From an optimization exercise on the open Yosys and OpenROAD flow, aimed at small area; shortcuts taken in it are not production practice.
Where RTL was checked, it was by simulation tests only, not by an equivalence proof against the original.
Some runs may be left out. An edit can pass the tests and still lose a function that they never use.
Function not checked in runs 12 to 16: the RTL went through the layout flow alone.

[flow/design.v]
module PE_R0(
  input         clock,
  input  [7:0]  a,
  input  [7:0]  b,
  input  [15:0] d,         
  input         keep,
  input         keep_n,
  output [15:0] c_out      
);
  reg  [15:0] acc;
  reg  [15:0] sh;
  wire [15:0] acc_d, sh_d;
  wire n1, n2, n3, n4, n5, n6, n7, n8, n9, n10, n11, n12, n13, n14, n15, n16;
  wire n17, n18, n19, n20, n21, n22, n23, n24, n25, n26, n27, n28, n29, n30, n31, n32;
  wire n33, n34, n35, n36, n37, n38, n39, n40, n41, n42, n43, n44, n45, n46, n47, n48;
  wire n49, n50, n51, n52, n53, n54, n55, n56, n57, n58, n59, n60, n61, n62, n63, n64;
  wire n65, n66, n67, n68, n69, n70, n71, n72, n73, n74, n75, n76, n77, n78, n79, n80;
  wire n81, n82, n83, n84, n85, n86, n87, n88, n89, n90, n91, n92, n93, n94, n95, n96;
  wire n97, n98, n99, n100, n101, n102, n103, n104, n105, n106, n107, n108, n109, n110, n111, n112;
  wire n113, n114, n115, n116, n117, n118, n119, n120, n121, n122, n123, n124, n125, n126, n127, n128;
  wire n129, n130, n131, n132, n133, n134, n135, n136, n137, n138, n139, n140, n141, n142, n143, n144;
  wire n145, n146, n147, n148, n149, n150, n151, n152, n153, n154, n155, n156, n157, n158, n159, n160;
  wire n161, n162, n163, n164, n165, n166, n167, n168, n169, n170, n171, n172, n173, n174, n175, n176;
  wire n177, n178, n179, n180, n181, n182, n183, n184, n185, n186, n187, n188, n189, n190, n191, n192;
  wire n193, n194, n195, n196, n197, n198, n199, n200, n201, n202, n203, n204, n205, n206, n207, n208;
  wire n209, n210, n211, n212, n213, n214, n215, n216, n217, n218, n219, n220, n221, n222, n223, n224;
  wire n225;
  ND2 u1 (.a(a[0]), .b(b[0]), .y(n1));
  ND2 u2 (.a(a[0]), .b(b[1]), .y(n2));
  ND2 u3 (.a(a[0]), .b(b[2]), .y(n3));
  ND2 u4 (.a(a[0]), .b(b[3]), .y(n4));
  ND2 u5 (.a(a[0]), .b(b[4]), .y(n5));
  ND2 u6 (.a(a[0]), .b(b[5]), .y(n6));
  ND2 u7 (.a(a[0]), .b(b[6]), .y(n7));
  AN2 u8 (.a(a[0]), .b(b[7]), .y(n8));
  ND2 u9 (.a(a[1]), .b(b[0]), .y(n9));
  ND2 u10 (.a(a[1]), .b(b[1]), .y(n10));
  ND2 u11 (.a(a[1]), .b(b[2]), .y(n11));
  ND2 u12 (.a(a[1]), .b(b[3]), .y(n12));
  ND2 u13 (.a(a[1]), .b(b[4]), .y(n13));
  ND2 u14 (.a(a[1]), .b(b[5]), .y(n14));
  ND2 u15 (.a(a[1]), .b(b[6]), .y(n15));
  AN2 u16 (.a(a[1]), .b(b[7]), .y(n16));
  ND2 u17 (.a(a[2]), .b(b[0]), .y(n17));
  ND2 u18 (.a(a[2]), .b(b[1]), .y(n18));
  ND2 u19 (.a(a[2]), .b(b[2]), .y(n19));
  ND2 u20 (.a(a[2]), .b(b[3]), .y(n20));
  ND2 u21 (.a(a[2]), .b(b[4]), .y(n21));
  ND2 u22 (.a(a[2]), .b(b[5]), .y(n22));
  ND2 u23 (.a(a[2]), .b(b[6]), .y(n23));
  AN2 u24 (.a(a[2]), .b(b[7]), .y(n24));
  ND2 u25 (.a(a[3]), .b(b[0]), .y(n25));
  ND2 u26 (.a(a[3]), .b(b[1]), .y(n26));
  ND2 u27 (.a(a[3]), .b(b[2]), .y(n27));
  ND2 u28 (.a(a[3]), .b(b[3]), .y(n28));
  ND2 u29 (.a(a[3]), .b(b[4]), .y(n29));
  ND2 u30 (.a(a[3]), .b(b[5]), .y(n30));
  ND2 u31 (.a(a[3]), .b(b[6]), .y(n31));
  AN2 u32 (.a(a[3]), .b(b[7]), .y(n32));
  ND2 u33 (.a(a[4]), .b(b[0]), .y(n33));
  ND2 u34 (.a(a[4]), .b(b[1]), .y(n34));
  ND2 u35 (.a(a[4]), .b(b[2]), .y(n35));
  ND2 u36 (.a(a[4]), .b(b[3]), .y(n36));
  ND2 u37 (.a(a[4]), .b(b[4]), .y(n37));
  ND2 u38 (.a(a[4]), .b(b[5]), .y(n38));
  ND2 u39 (.a(a[4]), .b(b[6]), .y(n39));
  AN2 u40 (.a(a[4]), .b(b[7]), .y(n40));
  ND2 u41 (.a(a[5]), .b(b[0]), .y(n41));
  ND2 u42 (.a(a[5]), .b(b[1]), .y(n42));
  ND2 u43 (.a(a[5]), .b(b[2]), .y(n43));
  ND2 u44 (.a(a[5]), .b(b[3]), .y(n44));
  ND2 u45 (.a(a[5]), .b(b[4]), .y(n45));
  ND2 u46 (.a(a[5]), .b(b[5]), .y(n46));
  ND2 u47 (.a(a[5]), .b(b[6]), .y(n47));
  AN2 u48 (.a(a[5]), .b(b[7]), .y(n48));
  ND2 u49 (.a(a[6]), .b(b[0]), .y(n49));
  ND2 u50 (.a(a[6]), .b(b[1]), .y(n50));
  ND2 u51 (.a(a[6]), .b(b[2]), .y(n51));
  ND2 u52 (.a(a[6]), .b(b[3]), .y(n52));
  ND2 u53 (.a(a[6]), .b(b[4]), .y(n53));
  ND2 u54 (.a(a[6]), .b(b[5]), .y(n54));
  ND2 u55 (.a(a[6]), .b(b[6]), .y(n55));
  AN2 u56 (.a(a[6]), .b(b[7]), .y(n56));
  AN2 u57 (.a(a[7]), .b(b[0]), .y(n57));
  AN2 u58 (.a(a[7]), .b(b[1]), .y(n58));
  AN2 u59 (.a(a[7]), .b(b[2]), .y(n59));
  AN2 u60 (.a(a[7]), .b(b[3]), .y(n60));
  AN2 u61 (.a(a[7]), .b(b[4]), .y(n61));
  AN2 u62 (.a(a[7]), .b(b[5]), .y(n62));
  AN2 u63 (.a(a[7]), .b(b[6]), .y(n63));
  ND2 u64 (.a(a[7]), .b(b[7]), .y(n64));
  ND2 u65 (.a(a[1]), .b(b[7]), .y(n65));
  FA u66 (.x(acc[1]), .y(n2), .z(n9), .s(n66), .c(n67));
  FA u67 (.x(acc[2]), .y(n3), .z(n10), .s(n68), .c(n69));
  FA u68 (.x(n17), .y(n67), .z(n68), .s(n70), .c(n71));
  FA u69 (.x(acc[3]), .y(n4), .z(n11), .s(n72), .c(n73));
  FA u70 (.x(n18), .y(n25), .z(n69), .s(n74), .c(n75));
  FA u71 (.x(n72), .y(n71), .z(n74), .s(n76), .c(n77));
  FA u72 (.x(acc[4]), .y(n5), .z(n12), .s(n78), .c(n79));
  FA u73 (.x(n19), .y(n26), .z(n33), .s(n80), .c(n81));
  FA u74 (.x(n73), .y(n78), .z(n80), .s(n82), .c(n83));
  FA u75 (.x(n75), .y(n82), .z(n77), .s(n84), .c(n85));
  FA u76 (.x(acc[5]), .y(n6), .z(n13), .s(n86), .c(n87));
  FA u77 (.x(n20), .y(n27), .z(n34), .s(n88), .c(n89));
  FA u78 (.x(n41), .y(n79), .z(n81), .s(n90), .c(n91));
  FA u79 (.x(n86), .y(n88), .z(n83), .s(n92), .c(n93));
  FA u80 (.x(n90), .y(n92), .z(n85), .s(n94), .c(n95));
  FA u81 (.x(acc[6]), .y(n7), .z(n14), .s(n96), .c(n97));
  FA u82 (.x(n21), .y(n28), .z(n35), .s(n98), .c(n99));
  FA u83 (.x(n42), .y(n49), .z(n87), .s(n100), .c(n101));
  FA u84 (.x(n89), .y(n96), .z(n98), .s(n102), .c(n103));
  FA u85 (.x(n91), .y(n100), .z(n102), .s(n104), .c(n105));
  FA u86 (.x(n93), .y(n104), .z(n95), .s(n106), .c(n107));
  FA u87 (.x(acc[7]), .y(n8), .z(n15), .s(n108), .c(n109));
  FA u88 (.x(n22), .y(n29), .z(n36), .s(n110), .c(n111));
  FA u89 (.x(n43), .y(n50), .z(n57), .s(n112), .c(n113));
  FA u90 (.x(n97), .y(n99), .z(n108), .s(n114), .c(n115));
  FA u91 (.x(n110), .y(n112), .z(n101), .s(n116), .c(n117));
  FA u92 (.x(n103), .y(n114), .z(n116), .s(n118), .c(n119));
  XNR2 u93 (.a(n105), .b(n118), .y(n120));
  OR2 u94 (.a(n105), .b(n118), .y(n121));
  FA u95 (.x(acc[8]), .y(n23), .z(n30), .s(n122), .c(n123));
  FA u96 (.x(n37), .y(n44), .z(n51), .s(n124), .c(n125));
  FA u97 (.x(n58), .y(n65), .z(n109), .s(n126), .c(n127));
  FA u98 (.x(n111), .y(n113), .z(n122), .s(n128), .c(n129));
  FA u99 (.x(n124), .y(n115), .z(n126), .s(n130), .c(n131));
  FA u100 (.x(n128), .y(n117), .z(n130), .s(n132), .c(n133));
  FA u101 (.x(n119), .y(n132), .z(n121), .s(n134), .c(n135));
  FA u102 (.x(acc[9]), .y(n24), .z(n31), .s(n136), .c(n137));
  FA u103 (.x(n38), .y(n45), .z(n52), .s(n138), .c(n139));
  FA u104 (.x(n59), .y(n16), .z(n123), .s(n140), .c(n141));
  FA u105 (.x(n125), .y(n136), .z(n138), .s(n142), .c(n143));
  FA u106 (.x(n127), .y(n129), .z(n140), .s(n144), .c(n145));
  FA u107 (.x(n142), .y(n131), .z(n144), .s(n146), .c(n147));
  XNR2 u108 (.a(n133), .b(n146), .y(n148));
  OR2 u109 (.a(n133), .b(n146), .y(n149));
  FA u110 (.x(acc[10]), .y(n32), .z(n39), .s(n150), .c(n151));
  FA u111 (.x(n46), .y(n53), .z(n60), .s(n152), .c(n153));
  FA u112 (.x(n137), .y(n139), .z(n150), .s(n154), .c(n155));
  FA u113 (.x(n152), .y(n141), .z(n143), .s(n156), .c(n157));
  FA u114 (.x(n154), .y(n145), .z(n156), .s(n158), .c(n159));
  FA u115 (.x(n147), .y(n158), .z(n149), .s(n160), .c(n161));
  FA u116 (.x(acc[11]), .y(n40), .z(n47), .s(n162), .c(n163));
  FA u117 (.x(n54), .y(n61), .z(n151), .s(n164), .c(n165));
  FA u118 (.x(n153), .y(n162), .z(n155), .s(n166), .c(n167));
  FA u119 (.x(n164), .y(n157), .z(n166), .s(n168), .c(n169));
  XNR2 u120 (.a(n159), .b(n168), .y(n170));
  OR2 u121 (.a(n159), .b(n168), .y(n171));
  FA u122 (.x(acc[12]), .y(n48), .z(n55), .s(n172), .c(n173));
  FA u123 (.x(n62), .y(n163), .z(n172), .s(n174), .c(n175));
  FA u124 (.x(n165), .y(n174), .z(n167), .s(n176), .c(n177));
  FA u125 (.x(n169), .y(n176), .z(n171), .s(n178), .c(n179));
  FA u126 (.x(acc[13]), .y(n56), .z(n63), .s(n180), .c(n181));
  FA u127 (.x(n173), .y(n180), .z(n175), .s(n182), .c(n183));
  FA u128 (.x(n182), .y(n177), .z(n179), .s(n184), .c(n185));
  FA u129 (.x(acc[14]), .y(n64), .z(n181), .s(n186), .c(n187));
  XNR2 u130 (.a(n186), .b(n183), .y(n188));
  OR2 u131 (.a(n186), .b(n183), .y(n189));
  XOR2 u132 (.a(acc[15]), .b(n187), .y(n191));
  XOR2 u133 (.a(n191), .b(n189), .y(n190));
  OR2 u134 (.a(acc[0]), .b(n1), .y(n192));
  OR2 u135 (.a(n66), .b(n192), .y(n193));
  OR2 u136 (.a(n70), .b(n193), .y(n194));
  OR2 u137 (.a(n76), .b(n194), .y(n195));
  OR2 u138 (.a(n84), .b(n195), .y(n196));
  OR2 u139 (.a(n94), .b(n196), .y(n197));
  OR2 u140 (.a(n106), .b(n197), .y(n198));
  XOR2 u141 (.a(n120), .b(n107), .y(n199));
  NR2 u142 (.a(n120), .b(n107), .y(n200));
  XOR2 u143 (.a(n148), .b(n135), .y(n201));
  NR2 u144 (.a(n148), .b(n135), .y(n202));
  XOR2 u145 (.a(n170), .b(n161), .y(n203));
  NR2 u146 (.a(n170), .b(n161), .y(n204));
  XOR2 u147 (.a(n188), .b(n185), .y(n205));
  NR2 u148 (.a(n188), .b(n185), .y(n206));
  INV u149 (.a(n198), .y(n207));
  AOI21 u150 (.a1(n199), .a2(n207), .b1(n200), .y(n208));
  NR2 u151 (.a(n134), .b(n208), .y(n209));
  INV u152 (.a(n134), .y(n210));
  ND2 u153 (.a(n201), .b(n210), .y(n211));
  INV u154 (.a(n202), .y(n212));
  OAI21 u155 (.a1(n211), .a2(n208), .b1(n212), .y(n213));
  INV u156 (.a(n160), .y(n214));
  ND2 u157 (.a(n214), .b(n213), .y(n215));
  ND2 u158 (.a(n203), .b(n214), .y(n216));
  INV u159 (.a(n216), .y(n217));
  AOI21 u160 (.a1(n217), .a2(n213), .b1(n204), .y(n218));
  NR2 u161 (.a(n178), .b(n218), .y(n219));
  NR2 u162 (.a(n184), .b(n178), .y(n220));
  ND2 u163 (.a(n220), .b(n204), .y(n221));
  ND2 u164 (.a(n220), .b(n217), .y(n222));
  INV u165 (.a(n213), .y(n223));
  OAI21 u166 (.a1(n222), .a2(n223), .b1(n221), .y(n224));
  AOI21 u167 (.a1(n205), .a2(n224), .b1(n206), .y(n225));
  wire sx0_T;
  XOR2 ux0_T (.a(acc[0]), .b(n1), .y(sx0_T));
  MUXI ma0 (.s(keep), .sn(keep_n), .x1(sx0_T), .x0(d[0]), .y(acc_d[0]));
  MUXI ms0 (.s(keep), .sn(keep_n), .x1(d[0]), .x0(sx0_T), .y(sh_d[0]));
  wire sx1_T;
  XOR2 ux1_T (.a(n66), .b(n192), .y(sx1_T));
  MUXI ma1 (.s(keep), .sn(keep_n), .x1(sx1_T), .x0(d[1]), .y(acc_d[1]));
  MUXI ms1 (.s(keep), .sn(keep_n), .x1(d[1]), .x0(sx1_T), .y(sh_d[1]));
  wire sx2_T;
  XOR2 ux2_T (.a(n70), .b(n193), .y(sx2_T));
  MUXI ma2 (.s(keep), .sn(keep_n), .x1(sx2_T), .x0(d[2]), .y(acc_d[2]));
  MUXI ms2 (.s(keep), .sn(keep_n), .x1(d[2]), .x0(sx2_T), .y(sh_d[2]));
  wire sx3_T;
  XOR2 ux3_T (.a(n76), .b(n194), .y(sx3_T));
  MUXI ma3 (.s(keep), .sn(keep_n), .x1(sx3_T), .x0(d[3]), .y(acc_d[3]));
  MUXI ms3 (.s(keep), .sn(keep_n), .x1(d[3]), .x0(sx3_T), .y(sh_d[3]));
  wire sx4_T;
  XOR2 ux4_T (.a(n84), .b(n195), .y(sx4_T));
  MUXI ma4 (.s(keep), .sn(keep_n), .x1(sx4_T), .x0(d[4]), .y(acc_d[4]));
  MUXI ms4 (.s(keep), .sn(keep_n), .x1(d[4]), .x0(sx4_T), .y(sh_d[4]));
  wire sx5_T;
  XOR2 ux5_T (.a(n94), .b(n196), .y(sx5_T));
  MUXI ma5 (.s(keep), .sn(keep_n), .x1(sx5_T), .x0(d[5]), .y(acc_d[5]));
  MUXI ms5 (.s(keep), .sn(keep_n), .x1(d[5]), .x0(sx5_T), .y(sh_d[5]));
  wire sx6_T;
  XOR2 ux6_T (.a(n106), .b(n197), .y(sx6_T));
  MUXI ma6 (.s(keep), .sn(keep_n), .x1(sx6_T), .x0(d[6]), .y(acc_d[6]));
  MUXI ms6 (.s(keep), .sn(keep_n), .x1(d[6]), .x0(sx6_T), .y(sh_d[6]));
  wire sx7_T;
  XNR2 ux7_T (.a(n199), .b(n198), .y(sx7_T));
  MUXI ma7 (.s(keep), .sn(keep_n), .x1(sx7_T), .x0(d[7]), .y(acc_d[7]));
  MUXI ms7 (.s(keep), .sn(keep_n), .x1(d[7]), .x0(sx7_T), .y(sh_d[7]));
  wire sx8_T;
  XOR2 ux8_T (.a(n134), .b(n208), .y(sx8_T));
  MUXI ma8 (.s(keep), .sn(keep_n), .x1(sx8_T), .x0(d[8]), .y(acc_d[8]));
  MUXI ms8 (.s(keep), .sn(keep_n), .x1(d[8]), .x0(sx8_T), .y(sh_d[8]));
  wire sx9_T;
  XOR2 ux9_T (.a(n201), .b(n209), .y(sx9_T));
  MUXI ma9 (.s(keep), .sn(keep_n), .x1(sx9_T), .x0(d[9]), .y(acc_d[9]));
  MUXI ms9 (.s(keep), .sn(keep_n), .x1(d[9]), .x0(sx9_T), .y(sh_d[9]));
  wire sx10_T;
  XNR2 ux10_T (.a(n160), .b(n213), .y(sx10_T));
  MUXI ma10 (.s(keep), .sn(keep_n), .x1(sx10_T), .x0(d[10]), .y(acc_d[10]));
  MUXI ms10 (.s(keep), .sn(keep_n), .x1(d[10]), .x0(sx10_T), .y(sh_d[10]));
  wire sx11_T;
  XNR2 ux11_T (.a(n203), .b(n215), .y(sx11_T));
  MUXI ma11 (.s(keep), .sn(keep_n), .x1(sx11_T), .x0(d[11]), .y(acc_d[11]));
  MUXI ms11 (.s(keep), .sn(keep_n), .x1(d[11]), .x0(sx11_T), .y(sh_d[11]));
  wire sx12_T;
  XOR2 ux12_T (.a(n178), .b(n218), .y(sx12_T));
  MUXI ma12 (.s(keep), .sn(keep_n), .x1(sx12_T), .x0(d[12]), .y(acc_d[12]));
  MUXI ms12 (.s(keep), .sn(keep_n), .x1(d[12]), .x0(sx12_T), .y(sh_d[12]));
  wire sx13_T;
  XNR2 ux13_T (.a(n184), .b(n219), .y(sx13_T));
  MUXI ma13 (.s(keep), .sn(keep_n), .x1(sx13_T), .x0(d[13]), .y(acc_d[13]));
  MUXI ms13 (.s(keep), .sn(keep_n), .x1(d[13]), .x0(sx13_T), .y(sh_d[13]));
  wire sx14_T;
  XOR2 ux14_T (.a(n205), .b(n224), .y(sx14_T));
  MUXI ma14 (.s(keep), .sn(keep_n), .x1(sx14_T), .x0(d[14]), .y(acc_d[14]));
  MUXI ms14 (.s(keep), .sn(keep_n), .x1(d[14]), .x0(sx14_T), .y(sh_d[14]));
  wire sx15_T;
  XNR2 ux15_T (.a(n190), .b(n225), .y(sx15_T));
  MUXI ma15 (.s(keep), .sn(keep_n), .x1(sx15_T), .x0(d[15]), .y(acc_d[15]));
  MUXI ms15 (.s(keep), .sn(keep_n), .x1(d[15]), .x0(sx15_T), .y(sh_d[15]));
  always @(posedge clock) begin
    acc <= acc_d;
    sh  <= sh_d;
  end
  assign c_out = sh;
endmodule
module PE_R1(
  input         clock,
  input  [7:0]  a,
  input  [7:0]  b,
  input  [15:0] d,         
  input         keep,
  input         keep_n,
  output [15:0] c_out      
);
  reg  [15:0] acc;
  reg  [15:0] sh;
  wire [15:0] acc_d, sh_d;
  wire n1, n2, n3, n4, n5, n6, n7, n8, n9, n10, n11, n12, n13, n14, n15, n16;
  wire n17, n18, n19, n20, n21, n22, n23, n24, n25, n26, n27, n28, n29, n30, n31, n32;
  wire n33, n34, n35, n36, n37, n38, n39, n40, n41, n42, n43, n44, n45, n46, n47, n48;
  wire n49, n50, n51, n52, n53, n54, n55, n56, n57, n58, n59, n60, n61, n62, n63, n64;
  wire n65, n66, n67, n68, n69, n70, n71, n72, n73, n74, n75, n76, n77, n78, n79, n80;
  wire n81, n82, n83, n84, n85, n86, n87, n88, n89, n90, n91, n92, n93, n94, n95, n96;
  wire n97, n98, n99, n100, n101, n102, n103, n104, n105, n106, n107, n108, n109, n110, n111, n112;
  wire n113, n114, n115, n116, n117, n118, n119, n120, n121, n122, n123, n124, n125, n126, n127, n128;
  wire n129, n130, n131, n132, n133, n134, n135, n136, n137, n138, n139, n140, n141, n142, n143, n144;
  wire n145, n146, n147, n148, n149, n150, n151, n152, n153, n154, n155, n156, n157, n158, n159, n160;
  wire n161, n162, n163, n164, n165, n166, n167, n168, n169, n170, n171, n172, n173, n174, n175, n176;
  wire n177, n178, n179, n180, n181, n182, n183, n184, n185, n186, n187, n188, n189, n190, n191, n192;
  wire n193, n194, n195, n196, n197, n198, n199, n200, n201, n202, n203, n204, n205, n206, n207, n208;
  wire n209, n210, n211, n212, n213, n214, n215, n216, n217, n218, n219, n220, n221, n222, n223, n224;
  wire n225;
  ND2 u1 (.a(a[0]), .b(b[0]), .y(n1));
  ND2 u2 (.a(a[0]), .b(b[1]), .y(n2));
  ND2 u3 (.a(a[0]), .b(b[2]), .y(n3));
  ND2 u4 (.a(a[0]), .b(b[3]), .y(n4));
  ND2 u5 (.a(a[0]), .b(b[4]), .y(n5));
  ND2 u6 (.a(a[0]), .b(b[5]), .y(n6));
  ND2 u7 (.a(a[0]), .b(b[6]), .y(n7));
  AN2 u8 (.a(a[0]), .b(b[7]), .y(n8));
  ND2 u9 (.a(a[1]), .b(b[0]), .y(n9));
  ND2 u10 (.a(a[1]), .b(b[1]), .y(n10));
  ND2 u11 (.a(a[1]), .b(b[2]), .y(n11));
  ND2 u12 (.a(a[1]), .b(b[3]), .y(n12));
  ND2 u13 (.a(a[1]), .b(b[4]), .y(n13));
  ND2 u14 (.a(a[1]), .b(b[5]), .y(n14));
  ND2 u15 (.a(a[1]), .b(b[6]), .y(n15));
  AN2 u16 (.a(a[1]), .b(b[7]), .y(n16));
  ND2 u17 (.a(a[2]), .b(b[0]), .y(n17));
  ND2 u18 (.a(a[2]), .b(b[1]), .y(n18));
  ND2 u19 (.a(a[2]), .b(b[2]), .y(n19));
  ND2 u20 (.a(a[2]), .b(b[3]), .y(n20));
  ND2 u21 (.a(a[2]), .b(b[4]), .y(n21));
  ND2 u22 (.a(a[2]), .b(b[5]), .y(n22));
  ND2 u23 (.a(a[2]), .b(b[6]), .y(n23));
  AN2 u24 (.a(a[2]), .b(b[7]), .y(n24));
  ND2 u25 (.a(a[3]), .b(b[0]), .y(n25));
  ND2 u26 (.a(a[3]), .b(b[1]), .y(n26));
  ND2 u27 (.a(a[3]), .b(b[2]), .y(n27));
  ND2 u28 (.a(a[3]), .b(b[3]), .y(n28));
  ND2 u29 (.a(a[3]), .b(b[4]), .y(n29));
  ND2 u30 (.a(a[3]), .b(b[5]), .y(n30));
  ND2 u31 (.a(a[3]), .b(b[6]), .y(n31));
  AN2 u32 (.a(a[3]), .b(b[7]), .y(n32));
  ND2 u33 (.a(a[4]), .b(b[0]), .y(n33));
  ND2 u34 (.a(a[4]), .b(b[1]), .y(n34));
  ND2 u35 (.a(a[4]), .b(b[2]), .y(n35));
  ND2 u36 (.a(a[4]), .b(b[3]), .y(n36));
  ND2 u37 (.a(a[4]), .b(b[4]), .y(n37));
  ND2 u38 (.a(a[4]), .b(b[5]), .y(n38));
  ND2 u39 (.a(a[4]), .b(b[6]), .y(n39));
  AN2 u40 (.a(a[4]), .b(b[7]), .y(n40));
  ND2 u41 (.a(a[5]), .b(b[0]), .y(n41));
  ND2 u42 (.a(a[5]), .b(b[1]), .y(n42));
  ND2 u43 (.a(a[5]), .b(b[2]), .y(n43));
  ND2 u44 (.a(a[5]), .b(b[3]), .y(n44));
  ND2 u45 (.a(a[5]), .b(b[4]), .y(n45));
  ND2 u46 (.a(a[5]), .b(b[5]), .y(n46));
  ND2 u47 (.a(a[5]), .b(b[6]), .y(n47));
  AN2 u48 (.a(a[5]), .b(b[7]), .y(n48));
  ND2 u49 (.a(a[6]), .b(b[0]), .y(n49));
  ND2 u50 (.a(a[6]), .b(b[1]), .y(n50));
  ND2 u51 (.a(a[6]), .b(b[2]), .y(n51));
  ND2 u52 (.a(a[6]), .b(b[3]), .y(n52));
  ND2 u53 (.a(a[6]), .b(b[4]), .y(n53));
  ND2 u54 (.a(a[6]), .b(b[5]), .y(n54));
  ND2 u55 (.a(a[6]), .b(b[6]), .y(n55));
  AN2 u56 (.a(a[6]), .b(b[7]), .y(n56));
  AN2 u57 (.a(a[7]), .b(b[0]), .y(n57));
  AN2 u58 (.a(a[7]), .b(b[1]), .y(n58));
  AN2 u59 (.a(a[7]), .b(b[2]), .y(n59));
  AN2 u60 (.a(a[7]), .b(b[3]), .y(n60));
  AN2 u61 (.a(a[7]), .b(b[4]), .y(n61));
  AN2 u62 (.a(a[7]), .b(b[5]), .y(n62));
  AN2 u63 (.a(a[7]), .b(b[6]), .y(n63));
  ND2 u64 (.a(a[7]), .b(b[7]), .y(n64));
  ND2 u65 (.a(a[1]), .b(b[7]), .y(n65));
  FA u66 (.x(acc[1]), .y(n2), .z(n9), .s(n66), .c(n67));
  FA u67 (.x(acc[2]), .y(n3), .z(n10), .s(n68), .c(n69));
  FA u68 (.x(n17), .y(n67), .z(n68), .s(n70), .c(n71));
  FA u69 (.x(acc[3]), .y(n4), .z(n11), .s(n72), .c(n73));
  FA u70 (.x(n18), .y(n25), .z(n69), .s(n74), .c(n75));
  FA u71 (.x(n72), .y(n71), .z(n74), .s(n76), .c(n77));
  FA u72 (.x(acc[4]), .y(n5), .z(n12), .s(n78), .c(n79));
  FA u73 (.x(n19), .y(n26), .z(n33), .s(n80), .c(n81));
  FA u74 (.x(n73), .y(n78), .z(n80), .s(n82), .c(n83));
  FA u75 (.x(n75), .y(n82), .z(n77), .s(n84), .c(n85));
  FA u76 (.x(acc[5]), .y(n6), .z(n13), .s(n86), .c(n87));
  FA u77 (.x(n20), .y(n27), .z(n34), .s(n88), .c(n89));
  FA u78 (.x(n41), .y(n79), .z(n81), .s(n90), .c(n91));
  FA u79 (.x(n86), .y(n88), .z(n83), .s(n92), .c(n93));
  FA u80 (.x(n90), .y(n92), .z(n85), .s(n94), .c(n95));
  FA u81 (.x(acc[6]), .y(n7), .z(n14), .s(n96), .c(n97));
  FA u82 (.x(n21), .y(n28), .z(n35), .s(n98), .c(n99));
  FA u83 (.x(n42), .y(n49), .z(n87), .s(n100), .c(n101));
  FA u84 (.x(n89), .y(n96), .z(n98), .s(n102), .c(n103));
  FA u85 (.x(n91), .y(n100), .z(n102), .s(n104), .c(n105));
  FA u86 (.x(n93), .y(n104), .z(n95), .s(n106), .c(n107));
  FA u87 (.x(acc[7]), .y(n8), .z(n15), .s(n108), .c(n109));
  FA u88 (.x(n22), .y(n29), .z(n36), .s(n110), .c(n111));
  FA u89 (.x(n43), .y(n50), .z(n57), .s(n112), .c(n113));
  FA u90 (.x(n97), .y(n99), .z(n108), .s(n114), .c(n115));
  FA u91 (.x(n110), .y(n112), .z(n101), .s(n116), .c(n117));
  FA u92 (.x(n103), .y(n114), .z(n116), .s(n118), .c(n119));
  XNR2 u93 (.a(n105), .b(n118), .y(n120));
  OR2 u94 (.a(n105), .b(n118), .y(n121));
  FA u95 (.x(acc[8]), .y(n23), .z(n30), .s(n122), .c(n123));
  FA u96 (.x(n37), .y(n44), .z(n51), .s(n124), .c(n125));
  FA u97 (.x(n58), .y(n65), .z(n109), .s(n126), .c(n127));
  FA u98 (.x(n111), .y(n113), .z(n122), .s(n128), .c(n129));
  FA u99 (.x(n124), .y(n115), .z(n126), .s(n130), .c(n131));
  FA u100 (.x(n128), .y(n117), .z(n130), .s(n132), .c(n133));
  FA u101 (.x(n119), .y(n132), .z(n121), .s(n134), .c(n135));
  FA u102 (.x(acc[9]), .y(n24), .z(n31), .s(n136), .c(n137));
  FA u103 (.x(n38), .y(n45), .z(n52), .s(n138), .c(n139));
  FA u104 (.x(n59), .y(n16), .z(n123), .s(n140), .c(n141));
  FA u105 (.x(n125), .y(n136), .z(n138), .s(n142), .c(n143));
  FA u106 (.x(n127), .y(n129), .z(n140), .s(n144), .c(n145));
  FA u107 (.x(n142), .y(n131), .z(n144), .s(n146), .c(n147));
  XNR2 u108 (.a(n133), .b(n146), .y(n148));
  OR2 u109 (.a(n133), .b(n146), .y(n149));
  FA u110 (.x(acc[10]), .y(n32), .z(n39), .s(n150), .c(n151));
  FA u111 (.x(n46), .y(n53), .z(n60), .s(n152), .c(n153));
  FA u112 (.x(n137), .y(n139), .z(n150), .s(n154), .c(n155));
  FA u113 (.x(n152), .y(n141), .z(n143), .s(n156), .c(n157));
  FA u114 (.x(n154), .y(n145), .z(n156), .s(n158), .c(n159));
  FA u115 (.x(n147), .y(n158), .z(n149), .s(n160), .c(n161));
  FA u116 (.x(acc[11]), .y(n40), .z(n47), .s(n162), .c(n163));
  FA u117 (.x(n54), .y(n61), .z(n151), .s(n164), .c(n165));
  FA u118 (.x(n153), .y(n162), .z(n155), .s(n166), .c(n167));
  FA u119 (.x(n164), .y(n157), .z(n166), .s(n168), .c(n169));
  XNR2 u120 (.a(n159), .b(n168), .y(n170));
  OR2 u121 (.a(n159), .b(n168), .y(n171));
  FA u122 (.x(acc[12]), .y(n48), .z(n55), .s(n172), .c(n173));
  FA u123 (.x(n62), .y(n163), .z(n172), .s(n174), .c(n175));
  FA u124 (.x(n165), .y(n174), .z(n167), .s(n176), .c(n177));
  FA u125 (.x(n169), .y(n176), .z(n171), .s(n178), .c(n179));
  FA u126 (.x(acc[13]), .y(n56), .z(n63), .s(n180), .c(n181));
  FA u127 (.x(n173), .y(n180), .z(n175), .s(n182), .c(n183));
  FA u128 (.x(n182), .y(n177), .z(n179), .s(n184), .c(n185));
  FA u129 (.x(acc[14]), .y(n64), .z(n181), .s(n186), .c(n187));
  XNR2 u130 (.a(n186), .b(n183), .y(n188));
  OR2 u131 (.a(n186), .b(n183), .y(n189));
  XOR2 u132 (.a(acc[15]), .b(n187), .y(n191));
  XOR2 u133 (.a(n191), .b(n189), .y(n190));
  OR2 u134 (.a(acc[0]), .b(n1), .y(n192));
  OR2 u135 (.a(n66), .b(n192), .y(n193));
  OR2 u136 (.a(n70), .b(n193), .y(n194));
  OR2 u137 (.a(n76), .b(n194), .y(n195));
  OR2 u138 (.a(n84), .b(n195), .y(n196));
  OR2 u139 (.a(n94), .b(n196), .y(n197));
  OR2 u140 (.a(n106), .b(n197), .y(n198));
  XOR2 u141 (.a(n120), .b(n107), .y(n199));
  NR2 u142 (.a(n120), .b(n107), .y(n200));
  XOR2 u143 (.a(n148), .b(n135), .y(n201));
  NR2 u144 (.a(n148), .b(n135), .y(n202));
  XOR2 u145 (.a(n170), .b(n161), .y(n203));
  NR2 u146 (.a(n170), .b(n161), .y(n204));
  XOR2 u147 (.a(n188), .b(n185), .y(n205));
  NR2 u148 (.a(n188), .b(n185), .y(n206));
  INV u149 (.a(n198), .y(n207));
  AOI21 u150 (.a1(n199), .a2(n207), .b1(n200), .y(n208));
  NR2 u151 (.a(n134), .b(n208), .y(n209));
  INV u152 (.a(n134), .y(n210));
  ND2 u153 (.a(n201), .b(n210), .y(n211));
  INV u154 (.a(n202), .y(n212));
  OAI21 u155 (.a1(n211), .a2(n208), .b1(n212), .y(n213));
  INV u156 (.a(n160), .y(n214));
  ND2 u157 (.a(n214), .b(n213), .y(n215));
  ND2 u158 (.a(n203), .b(n214), .y(n216));
  INV u159 (.a(n216), .y(n217));
  AOI21 u160 (.a1(n217), .a2(n213), .b1(n204), .y(n218));
  NR2 u161 (.a(n178), .b(n218), .y(n219));
  NR2 u162 (.a(n184), .b(n178), .y(n220));
  ND2 u163 (.a(n220), .b(n204), .y(n221));
  ND2 u164 (.a(n220), .b(n217), .y(n222));
  INV u165 (.a(n213), .y(n223));
  OAI21 u166 (.a1(n222), .a2(n223), .b1(n221), .y(n224));
  AOI21 u167 (.a1(n205), .a2(n224), .b1(n206), .y(n225));
  wire sx0_N;
  XNR2 ux0_N (.a(acc[0]), .b(n1), .y(sx0_N));
  MUXN ma0 (.s(keep), .sn(keep_n), .x1(sx0_N), .x0(d[0]), .y(acc_d[0]));
  MUXI ms0 (.s(keep), .sn(keep_n), .x1(d[0]), .x0(sx0_N), .y(sh_d[0]));
  wire sx1_N;
  XNR2 ux1_N (.a(n66), .b(n192), .y(sx1_N));
  MUXN ma1 (.s(keep), .sn(keep_n), .x1(sx1_N), .x0(d[1]), .y(acc_d[1]));
  MUXI ms1 (.s(keep), .sn(keep_n), .x1(d[1]), .x0(sx1_N), .y(sh_d[1]));
  wire sx2_N;
  XNR2 ux2_N (.a(n70), .b(n193), .y(sx2_N));
  MUXN ma2 (.s(keep), .sn(keep_n), .x1(sx2_N), .x0(d[2]), .y(acc_d[2]));
  MUXI ms2 (.s(keep), .sn(keep_n), .x1(d[2]), .x0(sx2_N), .y(sh_d[2]));
  wire sx3_N;
  XNR2 ux3_N (.a(n76), .b(n194), .y(sx3_N));
  MUXN ma3 (.s(keep), .sn(keep_n), .x1(sx3_N), .x0(d[3]), .y(acc_d[3]));
  MUXI ms3 (.s(keep), .sn(keep_n), .x1(d[3]), .x0(sx3_N), .y(sh_d[3]));
  wire sx4_N;
  XNR2 ux4_N (.a(n84), .b(n195), .y(sx4_N));
  MUXN ma4 (.s(keep), .sn(keep_n), .x1(sx4_N), .x0(d[4]), .y(acc_d[4]));
  MUXI ms4 (.s(keep), .sn(keep_n), .x1(d[4]), .x0(sx4_N), .y(sh_d[4]));
  wire sx5_N;
  XNR2 ux5_N (.a(n94), .b(n196), .y(sx5_N));
  MUXN ma5 (.s(keep), .sn(keep_n), .x1(sx5_N), .x0(d[5]), .y(acc_d[5]));
  MUXI ms5 (.s(keep), .sn(keep_n), .x1(d[5]), .x0(sx5_N), .y(sh_d[5]));
  wire sx6_N;
  XNR2 ux6_N (.a(n106), .b(n197), .y(sx6_N));
  MUXN ma6 (.s(keep), .sn(keep_n), .x1(sx6_N), .x0(d[6]), .y(acc_d[6]));
  MUXI ms6 (.s(keep), .sn(keep_n), .x1(d[6]), .x0(sx6_N), .y(sh_d[6]));
  wire sx7_N;
  XOR2 ux7_N (.a(n199), .b(n198), .y(sx7_N));
  MUXN ma7 (.s(keep), .sn(keep_n), .x1(sx7_N), .x0(d[7]), .y(acc_d[7]));
  MUXI ms7 (.s(keep), .sn(keep_n), .x1(d[7]), .x0(sx7_N), .y(sh_d[7]));
  wire sx8_N;
  XNR2 ux8_N (.a(n134), .b(n208), .y(sx8_N));
  MUXN ma8 (.s(keep), .sn(keep_n), .x1(sx8_N), .x0(d[8]), .y(acc_d[8]));
  MUXI ms8 (.s(keep), .sn(keep_n), .x1(d[8]), .x0(sx8_N), .y(sh_d[8]));
  wire sx9_N;
  XNR2 ux9_N (.a(n201), .b(n209), .y(sx9_N));
  MUXN ma9 (.s(keep), .sn(keep_n), .x1(sx9_N), .x0(d[9]), .y(acc_d[9]));
  MUXI ms9 (.s(keep), .sn(keep_n), .x1(d[9]), .x0(sx9_N), .y(sh_d[9]));
  wire sx10_N;
  XOR2 ux10_N (.a(n160), .b(n213), .y(sx10_N));
  MUXN ma10 (.s(keep), .sn(keep_n), .x1(sx10_N), .x0(d[10]), .y(acc_d[10]));
  MUXI ms10 (.s(keep), .sn(keep_n), .x1(d[10]), .x0(sx10_N), .y(sh_d[10]));
  wire sx11_N;
  XOR2 ux11_N (.a(n203), .b(n215), .y(sx11_N));
  MUXN ma11 (.s(keep), .sn(keep_n), .x1(sx11_N), .x0(d[11]), .y(acc_d[11]));
  MUXI ms11 (.s(keep), .sn(keep_n), .x1(d[11]), .x0(sx11_N), .y(sh_d[11]));
  wire sx12_N;
  XNR2 ux12_N (.a(n178), .b(n218), .y(sx12_N));
  MUXN ma12 (.s(keep), .sn(keep_n), .x1(sx12_N), .x0(d[12]), .y(acc_d[12]));
  MUXI ms12 (.s(keep), .sn(keep_n), .x1(d[12]), .x0(sx12_N), .y(sh_d[12]));
  wire sx13_N;
  XOR2 ux13_N (.a(n184), .b(n219), .y(sx13_N));
  MUXN ma13 (.s(keep), .sn(keep_n), .x1(sx13_N), .x0(d[13]), .y(acc_d[13]));
  MUXI ms13 (.s(keep), .sn(keep_n), .x1(d[13]), .x0(sx13_N), .y(sh_d[13]));
  wire sx14_N;
  XNR2 ux14_N (.a(n205), .b(n224), .y(sx14_N));
  MUXN ma14 (.s(keep), .sn(keep_n), .x1(sx14_N), .x0(d[14]), .y(acc_d[14]));
  MUXI ms14 (.s(keep), .sn(keep_n), .x1(d[14]), .x0(sx14_N), .y(sh_d[14]));
  wire sx15_N;
  XOR2 ux15_N (.a(n190), .b(n225), .y(sx15_N));
  MUXN ma15 (.s(keep), .sn(keep_n), .x1(sx15_N), .x0(d[15]), .y(acc_d[15]));
  MUXI ms15 (.s(keep), .sn(keep_n), .x1(d[15]), .x0(sx15_N), .y(sh_d[15]));
  always @(posedge clock) begin
    acc <= acc_d;
    sh  <= sh_d;
  end
  assign c_out = sh;
endmodule
module PE_R2(
  input         clock,
  input  [7:0]  a,
  input  [7:0]  b,
  input  [15:0] d,         
  input         keep,
  input         keep_n,
  output [15:0] c_out      
);
  reg  [15:0] acc;
  reg  [15:0] sh;
  wire [15:0] acc_d, sh_d;
  wire n1, n2, n3, n4, n5, n6, n7, n8, n9, n10, n11, n12, n13, n14, n15, n16;
  wire n17, n18, n19, n20, n21, n22, n23, n24, n25, n26, n27, n28, n29, n30, n31, n32;
  wire n33, n34, n35, n36, n37, n38, n39, n40, n41, n42, n43, n44, n45, n46, n47, n48;
  wire n49, n50, n51, n52, n53, n54, n55, n56, n57, n58, n59, n60, n61, n62, n63, n64;
  wire n65, n66, n67, n68, n69, n70, n71, n72, n73, n74, n75, n76, n77, n78, n79, n80;
  wire n81, n82, n83, n84, n85, n86, n87, n88, n89, n90, n91, n92, n93, n94, n95, n96;
  wire n97, n98, n99, n100, n101, n102, n103, n104, n105, n106, n107, n108, n109, n110, n111, n112;
  wire n113, n114, n115, n116, n117, n118, n119, n120, n121, n122, n123, n124, n125, n126, n127, n128;
  wire n129, n130, n131, n132, n133, n134, n135, n136, n137, n138, n139, n140, n141, n142, n143, n144;
  wire n145, n146, n147, n148, n149, n150, n151, n152, n153, n154, n155, n156, n157, n158, n159, n160;
  wire n161, n162, n163, n164, n165, n166, n167, n168, n169, n170, n171, n172, n173, n174, n175, n176;
  wire n177, n178, n179, n180, n181, n182, n183, n184, n185, n186, n187, n188, n189, n190, n191, n192;
  wire n193, n194, n195, n196, n197, n198, n199, n200, n201, n202, n203, n204, n205, n206, n207, n208;
  wire n209, n210, n211, n212, n213, n214, n215, n216, n217, n218, n219, n220, n221, n222, n223, n224;
  wire n225;
  ND2 u1 (.a(a[0]), .b(b[0]), .y(n1));
  ND2 u2 (.a(a[0]), .b(b[1]), .y(n2));
  ND2 u3 (.a(a[0]), .b(b[2]), .y(n3));
  ND2 u4 (.a(a[0]), .b(b[3]), .y(n4));
  ND2 u5 (.a(a[0]), .b(b[4]), .y(n5));
  ND2 u6 (.a(a[0]), .b(b[5]), .y(n6));
  ND2 u7 (.a(a[0]), .b(b[6]), .y(n7));
  AN2 u8 (.a(a[0]), .b(b[7]), .y(n8));
  ND2 u9 (.a(a[1]), .b(b[0]), .y(n9));
  ND2 u10 (.a(a[1]), .b(b[1]), .y(n10));
  ND2 u11 (.a(a[1]), .b(b[2]), .y(n11));
  ND2 u12 (.a(a[1]), .b(b[3]), .y(n12));
  ND2 u13 (.a(a[1]), .b(b[4]), .y(n13));
  ND2 u14 (.a(a[1]), .b(b[5]), .y(n14));
  ND2 u15 (.a(a[1]), .b(b[6]), .y(n15));
  AN2 u16 (.a(a[1]), .b(b[7]), .y(n16));
  ND2 u17 (.a(a[2]), .b(b[0]), .y(n17));
  ND2 u18 (.a(a[2]), .b(b[1]), .y(n18));
  ND2 u19 (.a(a[2]), .b(b[2]), .y(n19));
  ND2 u20 (.a(a[2]), .b(b[3]), .y(n20));
  ND2 u21 (.a(a[2]), .b(b[4]), .y(n21));
  ND2 u22 (.a(a[2]), .b(b[5]), .y(n22));
  ND2 u23 (.a(a[2]), .b(b[6]), .y(n23));
  AN2 u24 (.a(a[2]), .b(b[7]), .y(n24));
  ND2 u25 (.a(a[3]), .b(b[0]), .y(n25));
  ND2 u26 (.a(a[3]), .b(b[1]), .y(n26));
  ND2 u27 (.a(a[3]), .b(b[2]), .y(n27));
  ND2 u28 (.a(a[3]), .b(b[3]), .y(n28));
  ND2 u29 (.a(a[3]), .b(b[4]), .y(n29));
  ND2 u30 (.a(a[3]), .b(b[5]), .y(n30));
  ND2 u31 (.a(a[3]), .b(b[6]), .y(n31));
  AN2 u32 (.a(a[3]), .b(b[7]), .y(n32));
  ND2 u33 (.a(a[4]), .b(b[0]), .y(n33));
  ND2 u34 (.a(a[4]), .b(b[1]), .y(n34));
  ND2 u35 (.a(a[4]), .b(b[2]), .y(n35));
  ND2 u36 (.a(a[4]), .b(b[3]), .y(n36));
  ND2 u37 (.a(a[4]), .b(b[4]), .y(n37));
  ND2 u38 (.a(a[4]), .b(b[5]), .y(n38));
  ND2 u39 (.a(a[4]), .b(b[6]), .y(n39));
  AN2 u40 (.a(a[4]), .b(b[7]), .y(n40));
  ND2 u41 (.a(a[5]), .b(b[0]), .y(n41));
  ND2 u42 (.a(a[5]), .b(b[1]), .y(n42));
  ND2 u43 (.a(a[5]), .b(b[2]), .y(n43));
  ND2 u44 (.a(a[5]), .b(b[3]), .y(n44));
  ND2 u45 (.a(a[5]), .b(b[4]), .y(n45));
  ND2 u46 (.a(a[5]), .b(b[5]), .y(n46));
  ND2 u47 (.a(a[5]), .b(b[6]), .y(n47));
  AN2 u48 (.a(a[5]), .b(b[7]), .y(n48));
  ND2 u49 (.a(a[6]), .b(b[0]), .y(n49));
  ND2 u50 (.a(a[6]), .b(b[1]), .y(n50));
  ND2 u51 (.a(a[6]), .b(b[2]), .y(n51));
  ND2 u52 (.a(a[6]), .b(b[3]), .y(n52));
  ND2 u53 (.a(a[6]), .b(b[4]), .y(n53));
  ND2 u54 (.a(a[6]), .b(b[5]), .y(n54));
  ND2 u55 (.a(a[6]), .b(b[6]), .y(n55));
  AN2 u56 (.a(a[6]), .b(b[7]), .y(n56));
  AN2 u57 (.a(a[7]), .b(b[0]), .y(n57));
  AN2 u58 (.a(a[7]), .b(b[1]), .y(n58));
  AN2 u59 (.a(a[7]), .b(b[2]), .y(n59));
  AN2 u60 (.a(a[7]), .b(b[3]), .y(n60));
  AN2 u61 (.a(a[7]), .b(b[4]), .y(n61));
  AN2 u62 (.a(a[7]), .b(b[5]), .y(n62));
  AN2 u63 (.a(a[7]), .b(b[6]), .y(n63));
  ND2 u64 (.a(a[7]), .b(b[7]), .y(n64));
  ND2 u65 (.a(a[1]), .b(b[7]), .y(n65));
  FA u66 (.x(acc[1]), .y(n2), .z(n9), .s(n66), .c(n67));
  FA u67 (.x(acc[2]), .y(n3), .z(n10), .s(n68), .c(n69));
  FA u68 (.x(n17), .y(n67), .z(n68), .s(n70), .c(n71));
  FA u69 (.x(acc[3]), .y(n4), .z(n11), .s(n72), .c(n73));
  FA u70 (.x(n18), .y(n25), .z(n69), .s(n74), .c(n75));
  FA u71 (.x(n72), .y(n71), .z(n74), .s(n76), .c(n77));
  FA u72 (.x(acc[4]), .y(n5), .z(n12), .s(n78), .c(n79));
  FA u73 (.x(n19), .y(n26), .z(n33), .s(n80), .c(n81));
  FA u74 (.x(n73), .y(n78), .z(n80), .s(n82), .c(n83));
  FA u75 (.x(n75), .y(n82), .z(n77), .s(n84), .c(n85));
  FA u76 (.x(acc[5]), .y(n6), .z(n13), .s(n86), .c(n87));
  FA u77 (.x(n20), .y(n27), .z(n34), .s(n88), .c(n89));
  FA u78 (.x(n41), .y(n79), .z(n81), .s(n90), .c(n91));
  FA u79 (.x(n86), .y(n88), .z(n83), .s(n92), .c(n93));
  FA u80 (.x(n90), .y(n92), .z(n85), .s(n94), .c(n95));
  FA u81 (.x(acc[6]), .y(n7), .z(n14), .s(n96), .c(n97));
  FA u82 (.x(n21), .y(n28), .z(n35), .s(n98), .c(n99));
  FA u83 (.x(n42), .y(n49), .z(n87), .s(n100), .c(n101));
  FA u84 (.x(n89), .y(n96), .z(n98), .s(n102), .c(n103));
  FA u85 (.x(n91), .y(n100), .z(n102), .s(n104), .c(n105));
  FA u86 (.x(n93), .y(n104), .z(n95), .s(n106), .c(n107));
  FA u87 (.x(acc[7]), .y(n8), .z(n15), .s(n108), .c(n109));
  FA u88 (.x(n22), .y(n29), .z(n36), .s(n110), .c(n111));
  FA u89 (.x(n43), .y(n50), .z(n57), .s(n112), .c(n113));
  FA u90 (.x(n97), .y(n99), .z(n108), .s(n114), .c(n115));
  FA u91 (.x(n110), .y(n112), .z(n101), .s(n116), .c(n117));
  FA u92 (.x(n103), .y(n114), .z(n116), .s(n118), .c(n119));
  XNR2 u93 (.a(n105), .b(n118), .y(n120));
  OR2 u94 (.a(n105), .b(n118), .y(n121));
  FA u95 (.x(acc[8]), .y(n23), .z(n30), .s(n122), .c(n123));
  FA u96 (.x(n37), .y(n44), .z(n51), .s(n124), .c(n125));
  FA u97 (.x(n58), .y(n65), .z(n109), .s(n126), .c(n127));
  FA u98 (.x(n111), .y(n113), .z(n122), .s(n128), .c(n129));
  FA u99 (.x(n124), .y(n115), .z(n126), .s(n130), .c(n131));
  FA u100 (.x(n128), .y(n117), .z(n130), .s(n132), .c(n133));
  FA u101 (.x(n119), .y(n132), .z(n121), .s(n134), .c(n135));
  FA u102 (.x(acc[9]), .y(n24), .z(n31), .s(n136), .c(n137));
  FA u103 (.x(n38), .y(n45), .z(n52), .s(n138), .c(n139));
  FA u104 (.x(n59), .y(n16), .z(n123), .s(n140), .c(n141));
  FA u105 (.x(n125), .y(n136), .z(n138), .s(n142), .c(n143));
  FA u106 (.x(n127), .y(n129), .z(n140), .s(n144), .c(n145));
  FA u107 (.x(n142), .y(n131), .z(n144), .s(n146), .c(n147));
  XNR2 u108 (.a(n133), .b(n146), .y(n148));
  OR2 u109 (.a(n133), .b(n146), .y(n149));
  FA u110 (.x(acc[10]), .y(n32), .z(n39), .s(n150), .c(n151));
  FA u111 (.x(n46), .y(n53), .z(n60), .s(n152), .c(n153));
  FA u112 (.x(n137), .y(n139), .z(n150), .s(n154), .c(n155));
  FA u113 (.x(n152), .y(n141), .z(n143), .s(n156), .c(n157));
  FA u114 (.x(n154), .y(n145), .z(n156), .s(n158), .c(n159));
  FA u115 (.x(n147), .y(n158), .z(n149), .s(n160), .c(n161));
  FA u116 (.x(acc[11]), .y(n40), .z(n47), .s(n162), .c(n163));
  FA u117 (.x(n54), .y(n61), .z(n151), .s(n164), .c(n165));
  FA u118 (.x(n153), .y(n162), .z(n155), .s(n166), .c(n167));
  FA u119 (.x(n164), .y(n157), .z(n166), .s(n168), .c(n169));
  XNR2 u120 (.a(n159), .b(n168), .y(n170));
  OR2 u121 (.a(n159), .b(n168), .y(n171));
  FA u122 (.x(acc[12]), .y(n48), .z(n55), .s(n172), .c(n173));
  FA u123 (.x(n62), .y(n163), .z(n172), .s(n174), .c(n175));
  FA u124 (.x(n165), .y(n174), .z(n167), .s(n176), .c(n177));
  FA u125 (.x(n169), .y(n176), .z(n171), .s(n178), .c(n179));
  FA u126 (.x(acc[13]), .y(n56), .z(n63), .s(n180), .c(n181));
  FA u127 (.x(n173), .y(n180), .z(n175), .s(n182), .c(n183));
  FA u128 (.x(n182), .y(n177), .z(n179), .s(n184), .c(n185));
  FA u129 (.x(acc[14]), .y(n64), .z(n181), .s(n186), .c(n187));
  XNR2 u130 (.a(n186), .b(n183), .y(n188));
  OR2 u131 (.a(n186), .b(n183), .y(n189));
  XOR2 u132 (.a(acc[15]), .b(n187), .y(n191));
  XOR2 u133 (.a(n191), .b(n189), .y(n190));
  OR2 u134 (.a(acc[0]), .b(n1), .y(n192));
  OR2 u135 (.a(n66), .b(n192), .y(n193));
  OR2 u136 (.a(n70), .b(n193), .y(n194));
  OR2 u137 (.a(n76), .b(n194), .y(n195));
  OR2 u138 (.a(n84), .b(n195), .y(n196));
  OR2 u139 (.a(n94), .b(n196), .y(n197));
  OR2 u140 (.a(n106), .b(n197), .y(n198));
  XOR2 u141 (.a(n120), .b(n107), .y(n199));
  NR2 u142 (.a(n120), .b(n107), .y(n200));
  XOR2 u143 (.a(n148), .b(n135), .y(n201));
  NR2 u144 (.a(n148), .b(n135), .y(n202));
  XOR2 u145 (.a(n170), .b(n161), .y(n203));
  NR2 u146 (.a(n170), .b(n161), .y(n204));
  XOR2 u147 (.a(n188), .b(n185), .y(n205));
  NR2 u148 (.a(n188), .b(n185), .y(n206));
  INV u149 (.a(n198), .y(n207));
  AOI21 u150 (.a1(n199), .a2(n207), .b1(n200), .y(n208));
  NR2 u151 (.a(n134), .b(n208), .y(n209));
  INV u152 (.a(n134), .y(n210));
  ND2 u153 (.a(n201), .b(n210), .y(n211));
  INV u154 (.a(n202), .y(n212));
  OAI21 u155 (.a1(n211), .a2(n208), .b1(n212), .y(n213));
  INV u156 (.a(n160), .y(n214));
  ND2 u157 (.a(n214), .b(n213), .y(n215));
  ND2 u158 (.a(n203), .b(n214), .y(n216));
  INV u159 (.a(n216), .y(n217));
  AOI21 u160 (.a1(n217), .a2(n213), .b1(n204), .y(n218));
  NR2 u161 (.a(n178), .b(n218), .y(n219));
  NR2 u162 (.a(n184), .b(n178), .y(n220));
  ND2 u163 (.a(n220), .b(n204), .y(n221));
  ND2 u164 (.a(n220), .b(n217), .y(n222));
  INV u165 (.a(n213), .y(n223));
  OAI21 u166 (.a1(n222), .a2(n223), .b1(n221), .y(n224));
  AOI21 u167 (.a1(n205), .a2(n224), .b1(n206), .y(n225));
  wire sx0_T;
  XOR2 ux0_T (.a(acc[0]), .b(n1), .y(sx0_T));
  MUXI ma0 (.s(keep), .sn(keep_n), .x1(sx0_T), .x0(d[0]), .y(acc_d[0]));
  MUXI ms0 (.s(keep), .sn(keep_n), .x1(d[0]), .x0(sx0_T), .y(sh_d[0]));
  wire sx1_T;
  XOR2 ux1_T (.a(n66), .b(n192), .y(sx1_T));
  MUXI ma1 (.s(keep), .sn(keep_n), .x1(sx1_T), .x0(d[1]), .y(acc_d[1]));
  MUXI ms1 (.s(keep), .sn(keep_n), .x1(d[1]), .x0(sx1_T), .y(sh_d[1]));
  wire sx2_T;
  XOR2 ux2_T (.a(n70), .b(n193), .y(sx2_T));
  MUXI ma2 (.s(keep), .sn(keep_n), .x1(sx2_T), .x0(d[2]), .y(acc_d[2]));
  MUXI ms2 (.s(keep), .sn(keep_n), .x1(d[2]), .x0(sx2_T), .y(sh_d[2]));
  wire sx3_T;
  XOR2 ux3_T (.a(n76), .b(n194), .y(sx3_T));
  MUXI ma3 (.s(keep), .sn(keep_n), .x1(sx3_T), .x0(d[3]), .y(acc_d[3]));
  MUXI ms3 (.s(keep), .sn(keep_n), .x1(d[3]), .x0(sx3_T), .y(sh_d[3]));
  wire sx4_T;
  XOR2 ux4_T (.a(n84), .b(n195), .y(sx4_T));
  MUXI ma4 (.s(keep), .sn(keep_n), .x1(sx4_T), .x0(d[4]), .y(acc_d[4]));
  MUXI ms4 (.s(keep), .sn(keep_n), .x1(d[4]), .x0(sx4_T), .y(sh_d[4]));
  wire sx5_T;
  XOR2 ux5_T (.a(n94), .b(n196), .y(sx5_T));
  MUXI ma5 (.s(keep), .sn(keep_n), .x1(sx5_T), .x0(d[5]), .y(acc_d[5]));
  MUXI ms5 (.s(keep), .sn(keep_n), .x1(d[5]), .x0(sx5_T), .y(sh_d[5]));
  wire sx6_T;
  XOR2 ux6_T (.a(n106), .b(n197), .y(sx6_T));
  MUXI ma6 (.s(keep), .sn(keep_n), .x1(sx6_T), .x0(d[6]), .y(acc_d[6]));
  MUXI ms6 (.s(keep), .sn(keep_n), .x1(d[6]), .x0(sx6_T), .y(sh_d[6]));
  wire sx7_T;
  XNR2 ux7_T (.a(n199), .b(n198), .y(sx7_T));
  MUXI ma7 (.s(keep), .sn(keep_n), .x1(sx7_T), .x0(d[7]), .y(acc_d[7]));
  MUXI ms7 (.s(keep), .sn(keep_n), .x1(d[7]), .x0(sx7_T), .y(sh_d[7]));
  wire sx8_T;
  XOR2 ux8_T (.a(n134), .b(n208), .y(sx8_T));
  MUXI ma8 (.s(keep), .sn(keep_n), .x1(sx8_T), .x0(d[8]), .y(acc_d[8]));
  MUXI ms8 (.s(keep), .sn(keep_n), .x1(d[8]), .x0(sx8_T), .y(sh_d[8]));
  wire sx9_T;
  XOR2 ux9_T (.a(n201), .b(n209), .y(sx9_T));
  MUXI ma9 (.s(keep), .sn(keep_n), .x1(sx9_T), .x0(d[9]), .y(acc_d[9]));
  MUXI ms9 (.s(keep), .sn(keep_n), .x1(d[9]), .x0(sx9_T), .y(sh_d[9]));
  wire sx10_T;
  XNR2 ux10_T (.a(n160), .b(n213), .y(sx10_T));
  MUXI ma10 (.s(keep), .sn(keep_n), .x1(sx10_T), .x0(d[10]), .y(acc_d[10]));
  MUXI ms10 (.s(keep), .sn(keep_n), .x1(d[10]), .x0(sx10_T), .y(sh_d[10]));
  wire sx11_T;
  XNR2 ux11_T (.a(n203), .b(n215), .y(sx11_T));
  MUXI ma11 (.s(keep), .sn(keep_n), .x1(sx11_T), .x0(d[11]), .y(acc_d[11]));
  MUXI ms11 (.s(keep), .sn(keep_n), .x1(d[11]), .x0(sx11_T), .y(sh_d[11]));
  wire sx12_T;
  XOR2 ux12_T (.a(n178), .b(n218), .y(sx12_T));
  MUXI ma12 (.s(keep), .sn(keep_n), .x1(sx12_T), .x0(d[12]), .y(acc_d[12]));
  MUXI ms12 (.s(keep), .sn(keep_n), .x1(d[12]), .x0(sx12_T), .y(sh_d[12]));
  wire sx13_T;
  XNR2 ux13_T (.a(n184), .b(n219), .y(sx13_T));
  MUXI ma13 (.s(keep), .sn(keep_n), .x1(sx13_T), .x0(d[13]), .y(acc_d[13]));
  MUXI ms13 (.s(keep), .sn(keep_n), .x1(d[13]), .x0(sx13_T), .y(sh_d[13]));
  wire sx14_T;
  XOR2 ux14_T (.a(n205), .b(n224), .y(sx14_T));
  MUXI ma14 (.s(keep), .sn(keep_n), .x1(sx14_T), .x0(d[14]), .y(acc_d[14]));
  MUXI ms14 (.s(keep), .sn(keep_n), .x1(d[14]), .x0(sx14_T), .y(sh_d[14]));
  wire sx15_T;
  XNR2 ux15_T (.a(n190), .b(n225), .y(sx15_T));
  MUXI ma15 (.s(keep), .sn(keep_n), .x1(sx15_T), .x0(d[15]), .y(acc_d[15]));
  MUXI ms15 (.s(keep), .sn(keep_n), .x1(d[15]), .x0(sx15_T), .y(sh_d[15]));
  always @(posedge clock) begin
    acc <= acc_d;
    sh  <= sh_d;
  end
  assign c_out = sh;
endmodule
module PE_R3(
  input         clock,
  input  [7:0]  a,
  input  [7:0]  b,
  input  [15:0] d,         
  input         keep,
  input         keep_n,
  output [15:0] c_out      
);
  reg  [15:0] acc;
  reg  [15:0] sh;
  wire [15:0] acc_d, sh_d;
  wire n1, n2, n3, n4, n5, n6, n7, n8, n9, n10, n11, n12, n13, n14, n15, n16;
  wire n17, n18, n19, n20, n21, n22, n23, n24, n25, n26, n27, n28, n29, n30, n31, n32;
  wire n33, n34, n35, n36, n37, n38, n39, n40, n41, n42, n43, n44, n45, n46, n47, n48;
  wire n49, n50, n51, n52, n53, n54, n55, n56, n57, n58, n59, n60, n61, n62, n63, n64;
  wire n65, n66, n67, n68, n69, n70, n71, n72, n73, n74, n75, n76, n77, n78, n79, n80;
  wire n81, n82, n83, n84, n85, n86, n87, n88, n89, n90, n91, n92, n93, n94, n95, n96;
  wire n97, n98, n99, n100, n101, n102, n103, n104, n105, n106, n107, n108, n109, n110, n111, n112;
  wire n113, n114, n115, n116, n117, n118, n119, n120, n121, n122, n123, n124, n125, n126, n127, n128;
  wire n129, n130, n131, n132, n133, n134, n135, n136, n137, n138, n139, n140, n141, n142, n143, n144;
  wire n145, n146, n147, n148, n149, n150, n151, n152, n153, n154, n155, n156, n157, n158, n159, n160;
  wire n161, n162, n163, n164, n165, n166, n167, n168, n169, n170, n171, n172, n173, n174, n175, n176;
  wire n177, n178, n179, n180, n181, n182, n183, n184, n185, n186, n187, n188, n189, n190, n191, n192;
  wire n193, n194, n195, n196, n197, n198, n199, n200, n201, n202, n203, n204, n205, n206, n207, n208;
  wire n209, n210, n211, n212, n213, n214, n215, n216, n217, n218, n219, n220, n221, n222, n223, n224;
  wire n225;
  ND2 u1 (.a(a[0]), .b(b[0]), .y(n1));
  ND2 u2 (.a(a[0]), .b(b[1]), .y(n2));
  ND2 u3 (.a(a[0]), .b(b[2]), .y(n3));
  ND2 u4 (.a(a[0]), .b(b[3]), .y(n4));
  ND2 u5 (.a(a[0]), .b(b[4]), .y(n5));
  ND2 u6 (.a(a[0]), .b(b[5]), .y(n6));
  ND2 u7 (.a(a[0]), .b(b[6]), .y(n7));
  AN2 u8 (.a(a[0]), .b(b[7]), .y(n8));
  ND2 u9 (.a(a[1]), .b(b[0]), .y(n9));
  ND2 u10 (.a(a[1]), .b(b[1]), .y(n10));
  ND2 u11 (.a(a[1]), .b(b[2]), .y(n11));
  ND2 u12 (.a(a[1]), .b(b[3]), .y(n12));
  ND2 u13 (.a(a[1]), .b(b[4]), .y(n13));
  ND2 u14 (.a(a[1]), .b(b[5]), .y(n14));
  ND2 u15 (.a(a[1]), .b(b[6]), .y(n15));
  AN2 u16 (.a(a[1]), .b(b[7]), .y(n16));
  ND2 u17 (.a(a[2]), .b(b[0]), .y(n17));
  ND2 u18 (.a(a[2]), .b(b[1]), .y(n18));
  ND2 u19 (.a(a[2]), .b(b[2]), .y(n19));
  ND2 u20 (.a(a[2]), .b(b[3]), .y(n20));
  ND2 u21 (.a(a[2]), .b(b[4]), .y(n21));
  ND2 u22 (.a(a[2]), .b(b[5]), .y(n22));
  ND2 u23 (.a(a[2]), .b(b[6]), .y(n23));
  AN2 u24 (.a(a[2]), .b(b[7]), .y(n24));
  ND2 u25 (.a(a[3]), .b(b[0]), .y(n25));
  ND2 u26 (.a(a[3]), .b(b[1]), .y(n26));
  ND2 u27 (.a(a[3]), .b(b[2]), .y(n27));
  ND2 u28 (.a(a[3]), .b(b[3]), .y(n28));
  ND2 u29 (.a(a[3]), .b(b[4]), .y(n29));
  ND2 u30 (.a(a[3]), .b(b[5]), .y(n30));
  ND2 u31 (.a(a[3]), .b(b[6]), .y(n31));
  AN2 u32 (.a(a[3]), .b(b[7]), .y(n32));
  ND2 u33 (.a(a[4]), .b(b[0]), .y(n33));
  ND2 u34 (.a(a[4]), .b(b[1]), .y(n34));
  ND2 u35 (.a(a[4]), .b(b[2]), .y(n35));
  ND2 u36 (.a(a[4]), .b(b[3]), .y(n36));
  ND2 u37 (.a(a[4]), .b(b[4]), .y(n37));
  ND2 u38 (.a(a[4]), .b(b[5]), .y(n38));
  ND2 u39 (.a(a[4]), .b(b[6]), .y(n39));
  AN2 u40 (.a(a[4]), .b(b[7]), .y(n40));
  ND2 u41 (.a(a[5]), .b(b[0]), .y(n41));
  ND2 u42 (.a(a[5]), .b(b[1]), .y(n42));
  ND2 u43 (.a(a[5]), .b(b[2]), .y(n43));
  ND2 u44 (.a(a[5]), .b(b[3]), .y(n44));
  ND2 u45 (.a(a[5]), .b(b[4]), .y(n45));
  ND2 u46 (.a(a[5]), .b(b[5]), .y(n46));
  ND2 u47 (.a(a[5]), .b(b[6]), .y(n47));
  AN2 u48 (.a(a[5]), .b(b[7]), .y(n48));
  ND2 u49 (.a(a[6]), .b(b[0]), .y(n49));
  ND2 u50 (.a(a[6]), .b(b[1]), .y(n50));
  ND2 u51 (.a(a[6]), .b(b[2]), .y(n51));
  ND2 u52 (.a(a[6]), .b(b[3]), .y(n52));
  ND2 u53 (.a(a[6]), .b(b[4]), .y(n53));
  ND2 u54 (.a(a[6]), .b(b[5]), .y(n54));
  ND2 u55 (.a(a[6]), .b(b[6]), .y(n55));
  AN2 u56 (.a(a[6]), .b(b[7]), .y(n56));
  AN2 u57 (.a(a[7]), .b(b[0]), .y(n57));
  AN2 u58 (.a(a[7]), .b(b[1]), .y(n58));
  AN2 u59 (.a(a[7]), .b(b[2]), .y(n59));
  AN2 u60 (.a(a[7]), .b(b[3]), .y(n60));
  AN2 u61 (.a(a[7]), .b(b[4]), .y(n61));
  AN2 u62 (.a(a[7]), .b(b[5]), .y(n62));
  AN2 u63 (.a(a[7]), .b(b[6]), .y(n63));
  ND2 u64 (.a(a[7]), .b(b[7]), .y(n64));
  ND2 u65 (.a(a[1]), .b(b[7]), .y(n65));
  FA u66 (.x(acc[1]), .y(n2), .z(n9), .s(n66), .c(n67));
  FA u67 (.x(acc[2]), .y(n3), .z(n10), .s(n68), .c(n69));
  FA u68 (.x(n17), .y(n67), .z(n68), .s(n70), .c(n71));
  FA u69 (.x(acc[3]), .y(n4), .z(n11), .s(n72), .c(n73));
  FA u70 (.x(n18), .y(n25), .z(n69), .s(n74), .c(n75));
  FA u71 (.x(n72), .y(n71), .z(n74), .s(n76), .c(n77));
  FA u72 (.x(acc[4]), .y(n5), .z(n12), .s(n78), .c(n79));
  FA u73 (.x(n19), .y(n26), .z(n33), .s(n80), .c(n81));
  FA u74 (.x(n73), .y(n78), .z(n80), .s(n82), .c(n83));
  FA u75 (.x(n75), .y(n82), .z(n77), .s(n84), .c(n85));
  FA u76 (.x(acc[5]), .y(n6), .z(n13), .s(n86), .c(n87));
  FA u77 (.x(n20), .y(n27), .z(n34), .s(n88), .c(n89));
  FA u78 (.x(n41), .y(n79), .z(n81), .s(n90), .c(n91));
  FA u79 (.x(n86), .y(n88), .z(n83), .s(n92), .c(n93));
  FA u80 (.x(n90), .y(n92), .z(n85), .s(n94), .c(n95));
  FA u81 (.x(acc[6]), .y(n7), .z(n14), .s(n96), .c(n97));
  FA u82 (.x(n21), .y(n28), .z(n35), .s(n98), .c(n99));
  FA u83 (.x(n42), .y(n49), .z(n87), .s(n100), .c(n101));
  FA u84 (.x(n89), .y(n96), .z(n98), .s(n102), .c(n103));
  FA u85 (.x(n91), .y(n100), .z(n102), .s(n104), .c(n105));
  FA u86 (.x(n93), .y(n104), .z(n95), .s(n106), .c(n107));
  FA u87 (.x(acc[7]), .y(n8), .z(n15), .s(n108), .c(n109));
  FA u88 (.x(n22), .y(n29), .z(n36), .s(n110), .c(n111));
  FA u89 (.x(n43), .y(n50), .z(n57), .s(n112), .c(n113));
  FA u90 (.x(n97), .y(n99), .z(n108), .s(n114), .c(n115));
  FA u91 (.x(n110), .y(n112), .z(n101), .s(n116), .c(n117));
  FA u92 (.x(n103), .y(n114), .z(n116), .s(n118), .c(n119));
  XNR2 u93 (.a(n105), .b(n118), .y(n120));
  OR2 u94 (.a(n105), .b(n118), .y(n121));
  FA u95 (.x(acc[8]), .y(n23), .z(n30), .s(n122), .c(n123));
  FA u96 (.x(n37), .y(n44), .z(n51), .s(n124), .c(n125));
  FA u97 (.x(n58), .y(n65), .z(n109), .s(n126), .c(n127));
  FA u98 (.x(n111), .y(n113), .z(n122), .s(n128), .c(n129));
  FA u99 (.x(n124), .y(n115), .z(n126), .s(n130), .c(n131));
  FA u100 (.x(n128), .y(n117), .z(n130), .s(n132), .c(n133));
  FA u101 (.x(n119), .y(n132), .z(n121), .s(n134), .c(n135));
  FA u102 (.x(acc[9]), .y(n24), .z(n31), .s(n136), .c(n137));
  FA u103 (.x(n38), .y(n45), .z(n52), .s(n138), .c(n139));
  FA u104 (.x(n59), .y(n16), .z(n123), .s(n140), .c(n141));
  FA u105 (.x(n125), .y(n136), .z(n138), .s(n142), .c(n143));
  FA u106 (.x(n127), .y(n129), .z(n140), .s(n144), .c(n145));
  FA u107 (.x(n142), .y(n131), .z(n144), .s(n146), .c(n147));
  XNR2 u108 (.a(n133), .b(n146), .y(n148));
  OR2 u109 (.a(n133), .b(n146), .y(n149));
  FA u110 (.x(acc[10]), .y(n32), .z(n39), .s(n150), .c(n151));
  FA u111 (.x(n46), .y(n53), .z(n60), .s(n152), .c(n153));
  FA u112 (.x(n137), .y(n139), .z(n150), .s(n154), .c(n155));
  FA u113 (.x(n152), .y(n141), .z(n143), .s(n156), .c(n157));
  FA u114 (.x(n154), .y(n145), .z(n156), .s(n158), .c(n159));
  FA u115 (.x(n147), .y(n158), .z(n149), .s(n160), .c(n161));
  FA u116 (.x(acc[11]), .y(n40), .z(n47), .s(n162), .c(n163));
  FA u117 (.x(n54), .y(n61), .z(n151), .s(n164), .c(n165));
  FA u118 (.x(n153), .y(n162), .z(n155), .s(n166), .c(n167));
  FA u119 (.x(n164), .y(n157), .z(n166), .s(n168), .c(n169));
  XNR2 u120 (.a(n159), .b(n168), .y(n170));
  OR2 u121 (.a(n159), .b(n168), .y(n171));
  FA u122 (.x(acc[12]), .y(n48), .z(n55), .s(n172), .c(n173));
  FA u123 (.x(n62), .y(n163), .z(n172), .s(n174), .c(n175));
  FA u124 (.x(n165), .y(n174), .z(n167), .s(n176), .c(n177));
  FA u125 (.x(n169), .y(n176), .z(n171), .s(n178), .c(n179));
  FA u126 (.x(acc[13]), .y(n56), .z(n63), .s(n180), .c(n181));
  FA u127 (.x(n173), .y(n180), .z(n175), .s(n182), .c(n183));
  FA u128 (.x(n182), .y(n177), .z(n179), .s(n184), .c(n185));
  FA u129 (.x(acc[14]), .y(n64), .z(n181), .s(n186), .c(n187));
  XNR2 u130 (.a(n186), .b(n183), .y(n188));
  OR2 u131 (.a(n186), .b(n183), .y(n189));
  XOR2 u132 (.a(acc[15]), .b(n187), .y(n191));
  XOR2 u133 (.a(n191), .b(n189), .y(n190));
  OR2 u134 (.a(acc[0]), .b(n1), .y(n192));
  OR2 u135 (.a(n66), .b(n192), .y(n193));
  OR2 u136 (.a(n70), .b(n193), .y(n194));
  OR2 u137 (.a(n76), .b(n194), .y(n195));
  OR2 u138 (.a(n84), .b(n195), .y(n196));
  OR2 u139 (.a(n94), .b(n196), .y(n197));
  OR2 u140 (.a(n106), .b(n197), .y(n198));
  XOR2 u141 (.a(n120), .b(n107), .y(n199));
  NR2 u142 (.a(n120), .b(n107), .y(n200));
  XOR2 u143 (.a(n148), .b(n135), .y(n201));
  NR2 u144 (.a(n148), .b(n135), .y(n202));
  XOR2 u145 (.a(n170), .b(n161), .y(n203));
  NR2 u146 (.a(n170), .b(n161), .y(n204));
  XOR2 u147 (.a(n188), .b(n185), .y(n205));
  NR2 u148 (.a(n188), .b(n185), .y(n206));
  INV u149 (.a(n198), .y(n207));
  AOI21 u150 (.a1(n199), .a2(n207), .b1(n200), .y(n208));
  NR2 u151 (.a(n134), .b(n208), .y(n209));
  INV u152 (.a(n134), .y(n210));
  ND2 u153 (.a(n201), .b(n210), .y(n211));
  INV u154 (.a(n202), .y(n212));
  OAI21 u155 (.a1(n211), .a2(n208), .b1(n212), .y(n213));
  INV u156 (.a(n160), .y(n214));
  ND2 u157 (.a(n214), .b(n213), .y(n215));
  ND2 u158 (.a(n203), .b(n214), .y(n216));
  INV u159 (.a(n216), .y(n217));
  AOI21 u160 (.a1(n217), .a2(n213), .b1(n204), .y(n218));
  NR2 u161 (.a(n178), .b(n218), .y(n219));
  NR2 u162 (.a(n184), .b(n178), .y(n220));
  ND2 u163 (.a(n220), .b(n204), .y(n221));
  ND2 u164 (.a(n220), .b(n217), .y(n222));
  INV u165 (.a(n213), .y(n223));
  OAI21 u166 (.a1(n222), .a2(n223), .b1(n221), .y(n224));
  AOI21 u167 (.a1(n205), .a2(n224), .b1(n206), .y(n225));
  wire sx0_N;
  XNR2 ux0_N (.a(acc[0]), .b(n1), .y(sx0_N));
  MUXN ma0 (.s(keep), .sn(keep_n), .x1(sx0_N), .x0(d[0]), .y(acc_d[0]));
  MUXI ms0 (.s(keep), .sn(keep_n), .x1(d[0]), .x0(sx0_N), .y(sh_d[0]));
  wire sx1_N;
  XNR2 ux1_N (.a(n66), .b(n192), .y(sx1_N));
  MUXN ma1 (.s(keep), .sn(keep_n), .x1(sx1_N), .x0(d[1]), .y(acc_d[1]));
  MUXI ms1 (.s(keep), .sn(keep_n), .x1(d[1]), .x0(sx1_N), .y(sh_d[1]));
  wire sx2_N;
  XNR2 ux2_N (.a(n70), .b(n193), .y(sx2_N));
  MUXN ma2 (.s(keep), .sn(keep_n), .x1(sx2_N), .x0(d[2]), .y(acc_d[2]));
  MUXI ms2 (.s(keep), .sn(keep_n), .x1(d[2]), .x0(sx2_N), .y(sh_d[2]));
  wire sx3_N;
  XNR2 ux3_N (.a(n76), .b(n194), .y(sx3_N));
  MUXN ma3 (.s(keep), .sn(keep_n), .x1(sx3_N), .x0(d[3]), .y(acc_d[3]));
  MUXI ms3 (.s(keep), .sn(keep_n), .x1(d[3]), .x0(sx3_N), .y(sh_d[3]));
  wire sx4_N;
  XNR2 ux4_N (.a(n84), .b(n195), .y(sx4_N));
  MUXN ma4 (.s(keep), .sn(keep_n), .x1(sx4_N), .x0(d[4]), .y(acc_d[4]));
  MUXI ms4 (.s(keep), .sn(keep_n), .x1(d[4]), .x0(sx4_N), .y(sh_d[4]));
  wire sx5_N;
  XNR2 ux5_N (.a(n94), .b(n196), .y(sx5_N));
  MUXN ma5 (.s(keep), .sn(keep_n), .x1(sx5_N), .x0(d[5]), .y(acc_d[5]));
  MUXI ms5 (.s(keep), .sn(keep_n), .x1(d[5]), .x0(sx5_N), .y(sh_d[5]));
  wire sx6_N;
  XNR2 ux6_N (.a(n106), .b(n197), .y(sx6_N));
  MUXN ma6 (.s(keep), .sn(keep_n), .x1(sx6_N), .x0(d[6]), .y(acc_d[6]));
  MUXI ms6 (.s(keep), .sn(keep_n), .x1(d[6]), .x0(sx6_N), .y(sh_d[6]));
  wire sx7_N;
  XOR2 ux7_N (.a(n199), .b(n198), .y(sx7_N));
  MUXN ma7 (.s(keep), .sn(keep_n), .x1(sx7_N), .x0(d[7]), .y(acc_d[7]));
  MUXI ms7 (.s(keep), .sn(keep_n), .x1(d[7]), .x0(sx7_N), .y(sh_d[7]));
  wire sx8_N;
  XNR2 ux8_N (.a(n134), .b(n208), .y(sx8_N));
  MUXN ma8 (.s(keep), .sn(keep_n), .x1(sx8_N), .x0(d[8]), .y(acc_d[8]));
  MUXI ms8 (.s(keep), .sn(keep_n), .x1(d[8]), .x0(sx8_N), .y(sh_d[8]));
  wire sx9_N;
  XNR2 ux9_N (.a(n201), .b(n209), .y(sx9_N));
  MUXN ma9 (.s(keep), .sn(keep_n), .x1(sx9_N), .x0(d[9]), .y(acc_d[9]));
  MUXI ms9 (.s(keep), .sn(keep_n), .x1(d[9]), .x0(sx9_N), .y(sh_d[9]));
  wire sx10_N;
  XOR2 ux10_N (.a(n160), .b(n213), .y(sx10_N));
  MUXN ma10 (.s(keep), .sn(keep_n), .x1(sx10_N), .x0(d[10]), .y(acc_d[10]));
  MUXI ms10 (.s(keep), .sn(keep_n), .x1(d[10]), .x0(sx10_N), .y(sh_d[10]));
  wire sx11_N;
  XOR2 ux11_N (.a(n203), .b(n215), .y(sx11_N));
  MUXN ma11 (.s(keep), .sn(keep_n), .x1(sx11_N), .x0(d[11]), .y(acc_d[11]));
  MUXI ms11 (.s(keep), .sn(keep_n), .x1(d[11]), .x0(sx11_N), .y(sh_d[11]));
  wire sx12_N;
  XNR2 ux12_N (.a(n178), .b(n218), .y(sx12_N));
  MUXN ma12 (.s(keep), .sn(keep_n), .x1(sx12_N), .x0(d[12]), .y(acc_d[12]));
  MUXI ms12 (.s(keep), .sn(keep_n), .x1(d[12]), .x0(sx12_N), .y(sh_d[12]));
  wire sx13_N;
  XOR2 ux13_N (.a(n184), .b(n219), .y(sx13_N));
  MUXN ma13 (.s(keep), .sn(keep_n), .x1(sx13_N), .x0(d[13]), .y(acc_d[13]));
  MUXI ms13 (.s(keep), .sn(keep_n), .x1(d[13]), .x0(sx13_N), .y(sh_d[13]));
  wire sx14_N;
  XNR2 ux14_N (.a(n205), .b(n224), .y(sx14_N));
  MUXN ma14 (.s(keep), .sn(keep_n), .x1(sx14_N), .x0(d[14]), .y(acc_d[14]));
  MUXI ms14 (.s(keep), .sn(keep_n), .x1(d[14]), .x0(sx14_N), .y(sh_d[14]));
  wire sx15_N;
  XOR2 ux15_N (.a(n190), .b(n225), .y(sx15_N));
  MUXN ma15 (.s(keep), .sn(keep_n), .x1(sx15_N), .x0(d[15]), .y(acc_d[15]));
  MUXI ms15 (.s(keep), .sn(keep_n), .x1(d[15]), .x0(sx15_N), .y(sh_d[15]));
  always @(posedge clock) begin
    acc <= acc_d;
    sh  <= sh_d;
  end
  assign c_out = sh;
endmodule
module FA(input x, input y, input z, output s, output c);
  assign s = x ^ y ^ z;
  assign c = (x & y) | (x & z) | (y & z);
endmodule
module HA(input x, input y, output s, output c);
  assign s = x ^ y;
  assign c = x & y;
endmodule
module AN2(input a, input b, output y);
  assign y = a & b;
endmodule
module ND2(input a, input b, output y);
  assign y = ~(a & b);
endmodule
module NR2(input a, input b, output y);
  assign y = ~(a | b);
endmodule
module OR2(input a, input b, output y);
  assign y = a | b;
endmodule
module XOR2(input a, input b, output y);
  assign y = a ^ b;
endmodule
module XNR2(input a, input b, output y);
  assign y = ~(a ^ b);
endmodule
module INV(input a, output y);
  assign y = ~a;
endmodule
module AOI21(input a1, input a2, input b1, output y);
  assign y = ~((a1 & a2) | b1);
endmodule
module OAI21(input a1, input a2, input b1, output y);
  assign y = ~((a1 | a2) & b1);
endmodule
module MUXI(input s, input sn, input x1, input x0, output y);
  assign y = ~((sn | x1) & (s | x0));
endmodule
module MUXN(input s, input sn, input x1, input x0, output y);
  assign y = (s & x1) | (sn & x0);
endmodule
module MUXM(input s, input x1, input x0, output y);
  assign y = ~((~s & ~x0) | (s & x1));
endmodule
module Mesh(
  input         clock,
  input  [7:0]  io_in_a_0_0,
  input  [7:0]  io_in_a_1_0,
  input  [7:0]  io_in_a_2_0,
  input  [7:0]  io_in_a_3_0,
  input  [7:0]  io_in_d_0_0,
  input  [7:0]  io_in_d_1_0,
  input  [7:0]  io_in_d_2_0,
  input  [7:0]  io_in_d_3_0,
  input  [15:0] io_in_b_0_0,
  input  [15:0] io_in_b_1_0,
  input  [15:0] io_in_b_2_0,
  input  [15:0] io_in_b_3_0,
  input         io_in_control_0_0_propagate,
  input         io_in_control_1_0_propagate,
  input         io_in_control_2_0_propagate,
  input         io_in_control_3_0_propagate,
  output [15:0] io_out_c_0_0,
  output [15:0] io_out_c_1_0,
  output [15:0] io_out_c_2_0,
  output [15:0] io_out_c_3_0
);
  wire [7:0]  in_a [0:3];
  wire [7:0]  in_b [0:3];
  wire [15:0] in_d [0:3];
  wire        in_p [0:3];
  assign in_a[0] = io_in_a_0_0; assign in_a[1] = io_in_a_1_0;
  assign in_a[2] = io_in_a_2_0; assign in_a[3] = io_in_a_3_0;
  assign in_b[0] = io_in_d_0_0; assign in_b[1] = io_in_d_1_0;
  assign in_b[2] = io_in_d_2_0; assign in_b[3] = io_in_d_3_0;
  assign in_d[0] = io_in_b_0_0; assign in_d[1] = io_in_b_1_0;
  assign in_d[2] = io_in_b_2_0; assign in_d[3] = io_in_b_3_0;
  assign in_p[0] = io_in_control_0_0_propagate;
  assign in_p[1] = io_in_control_1_0_propagate;
  assign in_p[2] = io_in_control_2_0_propagate;
  assign in_p[3] = io_in_control_3_0_propagate;
  genvar i, j;
  generate
    for (i = 0; i < 4; i = i + 1) begin : row
      for (j = 0; j < 4; j = j + 1) begin : col
        reg  [7:0]  a_r;
        reg  [7:0]  b_r;
        reg  [15:0] d_r;
        reg         p_r;       
        wire [15:0] c_out;
        wire        keep, keep_n;
        if (j == 0) begin : ain
          always @(posedge clock) a_r <= in_a[i];
        end else begin : ain
          always @(posedge clock) a_r <= row[i].col[j-1].a_r;
        end
        if (i == 0) begin : top
          always @(posedge clock) begin
            b_r <= in_b[j];
            d_r <= in_d[j];
            p_r <= in_p[j];
          end
          XNR2 ukeep (.a(p_r), .b(in_p[j]), .y(keep));
        end else begin : top
          always @(posedge clock) begin
            b_r <= row[i-1].col[j].b_r;
            d_r <= row[i-1].col[j].c_out;
            p_r <= row[i-1].col[j].keep;
          end
          assign keep = p_r;
        end
        INV  ukeepn (.a(keep), .y(keep_n));
        if (i == 0) begin : pe
          PE_R0 u (.clock(clock), .a(a_r), .b(b_r), .d(d_r), .keep(keep), .keep_n(keep_n), .c_out(c_out));
        end else if (i == 1) begin : pe
          PE_R1 u (.clock(clock), .a(a_r), .b(b_r), .d(d_r), .keep(keep), .keep_n(keep_n), .c_out(c_out));
        end else if (i == 2) begin : pe
          PE_R2 u (.clock(clock), .a(a_r), .b(b_r), .d(d_r), .keep(keep), .keep_n(keep_n), .c_out(c_out));
        end else begin : pe
          PE_R3 u (.clock(clock), .a(a_r), .b(b_r), .d(d_r), .keep(keep), .keep_n(keep_n), .c_out(c_out));
        end
      end
    end
  endgenerate
  reg [15:0] out_0, out_1, out_2, out_3;
  always @(posedge clock) begin
    out_0 <= row[3].col[0].c_out ^ 16'h0000;
    out_1 <= row[3].col[1].c_out ^ 16'h0000;
    out_2 <= row[3].col[2].c_out ^ 16'h0000;
    out_3 <= row[3].col[3].c_out ^ 16'h0000;
  end
  assign io_out_c_0_0 = out_0;
  assign io_out_c_1_0 = out_1;
  assign io_out_c_2_0 = out_2;
  assign io_out_c_3_0 = out_3;
endmodule
[flow/config.mk]
export PLATFORM = sky130hd
export DESIGN_NAME = Mesh
export DESIGN_NICKNAME = Mesh
export VERILOG_FILES = /design/flow/design.v
export SDC_FILE = /design/flow/constraint.sdc
export NUM_CORES = 4
export LEC_CHECK = 0
export CAP_MARGIN = 20
export CORE_MARGIN = 2
export CORE_UTILIZATION = 40
export GPL_TIMING_DRIVEN = 0
export PLACE_DENSITY = 0.6
export SLEW_MARGIN = 20
export SYNTH_HIERARCHICAL = 1
[flow/constraint.sdc]
create_clock -name core_clock -period 5.2 [get_ports {clock}]
set_input_delay 1.0400 -clock core_clock [delete_from_list [all_inputs] [get_ports {clock}]]
set_output_delay 1.0400 -clock core_clock [all_outputs]
set_load 0.01 [all_outputs]
[flow/flow/run.sh]
#!/bin/bash
# Layout with the standard flow (standard synthesis unchanged), with two
# changes: the port buffers are the smallest buffer cell, and clock tree
# synthesis inserts no dummy load cells.
set -euo pipefail
CTS="-sink_clustering_enable -repair_clock_nets -sink_clustering_size 16 -sink_clustering_max_diameter 120 -buf_list sky130_fd_sc_hd__clkbuf_8 -dont_use_dummy_load"
bash standard.sh \
  "BUFFER_PORTS_ARGS=-buffer_cell sky130_fd_sc_hd__buf_1" \
  "CTS_ARGS=$CTS" \
  finish > flow.log 2>&1
[flow/standard.sh]
#!/bin/bash
# synth_recipe.tcl (not shown) runs the flow's synth.tcl, then flattens the netlist and writes it again
# the make line also repeats each setting of config.mk as NAME=value (left out here)
make -C /OpenROAD-flow-scripts/flow DESIGN_CONFIG=/design/flow/config.mk WORK_HOME=/design/flow/orfs CLKGATE_MAP_FILE= SYNTH_SCRIPT=/design/flow/synth_recipe.tcl "${@:-finish}"
run_1/floorplan.png
Pins as bars on the die edge. Tap cells in gray.
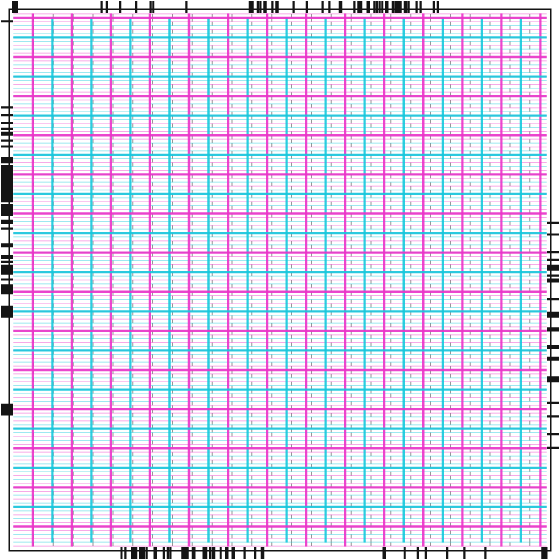
VSS: shown in magenta. VDD: shown in cyan.
1794 tap cells. 27 straps on met4. 137 met1 rails follow the rows. 27 straps on met5. 197 signal pins sit on the boundary.
Core Area: 0.137 mm²
die height: 375 µm
Die X: 375 µm

run_1/class_map.png
Scale bar: 100 µm. Fill, decap, tap and diode cells in gray.
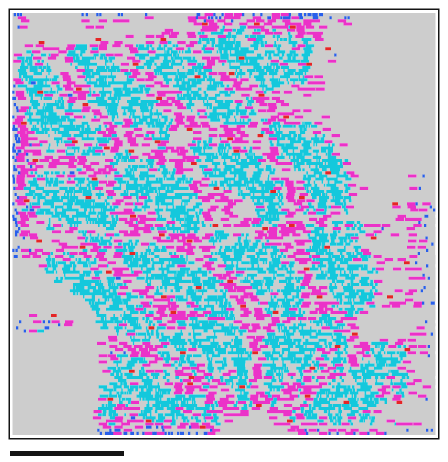
clock-net drivers: shown in red, cells 79, share of their area 1.9%. remaining logic cells: shown in cyan, cells 3460, share of their area 58%. registers: shown in magenta, cells 1104, share of their area 39%. remaining buffers and delay cells: shown in blue, cells 203, share of their area 1.4%.
Seq/total area: 0.373
Rows: 136

==> results.cfg, run 1 <==
[run_status]
status = no timing/DRC/antenna violations

[logic_synthesis]
syn_inst = 4564
netlist_top_cells_area = dfxtp_1 40%, fa_1 34%, nand2_1 6.1%
synth_cell_type_count = 13
syn-cell-area_mm2 = 0.0552

[timing]
finalCritPeriodShare = 0.957
fin_ws_ps = 223
hold_viol_final = 0
fin_crit_ps = 4980
rsz0062_at_grt = no
setup_violations = 0

[placement]
dpl.hpwl_um = 90500

[cells_and_area]
largestClassByArea = multi-input gates
final_area_mm2 = 0.0597
multi_input_area_mm2 = 0.0328
drive_gt1_frac = 0.0574
multi_input_area_share = 0.550
clock_buffers = 79

[worst_setup_path]
crit_end = row[0].col[1].pe.u.sh[15]
cp.required_ps = 5830
cp.arrival_ps = 5610
end_kind = flip-flop

[grt]
use_met2 = 0.277
grt_max_degree = 35
grt_use_total = 0.175

[floorplan]
dieArea_mm2 = 0.141

[detailed_routing]
first_iter_violations = 1771
met2_length_um = 55600
wire_per_inst_um = 18.0
vias_per_cell = 4.96
ant_nets = 0
wl_met1_um = 55700

[clock_tree]
clockBufferDepth = 3
cts_setup_buffers = 0
run_1/clock_wires.png
Scale bar: 100 µm.
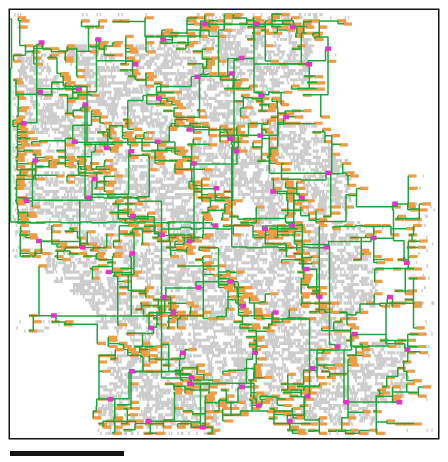
flip-flops: shown in orange, count 1104. clock-net drivers: shown in magenta, count 79. clock wires: shown in green, length 13500 µm.
There are 80 routed clock nets.
Layout Skew: 42.0 ps
later-pin clock latency in the skew report: 800 ps

[run 1: worst min path at each step]
stage,cells past startpoint,startpoint,slack [ps],end
floorplan,0,row[3].col[0].genblk3.genblk1.pe.u.sh[0],310,out_0[0]
global placement,0,row[3].col[3].genblk3.genblk1.pe.u.sh[10],310,out_3[10]
finish,0,row[1].col[0].genblk3.pe.u.sh[2],300,row[2].col[0].d_r[2]
global route,1,io_in_a_1_0[3],260,row[1].col[0].a_r[3]
detailed placement,0,row[3].col[3].genblk3.genblk1.pe.u.sh[13],310,out_3[13]
CTS,1,io_in_a_1_0[3],220,row[1].col[0].a_r[3]
[run 1: cells by family after synthesis]
kind of cell	count (synthesis)	share of synthesized area
and+or+nand+nor	1408	0.114
DFF	1104	0.401
adders and majority gates	928	0.337
AOI/OAI and AO/OA	592	0.0744
xor gates and xnor gates	420	0.0667
buffers and inverters	112	0.00762
[run 1: per-module statistics from Yosys (local to each module, per instance), excerpt]
module,cell area (µm²),cells,copies in the design,flops+latches
AN2,6.26,1,224,0
MUXN,8.76,1,128,0
AOI21,8.76,1,48,0
ND2,3.75,1,896,0
MUXI,6.26,1,384,0
INV,3.75,1,112,0
[run 1: metrics by stage]
stage	std cells	util	hold WS, ps
floorplan	4564	-	310
global placement	6554	0.424	310
detailed placement	6561	0.425	312
CTS	6640	0.433	219
global route	6642	0.435	256
finish	6642	0.435	300
[run 1: worst max-delay path, stage by stage (launching register included)]
cell	delay (ps)
dfxtp_2	470
nand2_1	120
fa_1	520
fa_1	460
fa_1	460
fa_1	430
fa_1	440
fa_1	500
or2_1	270
inv_1	90
a21oi_2	70
o21ai_2	250
inv_1	70
o21ai_1	250
a21oi_2	90
xnor2_1	200
o22ai_1	150
[run 1: cells in the final DEF, fill, tap and decap left out, drive strengths merged, types with 32 or more instances in the layout]
cell       n
dfxtp   1104
xor2     224
clkbuf    79
and2     224
a21oi     48
a22o     128
nor2     112
inv      110
nand2    896
o22ai    384
or2      176
xnor2    196
fa       928
o21ai     32
buf      203
## Run 2: what changed since run 1
--- a/flow/design.v
+++ b/flow/design.v
@@ -25,4 +25,3 @@
   wire n193, n194, n195, n196, n197, n198, n199, n200, n201, n202, n203, n204, n205, n206, n207, n208;
-  wire n209, n210, n211, n212, n213, n214, n215, n216, n217, n218, n219, n220, n221, n222, n223, n224;
-  wire n225;
+  wire n209, n210, n211, n212, n213, n214, n215, n216, n217, n218, n219, n220, n221, n222;
   ND2 u1 (.a(a[0]), .b(b[0]), .y(n1));
@@ -160,9 +159,9 @@
   XOR2 u133 (.a(n191), .b(n189), .y(n190));
-  OR2 u134 (.a(acc[0]), .b(n1), .y(n192));
-  OR2 u135 (.a(n66), .b(n192), .y(n193));
-  OR2 u136 (.a(n70), .b(n193), .y(n194));
-  OR2 u137 (.a(n76), .b(n194), .y(n195));
-  OR2 u138 (.a(n84), .b(n195), .y(n196));
-  OR2 u139 (.a(n94), .b(n196), .y(n197));
-  OR2 u140 (.a(n106), .b(n197), .y(n198));
+  NR2 u134 (.a(acc[0]), .b(n1), .y(n192));
+  NAND2B u135 (.an(n66), .b(n192), .y(n193));
+  NR2 u136 (.a(n70), .b(n193), .y(n194));
+  NAND2B u137 (.an(n76), .b(n194), .y(n195));
+  NR2 u138 (.a(n84), .b(n195), .y(n196));
+  NAND2B u139 (.an(n94), .b(n196), .y(n197));
+  NR2 u140 (.a(n106), .b(n197), .y(n198));
   XOR2 u141 (.a(n120), .b(n107), .y(n199));
@@ -170,4 +169,4 @@
   XOR2 u143 (.a(n148), .b(n135), .y(n201));
-  NR2 u144 (.a(n148), .b(n135), .y(n202));
-  XOR2 u145 (.a(n170), .b(n161), .y(n203));
+  OR2 u144 (.a(n148), .b(n135), .y(n202));
+  XNR2 u145 (.a(n170), .b(n161), .y(n203));
   NR2 u146 (.a(n170), .b(n161), .y(n204));
@@ -175,21 +174,18 @@
   NR2 u148 (.a(n188), .b(n185), .y(n206));
-  INV u149 (.a(n198), .y(n207));
-  AOI21 u150 (.a1(n199), .a2(n207), .b1(n200), .y(n208));
-  NR2 u151 (.a(n134), .b(n208), .y(n209));
-  INV u152 (.a(n134), .y(n210));
-  ND2 u153 (.a(n201), .b(n210), .y(n211));
-  INV u154 (.a(n202), .y(n212));
-  OAI21 u155 (.a1(n211), .a2(n208), .b1(n212), .y(n213));
-  INV u156 (.a(n160), .y(n214));
-  ND2 u157 (.a(n214), .b(n213), .y(n215));
-  ND2 u158 (.a(n203), .b(n214), .y(n216));
-  INV u159 (.a(n216), .y(n217));
-  AOI21 u160 (.a1(n217), .a2(n213), .b1(n204), .y(n218));
-  NR2 u161 (.a(n178), .b(n218), .y(n219));
-  NR2 u162 (.a(n184), .b(n178), .y(n220));
-  ND2 u163 (.a(n220), .b(n204), .y(n221));
-  ND2 u164 (.a(n220), .b(n217), .y(n222));
-  INV u165 (.a(n213), .y(n223));
-  OAI21 u166 (.a1(n222), .a2(n223), .b1(n221), .y(n224));
-  AOI21 u167 (.a1(n205), .a2(n224), .b1(n206), .y(n225));
+  AOI21 u149 (.a1(n199), .a2(n198), .b1(n200), .y(n207));
+  NR2 u150 (.a(n134), .b(n207), .y(n208));
+  INV u151 (.a(n134), .y(n209));
+  ND2 u152 (.a(n201), .b(n209), .y(n210));
+  OAI21 u153 (.a1(n210), .a2(n207), .b1(n202), .y(n211));
+  INV u154 (.a(n160), .y(n212));
+  ND2 u155 (.a(n212), .b(n211), .y(n213));
+  NR2 u156 (.a(n203), .b(n160), .y(n214));
+  AOI21 u157 (.a1(n214), .a2(n211), .b1(n204), .y(n215));
+  NR2 u158 (.a(n178), .b(n215), .y(n216));
+  NR2 u159 (.a(n184), .b(n178), .y(n217));
+  ND2 u160 (.a(n217), .b(n204), .y(n218));
+  ND2 u161 (.a(n217), .b(n214), .y(n219));
+  INV u162 (.a(n211), .y(n220));
+  OAI21 u163 (.a1(n219), .a2(n220), .b1(n218), .y(n221));
+  AOI21 u164 (.a1(n205), .a2(n221), .b1(n206), .y(n222));
   wire sx0_T;
@@ -199,3 +195,3 @@
   wire sx1_T;
-  XOR2 ux1_T (.a(n66), .b(n192), .y(sx1_T));
+  XNR2 ux1_T (.a(n66), .b(n192), .y(sx1_T));
   MUXI ma1 (.s(keep), .sn(keep_n), .x1(sx1_T), .x0(d[1]), .y(acc_d[1]));
@@ -207,3 +203,3 @@
   wire sx3_T;
-  XOR2 ux3_T (.a(n76), .b(n194), .y(sx3_T));
+  XNR2 ux3_T (.a(n76), .b(n194), .y(sx3_T));
   MUXI ma3 (.s(keep), .sn(keep_n), .x1(sx3_T), .x0(d[3]), .y(acc_d[3]));
@@ -215,3 +211,3 @@
   wire sx5_T;
-  XOR2 ux5_T (.a(n94), .b(n196), .y(sx5_T));
+  XNR2 ux5_T (.a(n94), .b(n196), .y(sx5_T));
   MUXI ma5 (.s(keep), .sn(keep_n), .x1(sx5_T), .x0(d[5]), .y(acc_d[5]));
@@ -223,3 +219,3 @@
   wire sx7_T;
-  XNR2 ux7_T (.a(n199), .b(n198), .y(sx7_T));
+  XOR2 ux7_T (.a(n199), .b(n198), .y(sx7_T));
   MUXI ma7 (.s(keep), .sn(keep_n), .x1(sx7_T), .x0(d[7]), .y(acc_d[7]));
@@ -227,3 +223,3 @@
   wire sx8_T;
-  XOR2 ux8_T (.a(n134), .b(n208), .y(sx8_T));
+  XOR2 ux8_T (.a(n134), .b(n207), .y(sx8_T));
   MUXI ma8 (.s(keep), .sn(keep_n), .x1(sx8_T), .x0(d[8]), .y(acc_d[8]));
@@ -231,3 +227,3 @@
   wire sx9_T;
-  XOR2 ux9_T (.a(n201), .b(n209), .y(sx9_T));
+  XOR2 ux9_T (.a(n201), .b(n208), .y(sx9_T));
   MUXI ma9 (.s(keep), .sn(keep_n), .x1(sx9_T), .x0(d[9]), .y(acc_d[9]));
@@ -235,3 +231,3 @@
   wire sx10_T;
-  XNR2 ux10_T (.a(n160), .b(n213), .y(sx10_T));
+  XNR2 ux10_T (.a(n160), .b(n211), .y(sx10_T));
   MUXI ma10 (.s(keep), .sn(keep_n), .x1(sx10_T), .x0(d[10]), .y(acc_d[10]));
@@ -239,3 +235,3 @@
   wire sx11_T;
-  XNR2 ux11_T (.a(n203), .b(n215), .y(sx11_T));
+  XOR2 ux11_T (.a(n203), .b(n213), .y(sx11_T));
   MUXI ma11 (.s(keep), .sn(keep_n), .x1(sx11_T), .x0(d[11]), .y(acc_d[11]));
@@ -243,3 +239,3 @@
   wire sx12_T;
-  XOR2 ux12_T (.a(n178), .b(n218), .y(sx12_T));
+  XOR2 ux12_T (.a(n178), .b(n215), .y(sx12_T));
   MUXI ma12 (.s(keep), .sn(keep_n), .x1(sx12_T), .x0(d[12]), .y(acc_d[12]));
@@ -247,3 +243,3 @@
   wire sx13_T;
-  XNR2 ux13_T (.a(n184), .b(n219), .y(sx13_T));
+  XNR2 ux13_T (.a(n184), .b(n216), .y(sx13_T));
   MUXI ma13 (.s(keep), .sn(keep_n), .x1(sx13_T), .x0(d[13]), .y(acc_d[13]));
@@ -251,3 +247,3 @@
   wire sx14_T;
-  XOR2 ux14_T (.a(n205), .b(n224), .y(sx14_T));
+  XOR2 ux14_T (.a(n205), .b(n221), .y(sx14_T));
   MUXI ma14 (.s(keep), .sn(keep_n), .x1(sx14_T), .x0(d[14]), .y(acc_d[14]));
@@ -255,3 +251,3 @@
   wire sx15_T;
-  XNR2 ux15_T (.a(n190), .b(n225), .y(sx15_T));
+  XNR2 ux15_T (.a(n190), .b(n222), .y(sx15_T));
   MUXI ma15 (.s(keep), .sn(keep_n), .x1(sx15_T), .x0(d[15]), .y(acc_d[15]));
@@ -289,4 +285,3 @@
   wire n193, n194, n195, n196, n197, n198, n199, n200, n201, n202, n203, n204, n205, n206, n207, n208;
-  wire n209, n210, n211, n212, n213, n214, n215, n216, n217, n218, n219, n220, n221, n222, n223, n224;
-  wire n225;
+  wire n209, n210, n211, n212, n213, n214, n215, n216, n217, n218, n219, n220, n221, n222;
   ND2 u1 (.a(a[0]), .b(b[0]), .y(n1));
@@ -424,9 +419,9 @@
   XOR2 u133 (.a(n191), .b(n189), .y(n190));
-  OR2 u134 (.a(acc[0]), .b(n1), .y(n192));
-  OR2 u135 (.a(n66), .b(n192), .y(n193));
-  OR2 u136 (.a(n70), .b(n193), .y(n194));
-  OR2 u137 (.a(n76), .b(n194), .y(n195));
-  OR2 u138 (.a(n84), .b(n195), .y(n196));
-  OR2 u139 (.a(n94), .b(n196), .y(n197));
-  OR2 u140 (.a(n106), .b(n197), .y(n198));
+  NR2 u134 (.a(acc[0]), .b(n1), .y(n192));
+  NAND2B u135 (.an(n66), .b(n192), .y(n193));
+  NR2 u136 (.a(n70), .b(n193), .y(n194));
+  NAND2B u137 (.an(n76), .b(n194), .y(n195));
+  NR2 u138 (.a(n84), .b(n195), .y(n196));
+  NAND2B u139 (.an(n94), .b(n196), .y(n197));
+  NR2 u140 (.a(n106), .b(n197), .y(n198));
   XOR2 u141 (.a(n120), .b(n107), .y(n199));
@@ -434,4 +429,4 @@
   XOR2 u143 (.a(n148), .b(n135), .y(n201));
-  NR2 u144 (.a(n148), .b(n135), .y(n202));
-  XOR2 u145 (.a(n170), .b(n161), .y(n203));
+  OR2 u144 (.a(n148), .b(n135), .y(n202));
+  XNR2 u145 (.a(n170), .b(n161), .y(n203));
   NR2 u146 (.a(n170), .b(n161), .y(n204));
@@ -439,21 +434,18 @@
   NR2 u148 (.a(n188), .b(n185), .y(n206));
-  INV u149 (.a(n198), .y(n207));
-  AOI21 u150 (.a1(n199), .a2(n207), .b1(n200), .y(n208));
-  NR2 u151 (.a(n134), .b(n208), .y(n209));
-  INV u152 (.a(n134), .y(n210));
-  ND2 u153 (.a(n201), .b(n210), .y(n211));
-  INV u154 (.a(n202), .y(n212));
-  OAI21 u155 (.a1(n211), .a2(n208), .b1(n212), .y(n213));
-  INV u156 (.a(n160), .y(n214));
-  ND2 u157 (.a(n214), .b(n213), .y(n215));
-  ND2 u158 (.a(n203), .b(n214), .y(n216));
-  INV u159 (.a(n216), .y(n217));
-  AOI21 u160 (.a1(n217), .a2(n213), .b1(n204), .y(n218));
-  NR2 u161 (.a(n178), .b(n218), .y(n219));
-  NR2 u162 (.a(n184), .b(n178), .y(n220));
-  ND2 u163 (.a(n220), .b(n204), .y(n221));
-  ND2 u164 (.a(n220), .b(n217), .y(n222));
-  INV u165 (.a(n213), .y(n223));
-  OAI21 u166 (.a1(n222), .a2(n223), .b1(n221), .y(n224));
-  AOI21 u167 (.a1(n205), .a2(n224), .b1(n206), .y(n225));
+  AOI21 u149 (.a1(n199), .a2(n198), .b1(n200), .y(n207));
+  NR2 u150 (.a(n134), .b(n207), .y(n208));
+  INV u151 (.a(n134), .y(n209));
+  ND2 u152 (.a(n201), .b(n209), .y(n210));
+  OAI21 u153 (.a1(n210), .a2(n207), .b1(n202), .y(n211));
+  INV u154 (.a(n160), .y(n212));
+  ND2 u155 (.a(n212), .b(n211), .y(n213));
+  NR2 u156 (.a(n203), .b(n160), .y(n214));
+  AOI21 u157 (.a1(n214), .a2(n211), .b1(n204), .y(n215));
+  NR2 u158 (.a(n178), .b(n215), .y(n216));
+  NR2 u159 (.a(n184), .b(n178), .y(n217));
+  ND2 u160 (.a(n217), .b(n204), .y(n218));
+  ND2 u161 (.a(n217), .b(n214), .y(n219));
+  INV u162 (.a(n211), .y(n220));
+  OAI21 u163 (.a1(n219), .a2(n220), .b1(n218), .y(n221));
+  AOI21 u164 (.a1(n205), .a2(n221), .b1(n206), .y(n222));
   wire sx0_N;
@@ -463,3 +455,3 @@
   wire sx1_N;
-  XNR2 ux1_N (.a(n66), .b(n192), .y(sx1_N));
+  XOR2 ux1_N (.a(n66), .b(n192), .y(sx1_N));
   MUXN ma1 (.s(keep), .sn(keep_n), .x1(sx1_N), .x0(d[1]), .y(acc_d[1]));
@@ -471,3 +463,3 @@
   wire sx3_N;
-  XNR2 ux3_N (.a(n76), .b(n194), .y(sx3_N));
+  XOR2 ux3_N (.a(n76), .b(n194), .y(sx3_N));
   MUXN ma3 (.s(keep), .sn(keep_n), .x1(sx3_N), .x0(d[3]), .y(acc_d[3]));
@@ -479,3 +471,3 @@
   wire sx5_N;
-  XNR2 ux5_N (.a(n94), .b(n196), .y(sx5_N));
+  XOR2 ux5_N (.a(n94), .b(n196), .y(sx5_N));
   MUXN ma5 (.s(keep), .sn(keep_n), .x1(sx5_N), .x0(d[5]), .y(acc_d[5]));
@@ -487,3 +479,3 @@
   wire sx7_N;
-  XOR2 ux7_N (.a(n199), .b(n198), .y(sx7_N));
+  XNR2 ux7_N (.a(n199), .b(n198), .y(sx7_N));
   MUXN ma7 (.s(keep), .sn(keep_n), .x1(sx7_N), .x0(d[7]), .y(acc_d[7]));
@@ -491,3 +483,3 @@
   wire sx8_N;
-  XNR2 ux8_N (.a(n134), .b(n208), .y(sx8_N));
+  XNR2 ux8_N (.a(n134), .b(n207), .y(sx8_N));
   MUXN ma8 (.s(keep), .sn(keep_n), .x1(sx8_N), .x0(d[8]), .y(acc_d[8]));
@@ -495,3 +487,3 @@
   wire sx9_N;
-  XNR2 ux9_N (.a(n201), .b(n209), .y(sx9_N));
+  XNR2 ux9_N (.a(n201), .b(n208), .y(sx9_N));
   MUXN ma9 (.s(keep), .sn(keep_n), .x1(sx9_N), .x0(d[9]), .y(acc_d[9]));
@@ -499,3 +491,3 @@
   wire sx10_N;
-  XOR2 ux10_N (.a(n160), .b(n213), .y(sx10_N));
+  XOR2 ux10_N (.a(n160), .b(n211), .y(sx10_N));
   MUXN ma10 (.s(keep), .sn(keep_n), .x1(sx10_N), .x0(d[10]), .y(acc_d[10]));
@@ -503,3 +495,3 @@
   wire sx11_N;
-  XOR2 ux11_N (.a(n203), .b(n215), .y(sx11_N));
+  XNR2 ux11_N (.a(n203), .b(n213), .y(sx11_N));
   MUXN ma11 (.s(keep), .sn(keep_n), .x1(sx11_N), .x0(d[11]), .y(acc_d[11]));
@@ -507,3 +499,3 @@
   wire sx12_N;
-  XNR2 ux12_N (.a(n178), .b(n218), .y(sx12_N));
+  XNR2 ux12_N (.a(n178), .b(n215), .y(sx12_N));
   MUXN ma12 (.s(keep), .sn(keep_n), .x1(sx12_N), .x0(d[12]), .y(acc_d[12]));
@@ -511,3 +503,3 @@
   wire sx13_N;
-  XOR2 ux13_N (.a(n184), .b(n219), .y(sx13_N));
+  XOR2 ux13_N (.a(n184), .b(n216), .y(sx13_N));
   MUXN ma13 (.s(keep), .sn(keep_n), .x1(sx13_N), .x0(d[13]), .y(acc_d[13]));
@@ -515,3 +507,3 @@
   wire sx14_N;
-  XNR2 ux14_N (.a(n205), .b(n224), .y(sx14_N));
+  XNR2 ux14_N (.a(n205), .b(n221), .y(sx14_N));
   MUXN ma14 (.s(keep), .sn(keep_n), .x1(sx14_N), .x0(d[14]), .y(acc_d[14]));
@@ -519,3 +511,3 @@
   wire sx15_N;
-  XOR2 ux15_N (.a(n190), .b(n225), .y(sx15_N));
+  XOR2 ux15_N (.a(n190), .b(n222), .y(sx15_N));
   MUXN ma15 (.s(keep), .sn(keep_n), .x1(sx15_N), .x0(d[15]), .y(acc_d[15]));
@@ -553,4 +545,3 @@
   wire n193, n194, n195, n196, n197, n198, n199, n200, n201, n202, n203, n204, n205, n206, n207, n208;
-  wire n209, n210, n211, n212, n213, n214, n215, n216, n217, n218, n219, n220, n221, n222, n223, n224;
-  wire n225;
+  wire n209, n210, n211, n212, n213, n214, n215, n216, n217, n218, n219, n220, n221, n222;
   ND2 u1 (.a(a[0]), .b(b[0]), .y(n1));
@@ -688,9 +679,9 @@
   XOR2 u133 (.a(n191), .b(n189), .y(n190));
-  OR2 u134 (.a(acc[0]), .b(n1), .y(n192));
-  OR2 u135 (.a(n66), .b(n192), .y(n193));
-  OR2 u136 (.a(n70), .b(n193), .y(n194));
-  OR2 u137 (.a(n76), .b(n194), .y(n195));
-  OR2 u138 (.a(n84), .b(n195), .y(n196));
-  OR2 u139 (.a(n94), .b(n196), .y(n197));
-  OR2 u140 (.a(n106), .b(n197), .y(n198));
+  NR2 u134 (.a(acc[0]), .b(n1), .y(n192));
+  NAND2B u135 (.an(n66), .b(n192), .y(n193));
+  NR2 u136 (.a(n70), .b(n193), .y(n194));
+  NAND2B u137 (.an(n76), .b(n194), .y(n195));
+  NR2 u138 (.a(n84), .b(n195), .y(n196));
+  NAND2B u139 (.an(n94), .b(n196), .y(n197));
+  NR2 u140 (.a(n106), .b(n197), .y(n198));
   XOR2 u141 (.a(n120), .b(n107), .y(n199));
@@ -698,4 +689,4 @@
   XOR2 u143 (.a(n148), .b(n135), .y(n201));
-  NR2 u144 (.a(n148), .b(n135), .y(n202));
-  XOR2 u145 (.a(n170), .b(n161), .y(n203));
+  OR2 u144 (.a(n148), .b(n135), .y(n202));
+  XNR2 u145 (.a(n170), .b(n161), .y(n203));
   NR2 u146 (.a(n170), .b(n161), .y(n204));
@@ -703,21 +694,18 @@
   NR2 u148 (.a(n188), .b(n185), .y(n206));
-  INV u149 (.a(n198), .y(n207));
-  AOI21 u150 (.a1(n199), .a2(n207), .b1(n200), .y(n208));
-  NR2 u151 (.a(n134), .b(n208), .y(n209));
-  INV u152 (.a(n134), .y(n210));
-  ND2 u153 (.a(n201), .b(n210), .y(n211));
-  INV u154 (.a(n202), .y(n212));
-  OAI21 u155 (.a1(n211), .a2(n208), .b1(n212), .y(n213));
-  INV u156 (.a(n160), .y(n214));
-  ND2 u157 (.a(n214), .b(n213), .y(n215));
-  ND2 u158 (.a(n203), .b(n214), .y(n216));
-  INV u159 (.a(n216), .y(n217));
-  AOI21 u160 (.a1(n217), .a2(n213), .b1(n204), .y(n218));
-  NR2 u161 (.a(n178), .b(n218), .y(n219));
-  NR2 u162 (.a(n184), .b(n178), .y(n220));
-  ND2 u163 (.a(n220), .b(n204), .y(n221));
-  ND2 u164 (.a(n220), .b(n217), .y(n222));
-  INV u165 (.a(n213), .y(n223));
-  OAI21 u166 (.a1(n222), .a2(n223), .b1(n221), .y(n224));
-  AOI21 u167 (.a1(n205), .a2(n224), .b1(n206), .y(n225));
+  AOI21 u149 (.a1(n199), .a2(n198), .b1(n200), .y(n207));
+  NR2 u150 (.a(n134), .b(n207), .y(n208));
+  INV u151 (.a(n134), .y(n209));
+  ND2 u152 (.a(n201), .b(n209), .y(n210));
+  OAI21 u153 (.a1(n210), .a2(n207), .b1(n202), .y(n211));
+  INV u154 (.a(n160), .y(n212));
+  ND2 u155 (.a(n212), .b(n211), .y(n213));
+  NR2 u156 (.a(n203), .b(n160), .y(n214));
+  AOI21 u157 (.a1(n214), .a2(n211), .b1(n204), .y(n215));
+  NR2 u158 (.a(n178), .b(n215), .y(n216));
+  NR2 u159 (.a(n184), .b(n178), .y(n217));
+  ND2 u160 (.a(n217), .b(n204), .y(n218));
+  ND2 u161 (.a(n217), .b(n214), .y(n219));
+  INV u162 (.a(n211), .y(n220));
+  OAI21 u163 (.a1(n219), .a2(n220), .b1(n218), .y(n221));
+  AOI21 u164 (.a1(n205), .a2(n221), .b1(n206), .y(n222));
   wire sx0_T;
@@ -727,3 +715,3 @@
   wire sx1_T;
-  XOR2 ux1_T (.a(n66), .b(n192), .y(sx1_T));
+  XNR2 ux1_T (.a(n66), .b(n192), .y(sx1_T));
   MUXI ma1 (.s(keep), .sn(keep_n), .x1(sx1_T), .x0(d[1]), .y(acc_d[1]));
@@ -735,3 +723,3 @@
   wire sx3_T;
-  XOR2 ux3_T (.a(n76), .b(n194), .y(sx3_T));
+  XNR2 ux3_T (.a(n76), .b(n194), .y(sx3_T));
   MUXI ma3 (.s(keep), .sn(keep_n), .x1(sx3_T), .x0(d[3]), .y(acc_d[3]));
@@ -743,3 +731,3 @@
   wire sx5_T;
-  XOR2 ux5_T (.a(n94), .b(n196), .y(sx5_T));
+  XNR2 ux5_T (.a(n94), .b(n196), .y(sx5_T));
   MUXI ma5 (.s(keep), .sn(keep_n), .x1(sx5_T), .x0(d[5]), .y(acc_d[5]));
@@ -751,3 +739,3 @@
   wire sx7_T;
-  XNR2 ux7_T (.a(n199), .b(n198), .y(sx7_T));
+  XOR2 ux7_T (.a(n199), .b(n198), .y(sx7_T));
   MUXI ma7 (.s(keep), .sn(keep_n), .x1(sx7_T), .x0(d[7]), .y(acc_d[7]));
@@ -755,3 +743,3 @@
   wire sx8_T;
-  XOR2 ux8_T (.a(n134), .b(n208), .y(sx8_T));
+  XOR2 ux8_T (.a(n134), .b(n207), .y(sx8_T));
   MUXI ma8 (.s(keep), .sn(keep_n), .x1(sx8_T), .x0(d[8]), .y(acc_d[8]));
@@ -759,3 +747,3 @@
   wire sx9_T;
-  XOR2 ux9_T (.a(n201), .b(n209), .y(sx9_T));
+  XOR2 ux9_T (.a(n201), .b(n208), .y(sx9_T));
   MUXI ma9 (.s(keep), .sn(keep_n), .x1(sx9_T), .x0(d[9]), .y(acc_d[9]));
@@ -763,3 +751,3 @@
   wire sx10_T;
-  XNR2 ux10_T (.a(n160), .b(n213), .y(sx10_T));
+  XNR2 ux10_T (.a(n160), .b(n211), .y(sx10_T));
   MUXI ma10 (.s(keep), .sn(keep_n), .x1(sx10_T), .x0(d[10]), .y(acc_d[10]));
@@ -767,3 +755,3 @@
   wire sx11_T;
-  XNR2 ux11_T (.a(n203), .b(n215), .y(sx11_T));
+  XOR2 ux11_T (.a(n203), .b(n213), .y(sx11_T));
   MUXI ma11 (.s(keep), .sn(keep_n), .x1(sx11_T), .x0(d[11]), .y(acc_d[11]));
@@ -771,3 +759,3 @@
   wire sx12_T;
-  XOR2 ux12_T (.a(n178), .b(n218), .y(sx12_T));
+  XOR2 ux12_T (.a(n178), .b(n215), .y(sx12_T));
   MUXI ma12 (.s(keep), .sn(keep_n), .x1(sx12_T), .x0(d[12]), .y(acc_d[12]));
@@ -775,3 +763,3 @@
   wire sx13_T;
-  XNR2 ux13_T (.a(n184), .b(n219), .y(sx13_T));
+  XNR2 ux13_T (.a(n184), .b(n216), .y(sx13_T));
   MUXI ma13 (.s(keep), .sn(keep_n), .x1(sx13_T), .x0(d[13]), .y(acc_d[13]));
@@ -779,3 +767,3 @@
   wire sx14_T;
-  XOR2 ux14_T (.a(n205), .b(n224), .y(sx14_T));
+  XOR2 ux14_T (.a(n205), .b(n221), .y(sx14_T));
   MUXI ma14 (.s(keep), .sn(keep_n), .x1(sx14_T), .x0(d[14]), .y(acc_d[14]));
@@ -783,3 +771,3 @@
   wire sx15_T;
-  XNR2 ux15_T (.a(n190), .b(n225), .y(sx15_T));
+  XNR2 ux15_T (.a(n190), .b(n222), .y(sx15_T));
   MUXI ma15 (.s(keep), .sn(keep_n), .x1(sx15_T), .x0(d[15]), .y(acc_d[15]));
@@ -817,4 +805,3 @@
   wire n193, n194, n195, n196, n197, n198, n199, n200, n201, n202, n203, n204, n205, n206, n207, n208;
-  wire n209, n210, n211, n212, n213, n214, n215, n216, n217, n218, n219, n220, n221, n222, n223, n224;
-  wire n225;
+  wire n209, n210, n211, n212, n213, n214, n215, n216, n217, n218, n219, n220, n221, n222;
   ND2 u1 (.a(a[0]), .b(b[0]), .y(n1));
@@ -952,9 +939,9 @@
   XOR2 u133 (.a(n191), .b(n189), .y(n190));
-  OR2 u134 (.a(acc[0]), .b(n1), .y(n192));
-  OR2 u135 (.a(n66), .b(n192), .y(n193));
-  OR2 u136 (.a(n70), .b(n193), .y(n194));
-  OR2 u137 (.a(n76), .b(n194), .y(n195));
-  OR2 u138 (.a(n84), .b(n195), .y(n196));
-  OR2 u139 (.a(n94), .b(n196), .y(n197));
-  OR2 u140 (.a(n106), .b(n197), .y(n198));
+  NR2 u134 (.a(acc[0]), .b(n1), .y(n192));
+  NAND2B u135 (.an(n66), .b(n192), .y(n193));
+  NR2 u136 (.a(n70), .b(n193), .y(n194));
+  NAND2B u137 (.an(n76), .b(n194), .y(n195));
+  NR2 u138 (.a(n84), .b(n195), .y(n196));
+  NAND2B u139 (.an(n94), .b(n196), .y(n197));
+  NR2 u140 (.a(n106), .b(n197), .y(n198));
   XOR2 u141 (.a(n120), .b(n107), .y(n199));
@@ -962,4 +949,4 @@
   XOR2 u143 (.a(n148), .b(n135), .y(n201));
-  NR2 u144 (.a(n148), .b(n135), .y(n202));
-  XOR2 u145 (.a(n170), .b(n161), .y(n203));
+  OR2 u144 (.a(n148), .b(n135), .y(n202));
+  XNR2 u145 (.a(n170), .b(n161), .y(n203));
   NR2 u146 (.a(n170), .b(n161), .y(n204));
@@ -967,21 +954,18 @@
   NR2 u148 (.a(n188), .b(n185), .y(n206));
-  INV u149 (.a(n198), .y(n207));
-  AOI21 u150 (.a1(n199), .a2(n207), .b1(n200), .y(n208));
-  NR2 u151 (.a(n134), .b(n208), .y(n209));
-  INV u152 (.a(n134), .y(n210));
-  ND2 u153 (.a(n201), .b(n210), .y(n211));
-  INV u154 (.a(n202), .y(n212));
-  OAI21 u155 (.a1(n211), .a2(n208), .b1(n212), .y(n213));
-  INV u156 (.a(n160), .y(n214));
-  ND2 u157 (.a(n214), .b(n213), .y(n215));
-  ND2 u158 (.a(n203), .b(n214), .y(n216));
-  INV u159 (.a(n216), .y(n217));
-  AOI21 u160 (.a1(n217), .a2(n213), .b1(n204), .y(n218));
-  NR2 u161 (.a(n178), .b(n218), .y(n219));
-  NR2 u162 (.a(n184), .b(n178), .y(n220));
-  ND2 u163 (.a(n220), .b(n204), .y(n221));
-  ND2 u164 (.a(n220), .b(n217), .y(n222));
-  INV u165 (.a(n213), .y(n223));
-  OAI21 u166 (.a1(n222), .a2(n223), .b1(n221), .y(n224));
-  AOI21 u167 (.a1(n205), .a2(n224), .b1(n206), .y(n225));
+  AOI21 u149 (.a1(n199), .a2(n198), .b1(n200), .y(n207));
+  NR2 u150 (.a(n134), .b(n207), .y(n208));
+  INV u151 (.a(n134), .y(n209));
+  ND2 u152 (.a(n201), .b(n209), .y(n210));
+  OAI21 u153 (.a1(n210), .a2(n207), .b1(n202), .y(n211));
+  INV u154 (.a(n160), .y(n212));
+  ND2 u155 (.a(n212), .b(n211), .y(n213));
+  NR2 u156 (.a(n203), .b(n160), .y(n214));
+  AOI21 u157 (.a1(n214), .a2(n211), .b1(n204), .y(n215));
+  NR2 u158 (.a(n178), .b(n215), .y(n216));
+  NR2 u159 (.a(n184), .b(n178), .y(n217));
+  ND2 u160 (.a(n217), .b(n204), .y(n218));
+  ND2 u161 (.a(n217), .b(n214), .y(n219));
+  INV u162 (.a(n211), .y(n220));
+  OAI21 u163 (.a1(n219), .a2(n220), .b1(n218), .y(n221));
+  AOI21 u164 (.a1(n205), .a2(n221), .b1(n206), .y(n222));
   wire sx0_N;
@@ -991,3 +975,3 @@
   wire sx1_N;
-  XNR2 ux1_N (.a(n66), .b(n192), .y(sx1_N));
+  XOR2 ux1_N (.a(n66), .b(n192), .y(sx1_N));
   MUXN ma1 (.s(keep), .sn(keep_n), .x1(sx1_N), .x0(d[1]), .y(acc_d[1]));
@@ -999,3 +983,3 @@
   wire sx3_N;
-  XNR2 ux3_N (.a(n76), .b(n194), .y(sx3_N));
+  XOR2 ux3_N (.a(n76), .b(n194), .y(sx3_N));
   MUXN ma3 (.s(keep), .sn(keep_n), .x1(sx3_N), .x0(d[3]), .y(acc_d[3]));
@@ -1007,3 +991,3 @@
   wire sx5_N;
-  XNR2 ux5_N (.a(n94), .b(n196), .y(sx5_N));
+  XOR2 ux5_N (.a(n94), .b(n196), .y(sx5_N));
   MUXN ma5 (.s(keep), .sn(keep_n), .x1(sx5_N), .x0(d[5]), .y(acc_d[5]));
@@ -1015,3 +999,3 @@
   wire sx7_N;
-  XOR2 ux7_N (.a(n199), .b(n198), .y(sx7_N));
+  XNR2 ux7_N (.a(n199), .b(n198), .y(sx7_N));
   MUXN ma7 (.s(keep), .sn(keep_n), .x1(sx7_N), .x0(d[7]), .y(acc_d[7]));
@@ -1019,3 +1003,3 @@
   wire sx8_N;
-  XNR2 ux8_N (.a(n134), .b(n208), .y(sx8_N));
+  XNR2 ux8_N (.a(n134), .b(n207), .y(sx8_N));
   MUXN ma8 (.s(keep), .sn(keep_n), .x1(sx8_N), .x0(d[8]), .y(acc_d[8]));
@@ -1023,3 +1007,3 @@
   wire sx9_N;
-  XNR2 ux9_N (.a(n201), .b(n209), .y(sx9_N));
+  XNR2 ux9_N (.a(n201), .b(n208), .y(sx9_N));
   MUXN ma9 (.s(keep), .sn(keep_n), .x1(sx9_N), .x0(d[9]), .y(acc_d[9]));
@@ -1027,3 +1011,3 @@
   wire sx10_N;
-  XOR2 ux10_N (.a(n160), .b(n213), .y(sx10_N));
+  XOR2 ux10_N (.a(n160), .b(n211), .y(sx10_N));
   MUXN ma10 (.s(keep), .sn(keep_n), .x1(sx10_N), .x0(d[10]), .y(acc_d[10]));
@@ -1031,3 +1015,3 @@
   wire sx11_N;
-  XOR2 ux11_N (.a(n203), .b(n215), .y(sx11_N));
+  XNR2 ux11_N (.a(n203), .b(n213), .y(sx11_N));
   MUXN ma11 (.s(keep), .sn(keep_n), .x1(sx11_N), .x0(d[11]), .y(acc_d[11]));
@@ -1035,3 +1019,3 @@
   wire sx12_N;
-  XNR2 ux12_N (.a(n178), .b(n218), .y(sx12_N));
+  XNR2 ux12_N (.a(n178), .b(n215), .y(sx12_N));
   MUXN ma12 (.s(keep), .sn(keep_n), .x1(sx12_N), .x0(d[12]), .y(acc_d[12]));
@@ -1039,3 +1023,3 @@
   wire sx13_N;
-  XOR2 ux13_N (.a(n184), .b(n219), .y(sx13_N));
+  XOR2 ux13_N (.a(n184), .b(n216), .y(sx13_N));
   MUXN ma13 (.s(keep), .sn(keep_n), .x1(sx13_N), .x0(d[13]), .y(acc_d[13]));
@@ -1043,3 +1027,3 @@
   wire sx14_N;
-  XNR2 ux14_N (.a(n205), .b(n224), .y(sx14_N));
+  XNR2 ux14_N (.a(n205), .b(n221), .y(sx14_N));
   MUXN ma14 (.s(keep), .sn(keep_n), .x1(sx14_N), .x0(d[14]), .y(acc_d[14]));
@@ -1047,3 +1031,3 @@
   wire sx15_N;
-  XOR2 ux15_N (.a(n190), .b(n225), .y(sx15_N));
+  XOR2 ux15_N (.a(n190), .b(n222), .y(sx15_N));
   MUXN ma15 (.s(keep), .sn(keep_n), .x1(sx15_N), .x0(d[15]), .y(acc_d[15]));
@@ -1085,2 +1069,5 @@
 endmodule
+module NAND2B(input an, input b, output y);
+  assign y = ~(~an & b);
+endmodule
 module AOI21(input a1, input a2, input b1, output y);
--- a/flow/config.mk
+++ b/flow/config.mk
@@ -9,5 +9,5 @@
 export CORE_MARGIN = 2
-export CORE_UTILIZATION = 40
+export CORE_UTILIZATION = 55
 export GPL_TIMING_DRIVEN = 0
-export PLACE_DENSITY = 0.6
+export PLACE_DENSITY = 0.7
 export SLEW_MARGIN = 20
==> results.cfg, run 2 <==
[detailed_routing]
wire_per_inst_um = 18.6
first_iter_violations = 2118
ant_nets = 0

[cells_and_area]
final_common_cell = dfxtp_1
drive_gt1_frac = 0.0573

[run_status]
status = no timing/DRC/antenna violations

[logic_synthesis]
netlist_top_cells_area = dfxtp_1 40%, fa_1 34%, nand2_1 6.0%
syn_inst = 4516

[grt]
grt_use_total = 0.229
grt_max_degree = 35

[worst_setup_path]
end_kind = flip-flop
max_stage_delay_ps = 580
crit_chain = and2_1 > fa_1 > fa_1 > fa_1 > fa_1 > or2_1 > fa_1 > fa_1 > nor2_1 > nand2_1 > o21ai_2 > a21oi_2 > xor2_1 > o22ai_1
cp_top_family = adder cells
cp.arrival_ps = 5620
cp_common_cell = fa_1
cp_num_buf_inv = 0

[timing]
finalCritPeriodShare = 0.960
hold_ws_ps = 301
skew_ps = 77.1
fin_ws_ps = 207
setup_violations = 0
hold_viol_final = 0

[clock_tree]
clk_latency_ps = 760
cts_htree_levels = 3
cts_setup_buffers = 0

[floorplan]
dieArea_mm2 = 0.102
[run 2: area by class of cell]
class,instances,area [µm²],area share
Multi-Input combinational cell,3348,32700,0.557
Sequential cell,1104,22200,0.379
Tap cell,1287,1610,0.0274
Clock buffer,78,1070,0.0183
Timing Repair Buffer,202,811,0.0138
Inverter,64,240,0.00410
Antenna cell,1,2.50,0.0000427
[run 2: per-layer routing]
layer  global-route usage  vias to the layer above  wire length, µm
met3               0.0313                      146             5980
li1                     -                    15300                -
met1                0.339                    16900            52400
met2                0.356                      941            52400
met4               0.0586                        0             2090
met5                    0                        -                0
[run 2: path summary, 6_finish.rpt]
path	startpoint	endpoint	slack [ps]	cells past startpoint
worst max-delay path	row[3].col[2].a_r[2]	row[3].col[2].genblk3.genblk1.pe.u.sh[15]	210	14
worst min-delay path	row[2].col[1].genblk3.genblk1.pe.u.sh[7]	row[3].col[1].d_r[7]	300	0
worst max register to register	row[3].col[2].a_r[2]	row[3].col[2].genblk3.genblk1.pe.u.sh[15]	210	14
worst min register to register	row[2].col[1].genblk3.genblk1.pe.u.sh[7]	row[3].col[1].d_r[7]	300	0
[run 2: timing repair]
action                                  4_1_cts  5_1_grt
endpoints found under the setup margin       15       78
resized for setup                            20      111
hold endpoints to repair                      0        0
[run 2: logic make-up (layout without fill, tap and decap cells)]
kind of cell / count (synthesis) / count (layout) / synth area share
other: 0 / 1 / 0
DFF: 1104 / 1104 / 0.403
buffers and inverters: 64 / 344 / 0.00438
adders and majority gates: 928 / 928 / 0.339
xor gates and xnor gates: 420 / 420 / 0.0670
AOI/OAI and AO/OA: 592 / 592 / 0.0748
and+or+nand+nor: 1408 / 1408 / 0.112
[run 2: stage by stage]
| step | std cells | instance area (µm²) | utilization |
|---|---|---|---|
| final | 6084 | 58700 | 0.595 |
| after global placement | 5999 | 57200 | 0.580 |
| after global routing | 6084 | 58700 | 0.595 |
| after floorplan | 4516 | 54900 | - |
| after CTS | 6082 | 58400 | 0.593 |
| after detailed placement | 6004 | 57300 | 0.581 |
run_2/floorplan.png
Pins as bars on the die edge. Tap cells in gray.
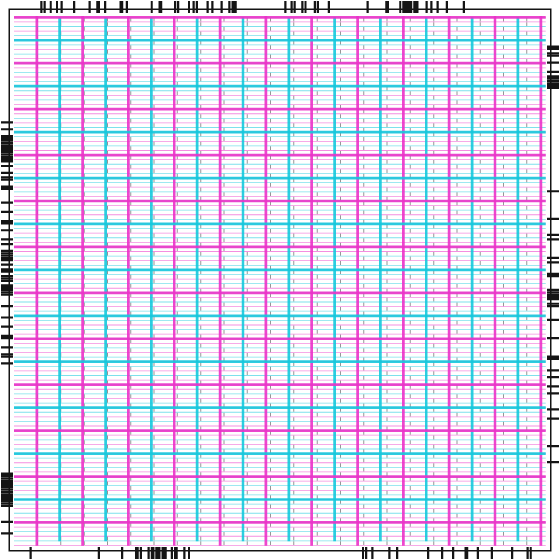
die height: 320 µm
Core Area: 0.0986 mm²
Die X: 320 µm

run_2/class_map.png
Scale bar: 100 µm. Fill, decap, tap and diode cells in gray.
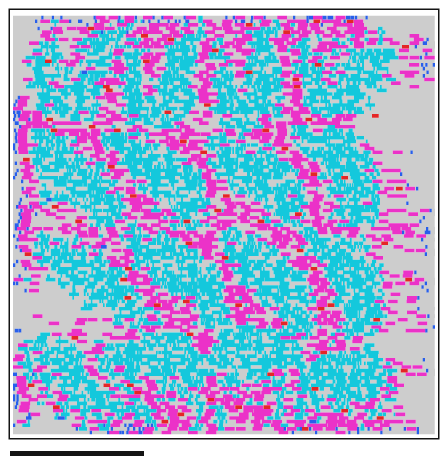
remaining buffers and delay cells: shown in blue, cells 202, share of their area 1.4%. remaining logic cells: shown in cyan, cells 3412, share of their area 58%. registers: shown in magenta, cells 1104, share of their area 39%. clock-net drivers: shown in red, cells 78, share of their area 1.9%.
post-route cell area: 0.0587 mm²
final core utilization: 0.595
Rows: 115
Seq/total area: 0.379

run_2/placed.png
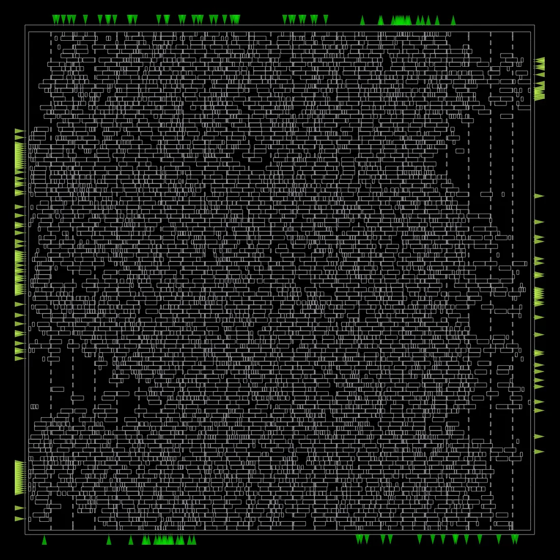
Finished Layout Cells: 6084
Seq cells: 1104
tap cells: 1287

## Run 3: what changed since run 2
--- a/flow/flow/run.sh
+++ b/flow/flow/run.sh
@@ -5,3 +5,3 @@
 set -euo pipefail
-CTS="-sink_clustering_enable -repair_clock_nets -sink_clustering_size 16 -sink_clustering_max_diameter 120 -buf_list sky130_fd_sc_hd__clkbuf_8 -dont_use_dummy_load"
+CTS="-sink_clustering_enable -repair_clock_nets -sink_clustering_size 16 -sink_clustering_max_diameter 70 -buf_list sky130_fd_sc_hd__clkbuf_8 -dont_use_dummy_load"
 bash standard.sh \
==> results.cfg, run 3 <==
[placement]
dp_cells = 6004
place_area_mm2 = 0.0573
dpl.hpwl_um = 85800

[cells_and_area]
fin_cells = 6093
multi_input_area_mm2 = 0.0327
layout_common_cells = 999 x dfxtp_1, 928 x fa_1, 880 x nand2_1

[worst_setup_path]
cp.required_ps = 5860
end_kind = flip-flop
cp.arrival_ps = 5650

[logic_synthesis]
synth_adder_area_share = 0.339
synth_top_family_by_area = adder cells
synth_cell_type_count = 14
synth_xor_area_frac = 0.0670
netlist_top_cells_area = dfxtp_1 40%, fa_1 34%, nand2_1 6.0%
syn-cell-area_mm2 = 0.0549
syn_inst = 4516
synth_compound_area_frac = 0.0748

[grt]
gr-usage-met3 = 0.0343
use_met2 = 0.355
grt_max_degree = 35
grt_busiest_layer = met2
grtUsageMet1 = 0.338

[detailed_routing]
vias_per_cell = 5.45
ant_nets = 0
met2_length_um = 52400
routed.top_layer = met5
dr_wl_met3_um = 6450
wl_met1_um = 51800

[timing]
finalCritPeriodShare = 0.959
hold_viol_final = 0
hold_ws_ps = 284
setup_violations = 0
fin_crit_ps = 4990

[floorplan]
dieArea_mm2 = 0.102
fp.coreArea_mm2 = 0.0986
rows = 115
fp.dieW_um = 320

[run_status]
status = no timing/DRC/antenna violations

[clock_tree]
clockBufferDepth = 3
cts_htree_levels = 3
cts_setup_buffers = 0
[run 3: changes by cell type in the layout (fill, tap and decap cells not counted)]
cell,before,now
clkbuf_8,78,87
dfxtp_1,993,999
dfxtp_2,109,103
nor2_1,175,176
nor2_2,1,0
o21ai_1,9,11
o21ai_2,22,20
xor2_1,205,204
xor2_2,3,4
[run 3: timing repair]
item	in CTS	in global routing
endpoints found under the setup margin	8	82
cloned	0	0
resized for setup	14	109
endpoints found under the hold margin	0	0
[run 3: per-module statistics from Yosys, one instance, submodules excluded, a selection]
module / times used / cells / area, µm² / flops+latches
OR2: 80 / 1 / 6.26 / 0
OAI21: 32 / 1 / 5.00 / 0
NAND2B: 48 / 1 / 6.26 / 0
XOR2: 208 / 1 / 8.76 / 0
PE_R0: 4 / 32 / 641 / 32
AN2: 224 / 1 / 6.26 / 0
MUXI: 384 / 1 / 6.26 / 0
FA: 928 / 1 / 20.0 / 0
AOI21: 48 / 1 / 8.76 / 0
NR2: 176 / 1 / 3.75 / 0
Mesh: 1 / 592 / 11900 / 592
INV: 64 / 1 / 3.75 / 0
PE_R3: 4 / 32 / 641 / 32
PE_R2: 4 / 32 / 641 / 32
[run 3: area by class of cell]
| class | instances | area share |
|---|---|---|
| Sequential cell | 1104 | 0.378 |
| Tap cell | 1287 | 0.0274 |
| Antenna cell | 1 | 0.0000426 |
| Clock buffer | 87 | 0.0204 |
| Timing Repair Buffer | 202 | 0.0138 |
| Multi-Input combinational cell | 3348 | 0.556 |
| Inverter | 64 | 0.00409 |
[run 3: path summary, 6_finish.rpt]
kind | start | endpoint | slack (ps) | cells after the start
setup / recovery | row[1].col[2].a_r[6] | row[1].col[2].genblk3.pe.u.sh[15] | 210 | 14
hold / removal | row[1].col[0].genblk3.pe.u.sh[9] | row[2].col[0].d_r[9] | 280 | 0
setup reg to reg | row[1].col[2].a_r[6] | row[1].col[2].genblk3.pe.u.sh[15] | 210 | 14
hold reg to reg | row[1].col[0].genblk3.pe.u.sh[9] | row[2].col[0].d_r[9] | 280 | 0
[run 3: worst max-delay path, cell delays in order (launching register included)]
cell and delay (ps):
dfxtp_1 560, nand2_1 130, fa_1 450, fa_1 470, fa_1 550, fa_1 450, or2_1 270, fa_1 420
fa_1 500, nor2_1 140, nand2_1 80, o21ai_1 260, a21oi_2 100, xor2_1 180, o22ai_1 290
run_3/class_map.png
Scale bar: 100 µm. Fill, decap, tap and diode cells in gray.
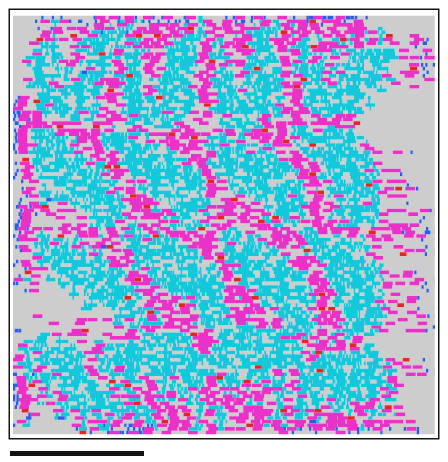
registers: shown in magenta, cells 1104, share of their area 39%. clock-net drivers: shown in red, cells 87, share of their area 2.1%. remaining buffers and delay cells: shown in blue, cells 202, share of their area 1.4%. remaining logic cells: shown in cyan, cells 3412, share of their area 58%.
post-route cell area: 0.0588 mm²
Seq/total area: 0.378
final core utilization: 0.596

run_3/layers.png
Scale bar: 100 µm.
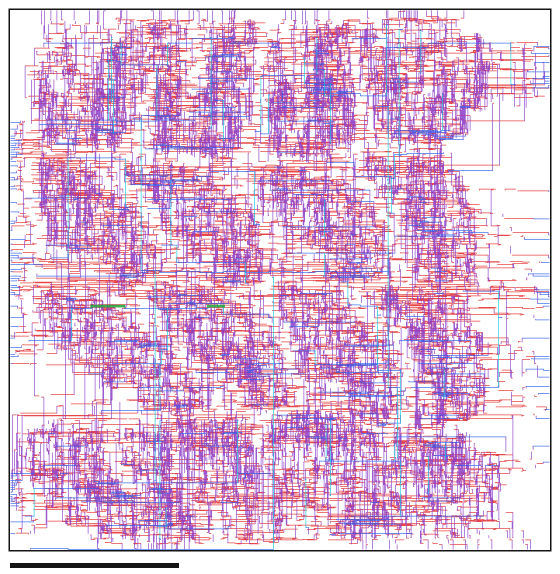
M5: shown in green, wire length 28.5 µm. M1: shown in red, wire length 51.8 mm. M3: shown in blue, wire length 6450 µm. M2: shown in purple, wire length 52.4 mm. M4: shown in cyan, wire length 1960 µm.
drt wl/cell: 18.5 µm
routed vias: 33200
final WL: 113000 µm
total global-route track usage: 0.228

run_3/clock_wires.png
Scale bar: 100 µm.
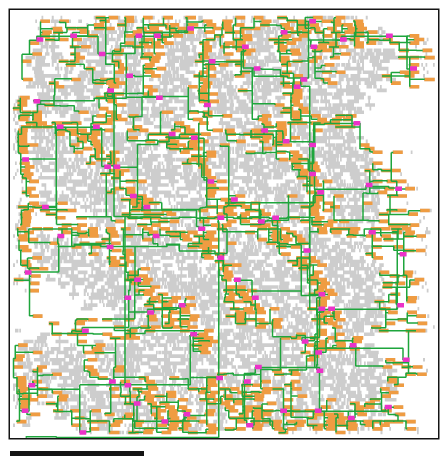
Layout Skew: 76.9 ps
later-pin clock latency in the skew report: 770 ps

## Run 4: what changed since run 3
--- a/flow/config.mk
+++ b/flow/config.mk
@@ -9,5 +9,5 @@
 export CORE_MARGIN = 2
-export CORE_UTILIZATION = 55
+export CORE_UTILIZATION = 65
 export GPL_TIMING_DRIVEN = 0
-export PLACE_DENSITY = 0.7
+export PLACE_DENSITY = 0.8
 export SLEW_MARGIN = 20
==> results.cfg, run 4 <==
[worst_setup_path]
cp_num_buf_inv = 1
cp.required_ps = 5810
path_depth = 15
cp_top_family = adder cells
r2r_cells = 15
cp.arrival_ps = 5630
end_kind = flip-flop
max_stage_delay_ps = 530
crit_path_top_delay_cell = dfxtp_1
cp_common_cell = fa_1

[floorplan]
rows = 106
dieArea_mm2 = 0.0868

[logic_synthesis]
synth_adder_area_share = 0.339
netlist_top_cells_area = dfxtp_1 40%, fa_1 34%, nand2_1 6.0%
synth_cell_type_count = 14
synthSimpleGateAreaFrac = 0.112
syn-cell-area_mm2 = 0.0549
synth_xor_area_frac = 0.0670
synth_top_family_by_area = adder cells
synthMuxAreaShare = 0
synth_compound_area_frac = 0.0748

[cells_and_area]
drive_gt1_frac = 0.0565
final_common_cell = dfxtp_1
layout_common_cells = 996 x dfxtp_1, 928 x fa_1, 880 x nand2_1

[detailed_routing]
first_iter_violations = 2489
ant_nets = 0
vias_per_cell = 5.72

[clock_tree]
cts_resized = 15
cts_htree_levels = 3
clk_latency_ps = 740
cts_setup_buffers = 0
clockBufferDepth = 3

[timing]
tightest_slew_ps = 1060
hold_viol_final = 0
setup_violations = 0
finalCritPeriodShare = 0.966
finalSetupTns_ps = 0
skew_ps = 82.0
fin_crit_ps = 5020

[min_path]
whs_path_depth = 0

[placement]
dpl.hpwl_um = 84800

[run_status]
status = no timing/DRC/antenna violations
==> run 4: cell counts after synthesis <==
No cell type changed its count.
==> run 4: worst register-to-register path, stage by stage, from the launching register on <==
cell,delay (ps)
dfxtp_1,530
nand2_1,130
fa_1,440
fa_1,470
fa_1,460
fa_1,440
fa_1,440
fa_1,440
xor2_1,280
a21oi_2,140
o21ai_2,290
inv_1,70
o21ai_1,270
a21oi_2,90
xor2_1,180
o22ai_1,260
==> run 4: path summary, 6_finish.rpt <==
check,slack [ps],from,to
max,180,row[1].col[2].b_r[0],row[1].col[2].genblk3.pe.u.sh[15]
min,300,row[3].col[0].genblk3.genblk1.pe.u.sh[10],out_0[10]
max reg2reg,180,row[1].col[2].b_r[0],row[1].col[2].genblk3.pe.u.sh[15]
min reg2reg,300,row[3].col[0].genblk3.genblk1.pe.u.sh[10],out_0[10]
==> run 4: logic make-up after synthesis <==
| group | after synthesis |
|---|---|
| XOR/XNOR | 420 |
| AND/OR/NAND/NOR | 1408 |
| flip-flops | 1104 |
| buffers and inverters | 64 |
| AO/OA/AOI/OAI | 592 |
| adder cells (fa/ha/maj) | 928 |
==> run 4: metal layers <==
layer	up-vias	track usage	part of all wire
met5	-	0	0
met4	0	0.0759	0.025
met3	200	0.0409	0.061
met2	1160	0.427	0.47
met1	17100	0.392	0.44
li1	15200	-	-
==> run 4: modules after synthesis, one instance, submodules excluded, a selection <==
module	cells inside	flip-flops and latches
Mesh	592	592
PE_R3	32	32
PE_R0	32	32
PE_R2	32	32
PE_R1	32	32
AOI21	1	0
MUXN	1	0
XOR2	1	0
AN2	1	0
NAND2B	1	0
MUXI	1	0
OR2	1	0
NR2	1	0
ND2	1	0
INV	1	0
==> run 4: cell type report <==
class	instances	area (µm²)
diodes	2	5.00
clock buffers	81	1110
fillers	5948	25100
inverters	64	240
multi-input cells	3348	32700
flip-flops and latches	1104	22200
well taps	1080	1350
repair buffers	201	800
==> run 4: metrics by stage <==
stage / setup slack, ps / hold slack (ps) / instances / instance area (µm²) / util
2_1_floorplan: 568 / 310 / 4516 / 54900 / -
3_3_place_gp: 11.4 / 311 / 5792 / 57000 / 0.682
3_5_place_dp: -73.4 / 312 / 5796 / 57000 / 0.683
4_1_cts: 2.82 / 312 / 5877 / 58200 / 0.696
5_1_grt: -18.8 / 296 / 5880 / 58400 / 0.699
6_report: 179 / 303 / 5880 / 58400 / 0.699
run_4/layers.png
Scale bar: 100 µm.
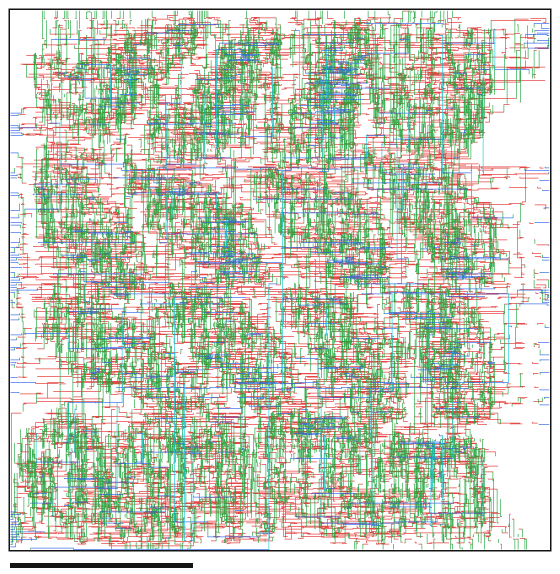
M2: shown in green, wire length 52.9 mm. M1: shown in red, wire length 49.4 mm. M4: shown in cyan, wire length 2830 µm. M3: shown in blue, wire length 6890 µm.
drt wl/cell: 19.1 µm
total global-route track usage: 0.270
routed vias: 33700

run_4/routed.png
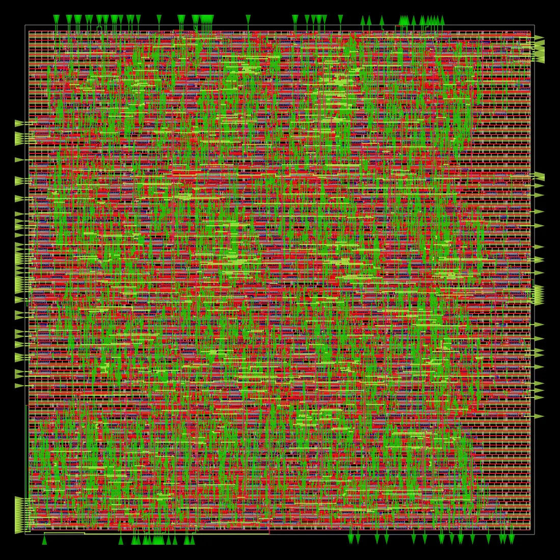
DR WL met2: 52900 µm
metal3 WL: 6890 µm
final WL: 112000 µm
Max Used Layer: met4
Metal-1 WL: 49400 µm

run_4/floorplan.png
Pins as bars on the die edge. Tap cells in gray.
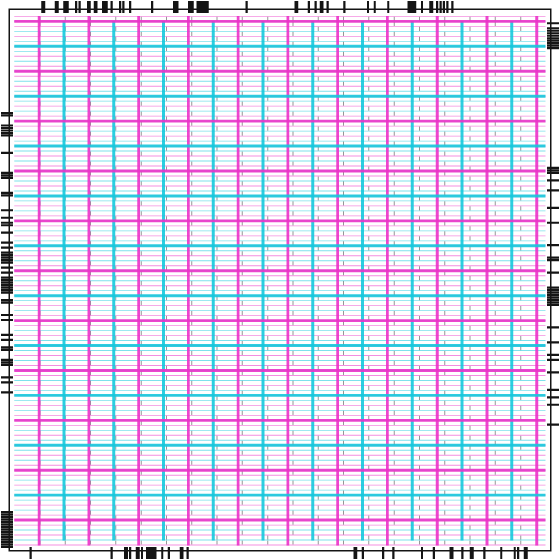
VDD: shown in cyan. VSS: shown in magenta.
107 met1 rails follow the rows. 21 straps on met5. 21 straps on met4.
Die X: 295 µm
Core Area: 0.0836 mm²
die height: 295 µm

## Run 5: what changed since run 4
--- a/flow/config.mk
+++ b/flow/config.mk
@@ -9,5 +9,5 @@
 export CORE_MARGIN = 2
-export CORE_UTILIZATION = 65
+export CORE_UTILIZATION = 70
 export GPL_TIMING_DRIVEN = 0
-export PLACE_DENSITY = 0.8
+export PLACE_DENSITY = 0.85
 export SLEW_MARGIN = 20
==> results.cfg, run 5 <==
[clock_tree]
cts_htree_levels = 3
clockBufferDepth = 3

[worst_setup_path]
crit_path_top_delay_cell = dfxtp_2
crit_chain = nand2_1 > fa_1 > fa_1 > fa_1 > fa_1 > fa_1 > fa_1 > nor2_1 > a21oi_2 > o21ai_2 > inv_1 > o21ai_1 > a21oi_2 > xnor2_1 > o22ai_1
r2r_cells = 15
cp.arrival_ps = 5570
worstReg2RegStart = row[2].col[0].a_r[1]
max_stage_delay_ps = 500
r2r-end = row[2].col[0].genblk3.genblk1.pe.u.acc[15]
cp_common_cell = fa_1
end_kind = flip-flop
rrSetupSlack_ps = 180

[min_path]
min_to = row[3].col[2].d_r[3]
hold_start = row[2].col[2].genblk3.genblk1.pe.u.sh[3]
whs_path_depth = 0

[grt]
grt_max_degree = 35
grt_use_total = 0.292

[cells_and_area]
clk_share = 0.0189
layout_common_cells = 1001 x dfxtp_1, 928 x fa_1, 880 x nand2_1
nonClockBufferCount = 202
multi_input_area_share = 0.560
nMultiInputCombCells = 3348
clock_buffers = 80
largestClassByArea = multi-input gates
insertedDiodeCount = 1
fillers = 4864
ff_latch_area_mm2 = 0.0222
flops_and_latches = 1104
final_common_cell = dfxtp_1
fin_cells = 5839
drive_gt1_frac = 0.0563
inverters = 64

[timing]
finalSetupTns_ps = 0
setup_violations = 0
tightest_slew_ps = 1080
hold_viol_final = 0
fin_crit_ps = 5020
skew_ps = 45.7

[logic_synthesis]
syn-cell-area_mm2 = 0.0549
syn_inst = 4516
netlist_top_cells_area = dfxtp_1 40%, fa_1 34%, nand2_1 6.0%
synth.most_common_cell = dfxtp_1
synthMuxAreaShare = 0
synth_top_family_by_area = adder cells
synthSimpleGateAreaFrac = 0.112
synth_xor_area_frac = 0.0670
synth_adder_area_share = 0.339

[detailed_routing]
ant_nets = 0
wire_per_inst_um = 19.7
vias_per_cell = 5.89
first_iter_violations = 2732
totalWireLength_um = 115000

[placement]
dpl.hpwl_um = 86100
dp_cells = 5758

[run_status]
status = no timing/DRC/antenna violations
==> run 5: cell counts after synthesis <==
Identical to the previous run, type by type.
==> run 5: repair_timing <==
action	CTS	global route
gates resized for setup	13	111
hold buffers	0	0
setup buffers	0	0
endpoints found under the hold margin	0	0
setup endpoints to repair	13	82
==> run 5: cell families after synthesis <==
family                   Yosys count
AO/OA/AOI/OAI                    592
flip-flops                      1104
buffers and inverters             64
AND/OR/NAND/NOR                 1408
XOR/XNOR                         420
adder cells (fa/ha/maj)          928
==> run 5: stage by stage <==
| stage | hold slack [ps] | setup WS, ps | instance area [µm²] |
|---|---|---|---|
| floorplan | 310 | 568 | 54900 |
| global placement | 310 | 46.2 | 56900 |
| detailed placement | 312 | -73.3 | 57000 |
| CTS | 302 | 1.06 | 58100 |
| global route | 316 | -33.1 | 58400 |
| finish | 302 | 180 | 58400 |
==> run 5: worst max path at each step <==
stage,startpoint,to,slack (ps),cells after the start
5_1_grt,row[3].col[1].b_r[0],row[3].col[1].genblk3.genblk1.pe.u.acc[15],-30,15
2_1_floorplan,row[1].col[0].a_r[0],row[1].col[0].genblk3.pe.u.acc[15],570,15
4_1_cts,row[2].col[0].a_r[1],row[2].col[0].genblk3.genblk1.pe.u.acc[15],1,15
3_3_place_gp,row[3].col[2].a_r[1],row[3].col[2].genblk3.genblk1.pe.u.sh[15],50,15
3_5_place_dp,row[1].col[2].a_r[1],row[1].col[2].genblk3.pe.u.sh[15],-70,15
6_report,row[2].col[0].a_r[1],row[2].col[0].genblk3.genblk1.pe.u.acc[15],180,15
==> run 5: layer usage <==
layer | part of all wire | vias to the layer above | track usage
li1 | - | 15200 | -
met1 | 0.42 | 17500 | 0.412
met2 | 0.49 | 1453 | 0.473
met3 | 0.070 | 203 | 0.0481
met4 | 0.022 | 2 | 0.0849
met5 | 0.00011 | - | 0
==> run 5: worst max-delay path, delay by kind of cell, from the launching register on <==
kind / cells / cell delay [ps]
fa+ha+maj: 6 / 2760
simple gates: 2 / 370
buf+inv: 1 / 80
compound gates: 5 / 940
xor+xnor: 1 / 210
flops: 1 / 500
run_5/floorplan.png
Pins as bars on the die edge. Tap cells in gray.
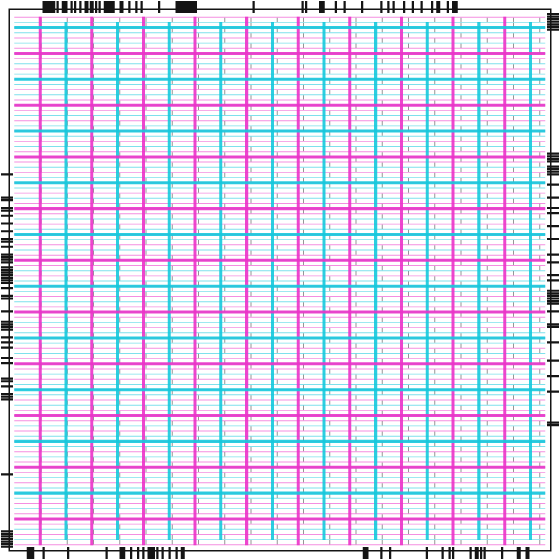
VDD: shown in cyan. VSS: shown in magenta.
20 straps on met5. 20 straps on met4. 1040 tap cells.
Die X: 284 µm

run_5/class_map.png
Scale bar: 100 µm. Fill, decap, tap and diode cells in gray.
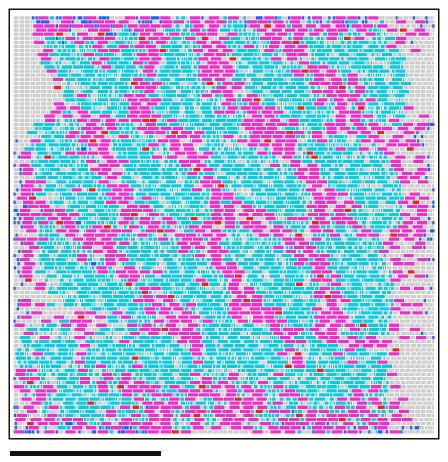
remaining buffers and delay cells: shown in blue, cells 202, share of their area 1.4%. clock-net drivers: shown in red, cells 80, share of their area 1.9%. registers: shown in magenta, cells 1104, share of their area 39%. remaining logic cells: shown in cyan, cells 3412, share of their area 58%.
Seq/total area: 0.381
final core utilization: 0.754
Core Area: 0.0775 mm²

run_5/clock_wires.png
Scale bar: 100 µm.
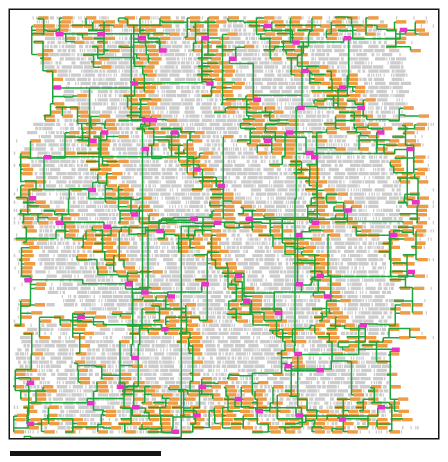
clock wires: shown in green, length 10800 µm. flip-flops: shown in orange, count 1104. clock-net drivers: shown in magenta, count 80.
There are 81 routed clock nets.
later-pin clock latency in the skew report: 710 ps

## Run 6: what changed since run 5
--- a/flow/flow/run.sh
+++ b/flow/flow/run.sh
@@ -5,3 +5,3 @@
 set -euo pipefail
-CTS="-sink_clustering_enable -repair_clock_nets -sink_clustering_size 16 -sink_clustering_max_diameter 70 -buf_list sky130_fd_sc_hd__clkbuf_8 -dont_use_dummy_load"
+CTS="-sink_clustering_enable -repair_clock_nets -sink_clustering_size 16 -sink_clustering_max_diameter 90 -buf_list sky130_fd_sc_hd__clkbuf_8 -dont_use_dummy_load"
 bash standard.sh \
--- a/flow/config.mk
+++ b/flow/config.mk
@@ -9,5 +9,5 @@
 export CORE_MARGIN = 2
-export CORE_UTILIZATION = 70
+export CORE_UTILIZATION = 65
 export GPL_TIMING_DRIVEN = 0
-export PLACE_DENSITY = 0.85
+export PLACE_DENSITY = 0.8
 export SLEW_MARGIN = 20
==> results.cfg, run 6 <==
[run_status]
status = no timing/DRC/antenna violations

[cells_and_area]
drive_gt1_frac = 0.0578
fillers = 5980

[placement]
dp_cells = 5796
dpl.hpwl_um = 84800
place_area_mm2 = 0.0570
pre_cts_slack_ps = -73.4

[timing]
hold_ws_ps = 317
skew_ps = 59.9
fin_ws_ps = 147
finalCritPeriodShare = 0.972
setup_violations = 0
finalSetupTns_ps = 0
tightest_slew_ps = 1070

[clock_tree]
cts_hold_buf = 0
cts_setup_buffers = 0

[worst_setup_path]
cp_common_cell = fa_1
cp_num_buf_inv = 1
end_kind = flip-flop
crit_path_top_delay_cell = dfxtp_2
cp.arrival_ps = 5640
cp.required_ps = 5790

[floorplan]
die_h_um = 295
dieArea_mm2 = 0.0868
fp.dieW_um = 295

[detailed_routing]
wire_per_inst_um = 19.1
ant_nets = 0
first_iter_violations = 2443

[logic_synthesis]
netlist_top_cells_area = dfxtp_1 40%, fa_1 34%, nand2_1 6.0%
run 6: changes by cell type in the layout (fill, tap and decap cells not counted):
| cell | previous run | this run |
|---|---|---|
| clkbuf_8 | 80 | 79 |
| o22ai_2 | 1 | 0 |
| dfxtp_1 | 1001 | 989 |
| diode_2 | 1 | 2 |
| o22ai_1 | 383 | 384 |
| xor2_1 | 202 | 204 |
| buf_6 | 4 | 3 |
| xor2_2 | 6 | 4 |
| dfxtp_4 | 1 | 3 |
| dfxtp_2 | 102 | 112 |
run 6: cell families (layout without fill, tap and decap cells):
group / count (synthesis) / after routing / synth area share
adder cells (fa/ha/maj): 928 / 928 / 0.339
other: 0 / 2 / 0
buffers and inverters: 64 / 344 / 0.00438
XOR/XNOR: 420 / 420 / 0.0670
AO/OA/AOI/OAI: 592 / 592 / 0.0748
AND/OR/NAND/NOR: 1408 / 1408 / 0.112
flip-flops: 1104 / 1104 / 0.403
run 6: timing repair:
| action | 4_1_cts | 5_1_grt |
|---|---|---|
| setup endpoints to repair | 13 | 79 |
| pin swaps | 0 | 0 |
| resized for setup | 18 | 118 |
run 6: layer usage:
| metal | wire length (µm) | track usage | vias up |
|---|---|---|---|
| met5 | 0 | 0 | - |
| met2 | 53400 | 0.428 | 1211 |
| met1 | 49300 | 0.390 | 17200 |
| li1 | - | - | 15200 |
| met4 | 2460 | 0.0745 | 0 |
| met3 | 6810 | 0.0376 | 201 |
run 6: path summary, 6_finish.rpt:
| path | slack [ps] | to | startpoint | depth (start not counted) |
|---|---|---|---|---|
| min | 320 | row[3].col[2].d_r[2] | row[2].col[2].genblk3.genblk1.pe.u.sh[2] | 0 |
| max reg2reg | 150 | row[1].col[2].genblk3.pe.u.sh[15] | row[1].col[2].a_r[1] | 15 |
| min reg2reg | 320 | row[3].col[2].d_r[2] | row[2].col[2].genblk3.genblk1.pe.u.sh[2] | 0 |
| max | 150 | row[1].col[2].genblk3.pe.u.sh[15] | row[1].col[2].a_r[1] | 15 |
run 6: final cells by class:
class,instances,area [µm²],share of cell area
clock buffers,79,1090,0.0186
diodes,2,5.00,0.0000857
multi-input cells,3348,32700,0.560
well taps,1080,1350,0.0231
repair buffers,201,800,0.0137
inverters,64,240,0.00411
flip-flops and latches,1104,22300,0.381
run_6/placed.png
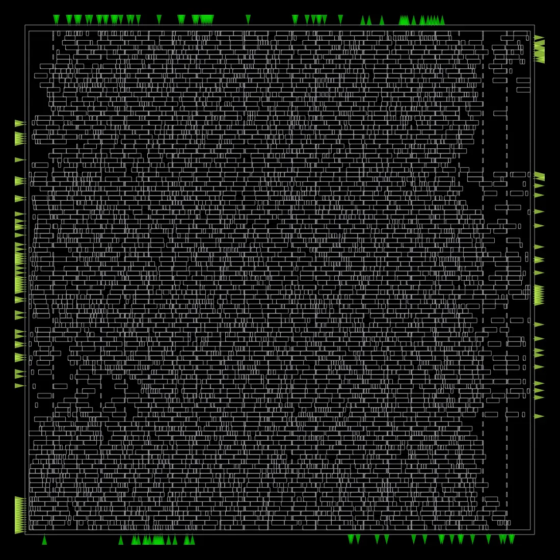
Finished Layout Cells: 5878
Seq/total area: 0.381

run_6/routed.png
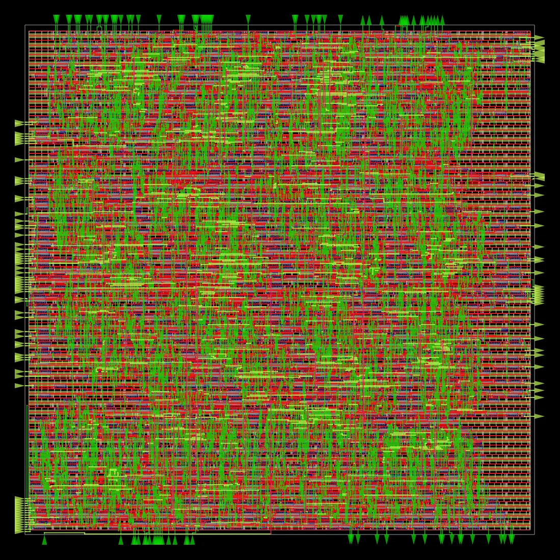
Metal-1 WL: 49300 µm
total global-route track usage: 0.268
final WL: 112000 µm
routed vias: 33900

run_6/class_map.png
Scale bar: 100 µm. Fill, decap, tap and diode cells in gray.
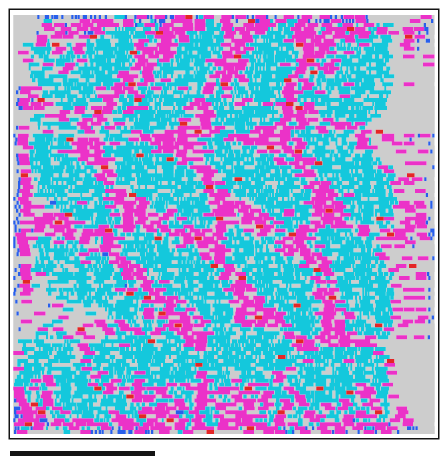
remaining buffers and delay cells: shown in blue, cells 201, share of their area 1.4%. remaining logic cells: shown in cyan, cells 3412, share of their area 58%. clock-net drivers: shown in red, cells 79, share of their area 1.9%. registers: shown in magenta, cells 1104, share of their area 39%.
final core utilization: 0.699
Core Area: 0.0836 mm²
Rows: 106
post-route cell area: 0.0584 mm²

--- run 7: outline of the changes from run 6 ---
flow/design.v: 1179 -> 1181 lines; modules unchanged: 16
  PE_R0: edited, 260 -> 259 lines
  PE_R1: edited, 260 -> 259 lines
  PE_R2: edited, 260 -> 259 lines
  PE_R3: edited, 260 -> 259 lines
  AO21: new, 3 lines
  OA21: new, 3 lines
==> module OA21 as of run 7 <==
module OA21(input a1, input a2, input b1, output y);
  assign y = (a1 | a2) & b1;
endmodule
==> module PE_R0 as of run 7 <==
module PE_R0(
  input         clock,
  input  [7:0]  a,
  input  [7:0]  b,
  input  [15:0] d,         
  input         keep,
  input         keep_n,
  output [15:0] c_out      
);
  reg  [15:0] acc;
  reg  [15:0] sh;
  wire [15:0] acc_d, sh_d;
  wire n1, n2, n3, n4, n5, n6, n7, n8, n9, n10, n11, n12, n13, n14, n15, n16;
  wire n17, n18, n19, n20, n21, n22, n23, n24, n25, n26, n27, n28, n29, n30, n31, n32;
  wire n33, n34, n35, n36, n37, n38, n39, n40, n41, n42, n43, n44, n45, n46, n47, n48;
  wire n49, n50, n51, n52, n53, n54, n55, n56, n57, n58, n59, n60, n61, n62, n63, n64;
  wire n65, n66, n67, n68, n69, n70, n71, n72, n73, n74, n75, n76, n77, n78, n79, n80;
  wire n81, n82, n83, n84, n85, n86, n87, n88, n89, n90, n91, n92, n93, n94, n95, n96;
  wire n97, n98, n99, n100, n101, n102, n103, n104, n105, n106, n107, n108, n109, n110, n111, n112;
  wire n113, n114, n115, n116, n117, n118, n119, n120, n121, n122, n123, n124, n125, n126, n127, n128;
  wire n129, n130, n131, n132, n133, n134, n135, n136, n137, n138, n139, n140, n141, n142, n143, n144;
  wire n145, n146, n147, n148, n149, n150, n151, n152, n153, n154, n155, n156, n157, n158, n159, n160;
  wire n161, n162, n163, n164, n165, n166, n167, n168, n169, n170, n171, n172, n173, n174, n175, n176;
  wire n177, n178, n179, n180, n181, n182, n183, n184, n185, n186, n187, n188, n189, n190, n191, n192;
  wire n193, n194, n195, n196, n197, n198, n199, n200, n201, n202, n203, n204, n205, n206, n207, n208;
  wire n209, n210, n211, n212, n213, n214, n215, n216, n217, n218, n219, n220, n221, n222;
  ND2 u1 (.a(a[0]), .b(b[0]), .y(n1));
  ND2 u2 (.a(a[0]), .b(b[1]), .y(n2));
  ND2 u3 (.a(a[0]), .b(b[2]), .y(n3));
  ND2 u4 (.a(a[0]), .b(b[3]), .y(n4));
  ND2 u5 (.a(a[0]), .b(b[4]), .y(n5));
  ND2 u6 (.a(a[0]), .b(b[5]), .y(n6));
  ND2 u7 (.a(a[0]), .b(b[6]), .y(n7));
  AN2 u8 (.a(a[0]), .b(b[7]), .y(n8));
  ND2 u9 (.a(a[1]), .b(b[0]), .y(n9));
  ND2 u10 (.a(a[1]), .b(b[1]), .y(n10));
  ND2 u11 (.a(a[1]), .b(b[2]), .y(n11));
  ND2 u12 (.a(a[1]), .b(b[3]), .y(n12));
  ND2 u13 (.a(a[1]), .b(b[4]), .y(n13));
  ND2 u14 (.a(a[1]), .b(b[5]), .y(n14));
  ND2 u15 (.a(a[1]), .b(b[6]), .y(n15));
  AN2 u16 (.a(a[1]), .b(b[7]), .y(n16));
  ND2 u17 (.a(a[2]), .b(b[0]), .y(n17));
  ND2 u18 (.a(a[2]), .b(b[1]), .y(n18));
  ND2 u19 (.a(a[2]), .b(b[2]), .y(n19));
  ND2 u20 (.a(a[2]), .b(b[3]), .y(n20));
  ND2 u21 (.a(a[2]), .b(b[4]), .y(n21));
  ND2 u22 (.a(a[2]), .b(b[5]), .y(n22));
  ND2 u23 (.a(a[2]), .b(b[6]), .y(n23));
  AN2 u24 (.a(a[2]), .b(b[7]), .y(n24));
  ND2 u25 (.a(a[3]), .b(b[0]), .y(n25));
  ND2 u26 (.a(a[3]), .b(b[1]), .y(n26));
  ND2 u27 (.a(a[3]), .b(b[2]), .y(n27));
  ND2 u28 (.a(a[3]), .b(b[3]), .y(n28));
  ND2 u29 (.a(a[3]), .b(b[4]), .y(n29));
  ND2 u30 (.a(a[3]), .b(b[5]), .y(n30));
  ND2 u31 (.a(a[3]), .b(b[6]), .y(n31));
  AN2 u32 (.a(a[3]), .b(b[7]), .y(n32));
  ND2 u33 (.a(a[4]), .b(b[0]), .y(n33));
  ND2 u34 (.a(a[4]), .b(b[1]), .y(n34));
  ND2 u35 (.a(a[4]), .b(b[2]), .y(n35));
  ND2 u36 (.a(a[4]), .b(b[3]), .y(n36));
  ND2 u37 (.a(a[4]), .b(b[4]), .y(n37));
  ND2 u38 (.a(a[4]), .b(b[5]), .y(n38));
  ND2 u39 (.a(a[4]), .b(b[6]), .y(n39));
  AN2 u40 (.a(a[4]), .b(b[7]), .y(n40));
  ND2 u41 (.a(a[5]), .b(b[0]), .y(n41));
  ND2 u42 (.a(a[5]), .b(b[1]), .y(n42));
  ND2 u43 (.a(a[5]), .b(b[2]), .y(n43));
  ND2 u44 (.a(a[5]), .b(b[3]), .y(n44));
  ND2 u45 (.a(a[5]), .b(b[4]), .y(n45));
  ND2 u46 (.a(a[5]), .b(b[5]), .y(n46));
  ND2 u47 (.a(a[5]), .b(b[6]), .y(n47));
  AN2 u48 (.a(a[5]), .b(b[7]), .y(n48));
  ND2 u49 (.a(a[6]), .b(b[0]), .y(n49));
  ND2 u50 (.a(a[6]), .b(b[1]), .y(n50));
  ND2 u51 (.a(a[6]), .b(b[2]), .y(n51));
  ND2 u52 (.a(a[6]), .b(b[3]), .y(n52));
  ND2 u53 (.a(a[6]), .b(b[4]), .y(n53));
  ND2 u54 (.a(a[6]), .b(b[5]), .y(n54));
  ND2 u55 (.a(a[6]), .b(b[6]), .y(n55));
  AN2 u56 (.a(a[6]), .b(b[7]), .y(n56));
  AN2 u57 (.a(a[7]), .b(b[0]), .y(n57));
  AN2 u58 (.a(a[7]), .b(b[1]), .y(n58));
  AN2 u59 (.a(a[7]), .b(b[2]), .y(n59));
  AN2 u60 (.a(a[7]), .b(b[3]), .y(n60));
  AN2 u61 (.a(a[7]), .b(b[4]), .y(n61));
  AN2 u62 (.a(a[7]), .b(b[5]), .y(n62));
  AN2 u63 (.a(a[7]), .b(b[6]), .y(n63));
  ND2 u64 (.a(a[7]), .b(b[7]), .y(n64));
  ND2 u65 (.a(a[1]), .b(b[7]), .y(n65));
  FA u66 (.x(acc[1]), .y(n2), .z(n9), .s(n66), .c(n67));
  FA u67 (.x(acc[2]), .y(n3), .z(n10), .s(n68), .c(n69));
  FA u68 (.x(n17), .y(n67), .z(n68), .s(n70), .c(n71));
  FA u69 (.x(acc[3]), .y(n4), .z(n11), .s(n72), .c(n73));
  FA u70 (.x(n18), .y(n25), .z(n69), .s(n74), .c(n75));
  FA u71 (.x(n72), .y(n71), .z(n74), .s(n76), .c(n77));
  FA u72 (.x(acc[4]), .y(n5), .z(n12), .s(n78), .c(n79));
  FA u73 (.x(n19), .y(n26), .z(n33), .s(n80), .c(n81));
  FA u74 (.x(n73), .y(n78), .z(n80), .s(n82), .c(n83));
  FA u75 (.x(n75), .y(n82), .z(n77), .s(n84), .c(n85));
  FA u76 (.x(acc[5]), .y(n6), .z(n13), .s(n86), .c(n87));
  FA u77 (.x(n20), .y(n27), .z(n34), .s(n88), .c(n89));
  FA u78 (.x(n41), .y(n79), .z(n81), .s(n90), .c(n91));
  FA u79 (.x(n86), .y(n88), .z(n83), .s(n92), .c(n93));
  FA u80 (.x(n90), .y(n92), .z(n85), .s(n94), .c(n95));
  FA u81 (.x(acc[6]), .y(n7), .z(n14), .s(n96), .c(n97));
  FA u82 (.x(n21), .y(n28), .z(n35), .s(n98), .c(n99));
  FA u83 (.x(n42), .y(n49), .z(n87), .s(n100), .c(n101));
  FA u84 (.x(n89), .y(n96), .z(n98), .s(n102), .c(n103));
  FA u85 (.x(n91), .y(n100), .z(n102), .s(n104), .c(n105));
  FA u86 (.x(n93), .y(n104), .z(n95), .s(n106), .c(n107));
  FA u87 (.x(acc[7]), .y(n8), .z(n15), .s(n108), .c(n109));
  FA u88 (.x(n22), .y(n29), .z(n36), .s(n110), .c(n111));
  FA u89 (.x(n43), .y(n50), .z(n57), .s(n112), .c(n113));
  FA u90 (.x(n97), .y(n99), .z(n108), .s(n114), .c(n115));
  FA u91 (.x(n110), .y(n112), .z(n101), .s(n116), .c(n117));
  FA u92 (.x(n103), .y(n114), .z(n116), .s(n118), .c(n119));
  XNR2 u93 (.a(n105), .b(n118), .y(n120));
  OR2 u94 (.a(n105), .b(n118), .y(n121));
  FA u95 (.x(acc[8]), .y(n23), .z(n30), .s(n122), .c(n123));
  FA u96 (.x(n37), .y(n44), .z(n51), .s(n124), .c(n125));
  FA u97 (.x(n58), .y(n65), .z(n109), .s(n126), .c(n127));
  FA u98 (.x(n111), .y(n113), .z(n122), .s(n128), .c(n129));
  FA u99 (.x(n124), .y(n115), .z(n126), .s(n130), .c(n131));
  FA u100 (.x(n128), .y(n117), .z(n130), .s(n132), .c(n133));
  FA u101 (.x(n119), .y(n132), .z(n121), .s(n134), .c(n135));
  FA u102 (.x(acc[9]), .y(n24), .z(n31), .s(n136), .c(n137));
  FA u103 (.x(n38), .y(n45), .z(n52), .s(n138), .c(n139));
  FA u104 (.x(n59), .y(n16), .z(n123), .s(n140), .c(n141));
  FA u105 (.x(n125), .y(n136), .z(n138), .s(n142), .c(n143));
  FA u106 (.x(n127), .y(n129), .z(n140), .s(n144), .c(n145));
  FA u107 (.x(n142), .y(n131), .z(n144), .s(n146), .c(n147));
  XNR2 u108 (.a(n133), .b(n146), .y(n148));
  OR2 u109 (.a(n133), .b(n146), .y(n149));
  FA u110 (.x(acc[10]), .y(n32), .z(n39), .s(n150), .c(n151));
  FA u111 (.x(n46), .y(n53), .z(n60), .s(n152), .c(n153));
  FA u112 (.x(n137), .y(n139), .z(n150), .s(n154), .c(n155));
  FA u113 (.x(n152), .y(n141), .z(n143), .s(n156), .c(n157));
  FA u114 (.x(n154), .y(n145), .z(n156), .s(n158), .c(n159));
  FA u115 (.x(n147), .y(n158), .z(n149), .s(n160), .c(n161));
  FA u116 (.x(acc[11]), .y(n40), .z(n47), .s(n162), .c(n163));
  FA u117 (.x(n54), .y(n61), .z(n151), .s(n164), .c(n165));
  FA u118 (.x(n153), .y(n162), .z(n155), .s(n166), .c(n167));
  FA u119 (.x(n164), .y(n157), .z(n166), .s(n168), .c(n169));
  XNR2 u120 (.a(n159), .b(n168), .y(n170));
  OR2 u121 (.a(n159), .b(n168), .y(n171));
  FA u122 (.x(acc[12]), .y(n48), .z(n55), .s(n172), .c(n173));
  FA u123 (.x(n62), .y(n163), .z(n172), .s(n174), .c(n175));
  FA u124 (.x(n165), .y(n174), .z(n167), .s(n176), .c(n177));
  FA u125 (.x(n169), .y(n176), .z(n171), .s(n178), .c(n179));
  FA u126 (.x(acc[13]), .y(n56), .z(n63), .s(n180), .c(n181));
  FA u127 (.x(n173), .y(n180), .z(n175), .s(n182), .c(n183));
  FA u128 (.x(n182), .y(n177), .z(n179), .s(n184), .c(n185));
  FA u129 (.x(acc[14]), .y(n64), .z(n181), .s(n186), .c(n187));
  FA u130 (.x(n186), .y(n183), .z(n185), .s(n188), .c(n189));
  XNR2 u131 (.a(acc[15]), .b(n187), .y(n190));
  NR2 u132 (.a(acc[0]), .b(n1), .y(n191));
  NAND2B u133 (.an(n66), .b(n191), .y(n192));
  NR2 u134 (.a(n70), .b(n192), .y(n193));
  NAND2B u135 (.an(n76), .b(n193), .y(n194));
  NR2 u136 (.a(n84), .b(n194), .y(n195));
  NAND2B u137 (.an(n94), .b(n195), .y(n196));
  NR2 u138 (.a(n106), .b(n196), .y(n197));
  XOR2 u139 (.a(n120), .b(n107), .y(n198));
  NR2 u140 (.a(n120), .b(n107), .y(n199));
  XNR2 u141 (.a(n148), .b(n135), .y(n200));
  NR2 u142 (.a(n148), .b(n135), .y(n201));
  XNR2 u143 (.a(n170), .b(n161), .y(n202));
  NR2 u144 (.a(n170), .b(n161), .y(n203));
  XOR2 u145 (.a(n190), .b(n189), .y(n204));
  AO21 u146 (.a1(n198), .a2(n197), .b1(n199), .y(n205));
  INV u147 (.a(n134), .y(n206));
  ND2 u148 (.a(n206), .b(n205), .y(n207));
  NR2 u149 (.a(n200), .b(n134), .y(n208));
  AO21 u150 (.a1(n208), .a2(n205), .b1(n201), .y(n209));
  INV u151 (.a(n160), .y(n210));
  ND2 u152 (.a(n210), .b(n209), .y(n211));
  NR2 u153 (.a(n202), .b(n160), .y(n212));
  AO21 u154 (.a1(n212), .a2(n209), .b1(n203), .y(n213));
  INV u155 (.a(n178), .y(n214));
  ND2 u156 (.a(n214), .b(n213), .y(n215));
  NR2 u157 (.a(n184), .b(n178), .y(n216));
  ND2 u158 (.a(n216), .b(n203), .y(n217));
  ND2 u159 (.a(n216), .b(n212), .y(n218));
  INV u160 (.a(n209), .y(n219));
  OAI21 u161 (.a1(n218), .a2(n219), .b1(n217), .y(n220));
  INV u162 (.a(n188), .y(n221));
  ND2 u163 (.a(n221), .b(n220), .y(n222));
  wire sx0_T;
  XOR2 ux0_T (.a(acc[0]), .b(n1), .y(sx0_T));
  MUXI ma0 (.s(keep), .sn(keep_n), .x1(sx0_T), .x0(d[0]), .y(acc_d[0]));
  MUXI ms0 (.s(keep), .sn(keep_n), .x1(d[0]), .x0(sx0_T), .y(sh_d[0]));
  wire sx1_T;
  XNR2 ux1_T (.a(n66), .b(n191), .y(sx1_T));
  MUXI ma1 (.s(keep), .sn(keep_n), .x1(sx1_T), .x0(d[1]), .y(acc_d[1]));
  MUXI ms1 (.s(keep), .sn(keep_n), .x1(d[1]), .x0(sx1_T), .y(sh_d[1]));
  wire sx2_T;
  XOR2 ux2_T (.a(n70), .b(n192), .y(sx2_T));
  MUXI ma2 (.s(keep), .sn(keep_n), .x1(sx2_T), .x0(d[2]), .y(acc_d[2]));
  MUXI ms2 (.s(keep), .sn(keep_n), .x1(d[2]), .x0(sx2_T), .y(sh_d[2]));
  wire sx3_T;
  XNR2 ux3_T (.a(n76), .b(n193), .y(sx3_T));
  MUXI ma3 (.s(keep), .sn(keep_n), .x1(sx3_T), .x0(d[3]), .y(acc_d[3]));
  MUXI ms3 (.s(keep), .sn(keep_n), .x1(d[3]), .x0(sx3_T), .y(sh_d[3]));
  wire sx4_T;
  XOR2 ux4_T (.a(n84), .b(n194), .y(sx4_T));
  MUXI ma4 (.s(keep), .sn(keep_n), .x1(sx4_T), .x0(d[4]), .y(acc_d[4]));
  MUXI ms4 (.s(keep), .sn(keep_n), .x1(d[4]), .x0(sx4_T), .y(sh_d[4]));
  wire sx5_T;
  XNR2 ux5_T (.a(n94), .b(n195), .y(sx5_T));
  MUXI ma5 (.s(keep), .sn(keep_n), .x1(sx5_T), .x0(d[5]), .y(acc_d[5]));
  MUXI ms5 (.s(keep), .sn(keep_n), .x1(d[5]), .x0(sx5_T), .y(sh_d[5]));
  wire sx6_T;
  XOR2 ux6_T (.a(n106), .b(n196), .y(sx6_T));
  MUXI ma6 (.s(keep), .sn(keep_n), .x1(sx6_T), .x0(d[6]), .y(acc_d[6]));
  MUXI ms6 (.s(keep), .sn(keep_n), .x1(d[6]), .x0(sx6_T), .y(sh_d[6]));
  wire sx7_T;
  XOR2 ux7_T (.a(n198), .b(n197), .y(sx7_T));
  MUXI ma7 (.s(keep), .sn(keep_n), .x1(sx7_T), .x0(d[7]), .y(acc_d[7]));
  MUXI ms7 (.s(keep), .sn(keep_n), .x1(d[7]), .x0(sx7_T), .y(sh_d[7]));
  wire sx8_T;
  XNR2 ux8_T (.a(n134), .b(n205), .y(sx8_T));
  MUXI ma8 (.s(keep), .sn(keep_n), .x1(sx8_T), .x0(d[8]), .y(acc_d[8]));
  MUXI ms8 (.s(keep), .sn(keep_n), .x1(d[8]), .x0(sx8_T), .y(sh_d[8]));
  wire sx9_T;
  XOR2 ux9_T (.a(n200), .b(n207), .y(sx9_T));
  MUXI ma9 (.s(keep), .sn(keep_n), .x1(sx9_T), .x0(d[9]), .y(acc_d[9]));
  MUXI ms9 (.s(keep), .sn(keep_n), .x1(d[9]), .x0(sx9_T), .y(sh_d[9]));
  wire sx10_T;
  XNR2 ux10_T (.a(n160), .b(n209), .y(sx10_T));
  MUXI ma10 (.s(keep), .sn(keep_n), .x1(sx10_T), .x0(d[10]), .y(acc_d[10]));
  MUXI ms10 (.s(keep), .sn(keep_n), .x1(d[10]), .x0(sx10_T), .y(sh_d[10]));
  wire sx11_T;
  XOR2 ux11_T (.a(n202), .b(n211), .y(sx11_T));
  MUXI ma11 (.s(keep), .sn(keep_n), .x1(sx11_T), .x0(d[11]), .y(acc_d[11]));
  MUXI ms11 (.s(keep), .sn(keep_n), .x1(d[11]), .x0(sx11_T), .y(sh_d[11]));
  wire sx12_T;
  XNR2 ux12_T (.a(n178), .b(n213), .y(sx12_T));
  MUXI ma12 (.s(keep), .sn(keep_n), .x1(sx12_T), .x0(d[12]), .y(acc_d[12]));
  MUXI ms12 (.s(keep), .sn(keep_n), .x1(d[12]), .x0(sx12_T), .y(sh_d[12]));
  wire sx13_T;
  XOR2 ux13_T (.a(n184), .b(n215), .y(sx13_T));
  MUXI ma13 (.s(keep), .sn(keep_n), .x1(sx13_T), .x0(d[13]), .y(acc_d[13]));
  MUXI ms13 (.s(keep), .sn(keep_n), .x1(d[13]), .x0(sx13_T), .y(sh_d[13]));
  wire sx14_T;
  XNR2 ux14_T (.a(n188), .b(n220), .y(sx14_T));
  MUXI ma14 (.s(keep), .sn(keep_n), .x1(sx14_T), .x0(d[14]), .y(acc_d[14]));
  MUXI ms14 (.s(keep), .sn(keep_n), .x1(d[14]), .x0(sx14_T), .y(sh_d[14]));
  wire sx15_T;
  XOR2 ux15_T (.a(n204), .b(n222), .y(sx15_T));
  MUXI ma15 (.s(keep), .sn(keep_n), .x1(sx15_T), .x0(d[15]), .y(acc_d[15]));
  MUXI ms15 (.s(keep), .sn(keep_n), .x1(d[15]), .x0(sx15_T), .y(sh_d[15]));
  always @(posedge clock) begin
    acc <= acc_d;
    sh  <= sh_d;
  end
  assign c_out = sh;
endmodule
==> flow/flow/run.sh (replaced) <==
#!/bin/bash
# Layout with the standard flow (standard synthesis unchanged), with two
# changes: the port buffers are the smallest buffer cell, and clock tree
# synthesis inserts no dummy load cells.
set -euo pipefail
CTS="-sink_clustering_enable -repair_clock_nets -sink_clustering_size 20 -sink_clustering_max_diameter 60 -buf_list sky130_fd_sc_hd__clkbuf_8 -dont_use_dummy_load"
bash standard.sh \
  "BUFFER_PORTS_ARGS=-buffer_cell sky130_fd_sc_hd__buf_1" \
  "CTS_ARGS=$CTS" \
  finish > flow.log 2>&1
==> results.cfg, run 7 <==
[grt]
grtUsageMet1 = 0.386
use_met2 = 0.418
grt_busiest_layer = met2
grt_max_degree = 35
grt_use_total = 0.267
gr-usage-met3 = 0.0489

[detailed_routing]
ant_nets = 0
routed.top_layer = met4
first_iter_violations = 2488

[timing]
hold_ws_ps = 274
skew_ps = 88.5
fin_crit_ps = 5040
finalSetupTns_ps = 0
finalCritPeriodShare = 0.969
fin_ws_ps = 162

[cells_and_area]
fin_cells = 5864
final_common_cell = dfxtp_1
drive_gt1_frac = 0.0381
layout_common_cells = 1017 x dfxtp_1, 944 x fa_1, 912 x nand2_1

[worst_setup_path]
worstReg2RegStart = row[3].col[2].a_r[4]
rrSetupSlack_ps = 160
cp.required_ps = 5750
r2r_cells = 14
cp.arrival_ps = 5590
r2r-end = row[3].col[2].genblk3.genblk1.pe.u.sh[15]

[logic_synthesis]
synth_cell_type_count = 14
synth.most_common_cell = dfxtp_1
netlist_top_cells_area = dfxtp_1 40%, fa_1 35%, nand2_1 6.3%

[clock_tree]
cts_htree_levels = 3
clk_latency_ps = 750
clockBufferDepth = 3

[run_status]
status = no timing/DRC/antenna violations

[floorplan]
rows = 106
fp.coreArea_mm2 = 0.0836

[placement]
place_area_mm2 = 0.0569
pre_cts_slack_ps = 65.5
-- run 7: cell count changes after synthesis, sizes merged, moves of 32 or more --
| cell | before | now |
|---|---|---|
| inv | 64 | 96 |
| or2 | 80 | 48 |
| nand2 | 880 | 912 |
| xor2 | 208 | 160 |
| a21o | 0 | 48 |
| a21oi | 48 | 0 |
-- run 7: what timing repair did --
| item | CTS | global route |
|---|---|---|
| setup buffers | 0 | 0 |
| hold buffers | 0 | 0 |
| gates resized for setup | 0 | 87 |
| endpoints found under the setup margin | 0 | 45 |
-- run 7: area by class of cell --
class	instances	area, µm²
Multi-Input combinational cell	3300	32300
Fill cell	5964	25400
Sequential cell	1104	22200
Tap cell	1080	1350
Clock buffer	80	1100
Timing Repair Buffer	203	822
Inverter	96	360
Antenna cell	1	2.50
-- run 7: critical path, cell delays in order, from the launching register on --
cell and delay, ps:
dfxtp_1 570, nand2_1 150, fa_1 510, fa_1 430, fa_1 550, fa_1 450
or2_1 270, fa_1 430, fa_1 510, nor2_1 140, nand2_1 70, o21ai_1 250
nand2_1 110, xnor2_1 230, o22ai_1 190
-- run 7: modules after synthesis (local to each module, per instance), a selection --
module,cells inside,flip-flops and latches,cell area (µm²)
PE_R0,32,32,641
NR2,1,0,3.75
AN2,1,0,6.26
PE_R3,32,32,641
Mesh,592,592,11900
PE_R1,32,32,641
NAND2B,1,0,6.26
OR2,1,0,6.26
-- run 7: how the worst max path moves through the flow --
stage | startpoint | cells after the start | slack, ps | to
2_1_floorplan | row[0].col[0].a_r[3] | 13 | 590 | row[0].col[0].pe.u.acc[15]
3_3_place_gp | row[3].col[2].a_r[1] | 15 | 140 | row[3].col[2].genblk3.genblk1.pe.u.sh[15]
3_5_place_dp | row[1].col[1].a_r[1] | 15 | 70 | row[1].col[1].genblk3.pe.u.sh[15]
4_1_cts | row[1].col[3].b_r[2] | 15 | 50 | row[1].col[3].genblk3.pe.u.sh[15]
5_1_grt | row[3].col[2].b_r[7] | 13 | -0.7 | row[3].col[2].genblk3.genblk1.pe.u.sh[15]
6_report | row[3].col[2].a_r[4] | 14 | 160 | row[3].col[2].genblk3.genblk1.pe.u.sh[15]
-- run 7: kinds of logic after synthesis --
family	Yosys count	share of synthesized area
and+or+nand+nor	1392	0.110
DFF	1104	0.404
adders and majority gates	944	0.345
AOI/OAI and AO/OA	576	0.0724
xor gates and xnor gates	388	0.0621
buffers and inverters	96	0.00658
run_7/layers.png
Scale bar: 100 µm.
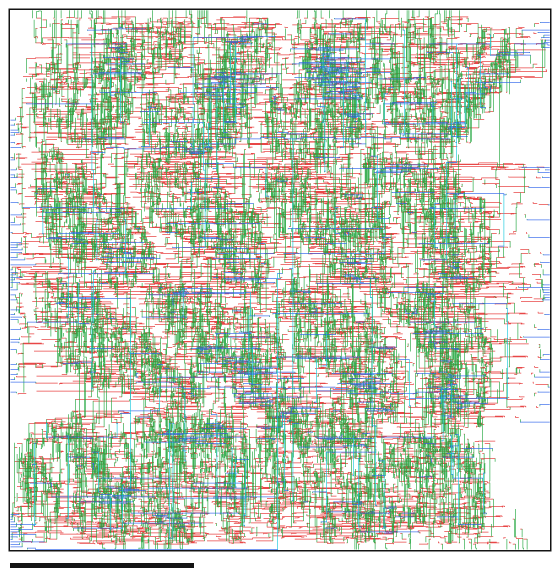
drt wl/cell: 18.9 µm
routed vias: 33600

run_7/floorplan.png
Pins as bars on the die edge. Tap cells in gray.
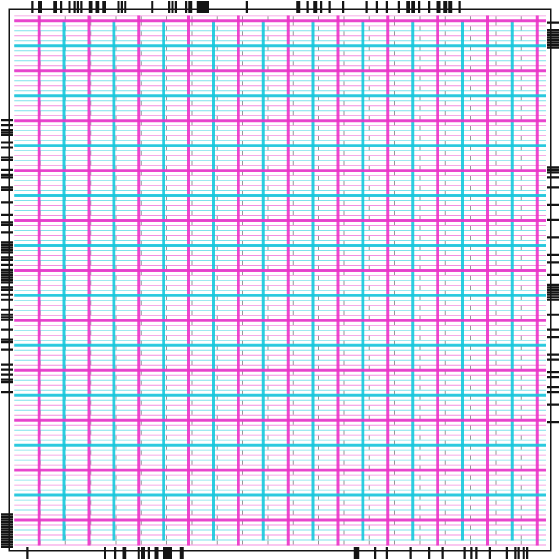
VDD: shown in cyan. VSS: shown in magenta.
197 signal pins sit on the boundary. The core has 106 rows.
Die X: 294 µm
die height: 294 µm

run_7/routed.png
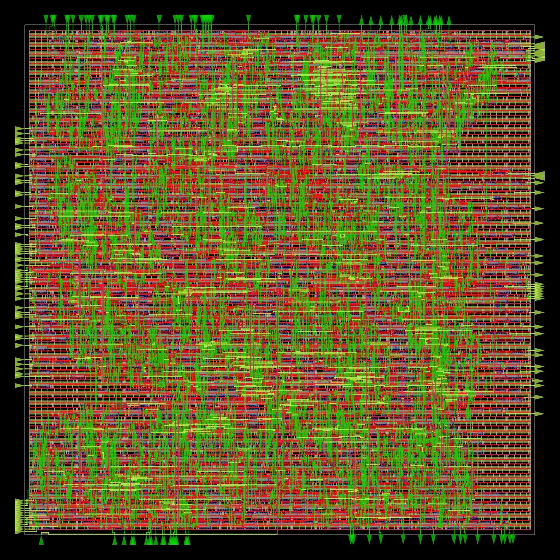
DR WL met2: 52200 µm
final WL: 111000 µm
metal3 WL: 7450 µm
Metal-1 WL: 48100 µm

## Run 8: what changed since run 7
--- a/flow/flow/run.sh
+++ b/flow/flow/run.sh
@@ -5,3 +5,3 @@
 set -euo pipefail
-CTS="-sink_clustering_enable -repair_clock_nets -sink_clustering_size 20 -sink_clustering_max_diameter 60 -buf_list sky130_fd_sc_hd__clkbuf_8 -dont_use_dummy_load"
+CTS="-sink_clustering_enable -repair_clock_nets -sink_clustering_size 16 -sink_clustering_max_diameter 70 -buf_list sky130_fd_sc_hd__clkbuf_8 -dont_use_dummy_load"
 bash standard.sh \
==> results.cfg, run 8 <==
[placement]
place_area_mm2 = 0.0569
gp_congestion = 0.863
dp_cells = 5782

[worst_setup_path]
worstReg2RegStart = row[0].col[1].a_r[2]
cp.required_ps = 5740
cp.arrival_ps = 5520
end_kind = flip-flop
crit_path_top_delay_cell = dfxtp_1
rrSetupSlack_ps = 220
max_stage_delay_ps = 560
cp_top_family = adder cells
crit_chain = and2_1 > fa_1 > fa_1 > fa_1 > fa_1 > or2_1 > fa_1 > fa_1 > fa_1 > inv_1 > nand2_1 > xor2_1 > o22ai_1
r2r_cells = 13
cp_common_cell = fa_1
r2r-end = row[0].col[1].pe.u.sh[15]
cp_num_buf_inv = 1

[floorplan]
die_h_um = 294
fp.coreArea_mm2 = 0.0836
dieArea_mm2 = 0.0866
fp.dieW_um = 294
rows = 106

[logic_synthesis]
syn_inst = 4500
netlist_top_cells_area = dfxtp_1 40%, fa_1 35%, nand2_1 6.3%
syn-cell-area_mm2 = 0.0547
synth_cell_type_count = 14
synth.most_common_cell = dfxtp_1
synth-seq-cells = 1104

[min_path]
hold_start = row[0].col[3].pe.u.sh[14]
whs_path_depth = 0
min_to = row[1].col[3].d_r[14]

[run_status]
status = no timing/DRC/antenna violations

[cells_and_area]
drive_gt1_frac = 0.0420
largest_reg_flops = 256
final_common_cell = dfxtp_1
layout_common_cells = 998 x dfxtp_1, 944 x fa_1, 912 x nand2_1

[clock_tree]
clockBufferDepth = 3
cts_hold_buf = 0
clk_latency_ps = 700

[timing]
tightest_slew_ps = 1040
drv_slew = 0
skew_ps = 65.9
setup_violations = 0
finalCritPeriodShare = 0.957
fin_crit_ps = 4980
hold_viol_final = 0

[grt]
grt_antenna_before_repair = 4
grt_max_degree = 35

[detailed_routing]
first_iter_violations = 2405
vias_per_cell = 5.74
ant_nets = 0
totalWireLength_um = 111000
run 8: cell counts after synthesis:
No cell type changed its count.
run 8: how the worst max path moves through the flow:
stage,end,from,depth (start not counted),slack [ps]
2_1_floorplan,row[0].col[0].pe.u.acc[15],row[0].col[0].a_r[3],13,590
3_3_place_gp,row[3].col[2].genblk3.genblk1.pe.u.sh[15],row[3].col[2].a_r[1],15,140
3_5_place_dp,row[1].col[1].genblk3.pe.u.sh[15],row[1].col[1].a_r[1],15,70
4_1_cts,row[1].col[3].genblk3.pe.u.sh[15],row[1].col[3].b_r[2],15,40
5_1_grt,row[3].col[2].genblk3.genblk1.pe.u.sh[15],row[3].col[2].a_r[0],15,-0.3
6_report,row[0].col[1].pe.u.sh[15],row[0].col[1].a_r[2],13,220
run 8: per-layer routing:
layer | up-vias | track usage | wire (µm)
li1 | 15200 | - | -
met1 | 17000 | 0.387 | 47900
met2 | 1258 | 0.417 | 52200
met3 | 235 | 0.0454 | 7670
met4 | 2 | 0.0903 | 3050
met5 | - | 0 | 8
run 8: cell type report:
cell class	count	area, µm²
antenna	1	2.50
clock buffer	81	1110
fill	5974	25300
inverter	96	360
multi-input combinational	3300	32300
sequential	1104	22200
tap	1080	1350
timing repair buffer	203	822
run 8: cells by family after synthesis:
kind of cell | count (synthesis) | share of synthesized area
xor+xnor | 388 | 0.0621
simple gates | 1392 | 0.110
flops | 1104 | 0.404
fa+ha+maj | 944 | 0.345
compound gates | 576 | 0.0724
buf+inv | 96 | 0.00658
run 8: timing repair:
action | in CTS | in global routing
gates resized for setup | 0 | 102
setup buffers | 0 | 0
setup endpoints to repair | 0 | 45
run 8: per-stage QoR:
| stage | TNS [ps] | setup slack [ps] | hold WS, ps |
|---|---|---|---|
| finish | 0 | 222 | 289 |
| global route | -0.310 | -0.310 | 292 |
| CTS | 0 | 44.1 | 296 |
| detailed placement | 0 | 65.5 | 312 |
| global placement | 0 | 143 | 310 |
| floorplan | 0 | 594 | 310 |
run_8/layers.png
Scale bar: 100 µm.
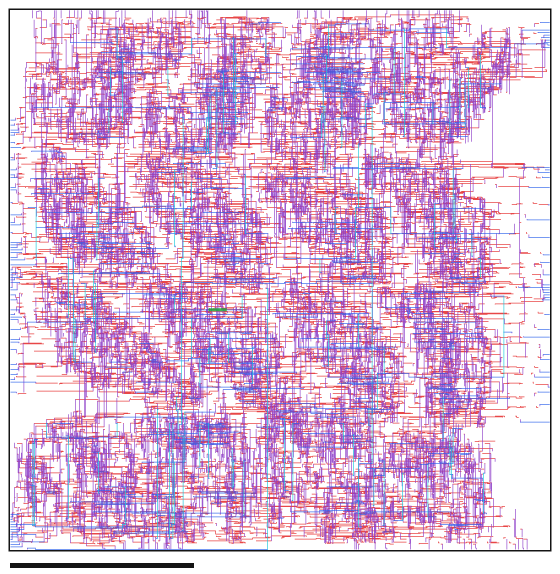
M1: shown in red, wire length 47.9 mm. M2: shown in purple, wire length 52.2 mm. M4: shown in cyan, wire length 3050 µm. M5: shown in green, wire length 8.30 µm. M3: shown in blue, wire length 7670 µm.
routed vias: 33700
drt wl/cell: 18.9 µm
total global-route track usage: 0.268

run_8/placed.png
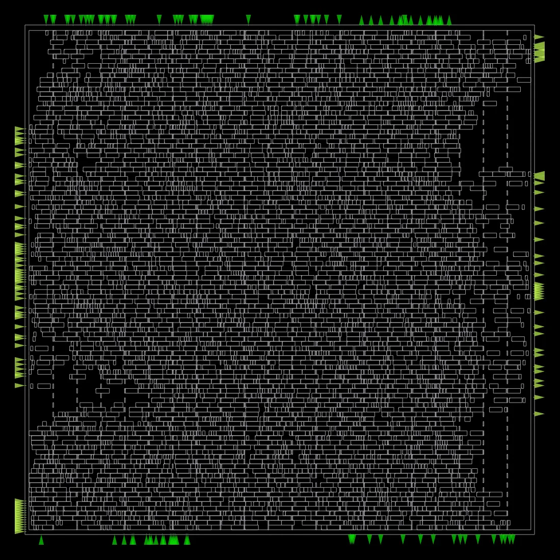
Seq/total area: 0.382
tap cells: 1080
final core utilization: 0.697
fill cell count: 5974
Finished Layout Cells: 5865

run_8/class_map.png
Scale bar: 100 µm. Fill, decap, tap and diode cells in gray.
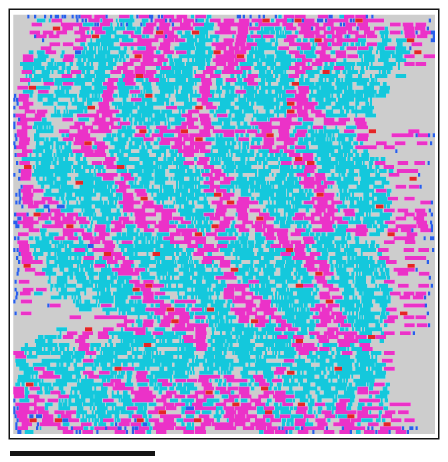
post-route cell area: 0.0582 mm²

## Run 9: what changed since run 8
--- a/flow/config.mk
+++ b/flow/config.mk
@@ -9,5 +9,5 @@
 export CORE_MARGIN = 2
-export CORE_UTILIZATION = 65
+export CORE_UTILIZATION = 55
 export GPL_TIMING_DRIVEN = 0
-export PLACE_DENSITY = 0.8
+export PLACE_DENSITY = 0.7
 export SLEW_MARGIN = 20
==> results.cfg, run 9 <==
[run_status]
status = no timing/DRC/antenna violations

[placement]
place_area_mm2 = 0.0572
gp_congestion = 0.858
dp_cells = 5988
pre_cts_slack_ps = 61.3

[detailed_routing]
vias = 33000
wire_per_inst_um = 18.4
first_iter_violations = 2016
ant_nets = 0

[timing]
finalSetupTns_ps = 0
rsz0062_at_grt = no
drv_slew = 0
finalCritPeriodShare = 0.959
tightest_slew_ps = 1060
hold_ws_ps = 281
fin_ws_ps = 211
skew_ps = 73.4

[clock_tree]
cts_hold_buf = 0
cts_setup_buffers = 0
cts_htree_levels = 3

[worst_setup_path]
end_kind = flip-flop
cp.arrival_ps = 5560

[floorplan]
fp.coreArea_mm2 = 0.0986
rows = 115
dieArea_mm2 = 0.102

[grt]
grt_antenna_before_repair = 1
grt_max_degree = 35

[logic_synthesis]
synth-seq-cells = 1104
syn_inst = 4500
synth_cell_type_count = 14
synth.most_common_cell = dfxtp_1
netlist_top_cells_area = dfxtp_1 40%, fa_1 35%, nand2_1 6.3%
syn-cell-area_mm2 = 0.0547

[cells_and_area]
final_util = 0.594
layout_common_cells = 1003 x dfxtp_1, 944 x fa_1, 912 x nand2_1
final_common_cell = dfxtp_1
multi_input_area_mm2 = 0.0323
## run 9: cell counts after synthesis
No cell type changed its count.
## run 9: per-layer routing
layer  global-route usage  routed length, µm
met1                0.336              51400
met2                0.352              51100
met3               0.0386               6710
met4               0.0627               2350
met5                    0                  0
## run 9: critical path, cell delays in order (launching register included)
cell and delay (ps):
dfxtp_1 630, nand2_1 140, fa_1 440, fa_1 490, fa_1 550, fa_1 450
or2_1 260, fa_1 430, fa_1 500, nor2_1 160, nand2_1 80, o21ai_1 260
nand2_1 100, xnor2_1 210, o22ai_1 120
## run 9: layout make-up
class                           instances  share of cell area
Antenna cell                            3            0.000128
Clock buffer                           88              0.0207
Inverter                               96             0.00615
Multi-Input combinational cell       3300               0.552
Sequential cell                      1104               0.380
Tap cell                             1287              0.0275
Timing Repair Buffer                  202              0.0138
## run 9: worst paths after layout
path	slack, ps	depth (start not counted)	startpoint	to
setup / recovery	210	14	row[1].col[0].a_r[6]	row[1].col[0].genblk3.pe.u.sh[15]
hold reg to reg	280	0	row[1].col[0].genblk3.pe.u.sh[7]	row[2].col[0].d_r[7]
hold / removal	280	0	row[1].col[0].genblk3.pe.u.sh[7]	row[2].col[0].d_r[7]
setup reg to reg	210	14	row[1].col[0].a_r[6]	row[1].col[0].genblk3.pe.u.sh[15]
## run 9: cells by family (layout without fill, tap and decap cells)
| family | Yosys count | after routing | share of synthesized area |
|---|---|---|---|
| other | 0 | 3 | 0 |
| AO/OA/AOI/OAI | 576 | 576 | 0.0724 |
| XOR/XNOR | 388 | 388 | 0.0621 |
| buffers and inverters | 96 | 386 | 0.00658 |
| adder cells (fa/ha/maj) | 944 | 944 | 0.345 |
| flip-flops | 1104 | 1104 | 0.404 |
| AND/OR/NAND/NOR | 1392 | 1392 | 0.110 |
## run 9: repair_timing
action / in CTS / in global routing
resized for setup: 0 / 93
endpoints found under the hold margin: 0 / 0
setup endpoints to repair: 0 / 33
run_9/placed.png
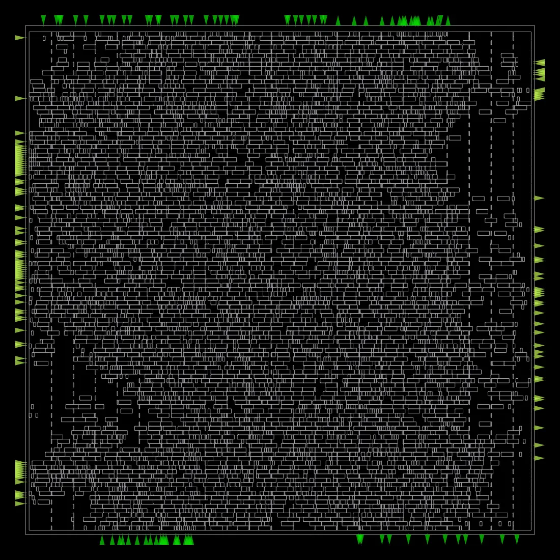
tap cells: 1287
fill cell count: 8041

run_9/floorplan.png
Pins as bars on the die edge. Tap cells in gray.
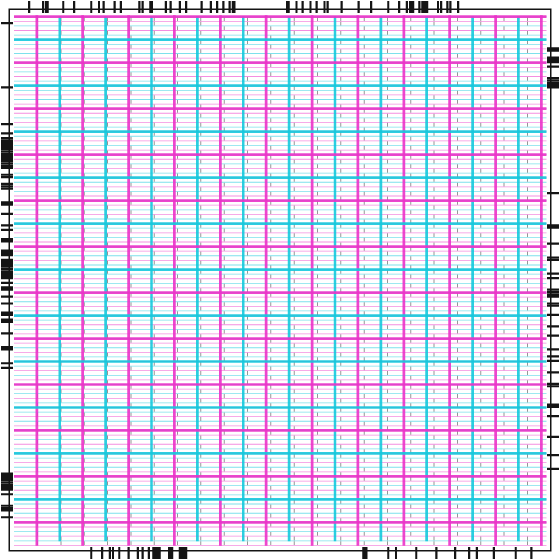
VSS: shown in magenta. VDD: shown in cyan.
23 straps on met5. 197 signal pins sit on the boundary. 116 met1 rails follow the rows. The core has 115 rows.
die height: 320 µm
Die X: 320 µm

run_9/routed.png
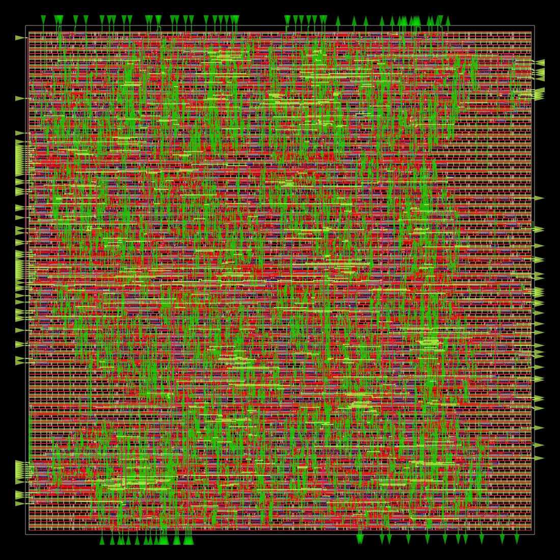
Metal-1 WL: 51400 µm
DR WL met2: 51100 µm
total global-route track usage: 0.228

## Run 10: what changed since run 9
--- a/flow/flow/run.sh
+++ b/flow/flow/run.sh
@@ -5,3 +5,3 @@
 set -euo pipefail
-CTS="-sink_clustering_enable -repair_clock_nets -sink_clustering_size 16 -sink_clustering_max_diameter 70 -buf_list sky130_fd_sc_hd__clkbuf_8 -dont_use_dummy_load"
+CTS="-sink_clustering_enable -repair_clock_nets -sink_clustering_size 14 -sink_clustering_max_diameter 100 -buf_list sky130_fd_sc_hd__clkbuf_8 -dont_use_dummy_load"
 bash standard.sh \
--- a/flow/config.mk
+++ b/flow/config.mk
@@ -9,5 +9,5 @@
 export CORE_MARGIN = 2
-export CORE_UTILIZATION = 55
+export CORE_UTILIZATION = 65
 export GPL_TIMING_DRIVEN = 0
-export PLACE_DENSITY = 0.7
+export PLACE_DENSITY = 0.8
 export SLEW_MARGIN = 20
==> results.cfg, run 10 <==
[run_status]
status = no timing/DRC/antenna violations

[logic_synthesis]
synth_adder_area_share = 0.345
synth_cell_type_count = 14
synth_xor_area_frac = 0.0621
synth_top_family_by_area = adder cells

[worst_setup_path]
cp.arrival_ps = 5550
crit_path_top_delay_cell = dfxtp_1
crit_chain = and2_1 > fa_1 > fa_1 > fa_1 > fa_1 > or2_1 > fa_1 > fa_1 > fa_1 > inv_1 > nand2_1 > xnor2_1 > o22ai_1
cp_common_cell = fa_1

[detailed_routing]
wl_met1_um = 48100
dr_wl_met3_um = 7780
routed.top_layer = met4
first_iter_violations = 2510

[timing]
drv_slew = 0
finalSetupTns_ps = 0
finalCritPeriodShare = 0.965
setup_violations = 0

[grt]
grt_use_total = 0.269

[cells_and_area]
fin_cells = 5872
drive_gt1_frac = 0.0430
layout_common_cells = 1001 x dfxtp_1, 944 x fa_1, 912 x nand2_1
final_common_cell = dfxtp_1
multi_input_area_mm2 = 0.0323
ff_latch_area_mm2 = 0.0222

[floorplan]
rows = 106
die_h_um = 294
dieArea_mm2 = 0.0866
fp.coreArea_mm2 = 0.0836

[clock_tree]
cts_htree_levels = 3
==> run 10: kinds of logic after synthesis <==
family / Yosys count
AOI/OAI and AO/OA: 576
xor gates and xnor gates: 388
adders and majority gates: 944
buffers and inverters: 96
DFF: 1104
and+or+nand+nor: 1392
==> run 10: per-stage QoR <==
stage,util,area (µm²),setup WS (ps)
after detailed placement,0.681,56900,65.5
after global placement,0.680,56800,143
after CTS,0.696,58100,45.1
final,0.698,58300,183
after global routing,0.698,58300,-0.121
after floorplan,-,54700,594
==> run 10: worst paths after layout <==
kind	slack, ps	from	to
setup / recovery	180	row[3].col[2].a_r[2]	row[3].col[2].genblk3.genblk1.pe.u.sh[15]
hold / removal	310	row[0].col[1].pe.u.sh[15]	row[1].col[1].d_r[15]
setup reg to reg	180	row[3].col[2].a_r[2]	row[3].col[2].genblk3.genblk1.pe.u.sh[15]
hold reg to reg	310	row[0].col[1].pe.u.sh[15]	row[1].col[1].d_r[15]
==> run 10: final cells by class <==
| cell class | instances | share of cell area |
|---|---|---|
| multi-input combinational | 3300 | 0.555 |
| sequential | 1104 | 0.381 |
| tap | 1080 | 0.0232 |
| clock buffer | 88 | 0.0208 |
| timing repair buffer | 203 | 0.0140 |
| inverter | 96 | 0.00618 |
| antenna | 1 | 0.0000429 |
==> run 10: critical path, delay by kind of cell (launching register included) <==
kind / cells / cell delay, ps
AO/OA/AOI/OAI: 1 / 190
XOR/XNOR: 1 / 230
adder cells (fa/ha/maj): 7 / 3240
buffers and inverters: 1 / 70
flip-flops: 1 / 570
AND/OR/NAND/NOR: 3 / 560
==> run 10: what timing repair did <==
item	4_1_cts	5_1_grt
hold endpoints to repair	0	0
resized for setup	0	98
endpoints found under the setup margin	0	44
==> run 10: routing by layer <==
metal,track usage,vias to the layer above
met1,0.389,17100
met2,0.420,1352
met3,0.0444,236
li1,-,15200
met5,0,-
met4,0.0864,0
run_10/clock_wires.png
Scale bar: 100 µm.
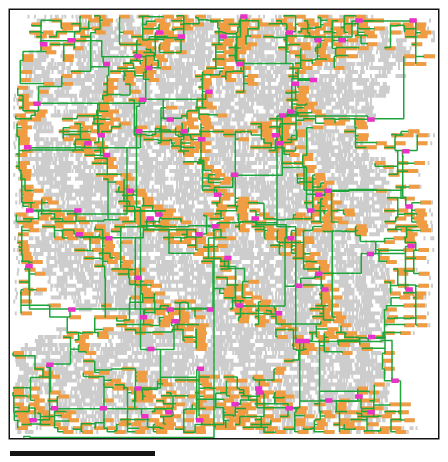
clock wires: shown in green, length 11400 µm. flip-flops: shown in orange, count 1104. clock-net drivers: shown in magenta, count 88.
There are 89 routed clock nets. Position of the flops: widely spread.
later-pin clock latency in the skew report: 720 ps
Layout Skew: 41.3 ps

run_10/layers.png
Scale bar: 100 µm.
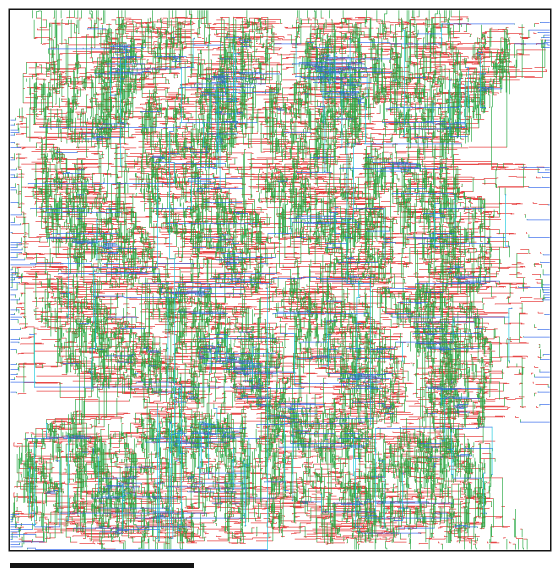
M4: shown in cyan, wire length 3050 µm. M2: shown in green, wire length 52.5 mm. M1: shown in red, wire length 48.1 mm. M3: shown in blue, wire length 7780 µm.
routed vias: 33900
drt wl/cell: 19.0 µm
final WL: 111000 µm

run_10/placed.png
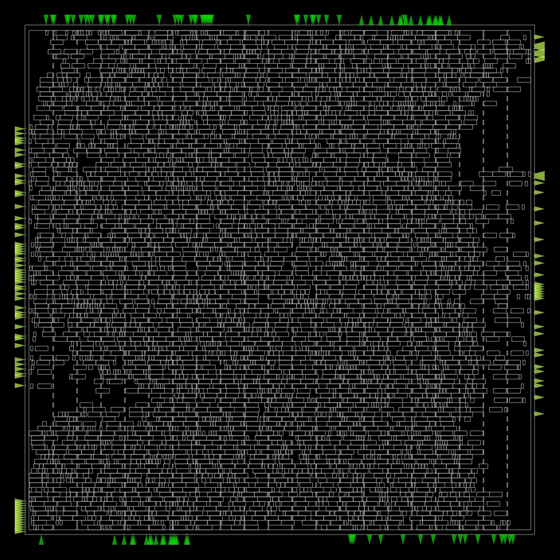
tap cells: 1080
fill cell count: 5963
Seq/total area: 0.381
final core utilization: 0.698

## Run 11: large edit since run 10, in outline
flow/design.v: 1181 -> 1174 lines; modules unchanged: 18
  PE_R0: edited, 259 -> 255 lines
  PE_R1: edited, 259 -> 255 lines
  PE_R2: edited, 259 -> 255 lines
  PE_R3: edited, 259 -> 255 lines
  NOR2B: new, 3 lines
  A21BOI: new, 3 lines
  O21BAI: new, 3 lines
==> module NOR2B as of run 11 <==
module NOR2B(input a, input bn, output y);
  assign y = ~(a | ~bn);
endmodule
==> module O21BAI as of run 11 <==
module O21BAI(input a1, input a2, input b1n, output y);
  assign y = ~((a1 | a2) & ~b1n);
endmodule
==> module A21BOI as of run 11 <==
module A21BOI(input a1, input a2, input b1n, output y);
  assign y = ~((a1 & a2) | ~b1n);
endmodule
==> flow/flow/run.sh (replaced) <==
#!/bin/bash
# Layout with the standard flow (standard synthesis unchanged), with two
# changes: the port buffers are the smallest buffer cell, and clock tree
# synthesis inserts no dummy load cells.
set -euo pipefail
CTS="-sink_clustering_enable -repair_clock_nets -sink_clustering_size 16 -sink_clustering_max_diameter 70 -buf_list sky130_fd_sc_hd__clkbuf_8 -dont_use_dummy_load"
bash standard.sh \
  "BUFFER_PORTS_ARGS=-buffer_cell sky130_fd_sc_hd__buf_1" \
  "CTS_ARGS=$CTS" \
  finish > flow.log 2>&1
==> results.cfg, run 11 <==
[run_status]
status = no timing/DRC/antenna violations

[worst_setup_path]
cp_num_buf_inv = 1
cp.arrival_ps = 5540
cp_common_cell = fa_1
max_stage_delay_ps = 490
crit_path_top_delay_cell = dfxtp_2

[clock_tree]
clockBufferDepth = 3
cts_htree_levels = 3
cts_hold_buf = 0
clk_latency_ps = 720
cts_resized = 0

[timing]
setup_violations = 0
hold_viol_final = 0
finalCritPeriodShare = 0.961
fin_crit_ps = 5000
hold_ws_ps = 315
drv_slew = 0

[detailed_routing]
ant_nets = 0
vias = 33200
wire_per_inst_um = 19.0
vias_per_cell = 5.72

[logic_synthesis]
syn_inst = 4436
synth_cell_type_count = 14
netlist_top_cells_area = dfxtp_1 40%, fa_1 35%, nand2_1 5.8%
synth-seq-cells = 1104

[grt]
grt_antenna_before_repair = 3
grt_use_total = 0.266

[cells_and_area]
layout_common_cells = 990 x dfxtp_1, 944 x fa_1, 848 x nand2_1

[placement]
gp_congestion = 0.864
==> run 11: final timing paths <==
| path | cells after the start | to | slack (ps) | startpoint |
|---|---|---|---|---|
| max | 15 | row[1].col[2].genblk3.pe.u.sh[15] | 200 | row[1].col[2].a_r[1] |
| min | 0 | row[3].col[3].d_r[14] | 320 | row[2].col[3].genblk3.genblk1.pe.u.sh[14] |
| max reg2reg | 15 | row[1].col[2].genblk3.pe.u.sh[15] | 200 | row[1].col[2].a_r[1] |
| min reg2reg | 0 | row[3].col[3].d_r[14] | 320 | row[2].col[3].genblk3.genblk1.pe.u.sh[14] |
==> run 11: layer usage <==
| layer | vias up | share of wire |
|---|---|---|
| met5 | - | 0.000073 |
| met4 | 2 | 0.027 |
| met3 | 202 | 0.060 |
| met2 | 1147 | 0.47 |
| met1 | 16800 | 0.44 |
| li1 | 15000 | - |
==> run 11: layout make-up <==
| cell class | instances | area (µm²) | share of cell area |
|---|---|---|---|
| Multi-Input combinational cell | 3300 | 32500 | 0.559 |
| Inverter | 32 | 120 | 0.00207 |
| Tap cell | 1080 | 1350 | 0.0232 |
| Clock buffer | 82 | 1130 | 0.0194 |
| Timing Repair Buffer | 201 | 792 | 0.0136 |
| Sequential cell | 1104 | 22200 | 0.383 |
| Antenna cell | 2 | 5.00 | 0.0000861 |
==> run 11: kinds of logic after synthesis <==
kind of cell / synth area share
AND/OR/NAND/NOR: 0.113
XOR/XNOR: 0.0622
AO/OA/AOI/OAI: 0.0725
flip-flops: 0.404
buffers and inverters: 0.00220
adder cells (fa/ha/maj): 0.346
==> run 11: stage by stage <==
| stage | setup slack [ps] | cell area, µm² | setup TNS (ps) | utilization | std cells |
|---|---|---|---|---|---|
| final | 202 | 58100 | 0 | 0.697 | 5801 |
| after global routing | -6.25 | 58100 | -6.25 | 0.697 | 5800 |
| after CTS | 30.2 | 58000 | 0 | 0.695 | 5799 |
| after detailed placement | 63.0 | 56800 | 0 | 0.681 | 5717 |
| after global placement | 62.5 | 56800 | 0 | 0.680 | 5712 |
| after floorplan | 577 | 54700 | 0 | - | 4436 |
run_11/clock_wires.png
Scale bar: 100 µm.
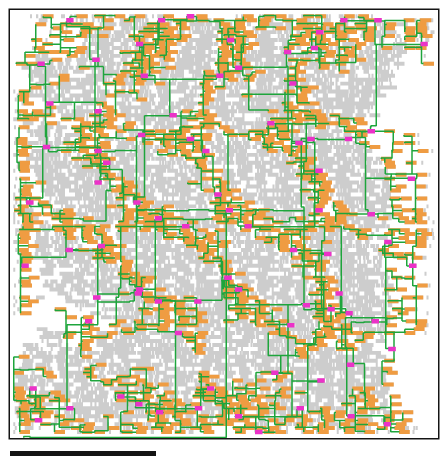
Layout Skew: 85.2 ps

run_11/floorplan.png
Pins as bars on the die edge. Tap cells in gray.
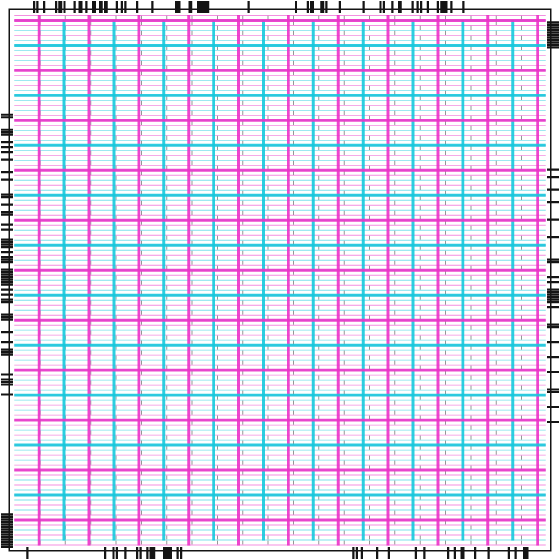
Die X: 294 µm
Core Area: 0.0834 mm²
die height: 294 µm

run_11/placed.png
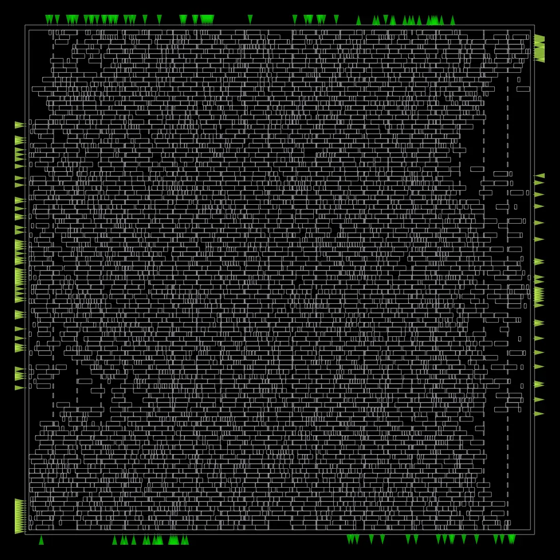
fill cell count: 5768
final core utilization: 0.697

## Run 12: large edit since run 11, in outline
flow/design.v: 1174 -> 1174 lines; modules unchanged: 14
  PE_R0: edited, 255 -> 259 lines
  PE_R1: edited, 255 -> 259 lines
  PE_R2: edited, 255 -> 259 lines
  PE_R3: edited, 255 -> 259 lines
  Mesh: edited, 92 -> 94 lines
  removed: NAND2B, NOR2B, A21BOI, O21BAI, AO21, OA21
==> module Mesh as of run 12 <==
module Mesh(
  input         clock,
  input  [7:0]  io_in_a_0_0,
  input  [7:0]  io_in_a_1_0,
  input  [7:0]  io_in_a_2_0,
  input  [7:0]  io_in_a_3_0,
  input  [7:0]  io_in_d_0_0,
  input  [7:0]  io_in_d_1_0,
  input  [7:0]  io_in_d_2_0,
  input  [7:0]  io_in_d_3_0,
  input  [15:0] io_in_b_0_0,
  input  [15:0] io_in_b_1_0,
  input  [15:0] io_in_b_2_0,
  input  [15:0] io_in_b_3_0,
  input         io_in_control_0_0_propagate,
  input         io_in_control_1_0_propagate,
  input         io_in_control_2_0_propagate,
  input         io_in_control_3_0_propagate,
  output [15:0] io_out_c_0_0,
  output [15:0] io_out_c_1_0,
  output [15:0] io_out_c_2_0,
  output [15:0] io_out_c_3_0
);
  wire [7:0]  in_a [0:3];
  wire [7:0]  in_b [0:3];
  wire [15:0] in_d [0:3];
  wire        in_p [0:3];
  assign in_a[0] = io_in_a_0_0; assign in_a[1] = io_in_a_1_0;
  assign in_a[2] = io_in_a_2_0; assign in_a[3] = io_in_a_3_0;
  assign in_b[0] = io_in_d_0_0; assign in_b[1] = io_in_d_1_0;
  assign in_b[2] = io_in_d_2_0; assign in_b[3] = io_in_d_3_0;
  assign in_d[0] = io_in_b_0_0; assign in_d[1] = io_in_b_1_0;
  assign in_d[2] = io_in_b_2_0; assign in_d[3] = io_in_b_3_0;
  assign in_p[0] = io_in_control_0_0_propagate;
  assign in_p[1] = io_in_control_1_0_propagate;
  assign in_p[2] = io_in_control_2_0_propagate;
  assign in_p[3] = io_in_control_3_0_propagate;
  genvar i, j;
  generate
    for (i = 0; i < 4; i = i + 1) begin : row
      for (j = 0; j < 4; j = j + 1) begin : col
        reg  [7:0]  a_r;
        reg  [7:0]  b_r;
        reg  [15:0] d_r;
        reg         p_r;
        wire [15:0] c_out;
        wire        p_next;
        wire        keep, keep_n;
        if (j == 0) begin : ain
          always @(posedge clock) a_r <= in_a[i];
        end else begin : ain
          always @(posedge clock) a_r <= row[i].col[j-1].a_r;
        end
        if (i == 0) begin : top
          always @(posedge clock) begin
            b_r <= in_b[j];
            d_r <= in_d[j];
            p_r <= in_p[j];
          end
          assign p_next = in_p[j];
        end else begin : top
          always @(posedge clock) begin
            b_r <= row[i-1].col[j].b_r;
            d_r <= row[i-1].col[j].c_out;
            p_r <= row[i-1].col[j].p_r;
          end
          assign p_next = row[i-1].col[j].p_r;
        end
        XNR2 ukeep (.a(p_r), .b(p_next), .y(keep));
        INV  ukeepn (.a(keep), .y(keep_n));
        if (i == 0) begin : pe
          PE_R0 u (.clock(clock), .a(a_r), .b(b_r), .d(d_r), .keep(keep), .keep_n(keep_n), .c_out(c_out));
        end else if (i == 1) begin : pe
          PE_R1 u (.clock(clock), .a(a_r), .b(b_r), .d(d_r), .keep(keep), .keep_n(keep_n), .c_out(c_out));
        end else if (i == 2) begin : pe
          PE_R2 u (.clock(clock), .a(a_r), .b(b_r), .d(d_r), .keep(keep), .keep_n(keep_n), .c_out(c_out));
        end else begin : pe
          PE_R3 u (.clock(clock), .a(a_r), .b(b_r), .d(d_r), .keep(keep), .keep_n(keep_n), .c_out(c_out));
        end
      end
    end
  endgenerate
  reg [15:0] out_0, out_1, out_2, out_3;
  always @(posedge clock) begin
    out_0 <= row[3].col[0].c_out ^ 16'h0000;
    out_1 <= row[3].col[1].c_out ^ 16'h0000;
    out_2 <= row[3].col[2].c_out ^ 16'h0000;
    out_3 <= row[3].col[3].c_out ^ 16'h0000;
  end
  assign io_out_c_0_0 = out_0;
  assign io_out_c_1_0 = out_1;
  assign io_out_c_2_0 = out_2;
  assign io_out_c_3_0 = out_3;
endmodule
==> flow/flow/run.sh (replaced) <==
#!/bin/bash
# Layout with the standard flow (standard synthesis unchanged), with two
# changes: the port buffers are the smallest buffer cell, and clock tree
# synthesis inserts no dummy load cells.
set -euo pipefail
CTS="-sink_clustering_enable -repair_clock_nets -sink_clustering_size 16 -sink_clustering_max_diameter 40 -buf_list sky130_fd_sc_hd__clkbuf_8 -dont_use_dummy_load"
bash standard.sh \
  "BUFFER_PORTS_ARGS=-buffer_cell sky130_fd_sc_hd__buf_1" \
  "CTS_ARGS=$CTS" \
  finish > flow.log 2>&1
--- a/flow/config.mk
+++ b/flow/config.mk
@@ -8,7 +8,9 @@
 export CAP_MARGIN = 20
 export CORE_MARGIN = 2
-export CORE_UTILIZATION = 65
-export GPL_TIMING_DRIVEN = 0
-export PLACE_DENSITY = 0.8
+export CORE_UTILIZATION = 40
+export CTS_BUF_LIST = sky130_fd_sc_hd__clkbuf_8
+export CTS_CLUSTER_DIAMETER = 40
+export CTS_CLUSTER_SIZE = 16
+export PLACE_DENSITY = 0.6
 export SLEW_MARGIN = 20
 export SYNTH_HIERARCHICAL = 1
==> results.cfg, run 12 <==
[clock_tree]
clockBufferDepth = 3
cts_setup_buffers = 0
clk_latency_ps = 880

[worst_setup_path]
cp_top_family = adder cells
cp.arrival_ps = 5760
end_kind = flip-flop
crit_path_top_delay_cell = fa_1
max_stage_delay_ps = 590
cp.required_ps = 5930
cp_common_cell = fa_1

[logic_synthesis]
synthMuxAreaShare = 0
syn_inst = 4512
synth_compound_area_frac = 0.0721
synth-seq-cells = 1104
synth_cell_type_count = 13
synth_xor_area_frac = 0.0586

[cells_and_area]
largest_reg_flops = 256
layout_common_cells = 1019 x dfxtp_1, 944 x fa_1, 927 x nand2_1

[detailed_routing]
first_iter_violations = 2133
ant_nets = 0

[placement]
pre_cts_slack_ps = -8.29

[timing]
rsz0062_at_grt = yes
drv_slew = 0
hold_viol_final = 0
setup_violations = 0

[run_status]
status = no timing/DRC/antenna violations

[grt]
grt_antenna_before_repair = 1

[floorplan]
dieArea_mm2 = 0.140
==> run 12: metrics by stage <==
| step | std cells | hold WS, ps |
|---|---|---|
| after floorplan | 4512 | 310 |
| after global placement | 6748 | 311 |
| after detailed placement | 6748 | 312 |
| after CTS | 6899 | 130 |
| after global routing | 6912 | 167 |
| final | 6912 | 240 |
==> run 12: cells by family (layout without fill, tap and decap cells) <==
family / after synthesis / after routing
AO/OA/AOI/OAI: 576 / 576
XOR/XNOR: 368 / 368
adder cells (fa/ha/maj): 960 / 960
buffers and inverters: 112 / 715
flip-flops: 1104 / 1104
other: 0 / 3
AND/OR/NAND/NOR: 1392 / 1392
==> run 12: worst paths after layout <==
check             cells past startpoint                                        end                 startpoint  slack (ps)
hold reg to reg                       0                      row[1].col[1].d_r[14]  row[0].col[1].pe.u.sh[14]         260
hold / removal                        1                       row[0].col[3].d_r[0]             io_in_b_3_0[0]         240
setup / recovery                     17  row[2].col[0].genblk3.genblk1.pe.u.sh[15]       row[2].col[0].b_r[6]         170
setup reg to reg                     17  row[2].col[0].genblk3.genblk1.pe.u.sh[15]       row[2].col[0].b_r[6]         170
==> run 12: routing by layer <==
layer  vias to the layer above  share of wire  track usage
met1                     17200           0.46        0.259
met4                         0          0.027       0.0590
met2                       943           0.45        0.278
met3                       220          0.058       0.0414
met5                         -              0            0
li1                      15800              -            -
==> run 12: worst register-to-register path: stages (launching register included) <==
cell	delay (ps)
dfxtp_1	440
nand2_1	120
fa_1	520
fa_1	440
fa_1	590
fa_1	450
or2_1	270
fa_1	420
fa_1	470
xor2_2	220
nand2_1	100
o21ai_1	180
a21oi_2	80
inv_1	60
nand2_1	70
nor2_1	140
xor2_1	210
o22ai_1	110
==> run 12: cell type report <==
cell class	instances	area, µm²
Timing Repair Buffer	452	2660
Clock buffer	151	2080
Multi-Input combinational cell	3296	32800
Inverter	112	420
Sequential cell	1104	22300
Antenna cell	3	7.51
Fill cell	12500	74500
Tap cell	1794	2240
run_12/floorplan.png
Pins as bars on the die edge. Tap cells in gray.
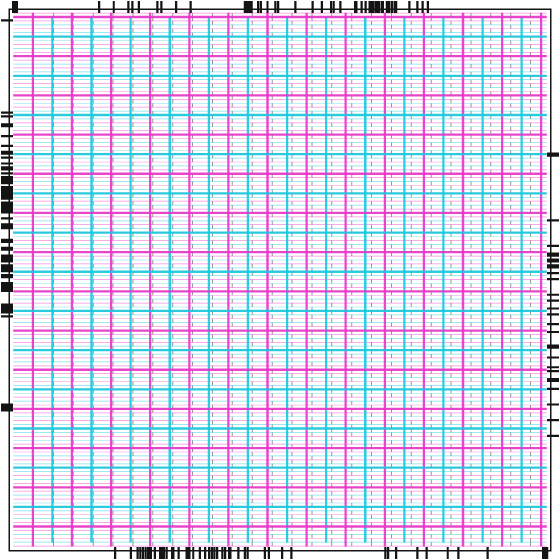
die height: 375 µm
Die X: 375 µm
Core Area: 0.137 mm²

run_12/class_map.png
Scale bar: 100 µm. Fill, decap, tap and diode cells in gray.
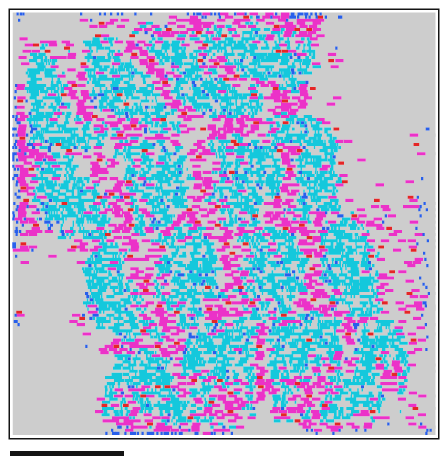
registers: shown in magenta, cells 1104, share of their area 37%. remaining logic cells: shown in cyan, cells 3408, share of their area 55%. remaining buffers and delay cells: shown in blue, cells 452, share of their area 4.4%. clock-net drivers: shown in red, cells 151, share of their area 3.4%.
final core utilization: 0.456
post-route cell area: 0.0625 mm²

run_12/routed.png
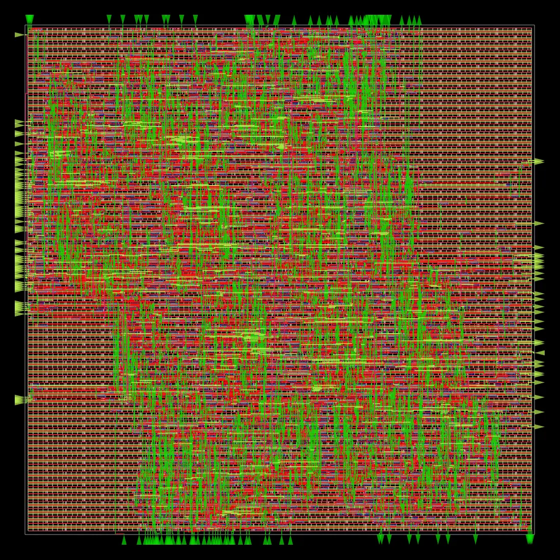
metal3 WL: 7230 µm
DR WL met2: 56400 µm

## Run 13: large edit since run 12, in outline
flow/design.v: 1174 -> 1169 lines; modules unchanged: 14
  PE_R0: edited, 259 -> 256 lines
  PE_R1: edited, 259 -> 256 lines
  PE_R2: edited, 259 -> 256 lines
  PE_R3: edited, 259 -> 256 lines
  NAND2B: new, 3 lines
  AO21: new, 3 lines
  OA21: new, 3 lines
  Mesh: edited, 94 -> 92 lines
==> module AO21 as of run 13 <==
module AO21(input a1, input a2, input b1, output y);
  assign y = (a1 & a2) | b1;
endmodule
==> module Mesh as of run 13 <==
module Mesh(
  input         clock,
  input  [7:0]  io_in_a_0_0,
  input  [7:0]  io_in_a_1_0,
  input  [7:0]  io_in_a_2_0,
  input  [7:0]  io_in_a_3_0,
  input  [7:0]  io_in_d_0_0,
  input  [7:0]  io_in_d_1_0,
  input  [7:0]  io_in_d_2_0,
  input  [7:0]  io_in_d_3_0,
  input  [15:0] io_in_b_0_0,
  input  [15:0] io_in_b_1_0,
  input  [15:0] io_in_b_2_0,
  input  [15:0] io_in_b_3_0,
  input         io_in_control_0_0_propagate,
  input         io_in_control_1_0_propagate,
  input         io_in_control_2_0_propagate,
  input         io_in_control_3_0_propagate,
  output [15:0] io_out_c_0_0,
  output [15:0] io_out_c_1_0,
  output [15:0] io_out_c_2_0,
  output [15:0] io_out_c_3_0
);
  wire [7:0]  in_a [0:3];
  wire [7:0]  in_b [0:3];
  wire [15:0] in_d [0:3];
  wire        in_p [0:3];
  assign in_a[0] = io_in_a_0_0; assign in_a[1] = io_in_a_1_0;
  assign in_a[2] = io_in_a_2_0; assign in_a[3] = io_in_a_3_0;
  assign in_b[0] = io_in_d_0_0; assign in_b[1] = io_in_d_1_0;
  assign in_b[2] = io_in_d_2_0; assign in_b[3] = io_in_d_3_0;
  assign in_d[0] = io_in_b_0_0; assign in_d[1] = io_in_b_1_0;
  assign in_d[2] = io_in_b_2_0; assign in_d[3] = io_in_b_3_0;
  assign in_p[0] = io_in_control_0_0_propagate;
  assign in_p[1] = io_in_control_1_0_propagate;
  assign in_p[2] = io_in_control_2_0_propagate;
  assign in_p[3] = io_in_control_3_0_propagate;
  genvar i, j;
  generate
    for (i = 0; i < 4; i = i + 1) begin : row
      for (j = 0; j < 4; j = j + 1) begin : col
        reg  [7:0]  a_r;
        reg  [7:0]  b_r;
        reg  [15:0] d_r;
        reg         p_r;       
        wire [15:0] c_out;
        wire        keep, keep_n;
        if (j == 0) begin : ain
          always @(posedge clock) a_r <= in_a[i];
        end else begin : ain
          always @(posedge clock) a_r <= row[i].col[j-1].a_r;
        end
        if (i == 0) begin : top
          always @(posedge clock) begin
            b_r <= in_b[j];
            d_r <= in_d[j];
            p_r <= in_p[j];
          end
          XNR2 ukeep (.a(p_r), .b(in_p[j]), .y(keep));
        end else begin : top
          always @(posedge clock) begin
            b_r <= row[i-1].col[j].b_r;
            d_r <= row[i-1].col[j].c_out;
            p_r <= row[i-1].col[j].keep;
          end
          assign keep = p_r;
        end
        INV  ukeepn (.a(keep), .y(keep_n));
        if (i == 0) begin : pe
          PE_R0 u (.clock(clock), .a(a_r), .b(b_r), .d(d_r), .keep(keep), .keep_n(keep_n), .c_out(c_out));
        end else if (i == 1) begin : pe
          PE_R1 u (.clock(clock), .a(a_r), .b(b_r), .d(d_r), .keep(keep), .keep_n(keep_n), .c_out(c_out));
        end else if (i == 2) begin : pe
          PE_R2 u (.clock(clock), .a(a_r), .b(b_r), .d(d_r), .keep(keep), .keep_n(keep_n), .c_out(c_out));
        end else begin : pe
          PE_R3 u (.clock(clock), .a(a_r), .b(b_r), .d(d_r), .keep(keep), .keep_n(keep_n), .c_out(c_out));
        end
      end
    end
  endgenerate
  reg [15:0] out_0, out_1, out_2, out_3;
  always @(posedge clock) begin
    out_0 <= row[3].col[0].c_out ^ 16'h0000;
    out_1 <= row[3].col[1].c_out ^ 16'h0000;
    out_2 <= row[3].col[2].c_out ^ 16'h0000;
    out_3 <= row[3].col[3].c_out ^ 16'h0000;
  end
  assign io_out_c_0_0 = out_0;
  assign io_out_c_1_0 = out_1;
  assign io_out_c_2_0 = out_2;
  assign io_out_c_3_0 = out_3;
endmodule
==> module OA21 as of run 13 <==
module OA21(input a1, input a2, input b1, output y);
  assign y = (a1 | a2) & b1;
endmodule
==> module NAND2B as of run 13 <==
module NAND2B(input an, input b, output y);
  assign y = ~(~an & b);
endmodule
==> flow/flow/run.sh (replaced) <==
#!/bin/bash
# Layout with the standard flow (standard synthesis unchanged), with two
# changes: the port buffers are the smallest buffer cell, and clock tree
# synthesis inserts no dummy load cells.
set -euo pipefail
CTS="-sink_clustering_enable -repair_clock_nets -sink_clustering_size 16 -sink_clustering_max_diameter 70 -buf_list sky130_fd_sc_hd__clkbuf_8 -dont_use_dummy_load"
bash standard.sh \
  "BUFFER_PORTS_ARGS=-buffer_cell sky130_fd_sc_hd__buf_1" \
  "CTS_ARGS=$CTS" \
  finish > flow.log 2>&1
==> flow/config.mk (replaced) <==
export PLATFORM = sky130hd
export DESIGN_NAME = Mesh
export DESIGN_NICKNAME = Mesh
export VERILOG_FILES = /design/flow/design.v
export SDC_FILE = /design/flow/constraint.sdc
export NUM_CORES = 4
export LEC_CHECK = 0
export CAP_MARGIN = 20
export CORE_MARGIN = 2
export CORE_UTILIZATION = 55
export GPL_TIMING_DRIVEN = 0
export PLACE_DENSITY = 0.7
export SLEW_MARGIN = 20
export SYNTH_HIERARCHICAL = 1
==> results.cfg, run 13 <==
[run_status]
status = no timing/DRC/antenna violations

[worst_setup_path]
cp_common_cell = fa_1
r2r_cells = 15
max_stage_delay_ps = 500
crit_chain = nand2_1 > fa_1 > fa_1 > fa_1 > fa_1 > fa_1 > fa_1 > fa_1 > xnor2_2 > nor2_1 > a21o_1 > a21o_1 > nand2_1 > xor2_1 > o22ai_1
cp.required_ps = 5770
startpoint = row[2].col[1].b_r[1]
end_kind = flip-flop
crit_path_top_delay_cell = fa_1

[placement]
dp_cells = 5941
dpl.hpwl_um = 85700
pre_cts_slack_ps = -85.0
place_area_mm2 = 0.0571

[logic_synthesis]
syn_inst = 4452
netlist_top_cells_area = dfxtp_1 40%, fa_1 35%, nand2_1 6.3%

[cells_and_area]
multi_input_area_mm2 = 0.0325
largest_reg_flops = 256
drive_gt1_frac = 0.0770
ff_latch_area_mm2 = 0.0225

[timing]
setup_violations = 0
skew_ps = 67.3
finalCritPeriodShare = 0.975
tightest_slew_ps = 1060
finalSetupTns_ps = 0
fin_crit_ps = 5070

[grt]
grt_max_degree = 35

[detailed_routing]
ant_nets = 0
totalWireLength_um = 113000
vias_per_cell = 5.47

[floorplan]
dieArea_mm2 = 0.102
rows = 115

[min_path]
hold_start = row[0].col[0].pe.u.sh[11]

[clock_tree]
clockBufferDepth = 3
==> run 13: cell types whose count changed after synthesis, sizes merged, moves of 20 or more <==
| cell | previous run | this run |
|---|---|---|
| nand2b | 0 | 48 |
| a21o | 0 | 32 |
| or2 | 112 | 48 |
| xnor2 | 176 | 196 |
| nor2 | 128 | 160 |
| a21oi | 32 | 0 |
| xor2 | 192 | 160 |
| inv | 112 | 80 |
==> run 13: logic make-up after synthesis <==
logic type | count (synthesis) | synth area share
AO/OA/AOI/OAI | 560 | 0.0704
XOR/XNOR | 356 | 0.0571
adder cells (fa/ha/maj) | 960 | 0.352
buffers and inverters | 80 | 0.00550
flip-flops | 1104 | 0.405
AND/OR/NAND/NOR | 1392 | 0.110
==> run 13: layout make-up <==
type	instances	area share
tap	1287	0.0273
antenna	1	0.0000424
timing repair buffer	212	0.0151
multi-input combinational	3268	0.551
sequential	1104	0.381
inverter	80	0.00508
clock buffer	88	0.0205
==> run 13: layer usage <==
metal / wire length, µm / track usage / vias up
met1: 52000 / 0.340 / 16900
met3: 5900 / 0.0335 / 161
li1: - / - / 15000
met5: 0 / 0 / -
met4: 2400 / 0.0638 / 0
met2: 52500 / 0.355 / 890
==> run 13: repair_timing <==
item | 4_1_cts | 5_1_grt
endpoints found under the setup margin | 39 | 150
gates resized for setup | 38 | 268
pin swaps | 0 | 6
hold buffers | 0 | 0
gates cloned | 0 | 0
setup buffers | 0 | 9
==> run 13: worst max path at each step <==
stage                                                endpoint  depth (start not counted)
floorplan                          row[0].col[0].pe.u.acc[14]                         15
global placement                    row[0].col[1].pe.u.sh[14]                         15
detailed placement  row[2].col[0].genblk3.genblk1.pe.u.sh[14]                         15
CTS                         row[1].col[2].genblk3.pe.u.sh[15]                         16
global route                row[1].col[1].genblk3.pe.u.sh[15]                         15
finish              row[2].col[1].genblk3.genblk1.pe.u.sh[14]                         15
==> run 13: worst max-delay path: cells and delay by family, from the launching register on <==
kind | cells | cell delay (ps)
AND/OR/NAND/NOR | 3 | 250
XOR/XNOR | 2 | 410
flip-flops | 1 | 440
adder cells (fa/ha/maj) | 7 | 3200
AO/OA/AOI/OAI | 3 | 600
run_13/routed.png
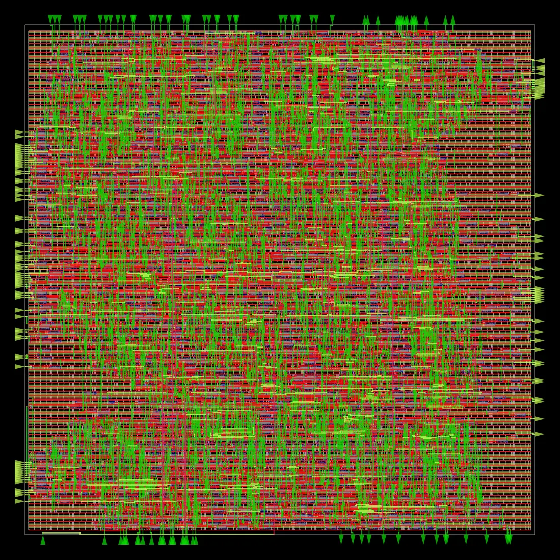
Metal-1 WL: 52000 µm
total global-route track usage: 0.230
metal3 WL: 5900 µm
drt wl/cell: 18.7 µm

run_13/placed.png
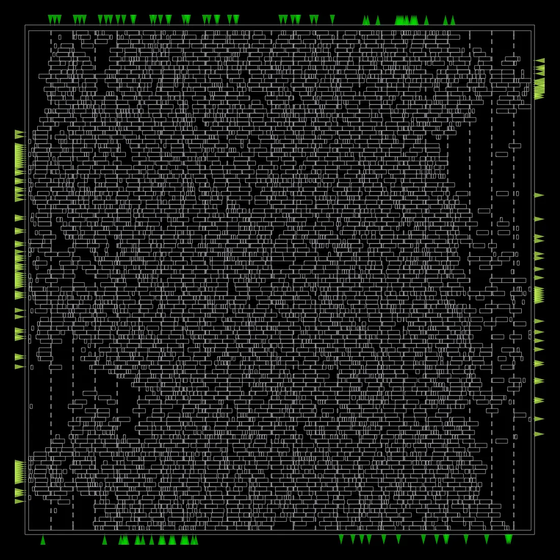
final core utilization: 0.600
Core Area: 0.0984 mm²
Finished Layout Cells: 6040
fill cell count: 7963
tap cells: 1287

run_13/floorplan.png
Pins as bars on the die edge. Tap cells in gray.
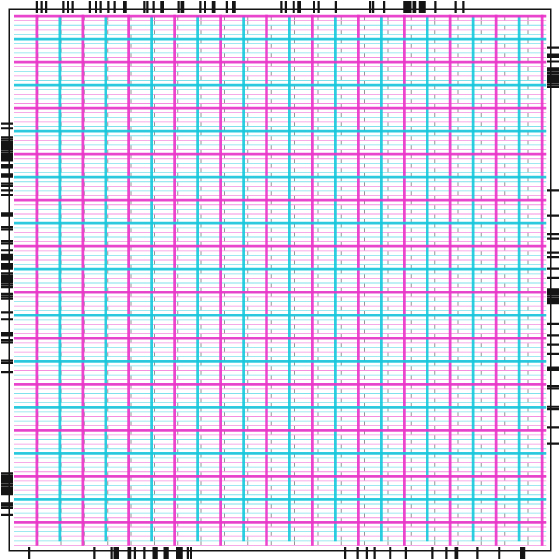
VDD: shown in cyan. VSS: shown in magenta.
1287 tap cells. 23 straps on met5. 23 straps on met4.
Die X: 319 µm
die height: 319 µm

## Run 14: what changed since run 13
--- a/flow/config.mk
+++ b/flow/config.mk
@@ -9,5 +9,5 @@
 export CORE_MARGIN = 2
-export CORE_UTILIZATION = 55
+export CORE_UTILIZATION = 65
 export GPL_TIMING_DRIVEN = 0
-export PLACE_DENSITY = 0.7
+export PLACE_DENSITY = 0.8
 export SLEW_MARGIN = 20
==> results.cfg, run 14 <==
[logic_synthesis]
synthMuxAreaShare = 0
syn_inst = 4452
synth_xor_area_frac = 0.0571
synth_adder_area_share = 0.352
synthSimpleGateAreaFrac = 0.110
synth-seq-cells = 1104
netlist_top_cells_area = dfxtp_1 40%, fa_1 35%, nand2_1 6.3%
synth_top_family_by_area = adder cells
synth.most_common_cell = dfxtp_1
syn-cell-area_mm2 = 0.0546

[detailed_routing]
vias = 33600
first_iter_violations = 2567
ant_nets = 0
vias_per_cell = 5.77
wire_per_inst_um = 19.3

[timing]
skew_ps = 58.6
hold_viol_final = 0
fin_crit_ps = 5070
finalCritPeriodShare = 0.975
drv_slew = 0
tightest_slew_ps = 1090
setup_violations = 0
fin_ws_ps = 130

[grt]
use_met2 = 0.424
grt_use_total = 0.267
gr-usage-met3 = 0.0450
grt_max_degree = 35
grt_busiest_layer = met2
grt_antenna_before_repair = 1

[worst_setup_path]
max_stage_delay_ps = 520
path_depth = 15
cp.required_ps = 5740
rrSetupSlack_ps = 130
end_kind = flip-flop
cp_common_cell = fa_1
cp.arrival_ps = 5610
crit_end = row[1].col[0].genblk3.pe.u.sh[15]
r2r_cells = 15
r2r-end = row[1].col[0].genblk3.pe.u.sh[15]
worstReg2RegStart = row[1].col[0].b_r[2]
cp_num_buf_inv = 0
crit_chain = nand2_1 > fa_1 > fa_1 > fa_1 > fa_1 > fa_1 > fa_1 > fa_1 > xnor2_2 > nor2_1 > a21o_1 > a21o_1 > nand2_1 > xor2_1 > o22ai_1
cp_top_family = adder cells

[clock_tree]
cts_htree_levels = 3
cts_hold_buf = 0

[placement]
pre_cts_slack_ps = -121
gp_congestion = 0.870

[floorplan]
dieArea_mm2 = 0.0863
rows = 106

[min_path]
hold_start = row[1].col[1].genblk3.pe.u.sh[0]

[cells_and_area]
largest_reg_flops = 256
drive_gt1_frac = 0.0776

[run_status]
status = no timing/DRC/antenna violations
## run 14: timing repair
item / 4_1_cts / 5_1_grt
buffers inserted: 0 / 9
hold endpoints to repair: 0 / 0
endpoints found under the setup margin: 40 / 162
gates resized for setup: 38 / 283
pin swaps: 0 / 7
## run 14: worst min path at each step
stage / to / slack [ps] / depth (start not counted)
floorplan: out_0[0] / 310 / 0
CTS: row[2].col[1].d_r[0] / 270 / 0
finish: row[2].col[1].d_r[0] / 280 / 0
detailed placement: out_0[7] / 310 / 0
global placement: out_3[15] / 310 / 0
global route: row[2].col[1].d_r[0] / 290 / 0
## run 14: cells by family (layout without fill, tap and decap cells)
family,after synthesis,after routing
compound gates,560,560
flops,1104,1104
other cells,0,1
xor+xnor,356,356
fa+ha+maj,960,960
simple gates,1392,1392
buf+inv,80,371
## run 14: through the flow
stage	setup TNS, ps	cells	instance area [µm²]
after global placement	-107	5728	56700
after detailed placement	-1450	5732	56800
after CTS	0	5814	58000
final	0	5824	58700
after floorplan	0	4452	54600
after global routing	-487	5824	58700
## run 14: per-layer routing
layer  routed length, µm  up-vias
met2               53900     1245
met5                   0        -
li1                    -    15000
met4                2010        0
met1               48700    17200
met3                7870      168
## run 14: layout make-up
type,instances,area (µm²),share of cell area
inverters,80,300,0.00511
repair buffers,209,852,0.0145
well taps,1080,1350,0.0230
clock buffers,82,1130,0.0192
diodes,1,2.50,0.0000426
multi-input cells,3268,32600,0.555
flip-flops and latches,1104,22500,0.384
## run 14: modules after synthesis, one instance, submodules excluded, a selection
module  copies in the design  cell area [µm²]  flops+latches  cells
Mesh                       1            11900            592    592
PE_R1                      4              641             32     32
PE_R0                      4              641             32     32
PE_R3                      4              641             32     32
PE_R2                      4              641             32     32
FA                       960             20.0              0      1
MUXN                     128             8.76              0      1
AO21                      32             7.51              0      1
OR2                       48             6.26              0      1
NAND2B                    48             6.26              0      1
MUXI                     384             6.26              0      1
AN2                      224             6.26              0      1
OAI21                     16             5.00              0      1
INV                       80             3.75              0      1
NR2                      160             3.75              0      1
run_14/floorplan.png
Pins as bars on the die edge. Tap cells in gray.
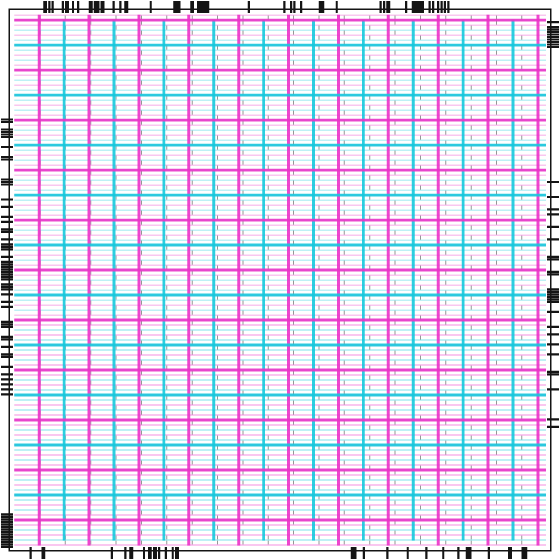
VDD: shown in cyan. VSS: shown in magenta.
197 signal pins sit on the boundary. 21 straps on met4. The core has 106 rows. 21 straps on met5. 107 met1 rails follow the rows.
Die X: 294 µm
Core Area: 0.0834 mm²
die height: 294 µm

run_14/class_map.png
Scale bar: 100 µm. Fill, decap, tap and diode cells in gray.
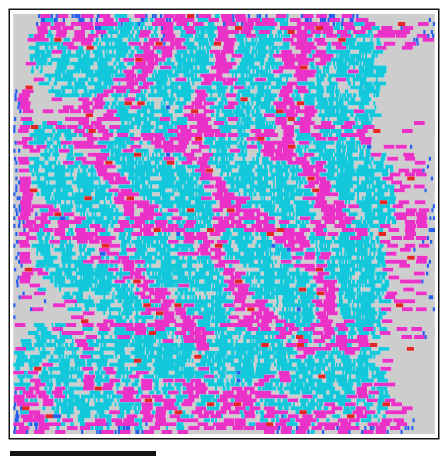
final core utilization: 0.704
Seq/total area: 0.384
post-route cell area: 0.0587 mm²

run_14/routed.png
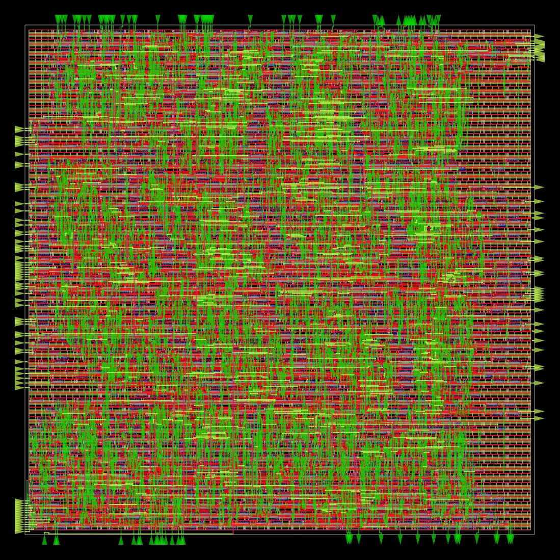
DR WL met2: 53900 µm
metal3 WL: 7870 µm
final WL: 112000 µm
Metal-1 WL: 48700 µm

--- run 15: outline of the changes from run 14 ---
flow/design.v: 1169 -> 1226 lines; modules unchanged: 14
  PE_R0: edited, 256 -> 272 lines
  PE_R1: edited, 256 -> 272 lines
  PE_R2: edited, 256 -> 272 lines
  PE_R3: edited, 256 -> 272 lines
  Mesh: edited, 92 -> 94 lines
  removed: NAND2B, AO21, OA21
==> module Mesh as of run 15 <==
module Mesh(
  input         clock,
  input  [7:0]  io_in_a_0_0,
  input  [7:0]  io_in_a_1_0,
  input  [7:0]  io_in_a_2_0,
  input  [7:0]  io_in_a_3_0,
  input  [7:0]  io_in_d_0_0,
  input  [7:0]  io_in_d_1_0,
  input  [7:0]  io_in_d_2_0,
  input  [7:0]  io_in_d_3_0,
  input  [15:0] io_in_b_0_0,
  input  [15:0] io_in_b_1_0,
  input  [15:0] io_in_b_2_0,
  input  [15:0] io_in_b_3_0,
  input         io_in_control_0_0_propagate,
  input         io_in_control_1_0_propagate,
  input         io_in_control_2_0_propagate,
  input         io_in_control_3_0_propagate,
  output [15:0] io_out_c_0_0,
  output [15:0] io_out_c_1_0,
  output [15:0] io_out_c_2_0,
  output [15:0] io_out_c_3_0
);
  wire [7:0]  in_a [0:3];
  wire [7:0]  in_b [0:3];
  wire [15:0] in_d [0:3];
  wire        in_p [0:3];
  assign in_a[0] = io_in_a_0_0; assign in_a[1] = io_in_a_1_0;
  assign in_a[2] = io_in_a_2_0; assign in_a[3] = io_in_a_3_0;
  assign in_b[0] = io_in_d_0_0; assign in_b[1] = io_in_d_1_0;
  assign in_b[2] = io_in_d_2_0; assign in_b[3] = io_in_d_3_0;
  assign in_d[0] = io_in_b_0_0; assign in_d[1] = io_in_b_1_0;
  assign in_d[2] = io_in_b_2_0; assign in_d[3] = io_in_b_3_0;
  assign in_p[0] = io_in_control_0_0_propagate;
  assign in_p[1] = io_in_control_1_0_propagate;
  assign in_p[2] = io_in_control_2_0_propagate;
  assign in_p[3] = io_in_control_3_0_propagate;
  genvar i, j;
  generate
    for (i = 0; i < 4; i = i + 1) begin : row
      for (j = 0; j < 4; j = j + 1) begin : col
        reg  [7:0]  a_r;
        reg  [7:0]  b_r;
        reg  [15:0] d_r;
        reg         p_r;
        wire [15:0] c_out;
        wire        p_next;
        wire        keep, keep_n;
        if (j == 0) begin : ain
          always @(posedge clock) a_r <= in_a[i];
        end else begin : ain
          always @(posedge clock) a_r <= row[i].col[j-1].a_r;
        end
        if (i == 0) begin : top
          always @(posedge clock) begin
            b_r <= in_b[j];
            d_r <= in_d[j];
            p_r <= in_p[j];
          end
          assign p_next = in_p[j];
        end else begin : top
          always @(posedge clock) begin
            b_r <= row[i-1].col[j].b_r;
            d_r <= row[i-1].col[j].c_out;
            p_r <= row[i-1].col[j].p_r;
          end
          assign p_next = row[i-1].col[j].p_r;
        end
        XNR2 ukeep (.a(p_r), .b(p_next), .y(keep));
        INV  ukeepn (.a(keep), .y(keep_n));
        if (i == 0) begin : pe
          PE_R0 u (.clock(clock), .a(a_r), .b(b_r), .d(d_r), .keep(keep), .keep_n(keep_n), .c_out(c_out));
        end else if (i == 1) begin : pe
          PE_R1 u (.clock(clock), .a(a_r), .b(b_r), .d(d_r), .keep(keep), .keep_n(keep_n), .c_out(c_out));
        end else if (i == 2) begin : pe
          PE_R2 u (.clock(clock), .a(a_r), .b(b_r), .d(d_r), .keep(keep), .keep_n(keep_n), .c_out(c_out));
        end else begin : pe
          PE_R3 u (.clock(clock), .a(a_r), .b(b_r), .d(d_r), .keep(keep), .keep_n(keep_n), .c_out(c_out));
        end
      end
    end
  endgenerate
  reg [15:0] out_0, out_1, out_2, out_3;
  always @(posedge clock) begin
    out_0 <= row[3].col[0].c_out ^ 16'h0000;
    out_1 <= row[3].col[1].c_out ^ 16'h0000;
    out_2 <= row[3].col[2].c_out ^ 16'h0000;
    out_3 <= row[3].col[3].c_out ^ 16'h0000;
  end
  assign io_out_c_0_0 = out_0;
  assign io_out_c_1_0 = out_1;
  assign io_out_c_2_0 = out_2;
  assign io_out_c_3_0 = out_3;
endmodule
==> flow/flow/run.sh (replaced) <==
#!/bin/bash
# Layout with the standard flow (standard synthesis unchanged), with two
# changes: the port buffers are the smallest buffer cell, and clock tree
# synthesis inserts no dummy load cells.
set -euo pipefail
CTS="-sink_clustering_enable -repair_clock_nets -sink_clustering_size 16 -sink_clustering_max_diameter 40 -buf_list sky130_fd_sc_hd__clkbuf_8 -dont_use_dummy_load"
bash standard.sh \
  "BUFFER_PORTS_ARGS=-buffer_cell sky130_fd_sc_hd__buf_1" \
  "CTS_ARGS=$CTS" \
  finish > flow.log 2>&1
--- a/flow/config.mk
+++ b/flow/config.mk
@@ -8,7 +8,9 @@
 export CAP_MARGIN = 20
 export CORE_MARGIN = 2
-export CORE_UTILIZATION = 65
-export GPL_TIMING_DRIVEN = 0
-export PLACE_DENSITY = 0.8
+export CORE_UTILIZATION = 40
+export CTS_BUF_LIST = sky130_fd_sc_hd__clkbuf_8
+export CTS_CLUSTER_DIAMETER = 40
+export CTS_CLUSTER_SIZE = 16
+export PLACE_DENSITY = 0.6
 export SLEW_MARGIN = 20
 export SYNTH_HIERARCHICAL = 1
==> results.cfg, run 15 <==
[run_status]
status = no timing/DRC/antenna violations

[clock_tree]
cts_htree_levels = 4
cts_setup_buffers = 0
clockBufferDepth = 3

[detailed_routing]
first_pass_iters = 8
first_iter_violations = 2023
ant_nets = 0

[cells_and_area]
ff_latch_area_mm2 = 0.0221
drive_gt1_frac = 0.0687
largest_reg_flops = 256
multi_input_area_mm2 = 0.0335
fin_cells = 7016
layout_common_cells = 1102 x dfxtp_1, 896 x fa_1, 880 x nand2_1
fillers = 12900
final_common_cell = dfxtp_1

[floorplan]
dieArea_mm2 = 0.143
fp.dieW_um = 378

[timing]
fin_ws_ps = 329
tightest_slew_ps = 1050
hold_viol_final = 0
finalSetupTns_ps = 0
setup_violations = 0
drv_slew = 0
fin_crit_ps = 4870
hold_ws_ps = 251
finalCritPeriodShare = 0.937

[logic_synthesis]
syn-cell-area_mm2 = 0.0559
synth_cell_type_count = 13
netlist_top_cells_area = dfxtp_1 40%, fa_1 32%, nand2_1 5.9%
synth-seq-cells = 1104

[placement]
dpl.hpwl_um = 97000
gp_congestion = 0.864
dp_cells = 6857
pre_cts_slack_ps = 238
place_area_mm2 = 0.0597

[worst_setup_path]
max_stage_delay_ps = 610
cp_top_family = adder cells
r2r_cells = 15
crit_chain = nand2_1 > fa_1 > fa_1 > fa_1 > fa_1 > fa_1 > or2_1 > inv_1 > a21oi_2 > o21ai_1 > inv_1 > o21ai_1 > a21oi_2 > xor2_1 > a22o_1
cp_common_cell = fa_1
crit_path_top_delay_cell = dfxtp_1
cp_num_buf_inv = 2
cp.required_ps = 5920
end_kind = flip-flop
cp.arrival_ps = 5590

[grt]
grt_max_degree = 34
grt_antenna_before_repair = 2

[min_path]
whs_path_depth = 1
-- run 15: changes by cell type in the layout (fill, tap and decap cells not counted), moves of 79 or more --
cell	delta
dfxtp_1	+216
or2_1	+144
xnor2_1	+79
dfxtp_2	-152
a21oi_2	+96
xor2_1	+86
-- run 15: cells by family (layout without fill, tap and decap cells) --
family / count (synthesis) / in the layout / synth area share
AND/OR/NAND/NOR: 1456 / 1456 / 0.116
flip-flops: 1104 / 1104 / 0.396
AO/OA/AOI/OAI: 656 / 656 / 0.0824
XOR/XNOR: 496 / 496 / 0.0778
other: 0 / 1 / 0
buffers and inverters: 96 / 531 / 0.00645
adder cells (fa/ha/maj): 896 / 896 / 0.321
-- run 15: per-module statistics from Yosys, one instance, submodules excluded, a selection --
module	cell area [µm²]	cells inside	flip-flops and latches
AOI21	8.76	1	0
MUXI	6.26	1	0
OR2	6.26	1	0
INV	3.75	1	0
XOR2	8.76	1	0
NR2	3.75	1	0
FA	20.0	1	0
-- run 15: metal layers --
layer / wire length (µm) / GRT usage
met5: 13 / 0
met4: 3440 / 0.0613
met3: 6560 / 0.0351
met2: 56800 / 0.280
met1: 58400 / 0.257
-- run 15: area by class of cell --
class                           instances  share of cell area
Antenna cell                            1           0.0000405
Inverter                               96             0.00583
Clock buffer                          157              0.0349
Multi-Input combinational cell       3504               0.542
Timing Repair Buffer                  278              0.0219
Tap cell                             1876              0.0380
Sequential cell                      1104               0.357
-- run 15: repair_timing --
| item | 4_1_cts | 5_1_grt |
|---|---|---|
| gates resized for setup | 0 | 2 |
| hold buffers | 0 | 0 |
| endpoints found under the setup margin | 0 | 2 |
-- run 15: worst paths after layout --
| path | startpoint | to | slack (ps) |
|---|---|---|---|
| min | io_in_a_1_0[0] | row[1].col[0].a_r[0] | 250 |
| max | row[3].col[0].a_r[0] | row[3].col[0].genblk3.genblk1.pe.u.acc[12] | 330 |
| max reg2reg | row[3].col[0].a_r[0] | row[3].col[0].genblk3.genblk1.pe.u.acc[12] | 330 |
| min reg2reg | row[2].col[1].genblk3.genblk1.pe.u.sh[6] | row[3].col[1].d_r[6] | 280 |
run_15/floorplan.png
Pins as bars on the die edge. Tap cells in gray.
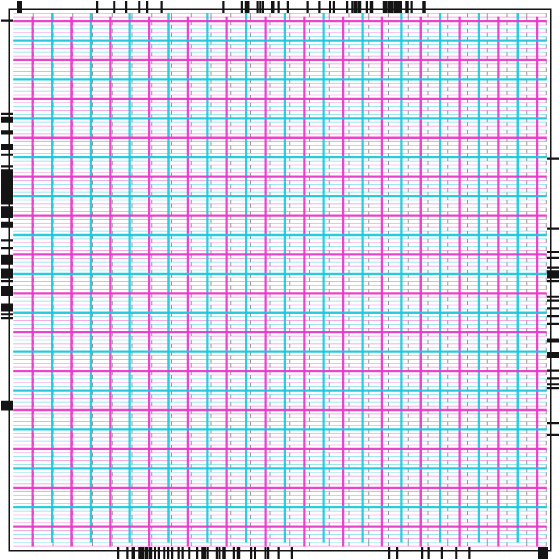
VSS: shown in magenta. VDD: shown in cyan.
1876 tap cells. 138 met1 rails follow the rows. 27 straps on met4. The core has 137 rows. 197 signal pins sit on the boundary.
die height: 378 µm

run_15/class_map.png
Scale bar: 100 µm. Fill, decap, tap and diode cells in gray.
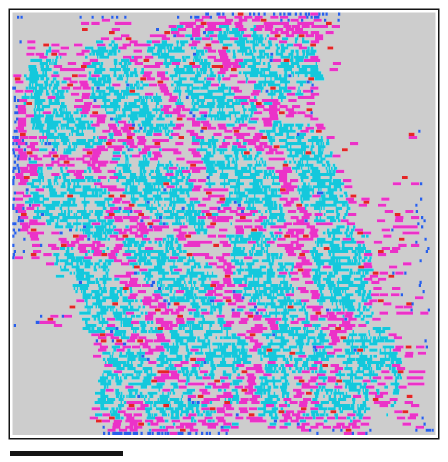
Seq/total area: 0.357
Rows: 137
Core Area: 0.139 mm²
final core utilization: 0.445
post-route cell area: 0.0618 mm²

run_15/layers.png
Scale bar: 100 µm.
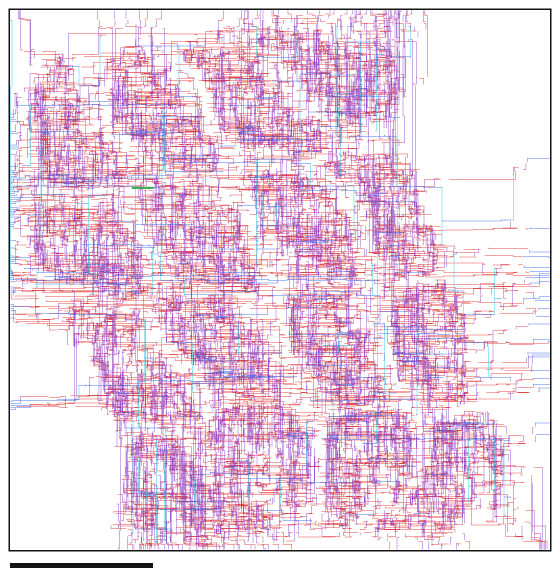
M2: shown in purple, wire length 56.8 mm. M5: shown in green, wire length 13.8 µm. M3: shown in blue, wire length 6560 µm. M4: shown in cyan, wire length 3440 µm. M1: shown in red, wire length 58.4 mm.
total global-route track usage: 0.182
routed vias: 34500
final WL: 125000 µm
drt wl/cell: 17.8 µm

--- run 16: outline of the changes from run 15 ---
flow/design.v: 1226 -> 1228 lines; modules unchanged: 13
  CPA_R0: new, 28 lines
  PE_R0: edited, 272 -> 246 lines
  CPA_R1: new, 28 lines
  PE_R1: edited, 272 -> 246 lines
  CPA_R2: new, 28 lines
  PE_R2: edited, 272 -> 246 lines
  CPA_R3: new, 28 lines
  PE_R3: edited, 272 -> 246 lines
  removed: AOI21, OAI21
==> module CPA_R0 as of run 16 <==
module CPA_R0(input ci, input [7:0] g, input [7:0] p, output [8:0] c);
  wire cin = ~ci;
  wire t1 = g[0] | (p[0] & cin);
  wire t2 = g[2] | (p[2] & g[1]);
  wire t3 = p[2] & p[1];
  wire t4 = g[4] | (p[4] & g[3]);
  wire t5 = p[4] & p[3];
  wire t6 = g[6] | (p[6] & g[5]);
  wire t7 = p[6] & p[5];
  wire t8 = t2 | (t3 & t1);
  wire t9 = t6 | (t7 & t4);
  wire t10 = t7 & t5;
  wire t11 = t9 | (t10 & t8);
  wire t12 = t4 | (t5 & t8);
  wire t13 = g[1] | (p[1] & t1);
  wire t14 = g[3] | (p[3] & t8);
  wire t15 = g[5] | (p[5] & t12);
  wire t16 = g[7] | (p[7] & t11);
  assign c[0] = cin;
  assign c[1] = t1;
  assign c[2] = t13;
  assign c[3] = t8;
  assign c[4] = t14;
  assign c[5] = t12;
  assign c[6] = t15;
  assign c[7] = t11;
  assign c[8] = t16;
endmodule
==> module CPA_R2 as of run 16 <==
module CPA_R2(input ci, input [7:0] g, input [7:0] p, output [8:0] c);
  wire cin = ~ci;
  wire t1 = g[0] | (p[0] & cin);
  wire t2 = g[2] | (p[2] & g[1]);
  wire t3 = p[2] & p[1];
  wire t4 = g[4] | (p[4] & g[3]);
  wire t5 = p[4] & p[3];
  wire t6 = g[6] | (p[6] & g[5]);
  wire t7 = p[6] & p[5];
  wire t8 = t2 | (t3 & t1);
  wire t9 = t6 | (t7 & t4);
  wire t10 = t7 & t5;
  wire t11 = t9 | (t10 & t8);
  wire t12 = t4 | (t5 & t8);
  wire t13 = g[1] | (p[1] & t1);
  wire t14 = g[3] | (p[3] & t8);
  wire t15 = g[5] | (p[5] & t12);
  wire t16 = g[7] | (p[7] & t11);
  assign c[0] = cin;
  assign c[1] = t1;
  assign c[2] = t13;
  assign c[3] = t8;
  assign c[4] = t14;
  assign c[5] = t12;
  assign c[6] = t15;
  assign c[7] = t11;
  assign c[8] = t16;
endmodule
==> module CPA_R3 as of run 16 <==
module CPA_R3(input ci, input [7:0] g, input [7:0] p, output [8:0] c);
  wire cin = ~ci;
  wire t1 = g[0] | (p[0] & cin);
  wire t2 = g[2] | (p[2] & g[1]);
  wire t3 = p[2] & p[1];
  wire t4 = g[4] | (p[4] & g[3]);
  wire t5 = p[4] & p[3];
  wire t6 = g[6] | (p[6] & g[5]);
  wire t7 = p[6] & p[5];
  wire t8 = t2 | (t3 & t1);
  wire t9 = t6 | (t7 & t4);
  wire t10 = t7 & t5;
  wire t11 = t9 | (t10 & t8);
  wire t12 = t4 | (t5 & t8);
  wire t13 = g[1] | (p[1] & t1);
  wire t14 = g[3] | (p[3] & t8);
  wire t15 = g[5] | (p[5] & t12);
  wire t16 = g[7] | (p[7] & t11);
  assign c[0] = cin;
  assign c[1] = t1;
  assign c[2] = t13;
  assign c[3] = t8;
  assign c[4] = t14;
  assign c[5] = t12;
  assign c[6] = t15;
  assign c[7] = t11;
  assign c[8] = t16;
endmodule
==> results.cfg, run 16 <==
[logic_synthesis]
synthSimpleGateAreaFrac = 0.114
netlist_top_cells_area = dfxtp_1 38%, fa_1 33%, nand2_1 5.6%
synth_compound_area_frac = 0.0842
synth_adder_area_share = 0.327
synth_cell_type_count = 27
synth-seq-cells = 1104
syn-cell-area_mm2 = 0.0577
synth_xor_area_frac = 0.0607

[clock_tree]
clk_latency_ps = 870
clockBufferDepth = 3
cts_htree_levels = 4

[floorplan]
die_h_um = 384
dieArea_mm2 = 0.147
fp.coreArea_mm2 = 0.143
fp.dieW_um = 384

[cells_and_area]
drive_gt1_frac = 0.0634
layout_common_cells = 1097 x dfxtp_1, 944 x fa_1, 864 x nand2_1
largest_reg_flops = 256
final_common_cell = dfxtp_1

[worst_setup_path]
cp.required_ps = 5880

[detailed_routing]
ant_nets = 0
vias_per_cell = 4.86

[placement]
gp_congestion = 0.844
dpl.hpwl_um = 99300

[timing]
fin_crit_ps = 4950
drv_slew = 0
hold_ws_ps = 240
skew_ps = 94.3
tightest_slew_ps = 1080

[run_status]
status = no timing/DRC/antenna violations

[grt]
grt_antenna_before_repair = 3
-- run 16: path summary, 6_finish.rpt --
kind / from / end / slack, ps / depth (start not counted)
hold / removal: io_in_a_3_0[0] / row[3].col[0].a_r[0] / 240 / 1
setup / recovery: row[1].col[2].b_r[2] / row[1].col[2].genblk3.pe.u.sh[12] / 250 / 14
setup reg to reg: row[1].col[2].b_r[2] / row[1].col[2].genblk3.pe.u.sh[12] / 250 / 14
hold reg to reg: row[1].col[1].genblk3.pe.u.sh[1] / row[2].col[1].d_r[1] / 270 / 0
-- run 16: metal layers --
| layer | global-route usage | vias up | wire length (µm) |
|---|---|---|---|
| met3 | 0.0356 | 211 | 6770 |
| li1 | - | 16700 | - |
| met4 | 0.0582 | 2 | 3440 |
| met1 | 0.251 | 17800 | 58400 |
| met5 | 0 | - | 13 |
| met2 | 0.281 | 898 | 58400 |
-- run 16: area by class of cell --
cell class                 count  area, µm²  area share
inverter                     128        480     0.00755
multi-input combinational   3712      34900       0.549
timing repair buffer         303       1540      0.0242
clock buffer                 160       2200      0.0346
tap                         1903       2380      0.0374
sequential                  1104      22100       0.347
antenna                        2       5.00   0.0000786
-- run 16: Yosys stat by module (local to each module, per instance), a selection --
| module | cells | flops+latches |
|---|---|---|
| NR2 | 1 | 0 |
| OR2 | 1 | 0 |
| AN2 | 1 | 0 |
| ND2 | 1 | 0 |
| CPA_R1 | 35 | 0 |
| XNR2 | 1 | 0 |
| PE_R3 | 33 | 32 |
-- run 16: stage by stage --
step / std cells / TNS, ps / worst slack, ps / area, µm²
2_1_floorplan: 5088 / 0 / 669 / 58500
3_3_place_gp: 7150 / 0 / 176 / 61400
6_report: 7312 / 0 / 253 / 63600
3_5_place_dp: 7150 / 0 / 162 / 61400
5_1_grt: 7311 / -6.18 / -6.18 / 63600
4_1_cts: 7310 / 0 / 117 / 63600
-- run 16: worst max-delay path, stage by stage (launching register included) --
cell	delay, ps
dfxtp_1	510
nand2_1	130
fa_1	520
fa_1	430
fa_1	460
fa_1	440
fa_1	490
or2_1	240
fa_1	420
inv_2	80
a21o_1	170
a41oi_2	240
a21boi_0	280
xnor2_1	180
o22ai_1	160
-- run 16: repair_timing --
item	4_1_cts	5_1_grt
hold buffers	0	0
setup endpoints to repair	0	17
setup buffers	0	0
resized for setup	0	9
run_16/class_map.png
Scale bar: 100 µm. Fill, decap, tap and diode cells in gray.
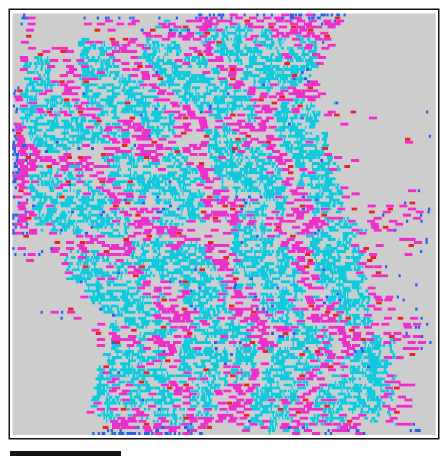
clock-net drivers: shown in red, cells 160, share of their area 3.6%. remaining logic cells: shown in cyan, cells 3840, share of their area 58%. registers: shown in magenta, cells 1104, share of their area 36%. remaining buffers and delay cells: shown in blue, cells 303, share of their area 2.5%.
final core utilization: 0.444
post-route cell area: 0.0636 mm²

run_16/layers.png
Scale bar: 100 µm.
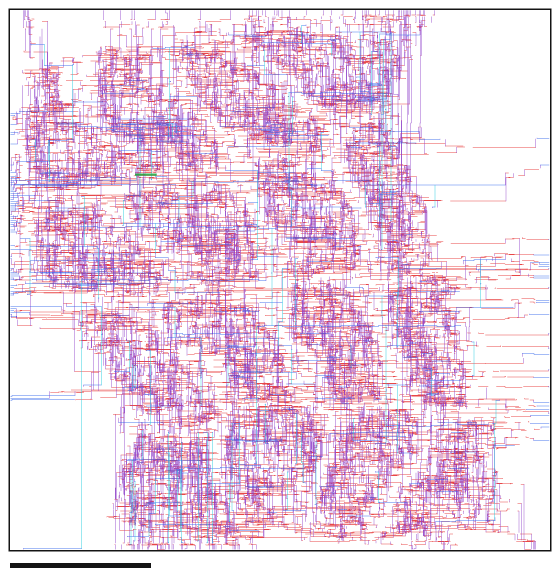
M1: shown in red, wire length 58.4 mm. M5: shown in green, wire length 13.8 µm. M4: shown in cyan, wire length 3440 µm. M2: shown in purple, wire length 58.4 mm. M3: shown in blue, wire length 6770 µm.
total global-route track usage: 0.180
routed vias: 35600
final WL: 127000 µm
drt wl/cell: 17.4 µm

run_16/placed.png
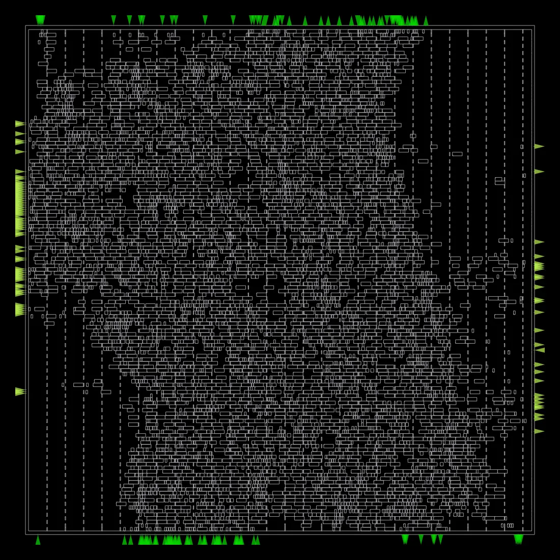
fill cell count: 13400
Seq/total area: 0.347
Finished Layout Cells: 7312
Rows: 139
tap cells: 1903

[re-timing with driven ports]
The results above use ideal ports. As a check the final layouts listed here were re-extracted and re-timed, cells and wires unchanged.
Step 1, drivers: a clkbuf_16 drives clock and a buf_2 each remaining input, both assumed.
Step 2 also shifts input and output timing later by t, the mid clock arrival at the registers, as if the neighbouring blocks saw the same clock.
Slacks: no drivers / after step 1 / after step 2; pairs: no drivers / after step 1.
run	shift t [ns]	setup WS [ns]	worst data-port slew with drivers (ns)
run 1	0.842	0.223 / 0.223 / 0.223	0.07
run 2	0.786	0.207 / 0.207 / 0.207	0.05
run 3	0.798	0.211 / 0.211 / 0.211	0.05
run 4	0.757	0.179 / 0.179 / 0.179	0.10
run 5	0.750	0.180 / 0.180 / 0.180	0.04
run 6	0.762	0.147 / 0.147 / 0.147	0.09
run 7	0.762	0.162 / 0.162 / 0.162	0.04
run 8	0.748	0.222 / 0.222 / 0.222	0.04
run 9	0.781	0.211 / 0.211 / 0.211	0.05
run 10	0.757	0.183 / 0.183 / 0.183	0.04
run 11	0.742	0.202 / 0.202 / 0.202	0.04
run 12	0.918	0.173 / 0.173 / 0.173	0.08
run 13	0.775	0.130 / 0.130 / 0.130	0.04
run 14	0.746	0.130 / 0.130 / 0.130	0.04
run 15	0.923	0.329 / 0.329 / 0.329	0.10
run 16	0.903	0.253 / 0.253 / 0.253	0.11
After both steps every run listed still meets setup and hold.
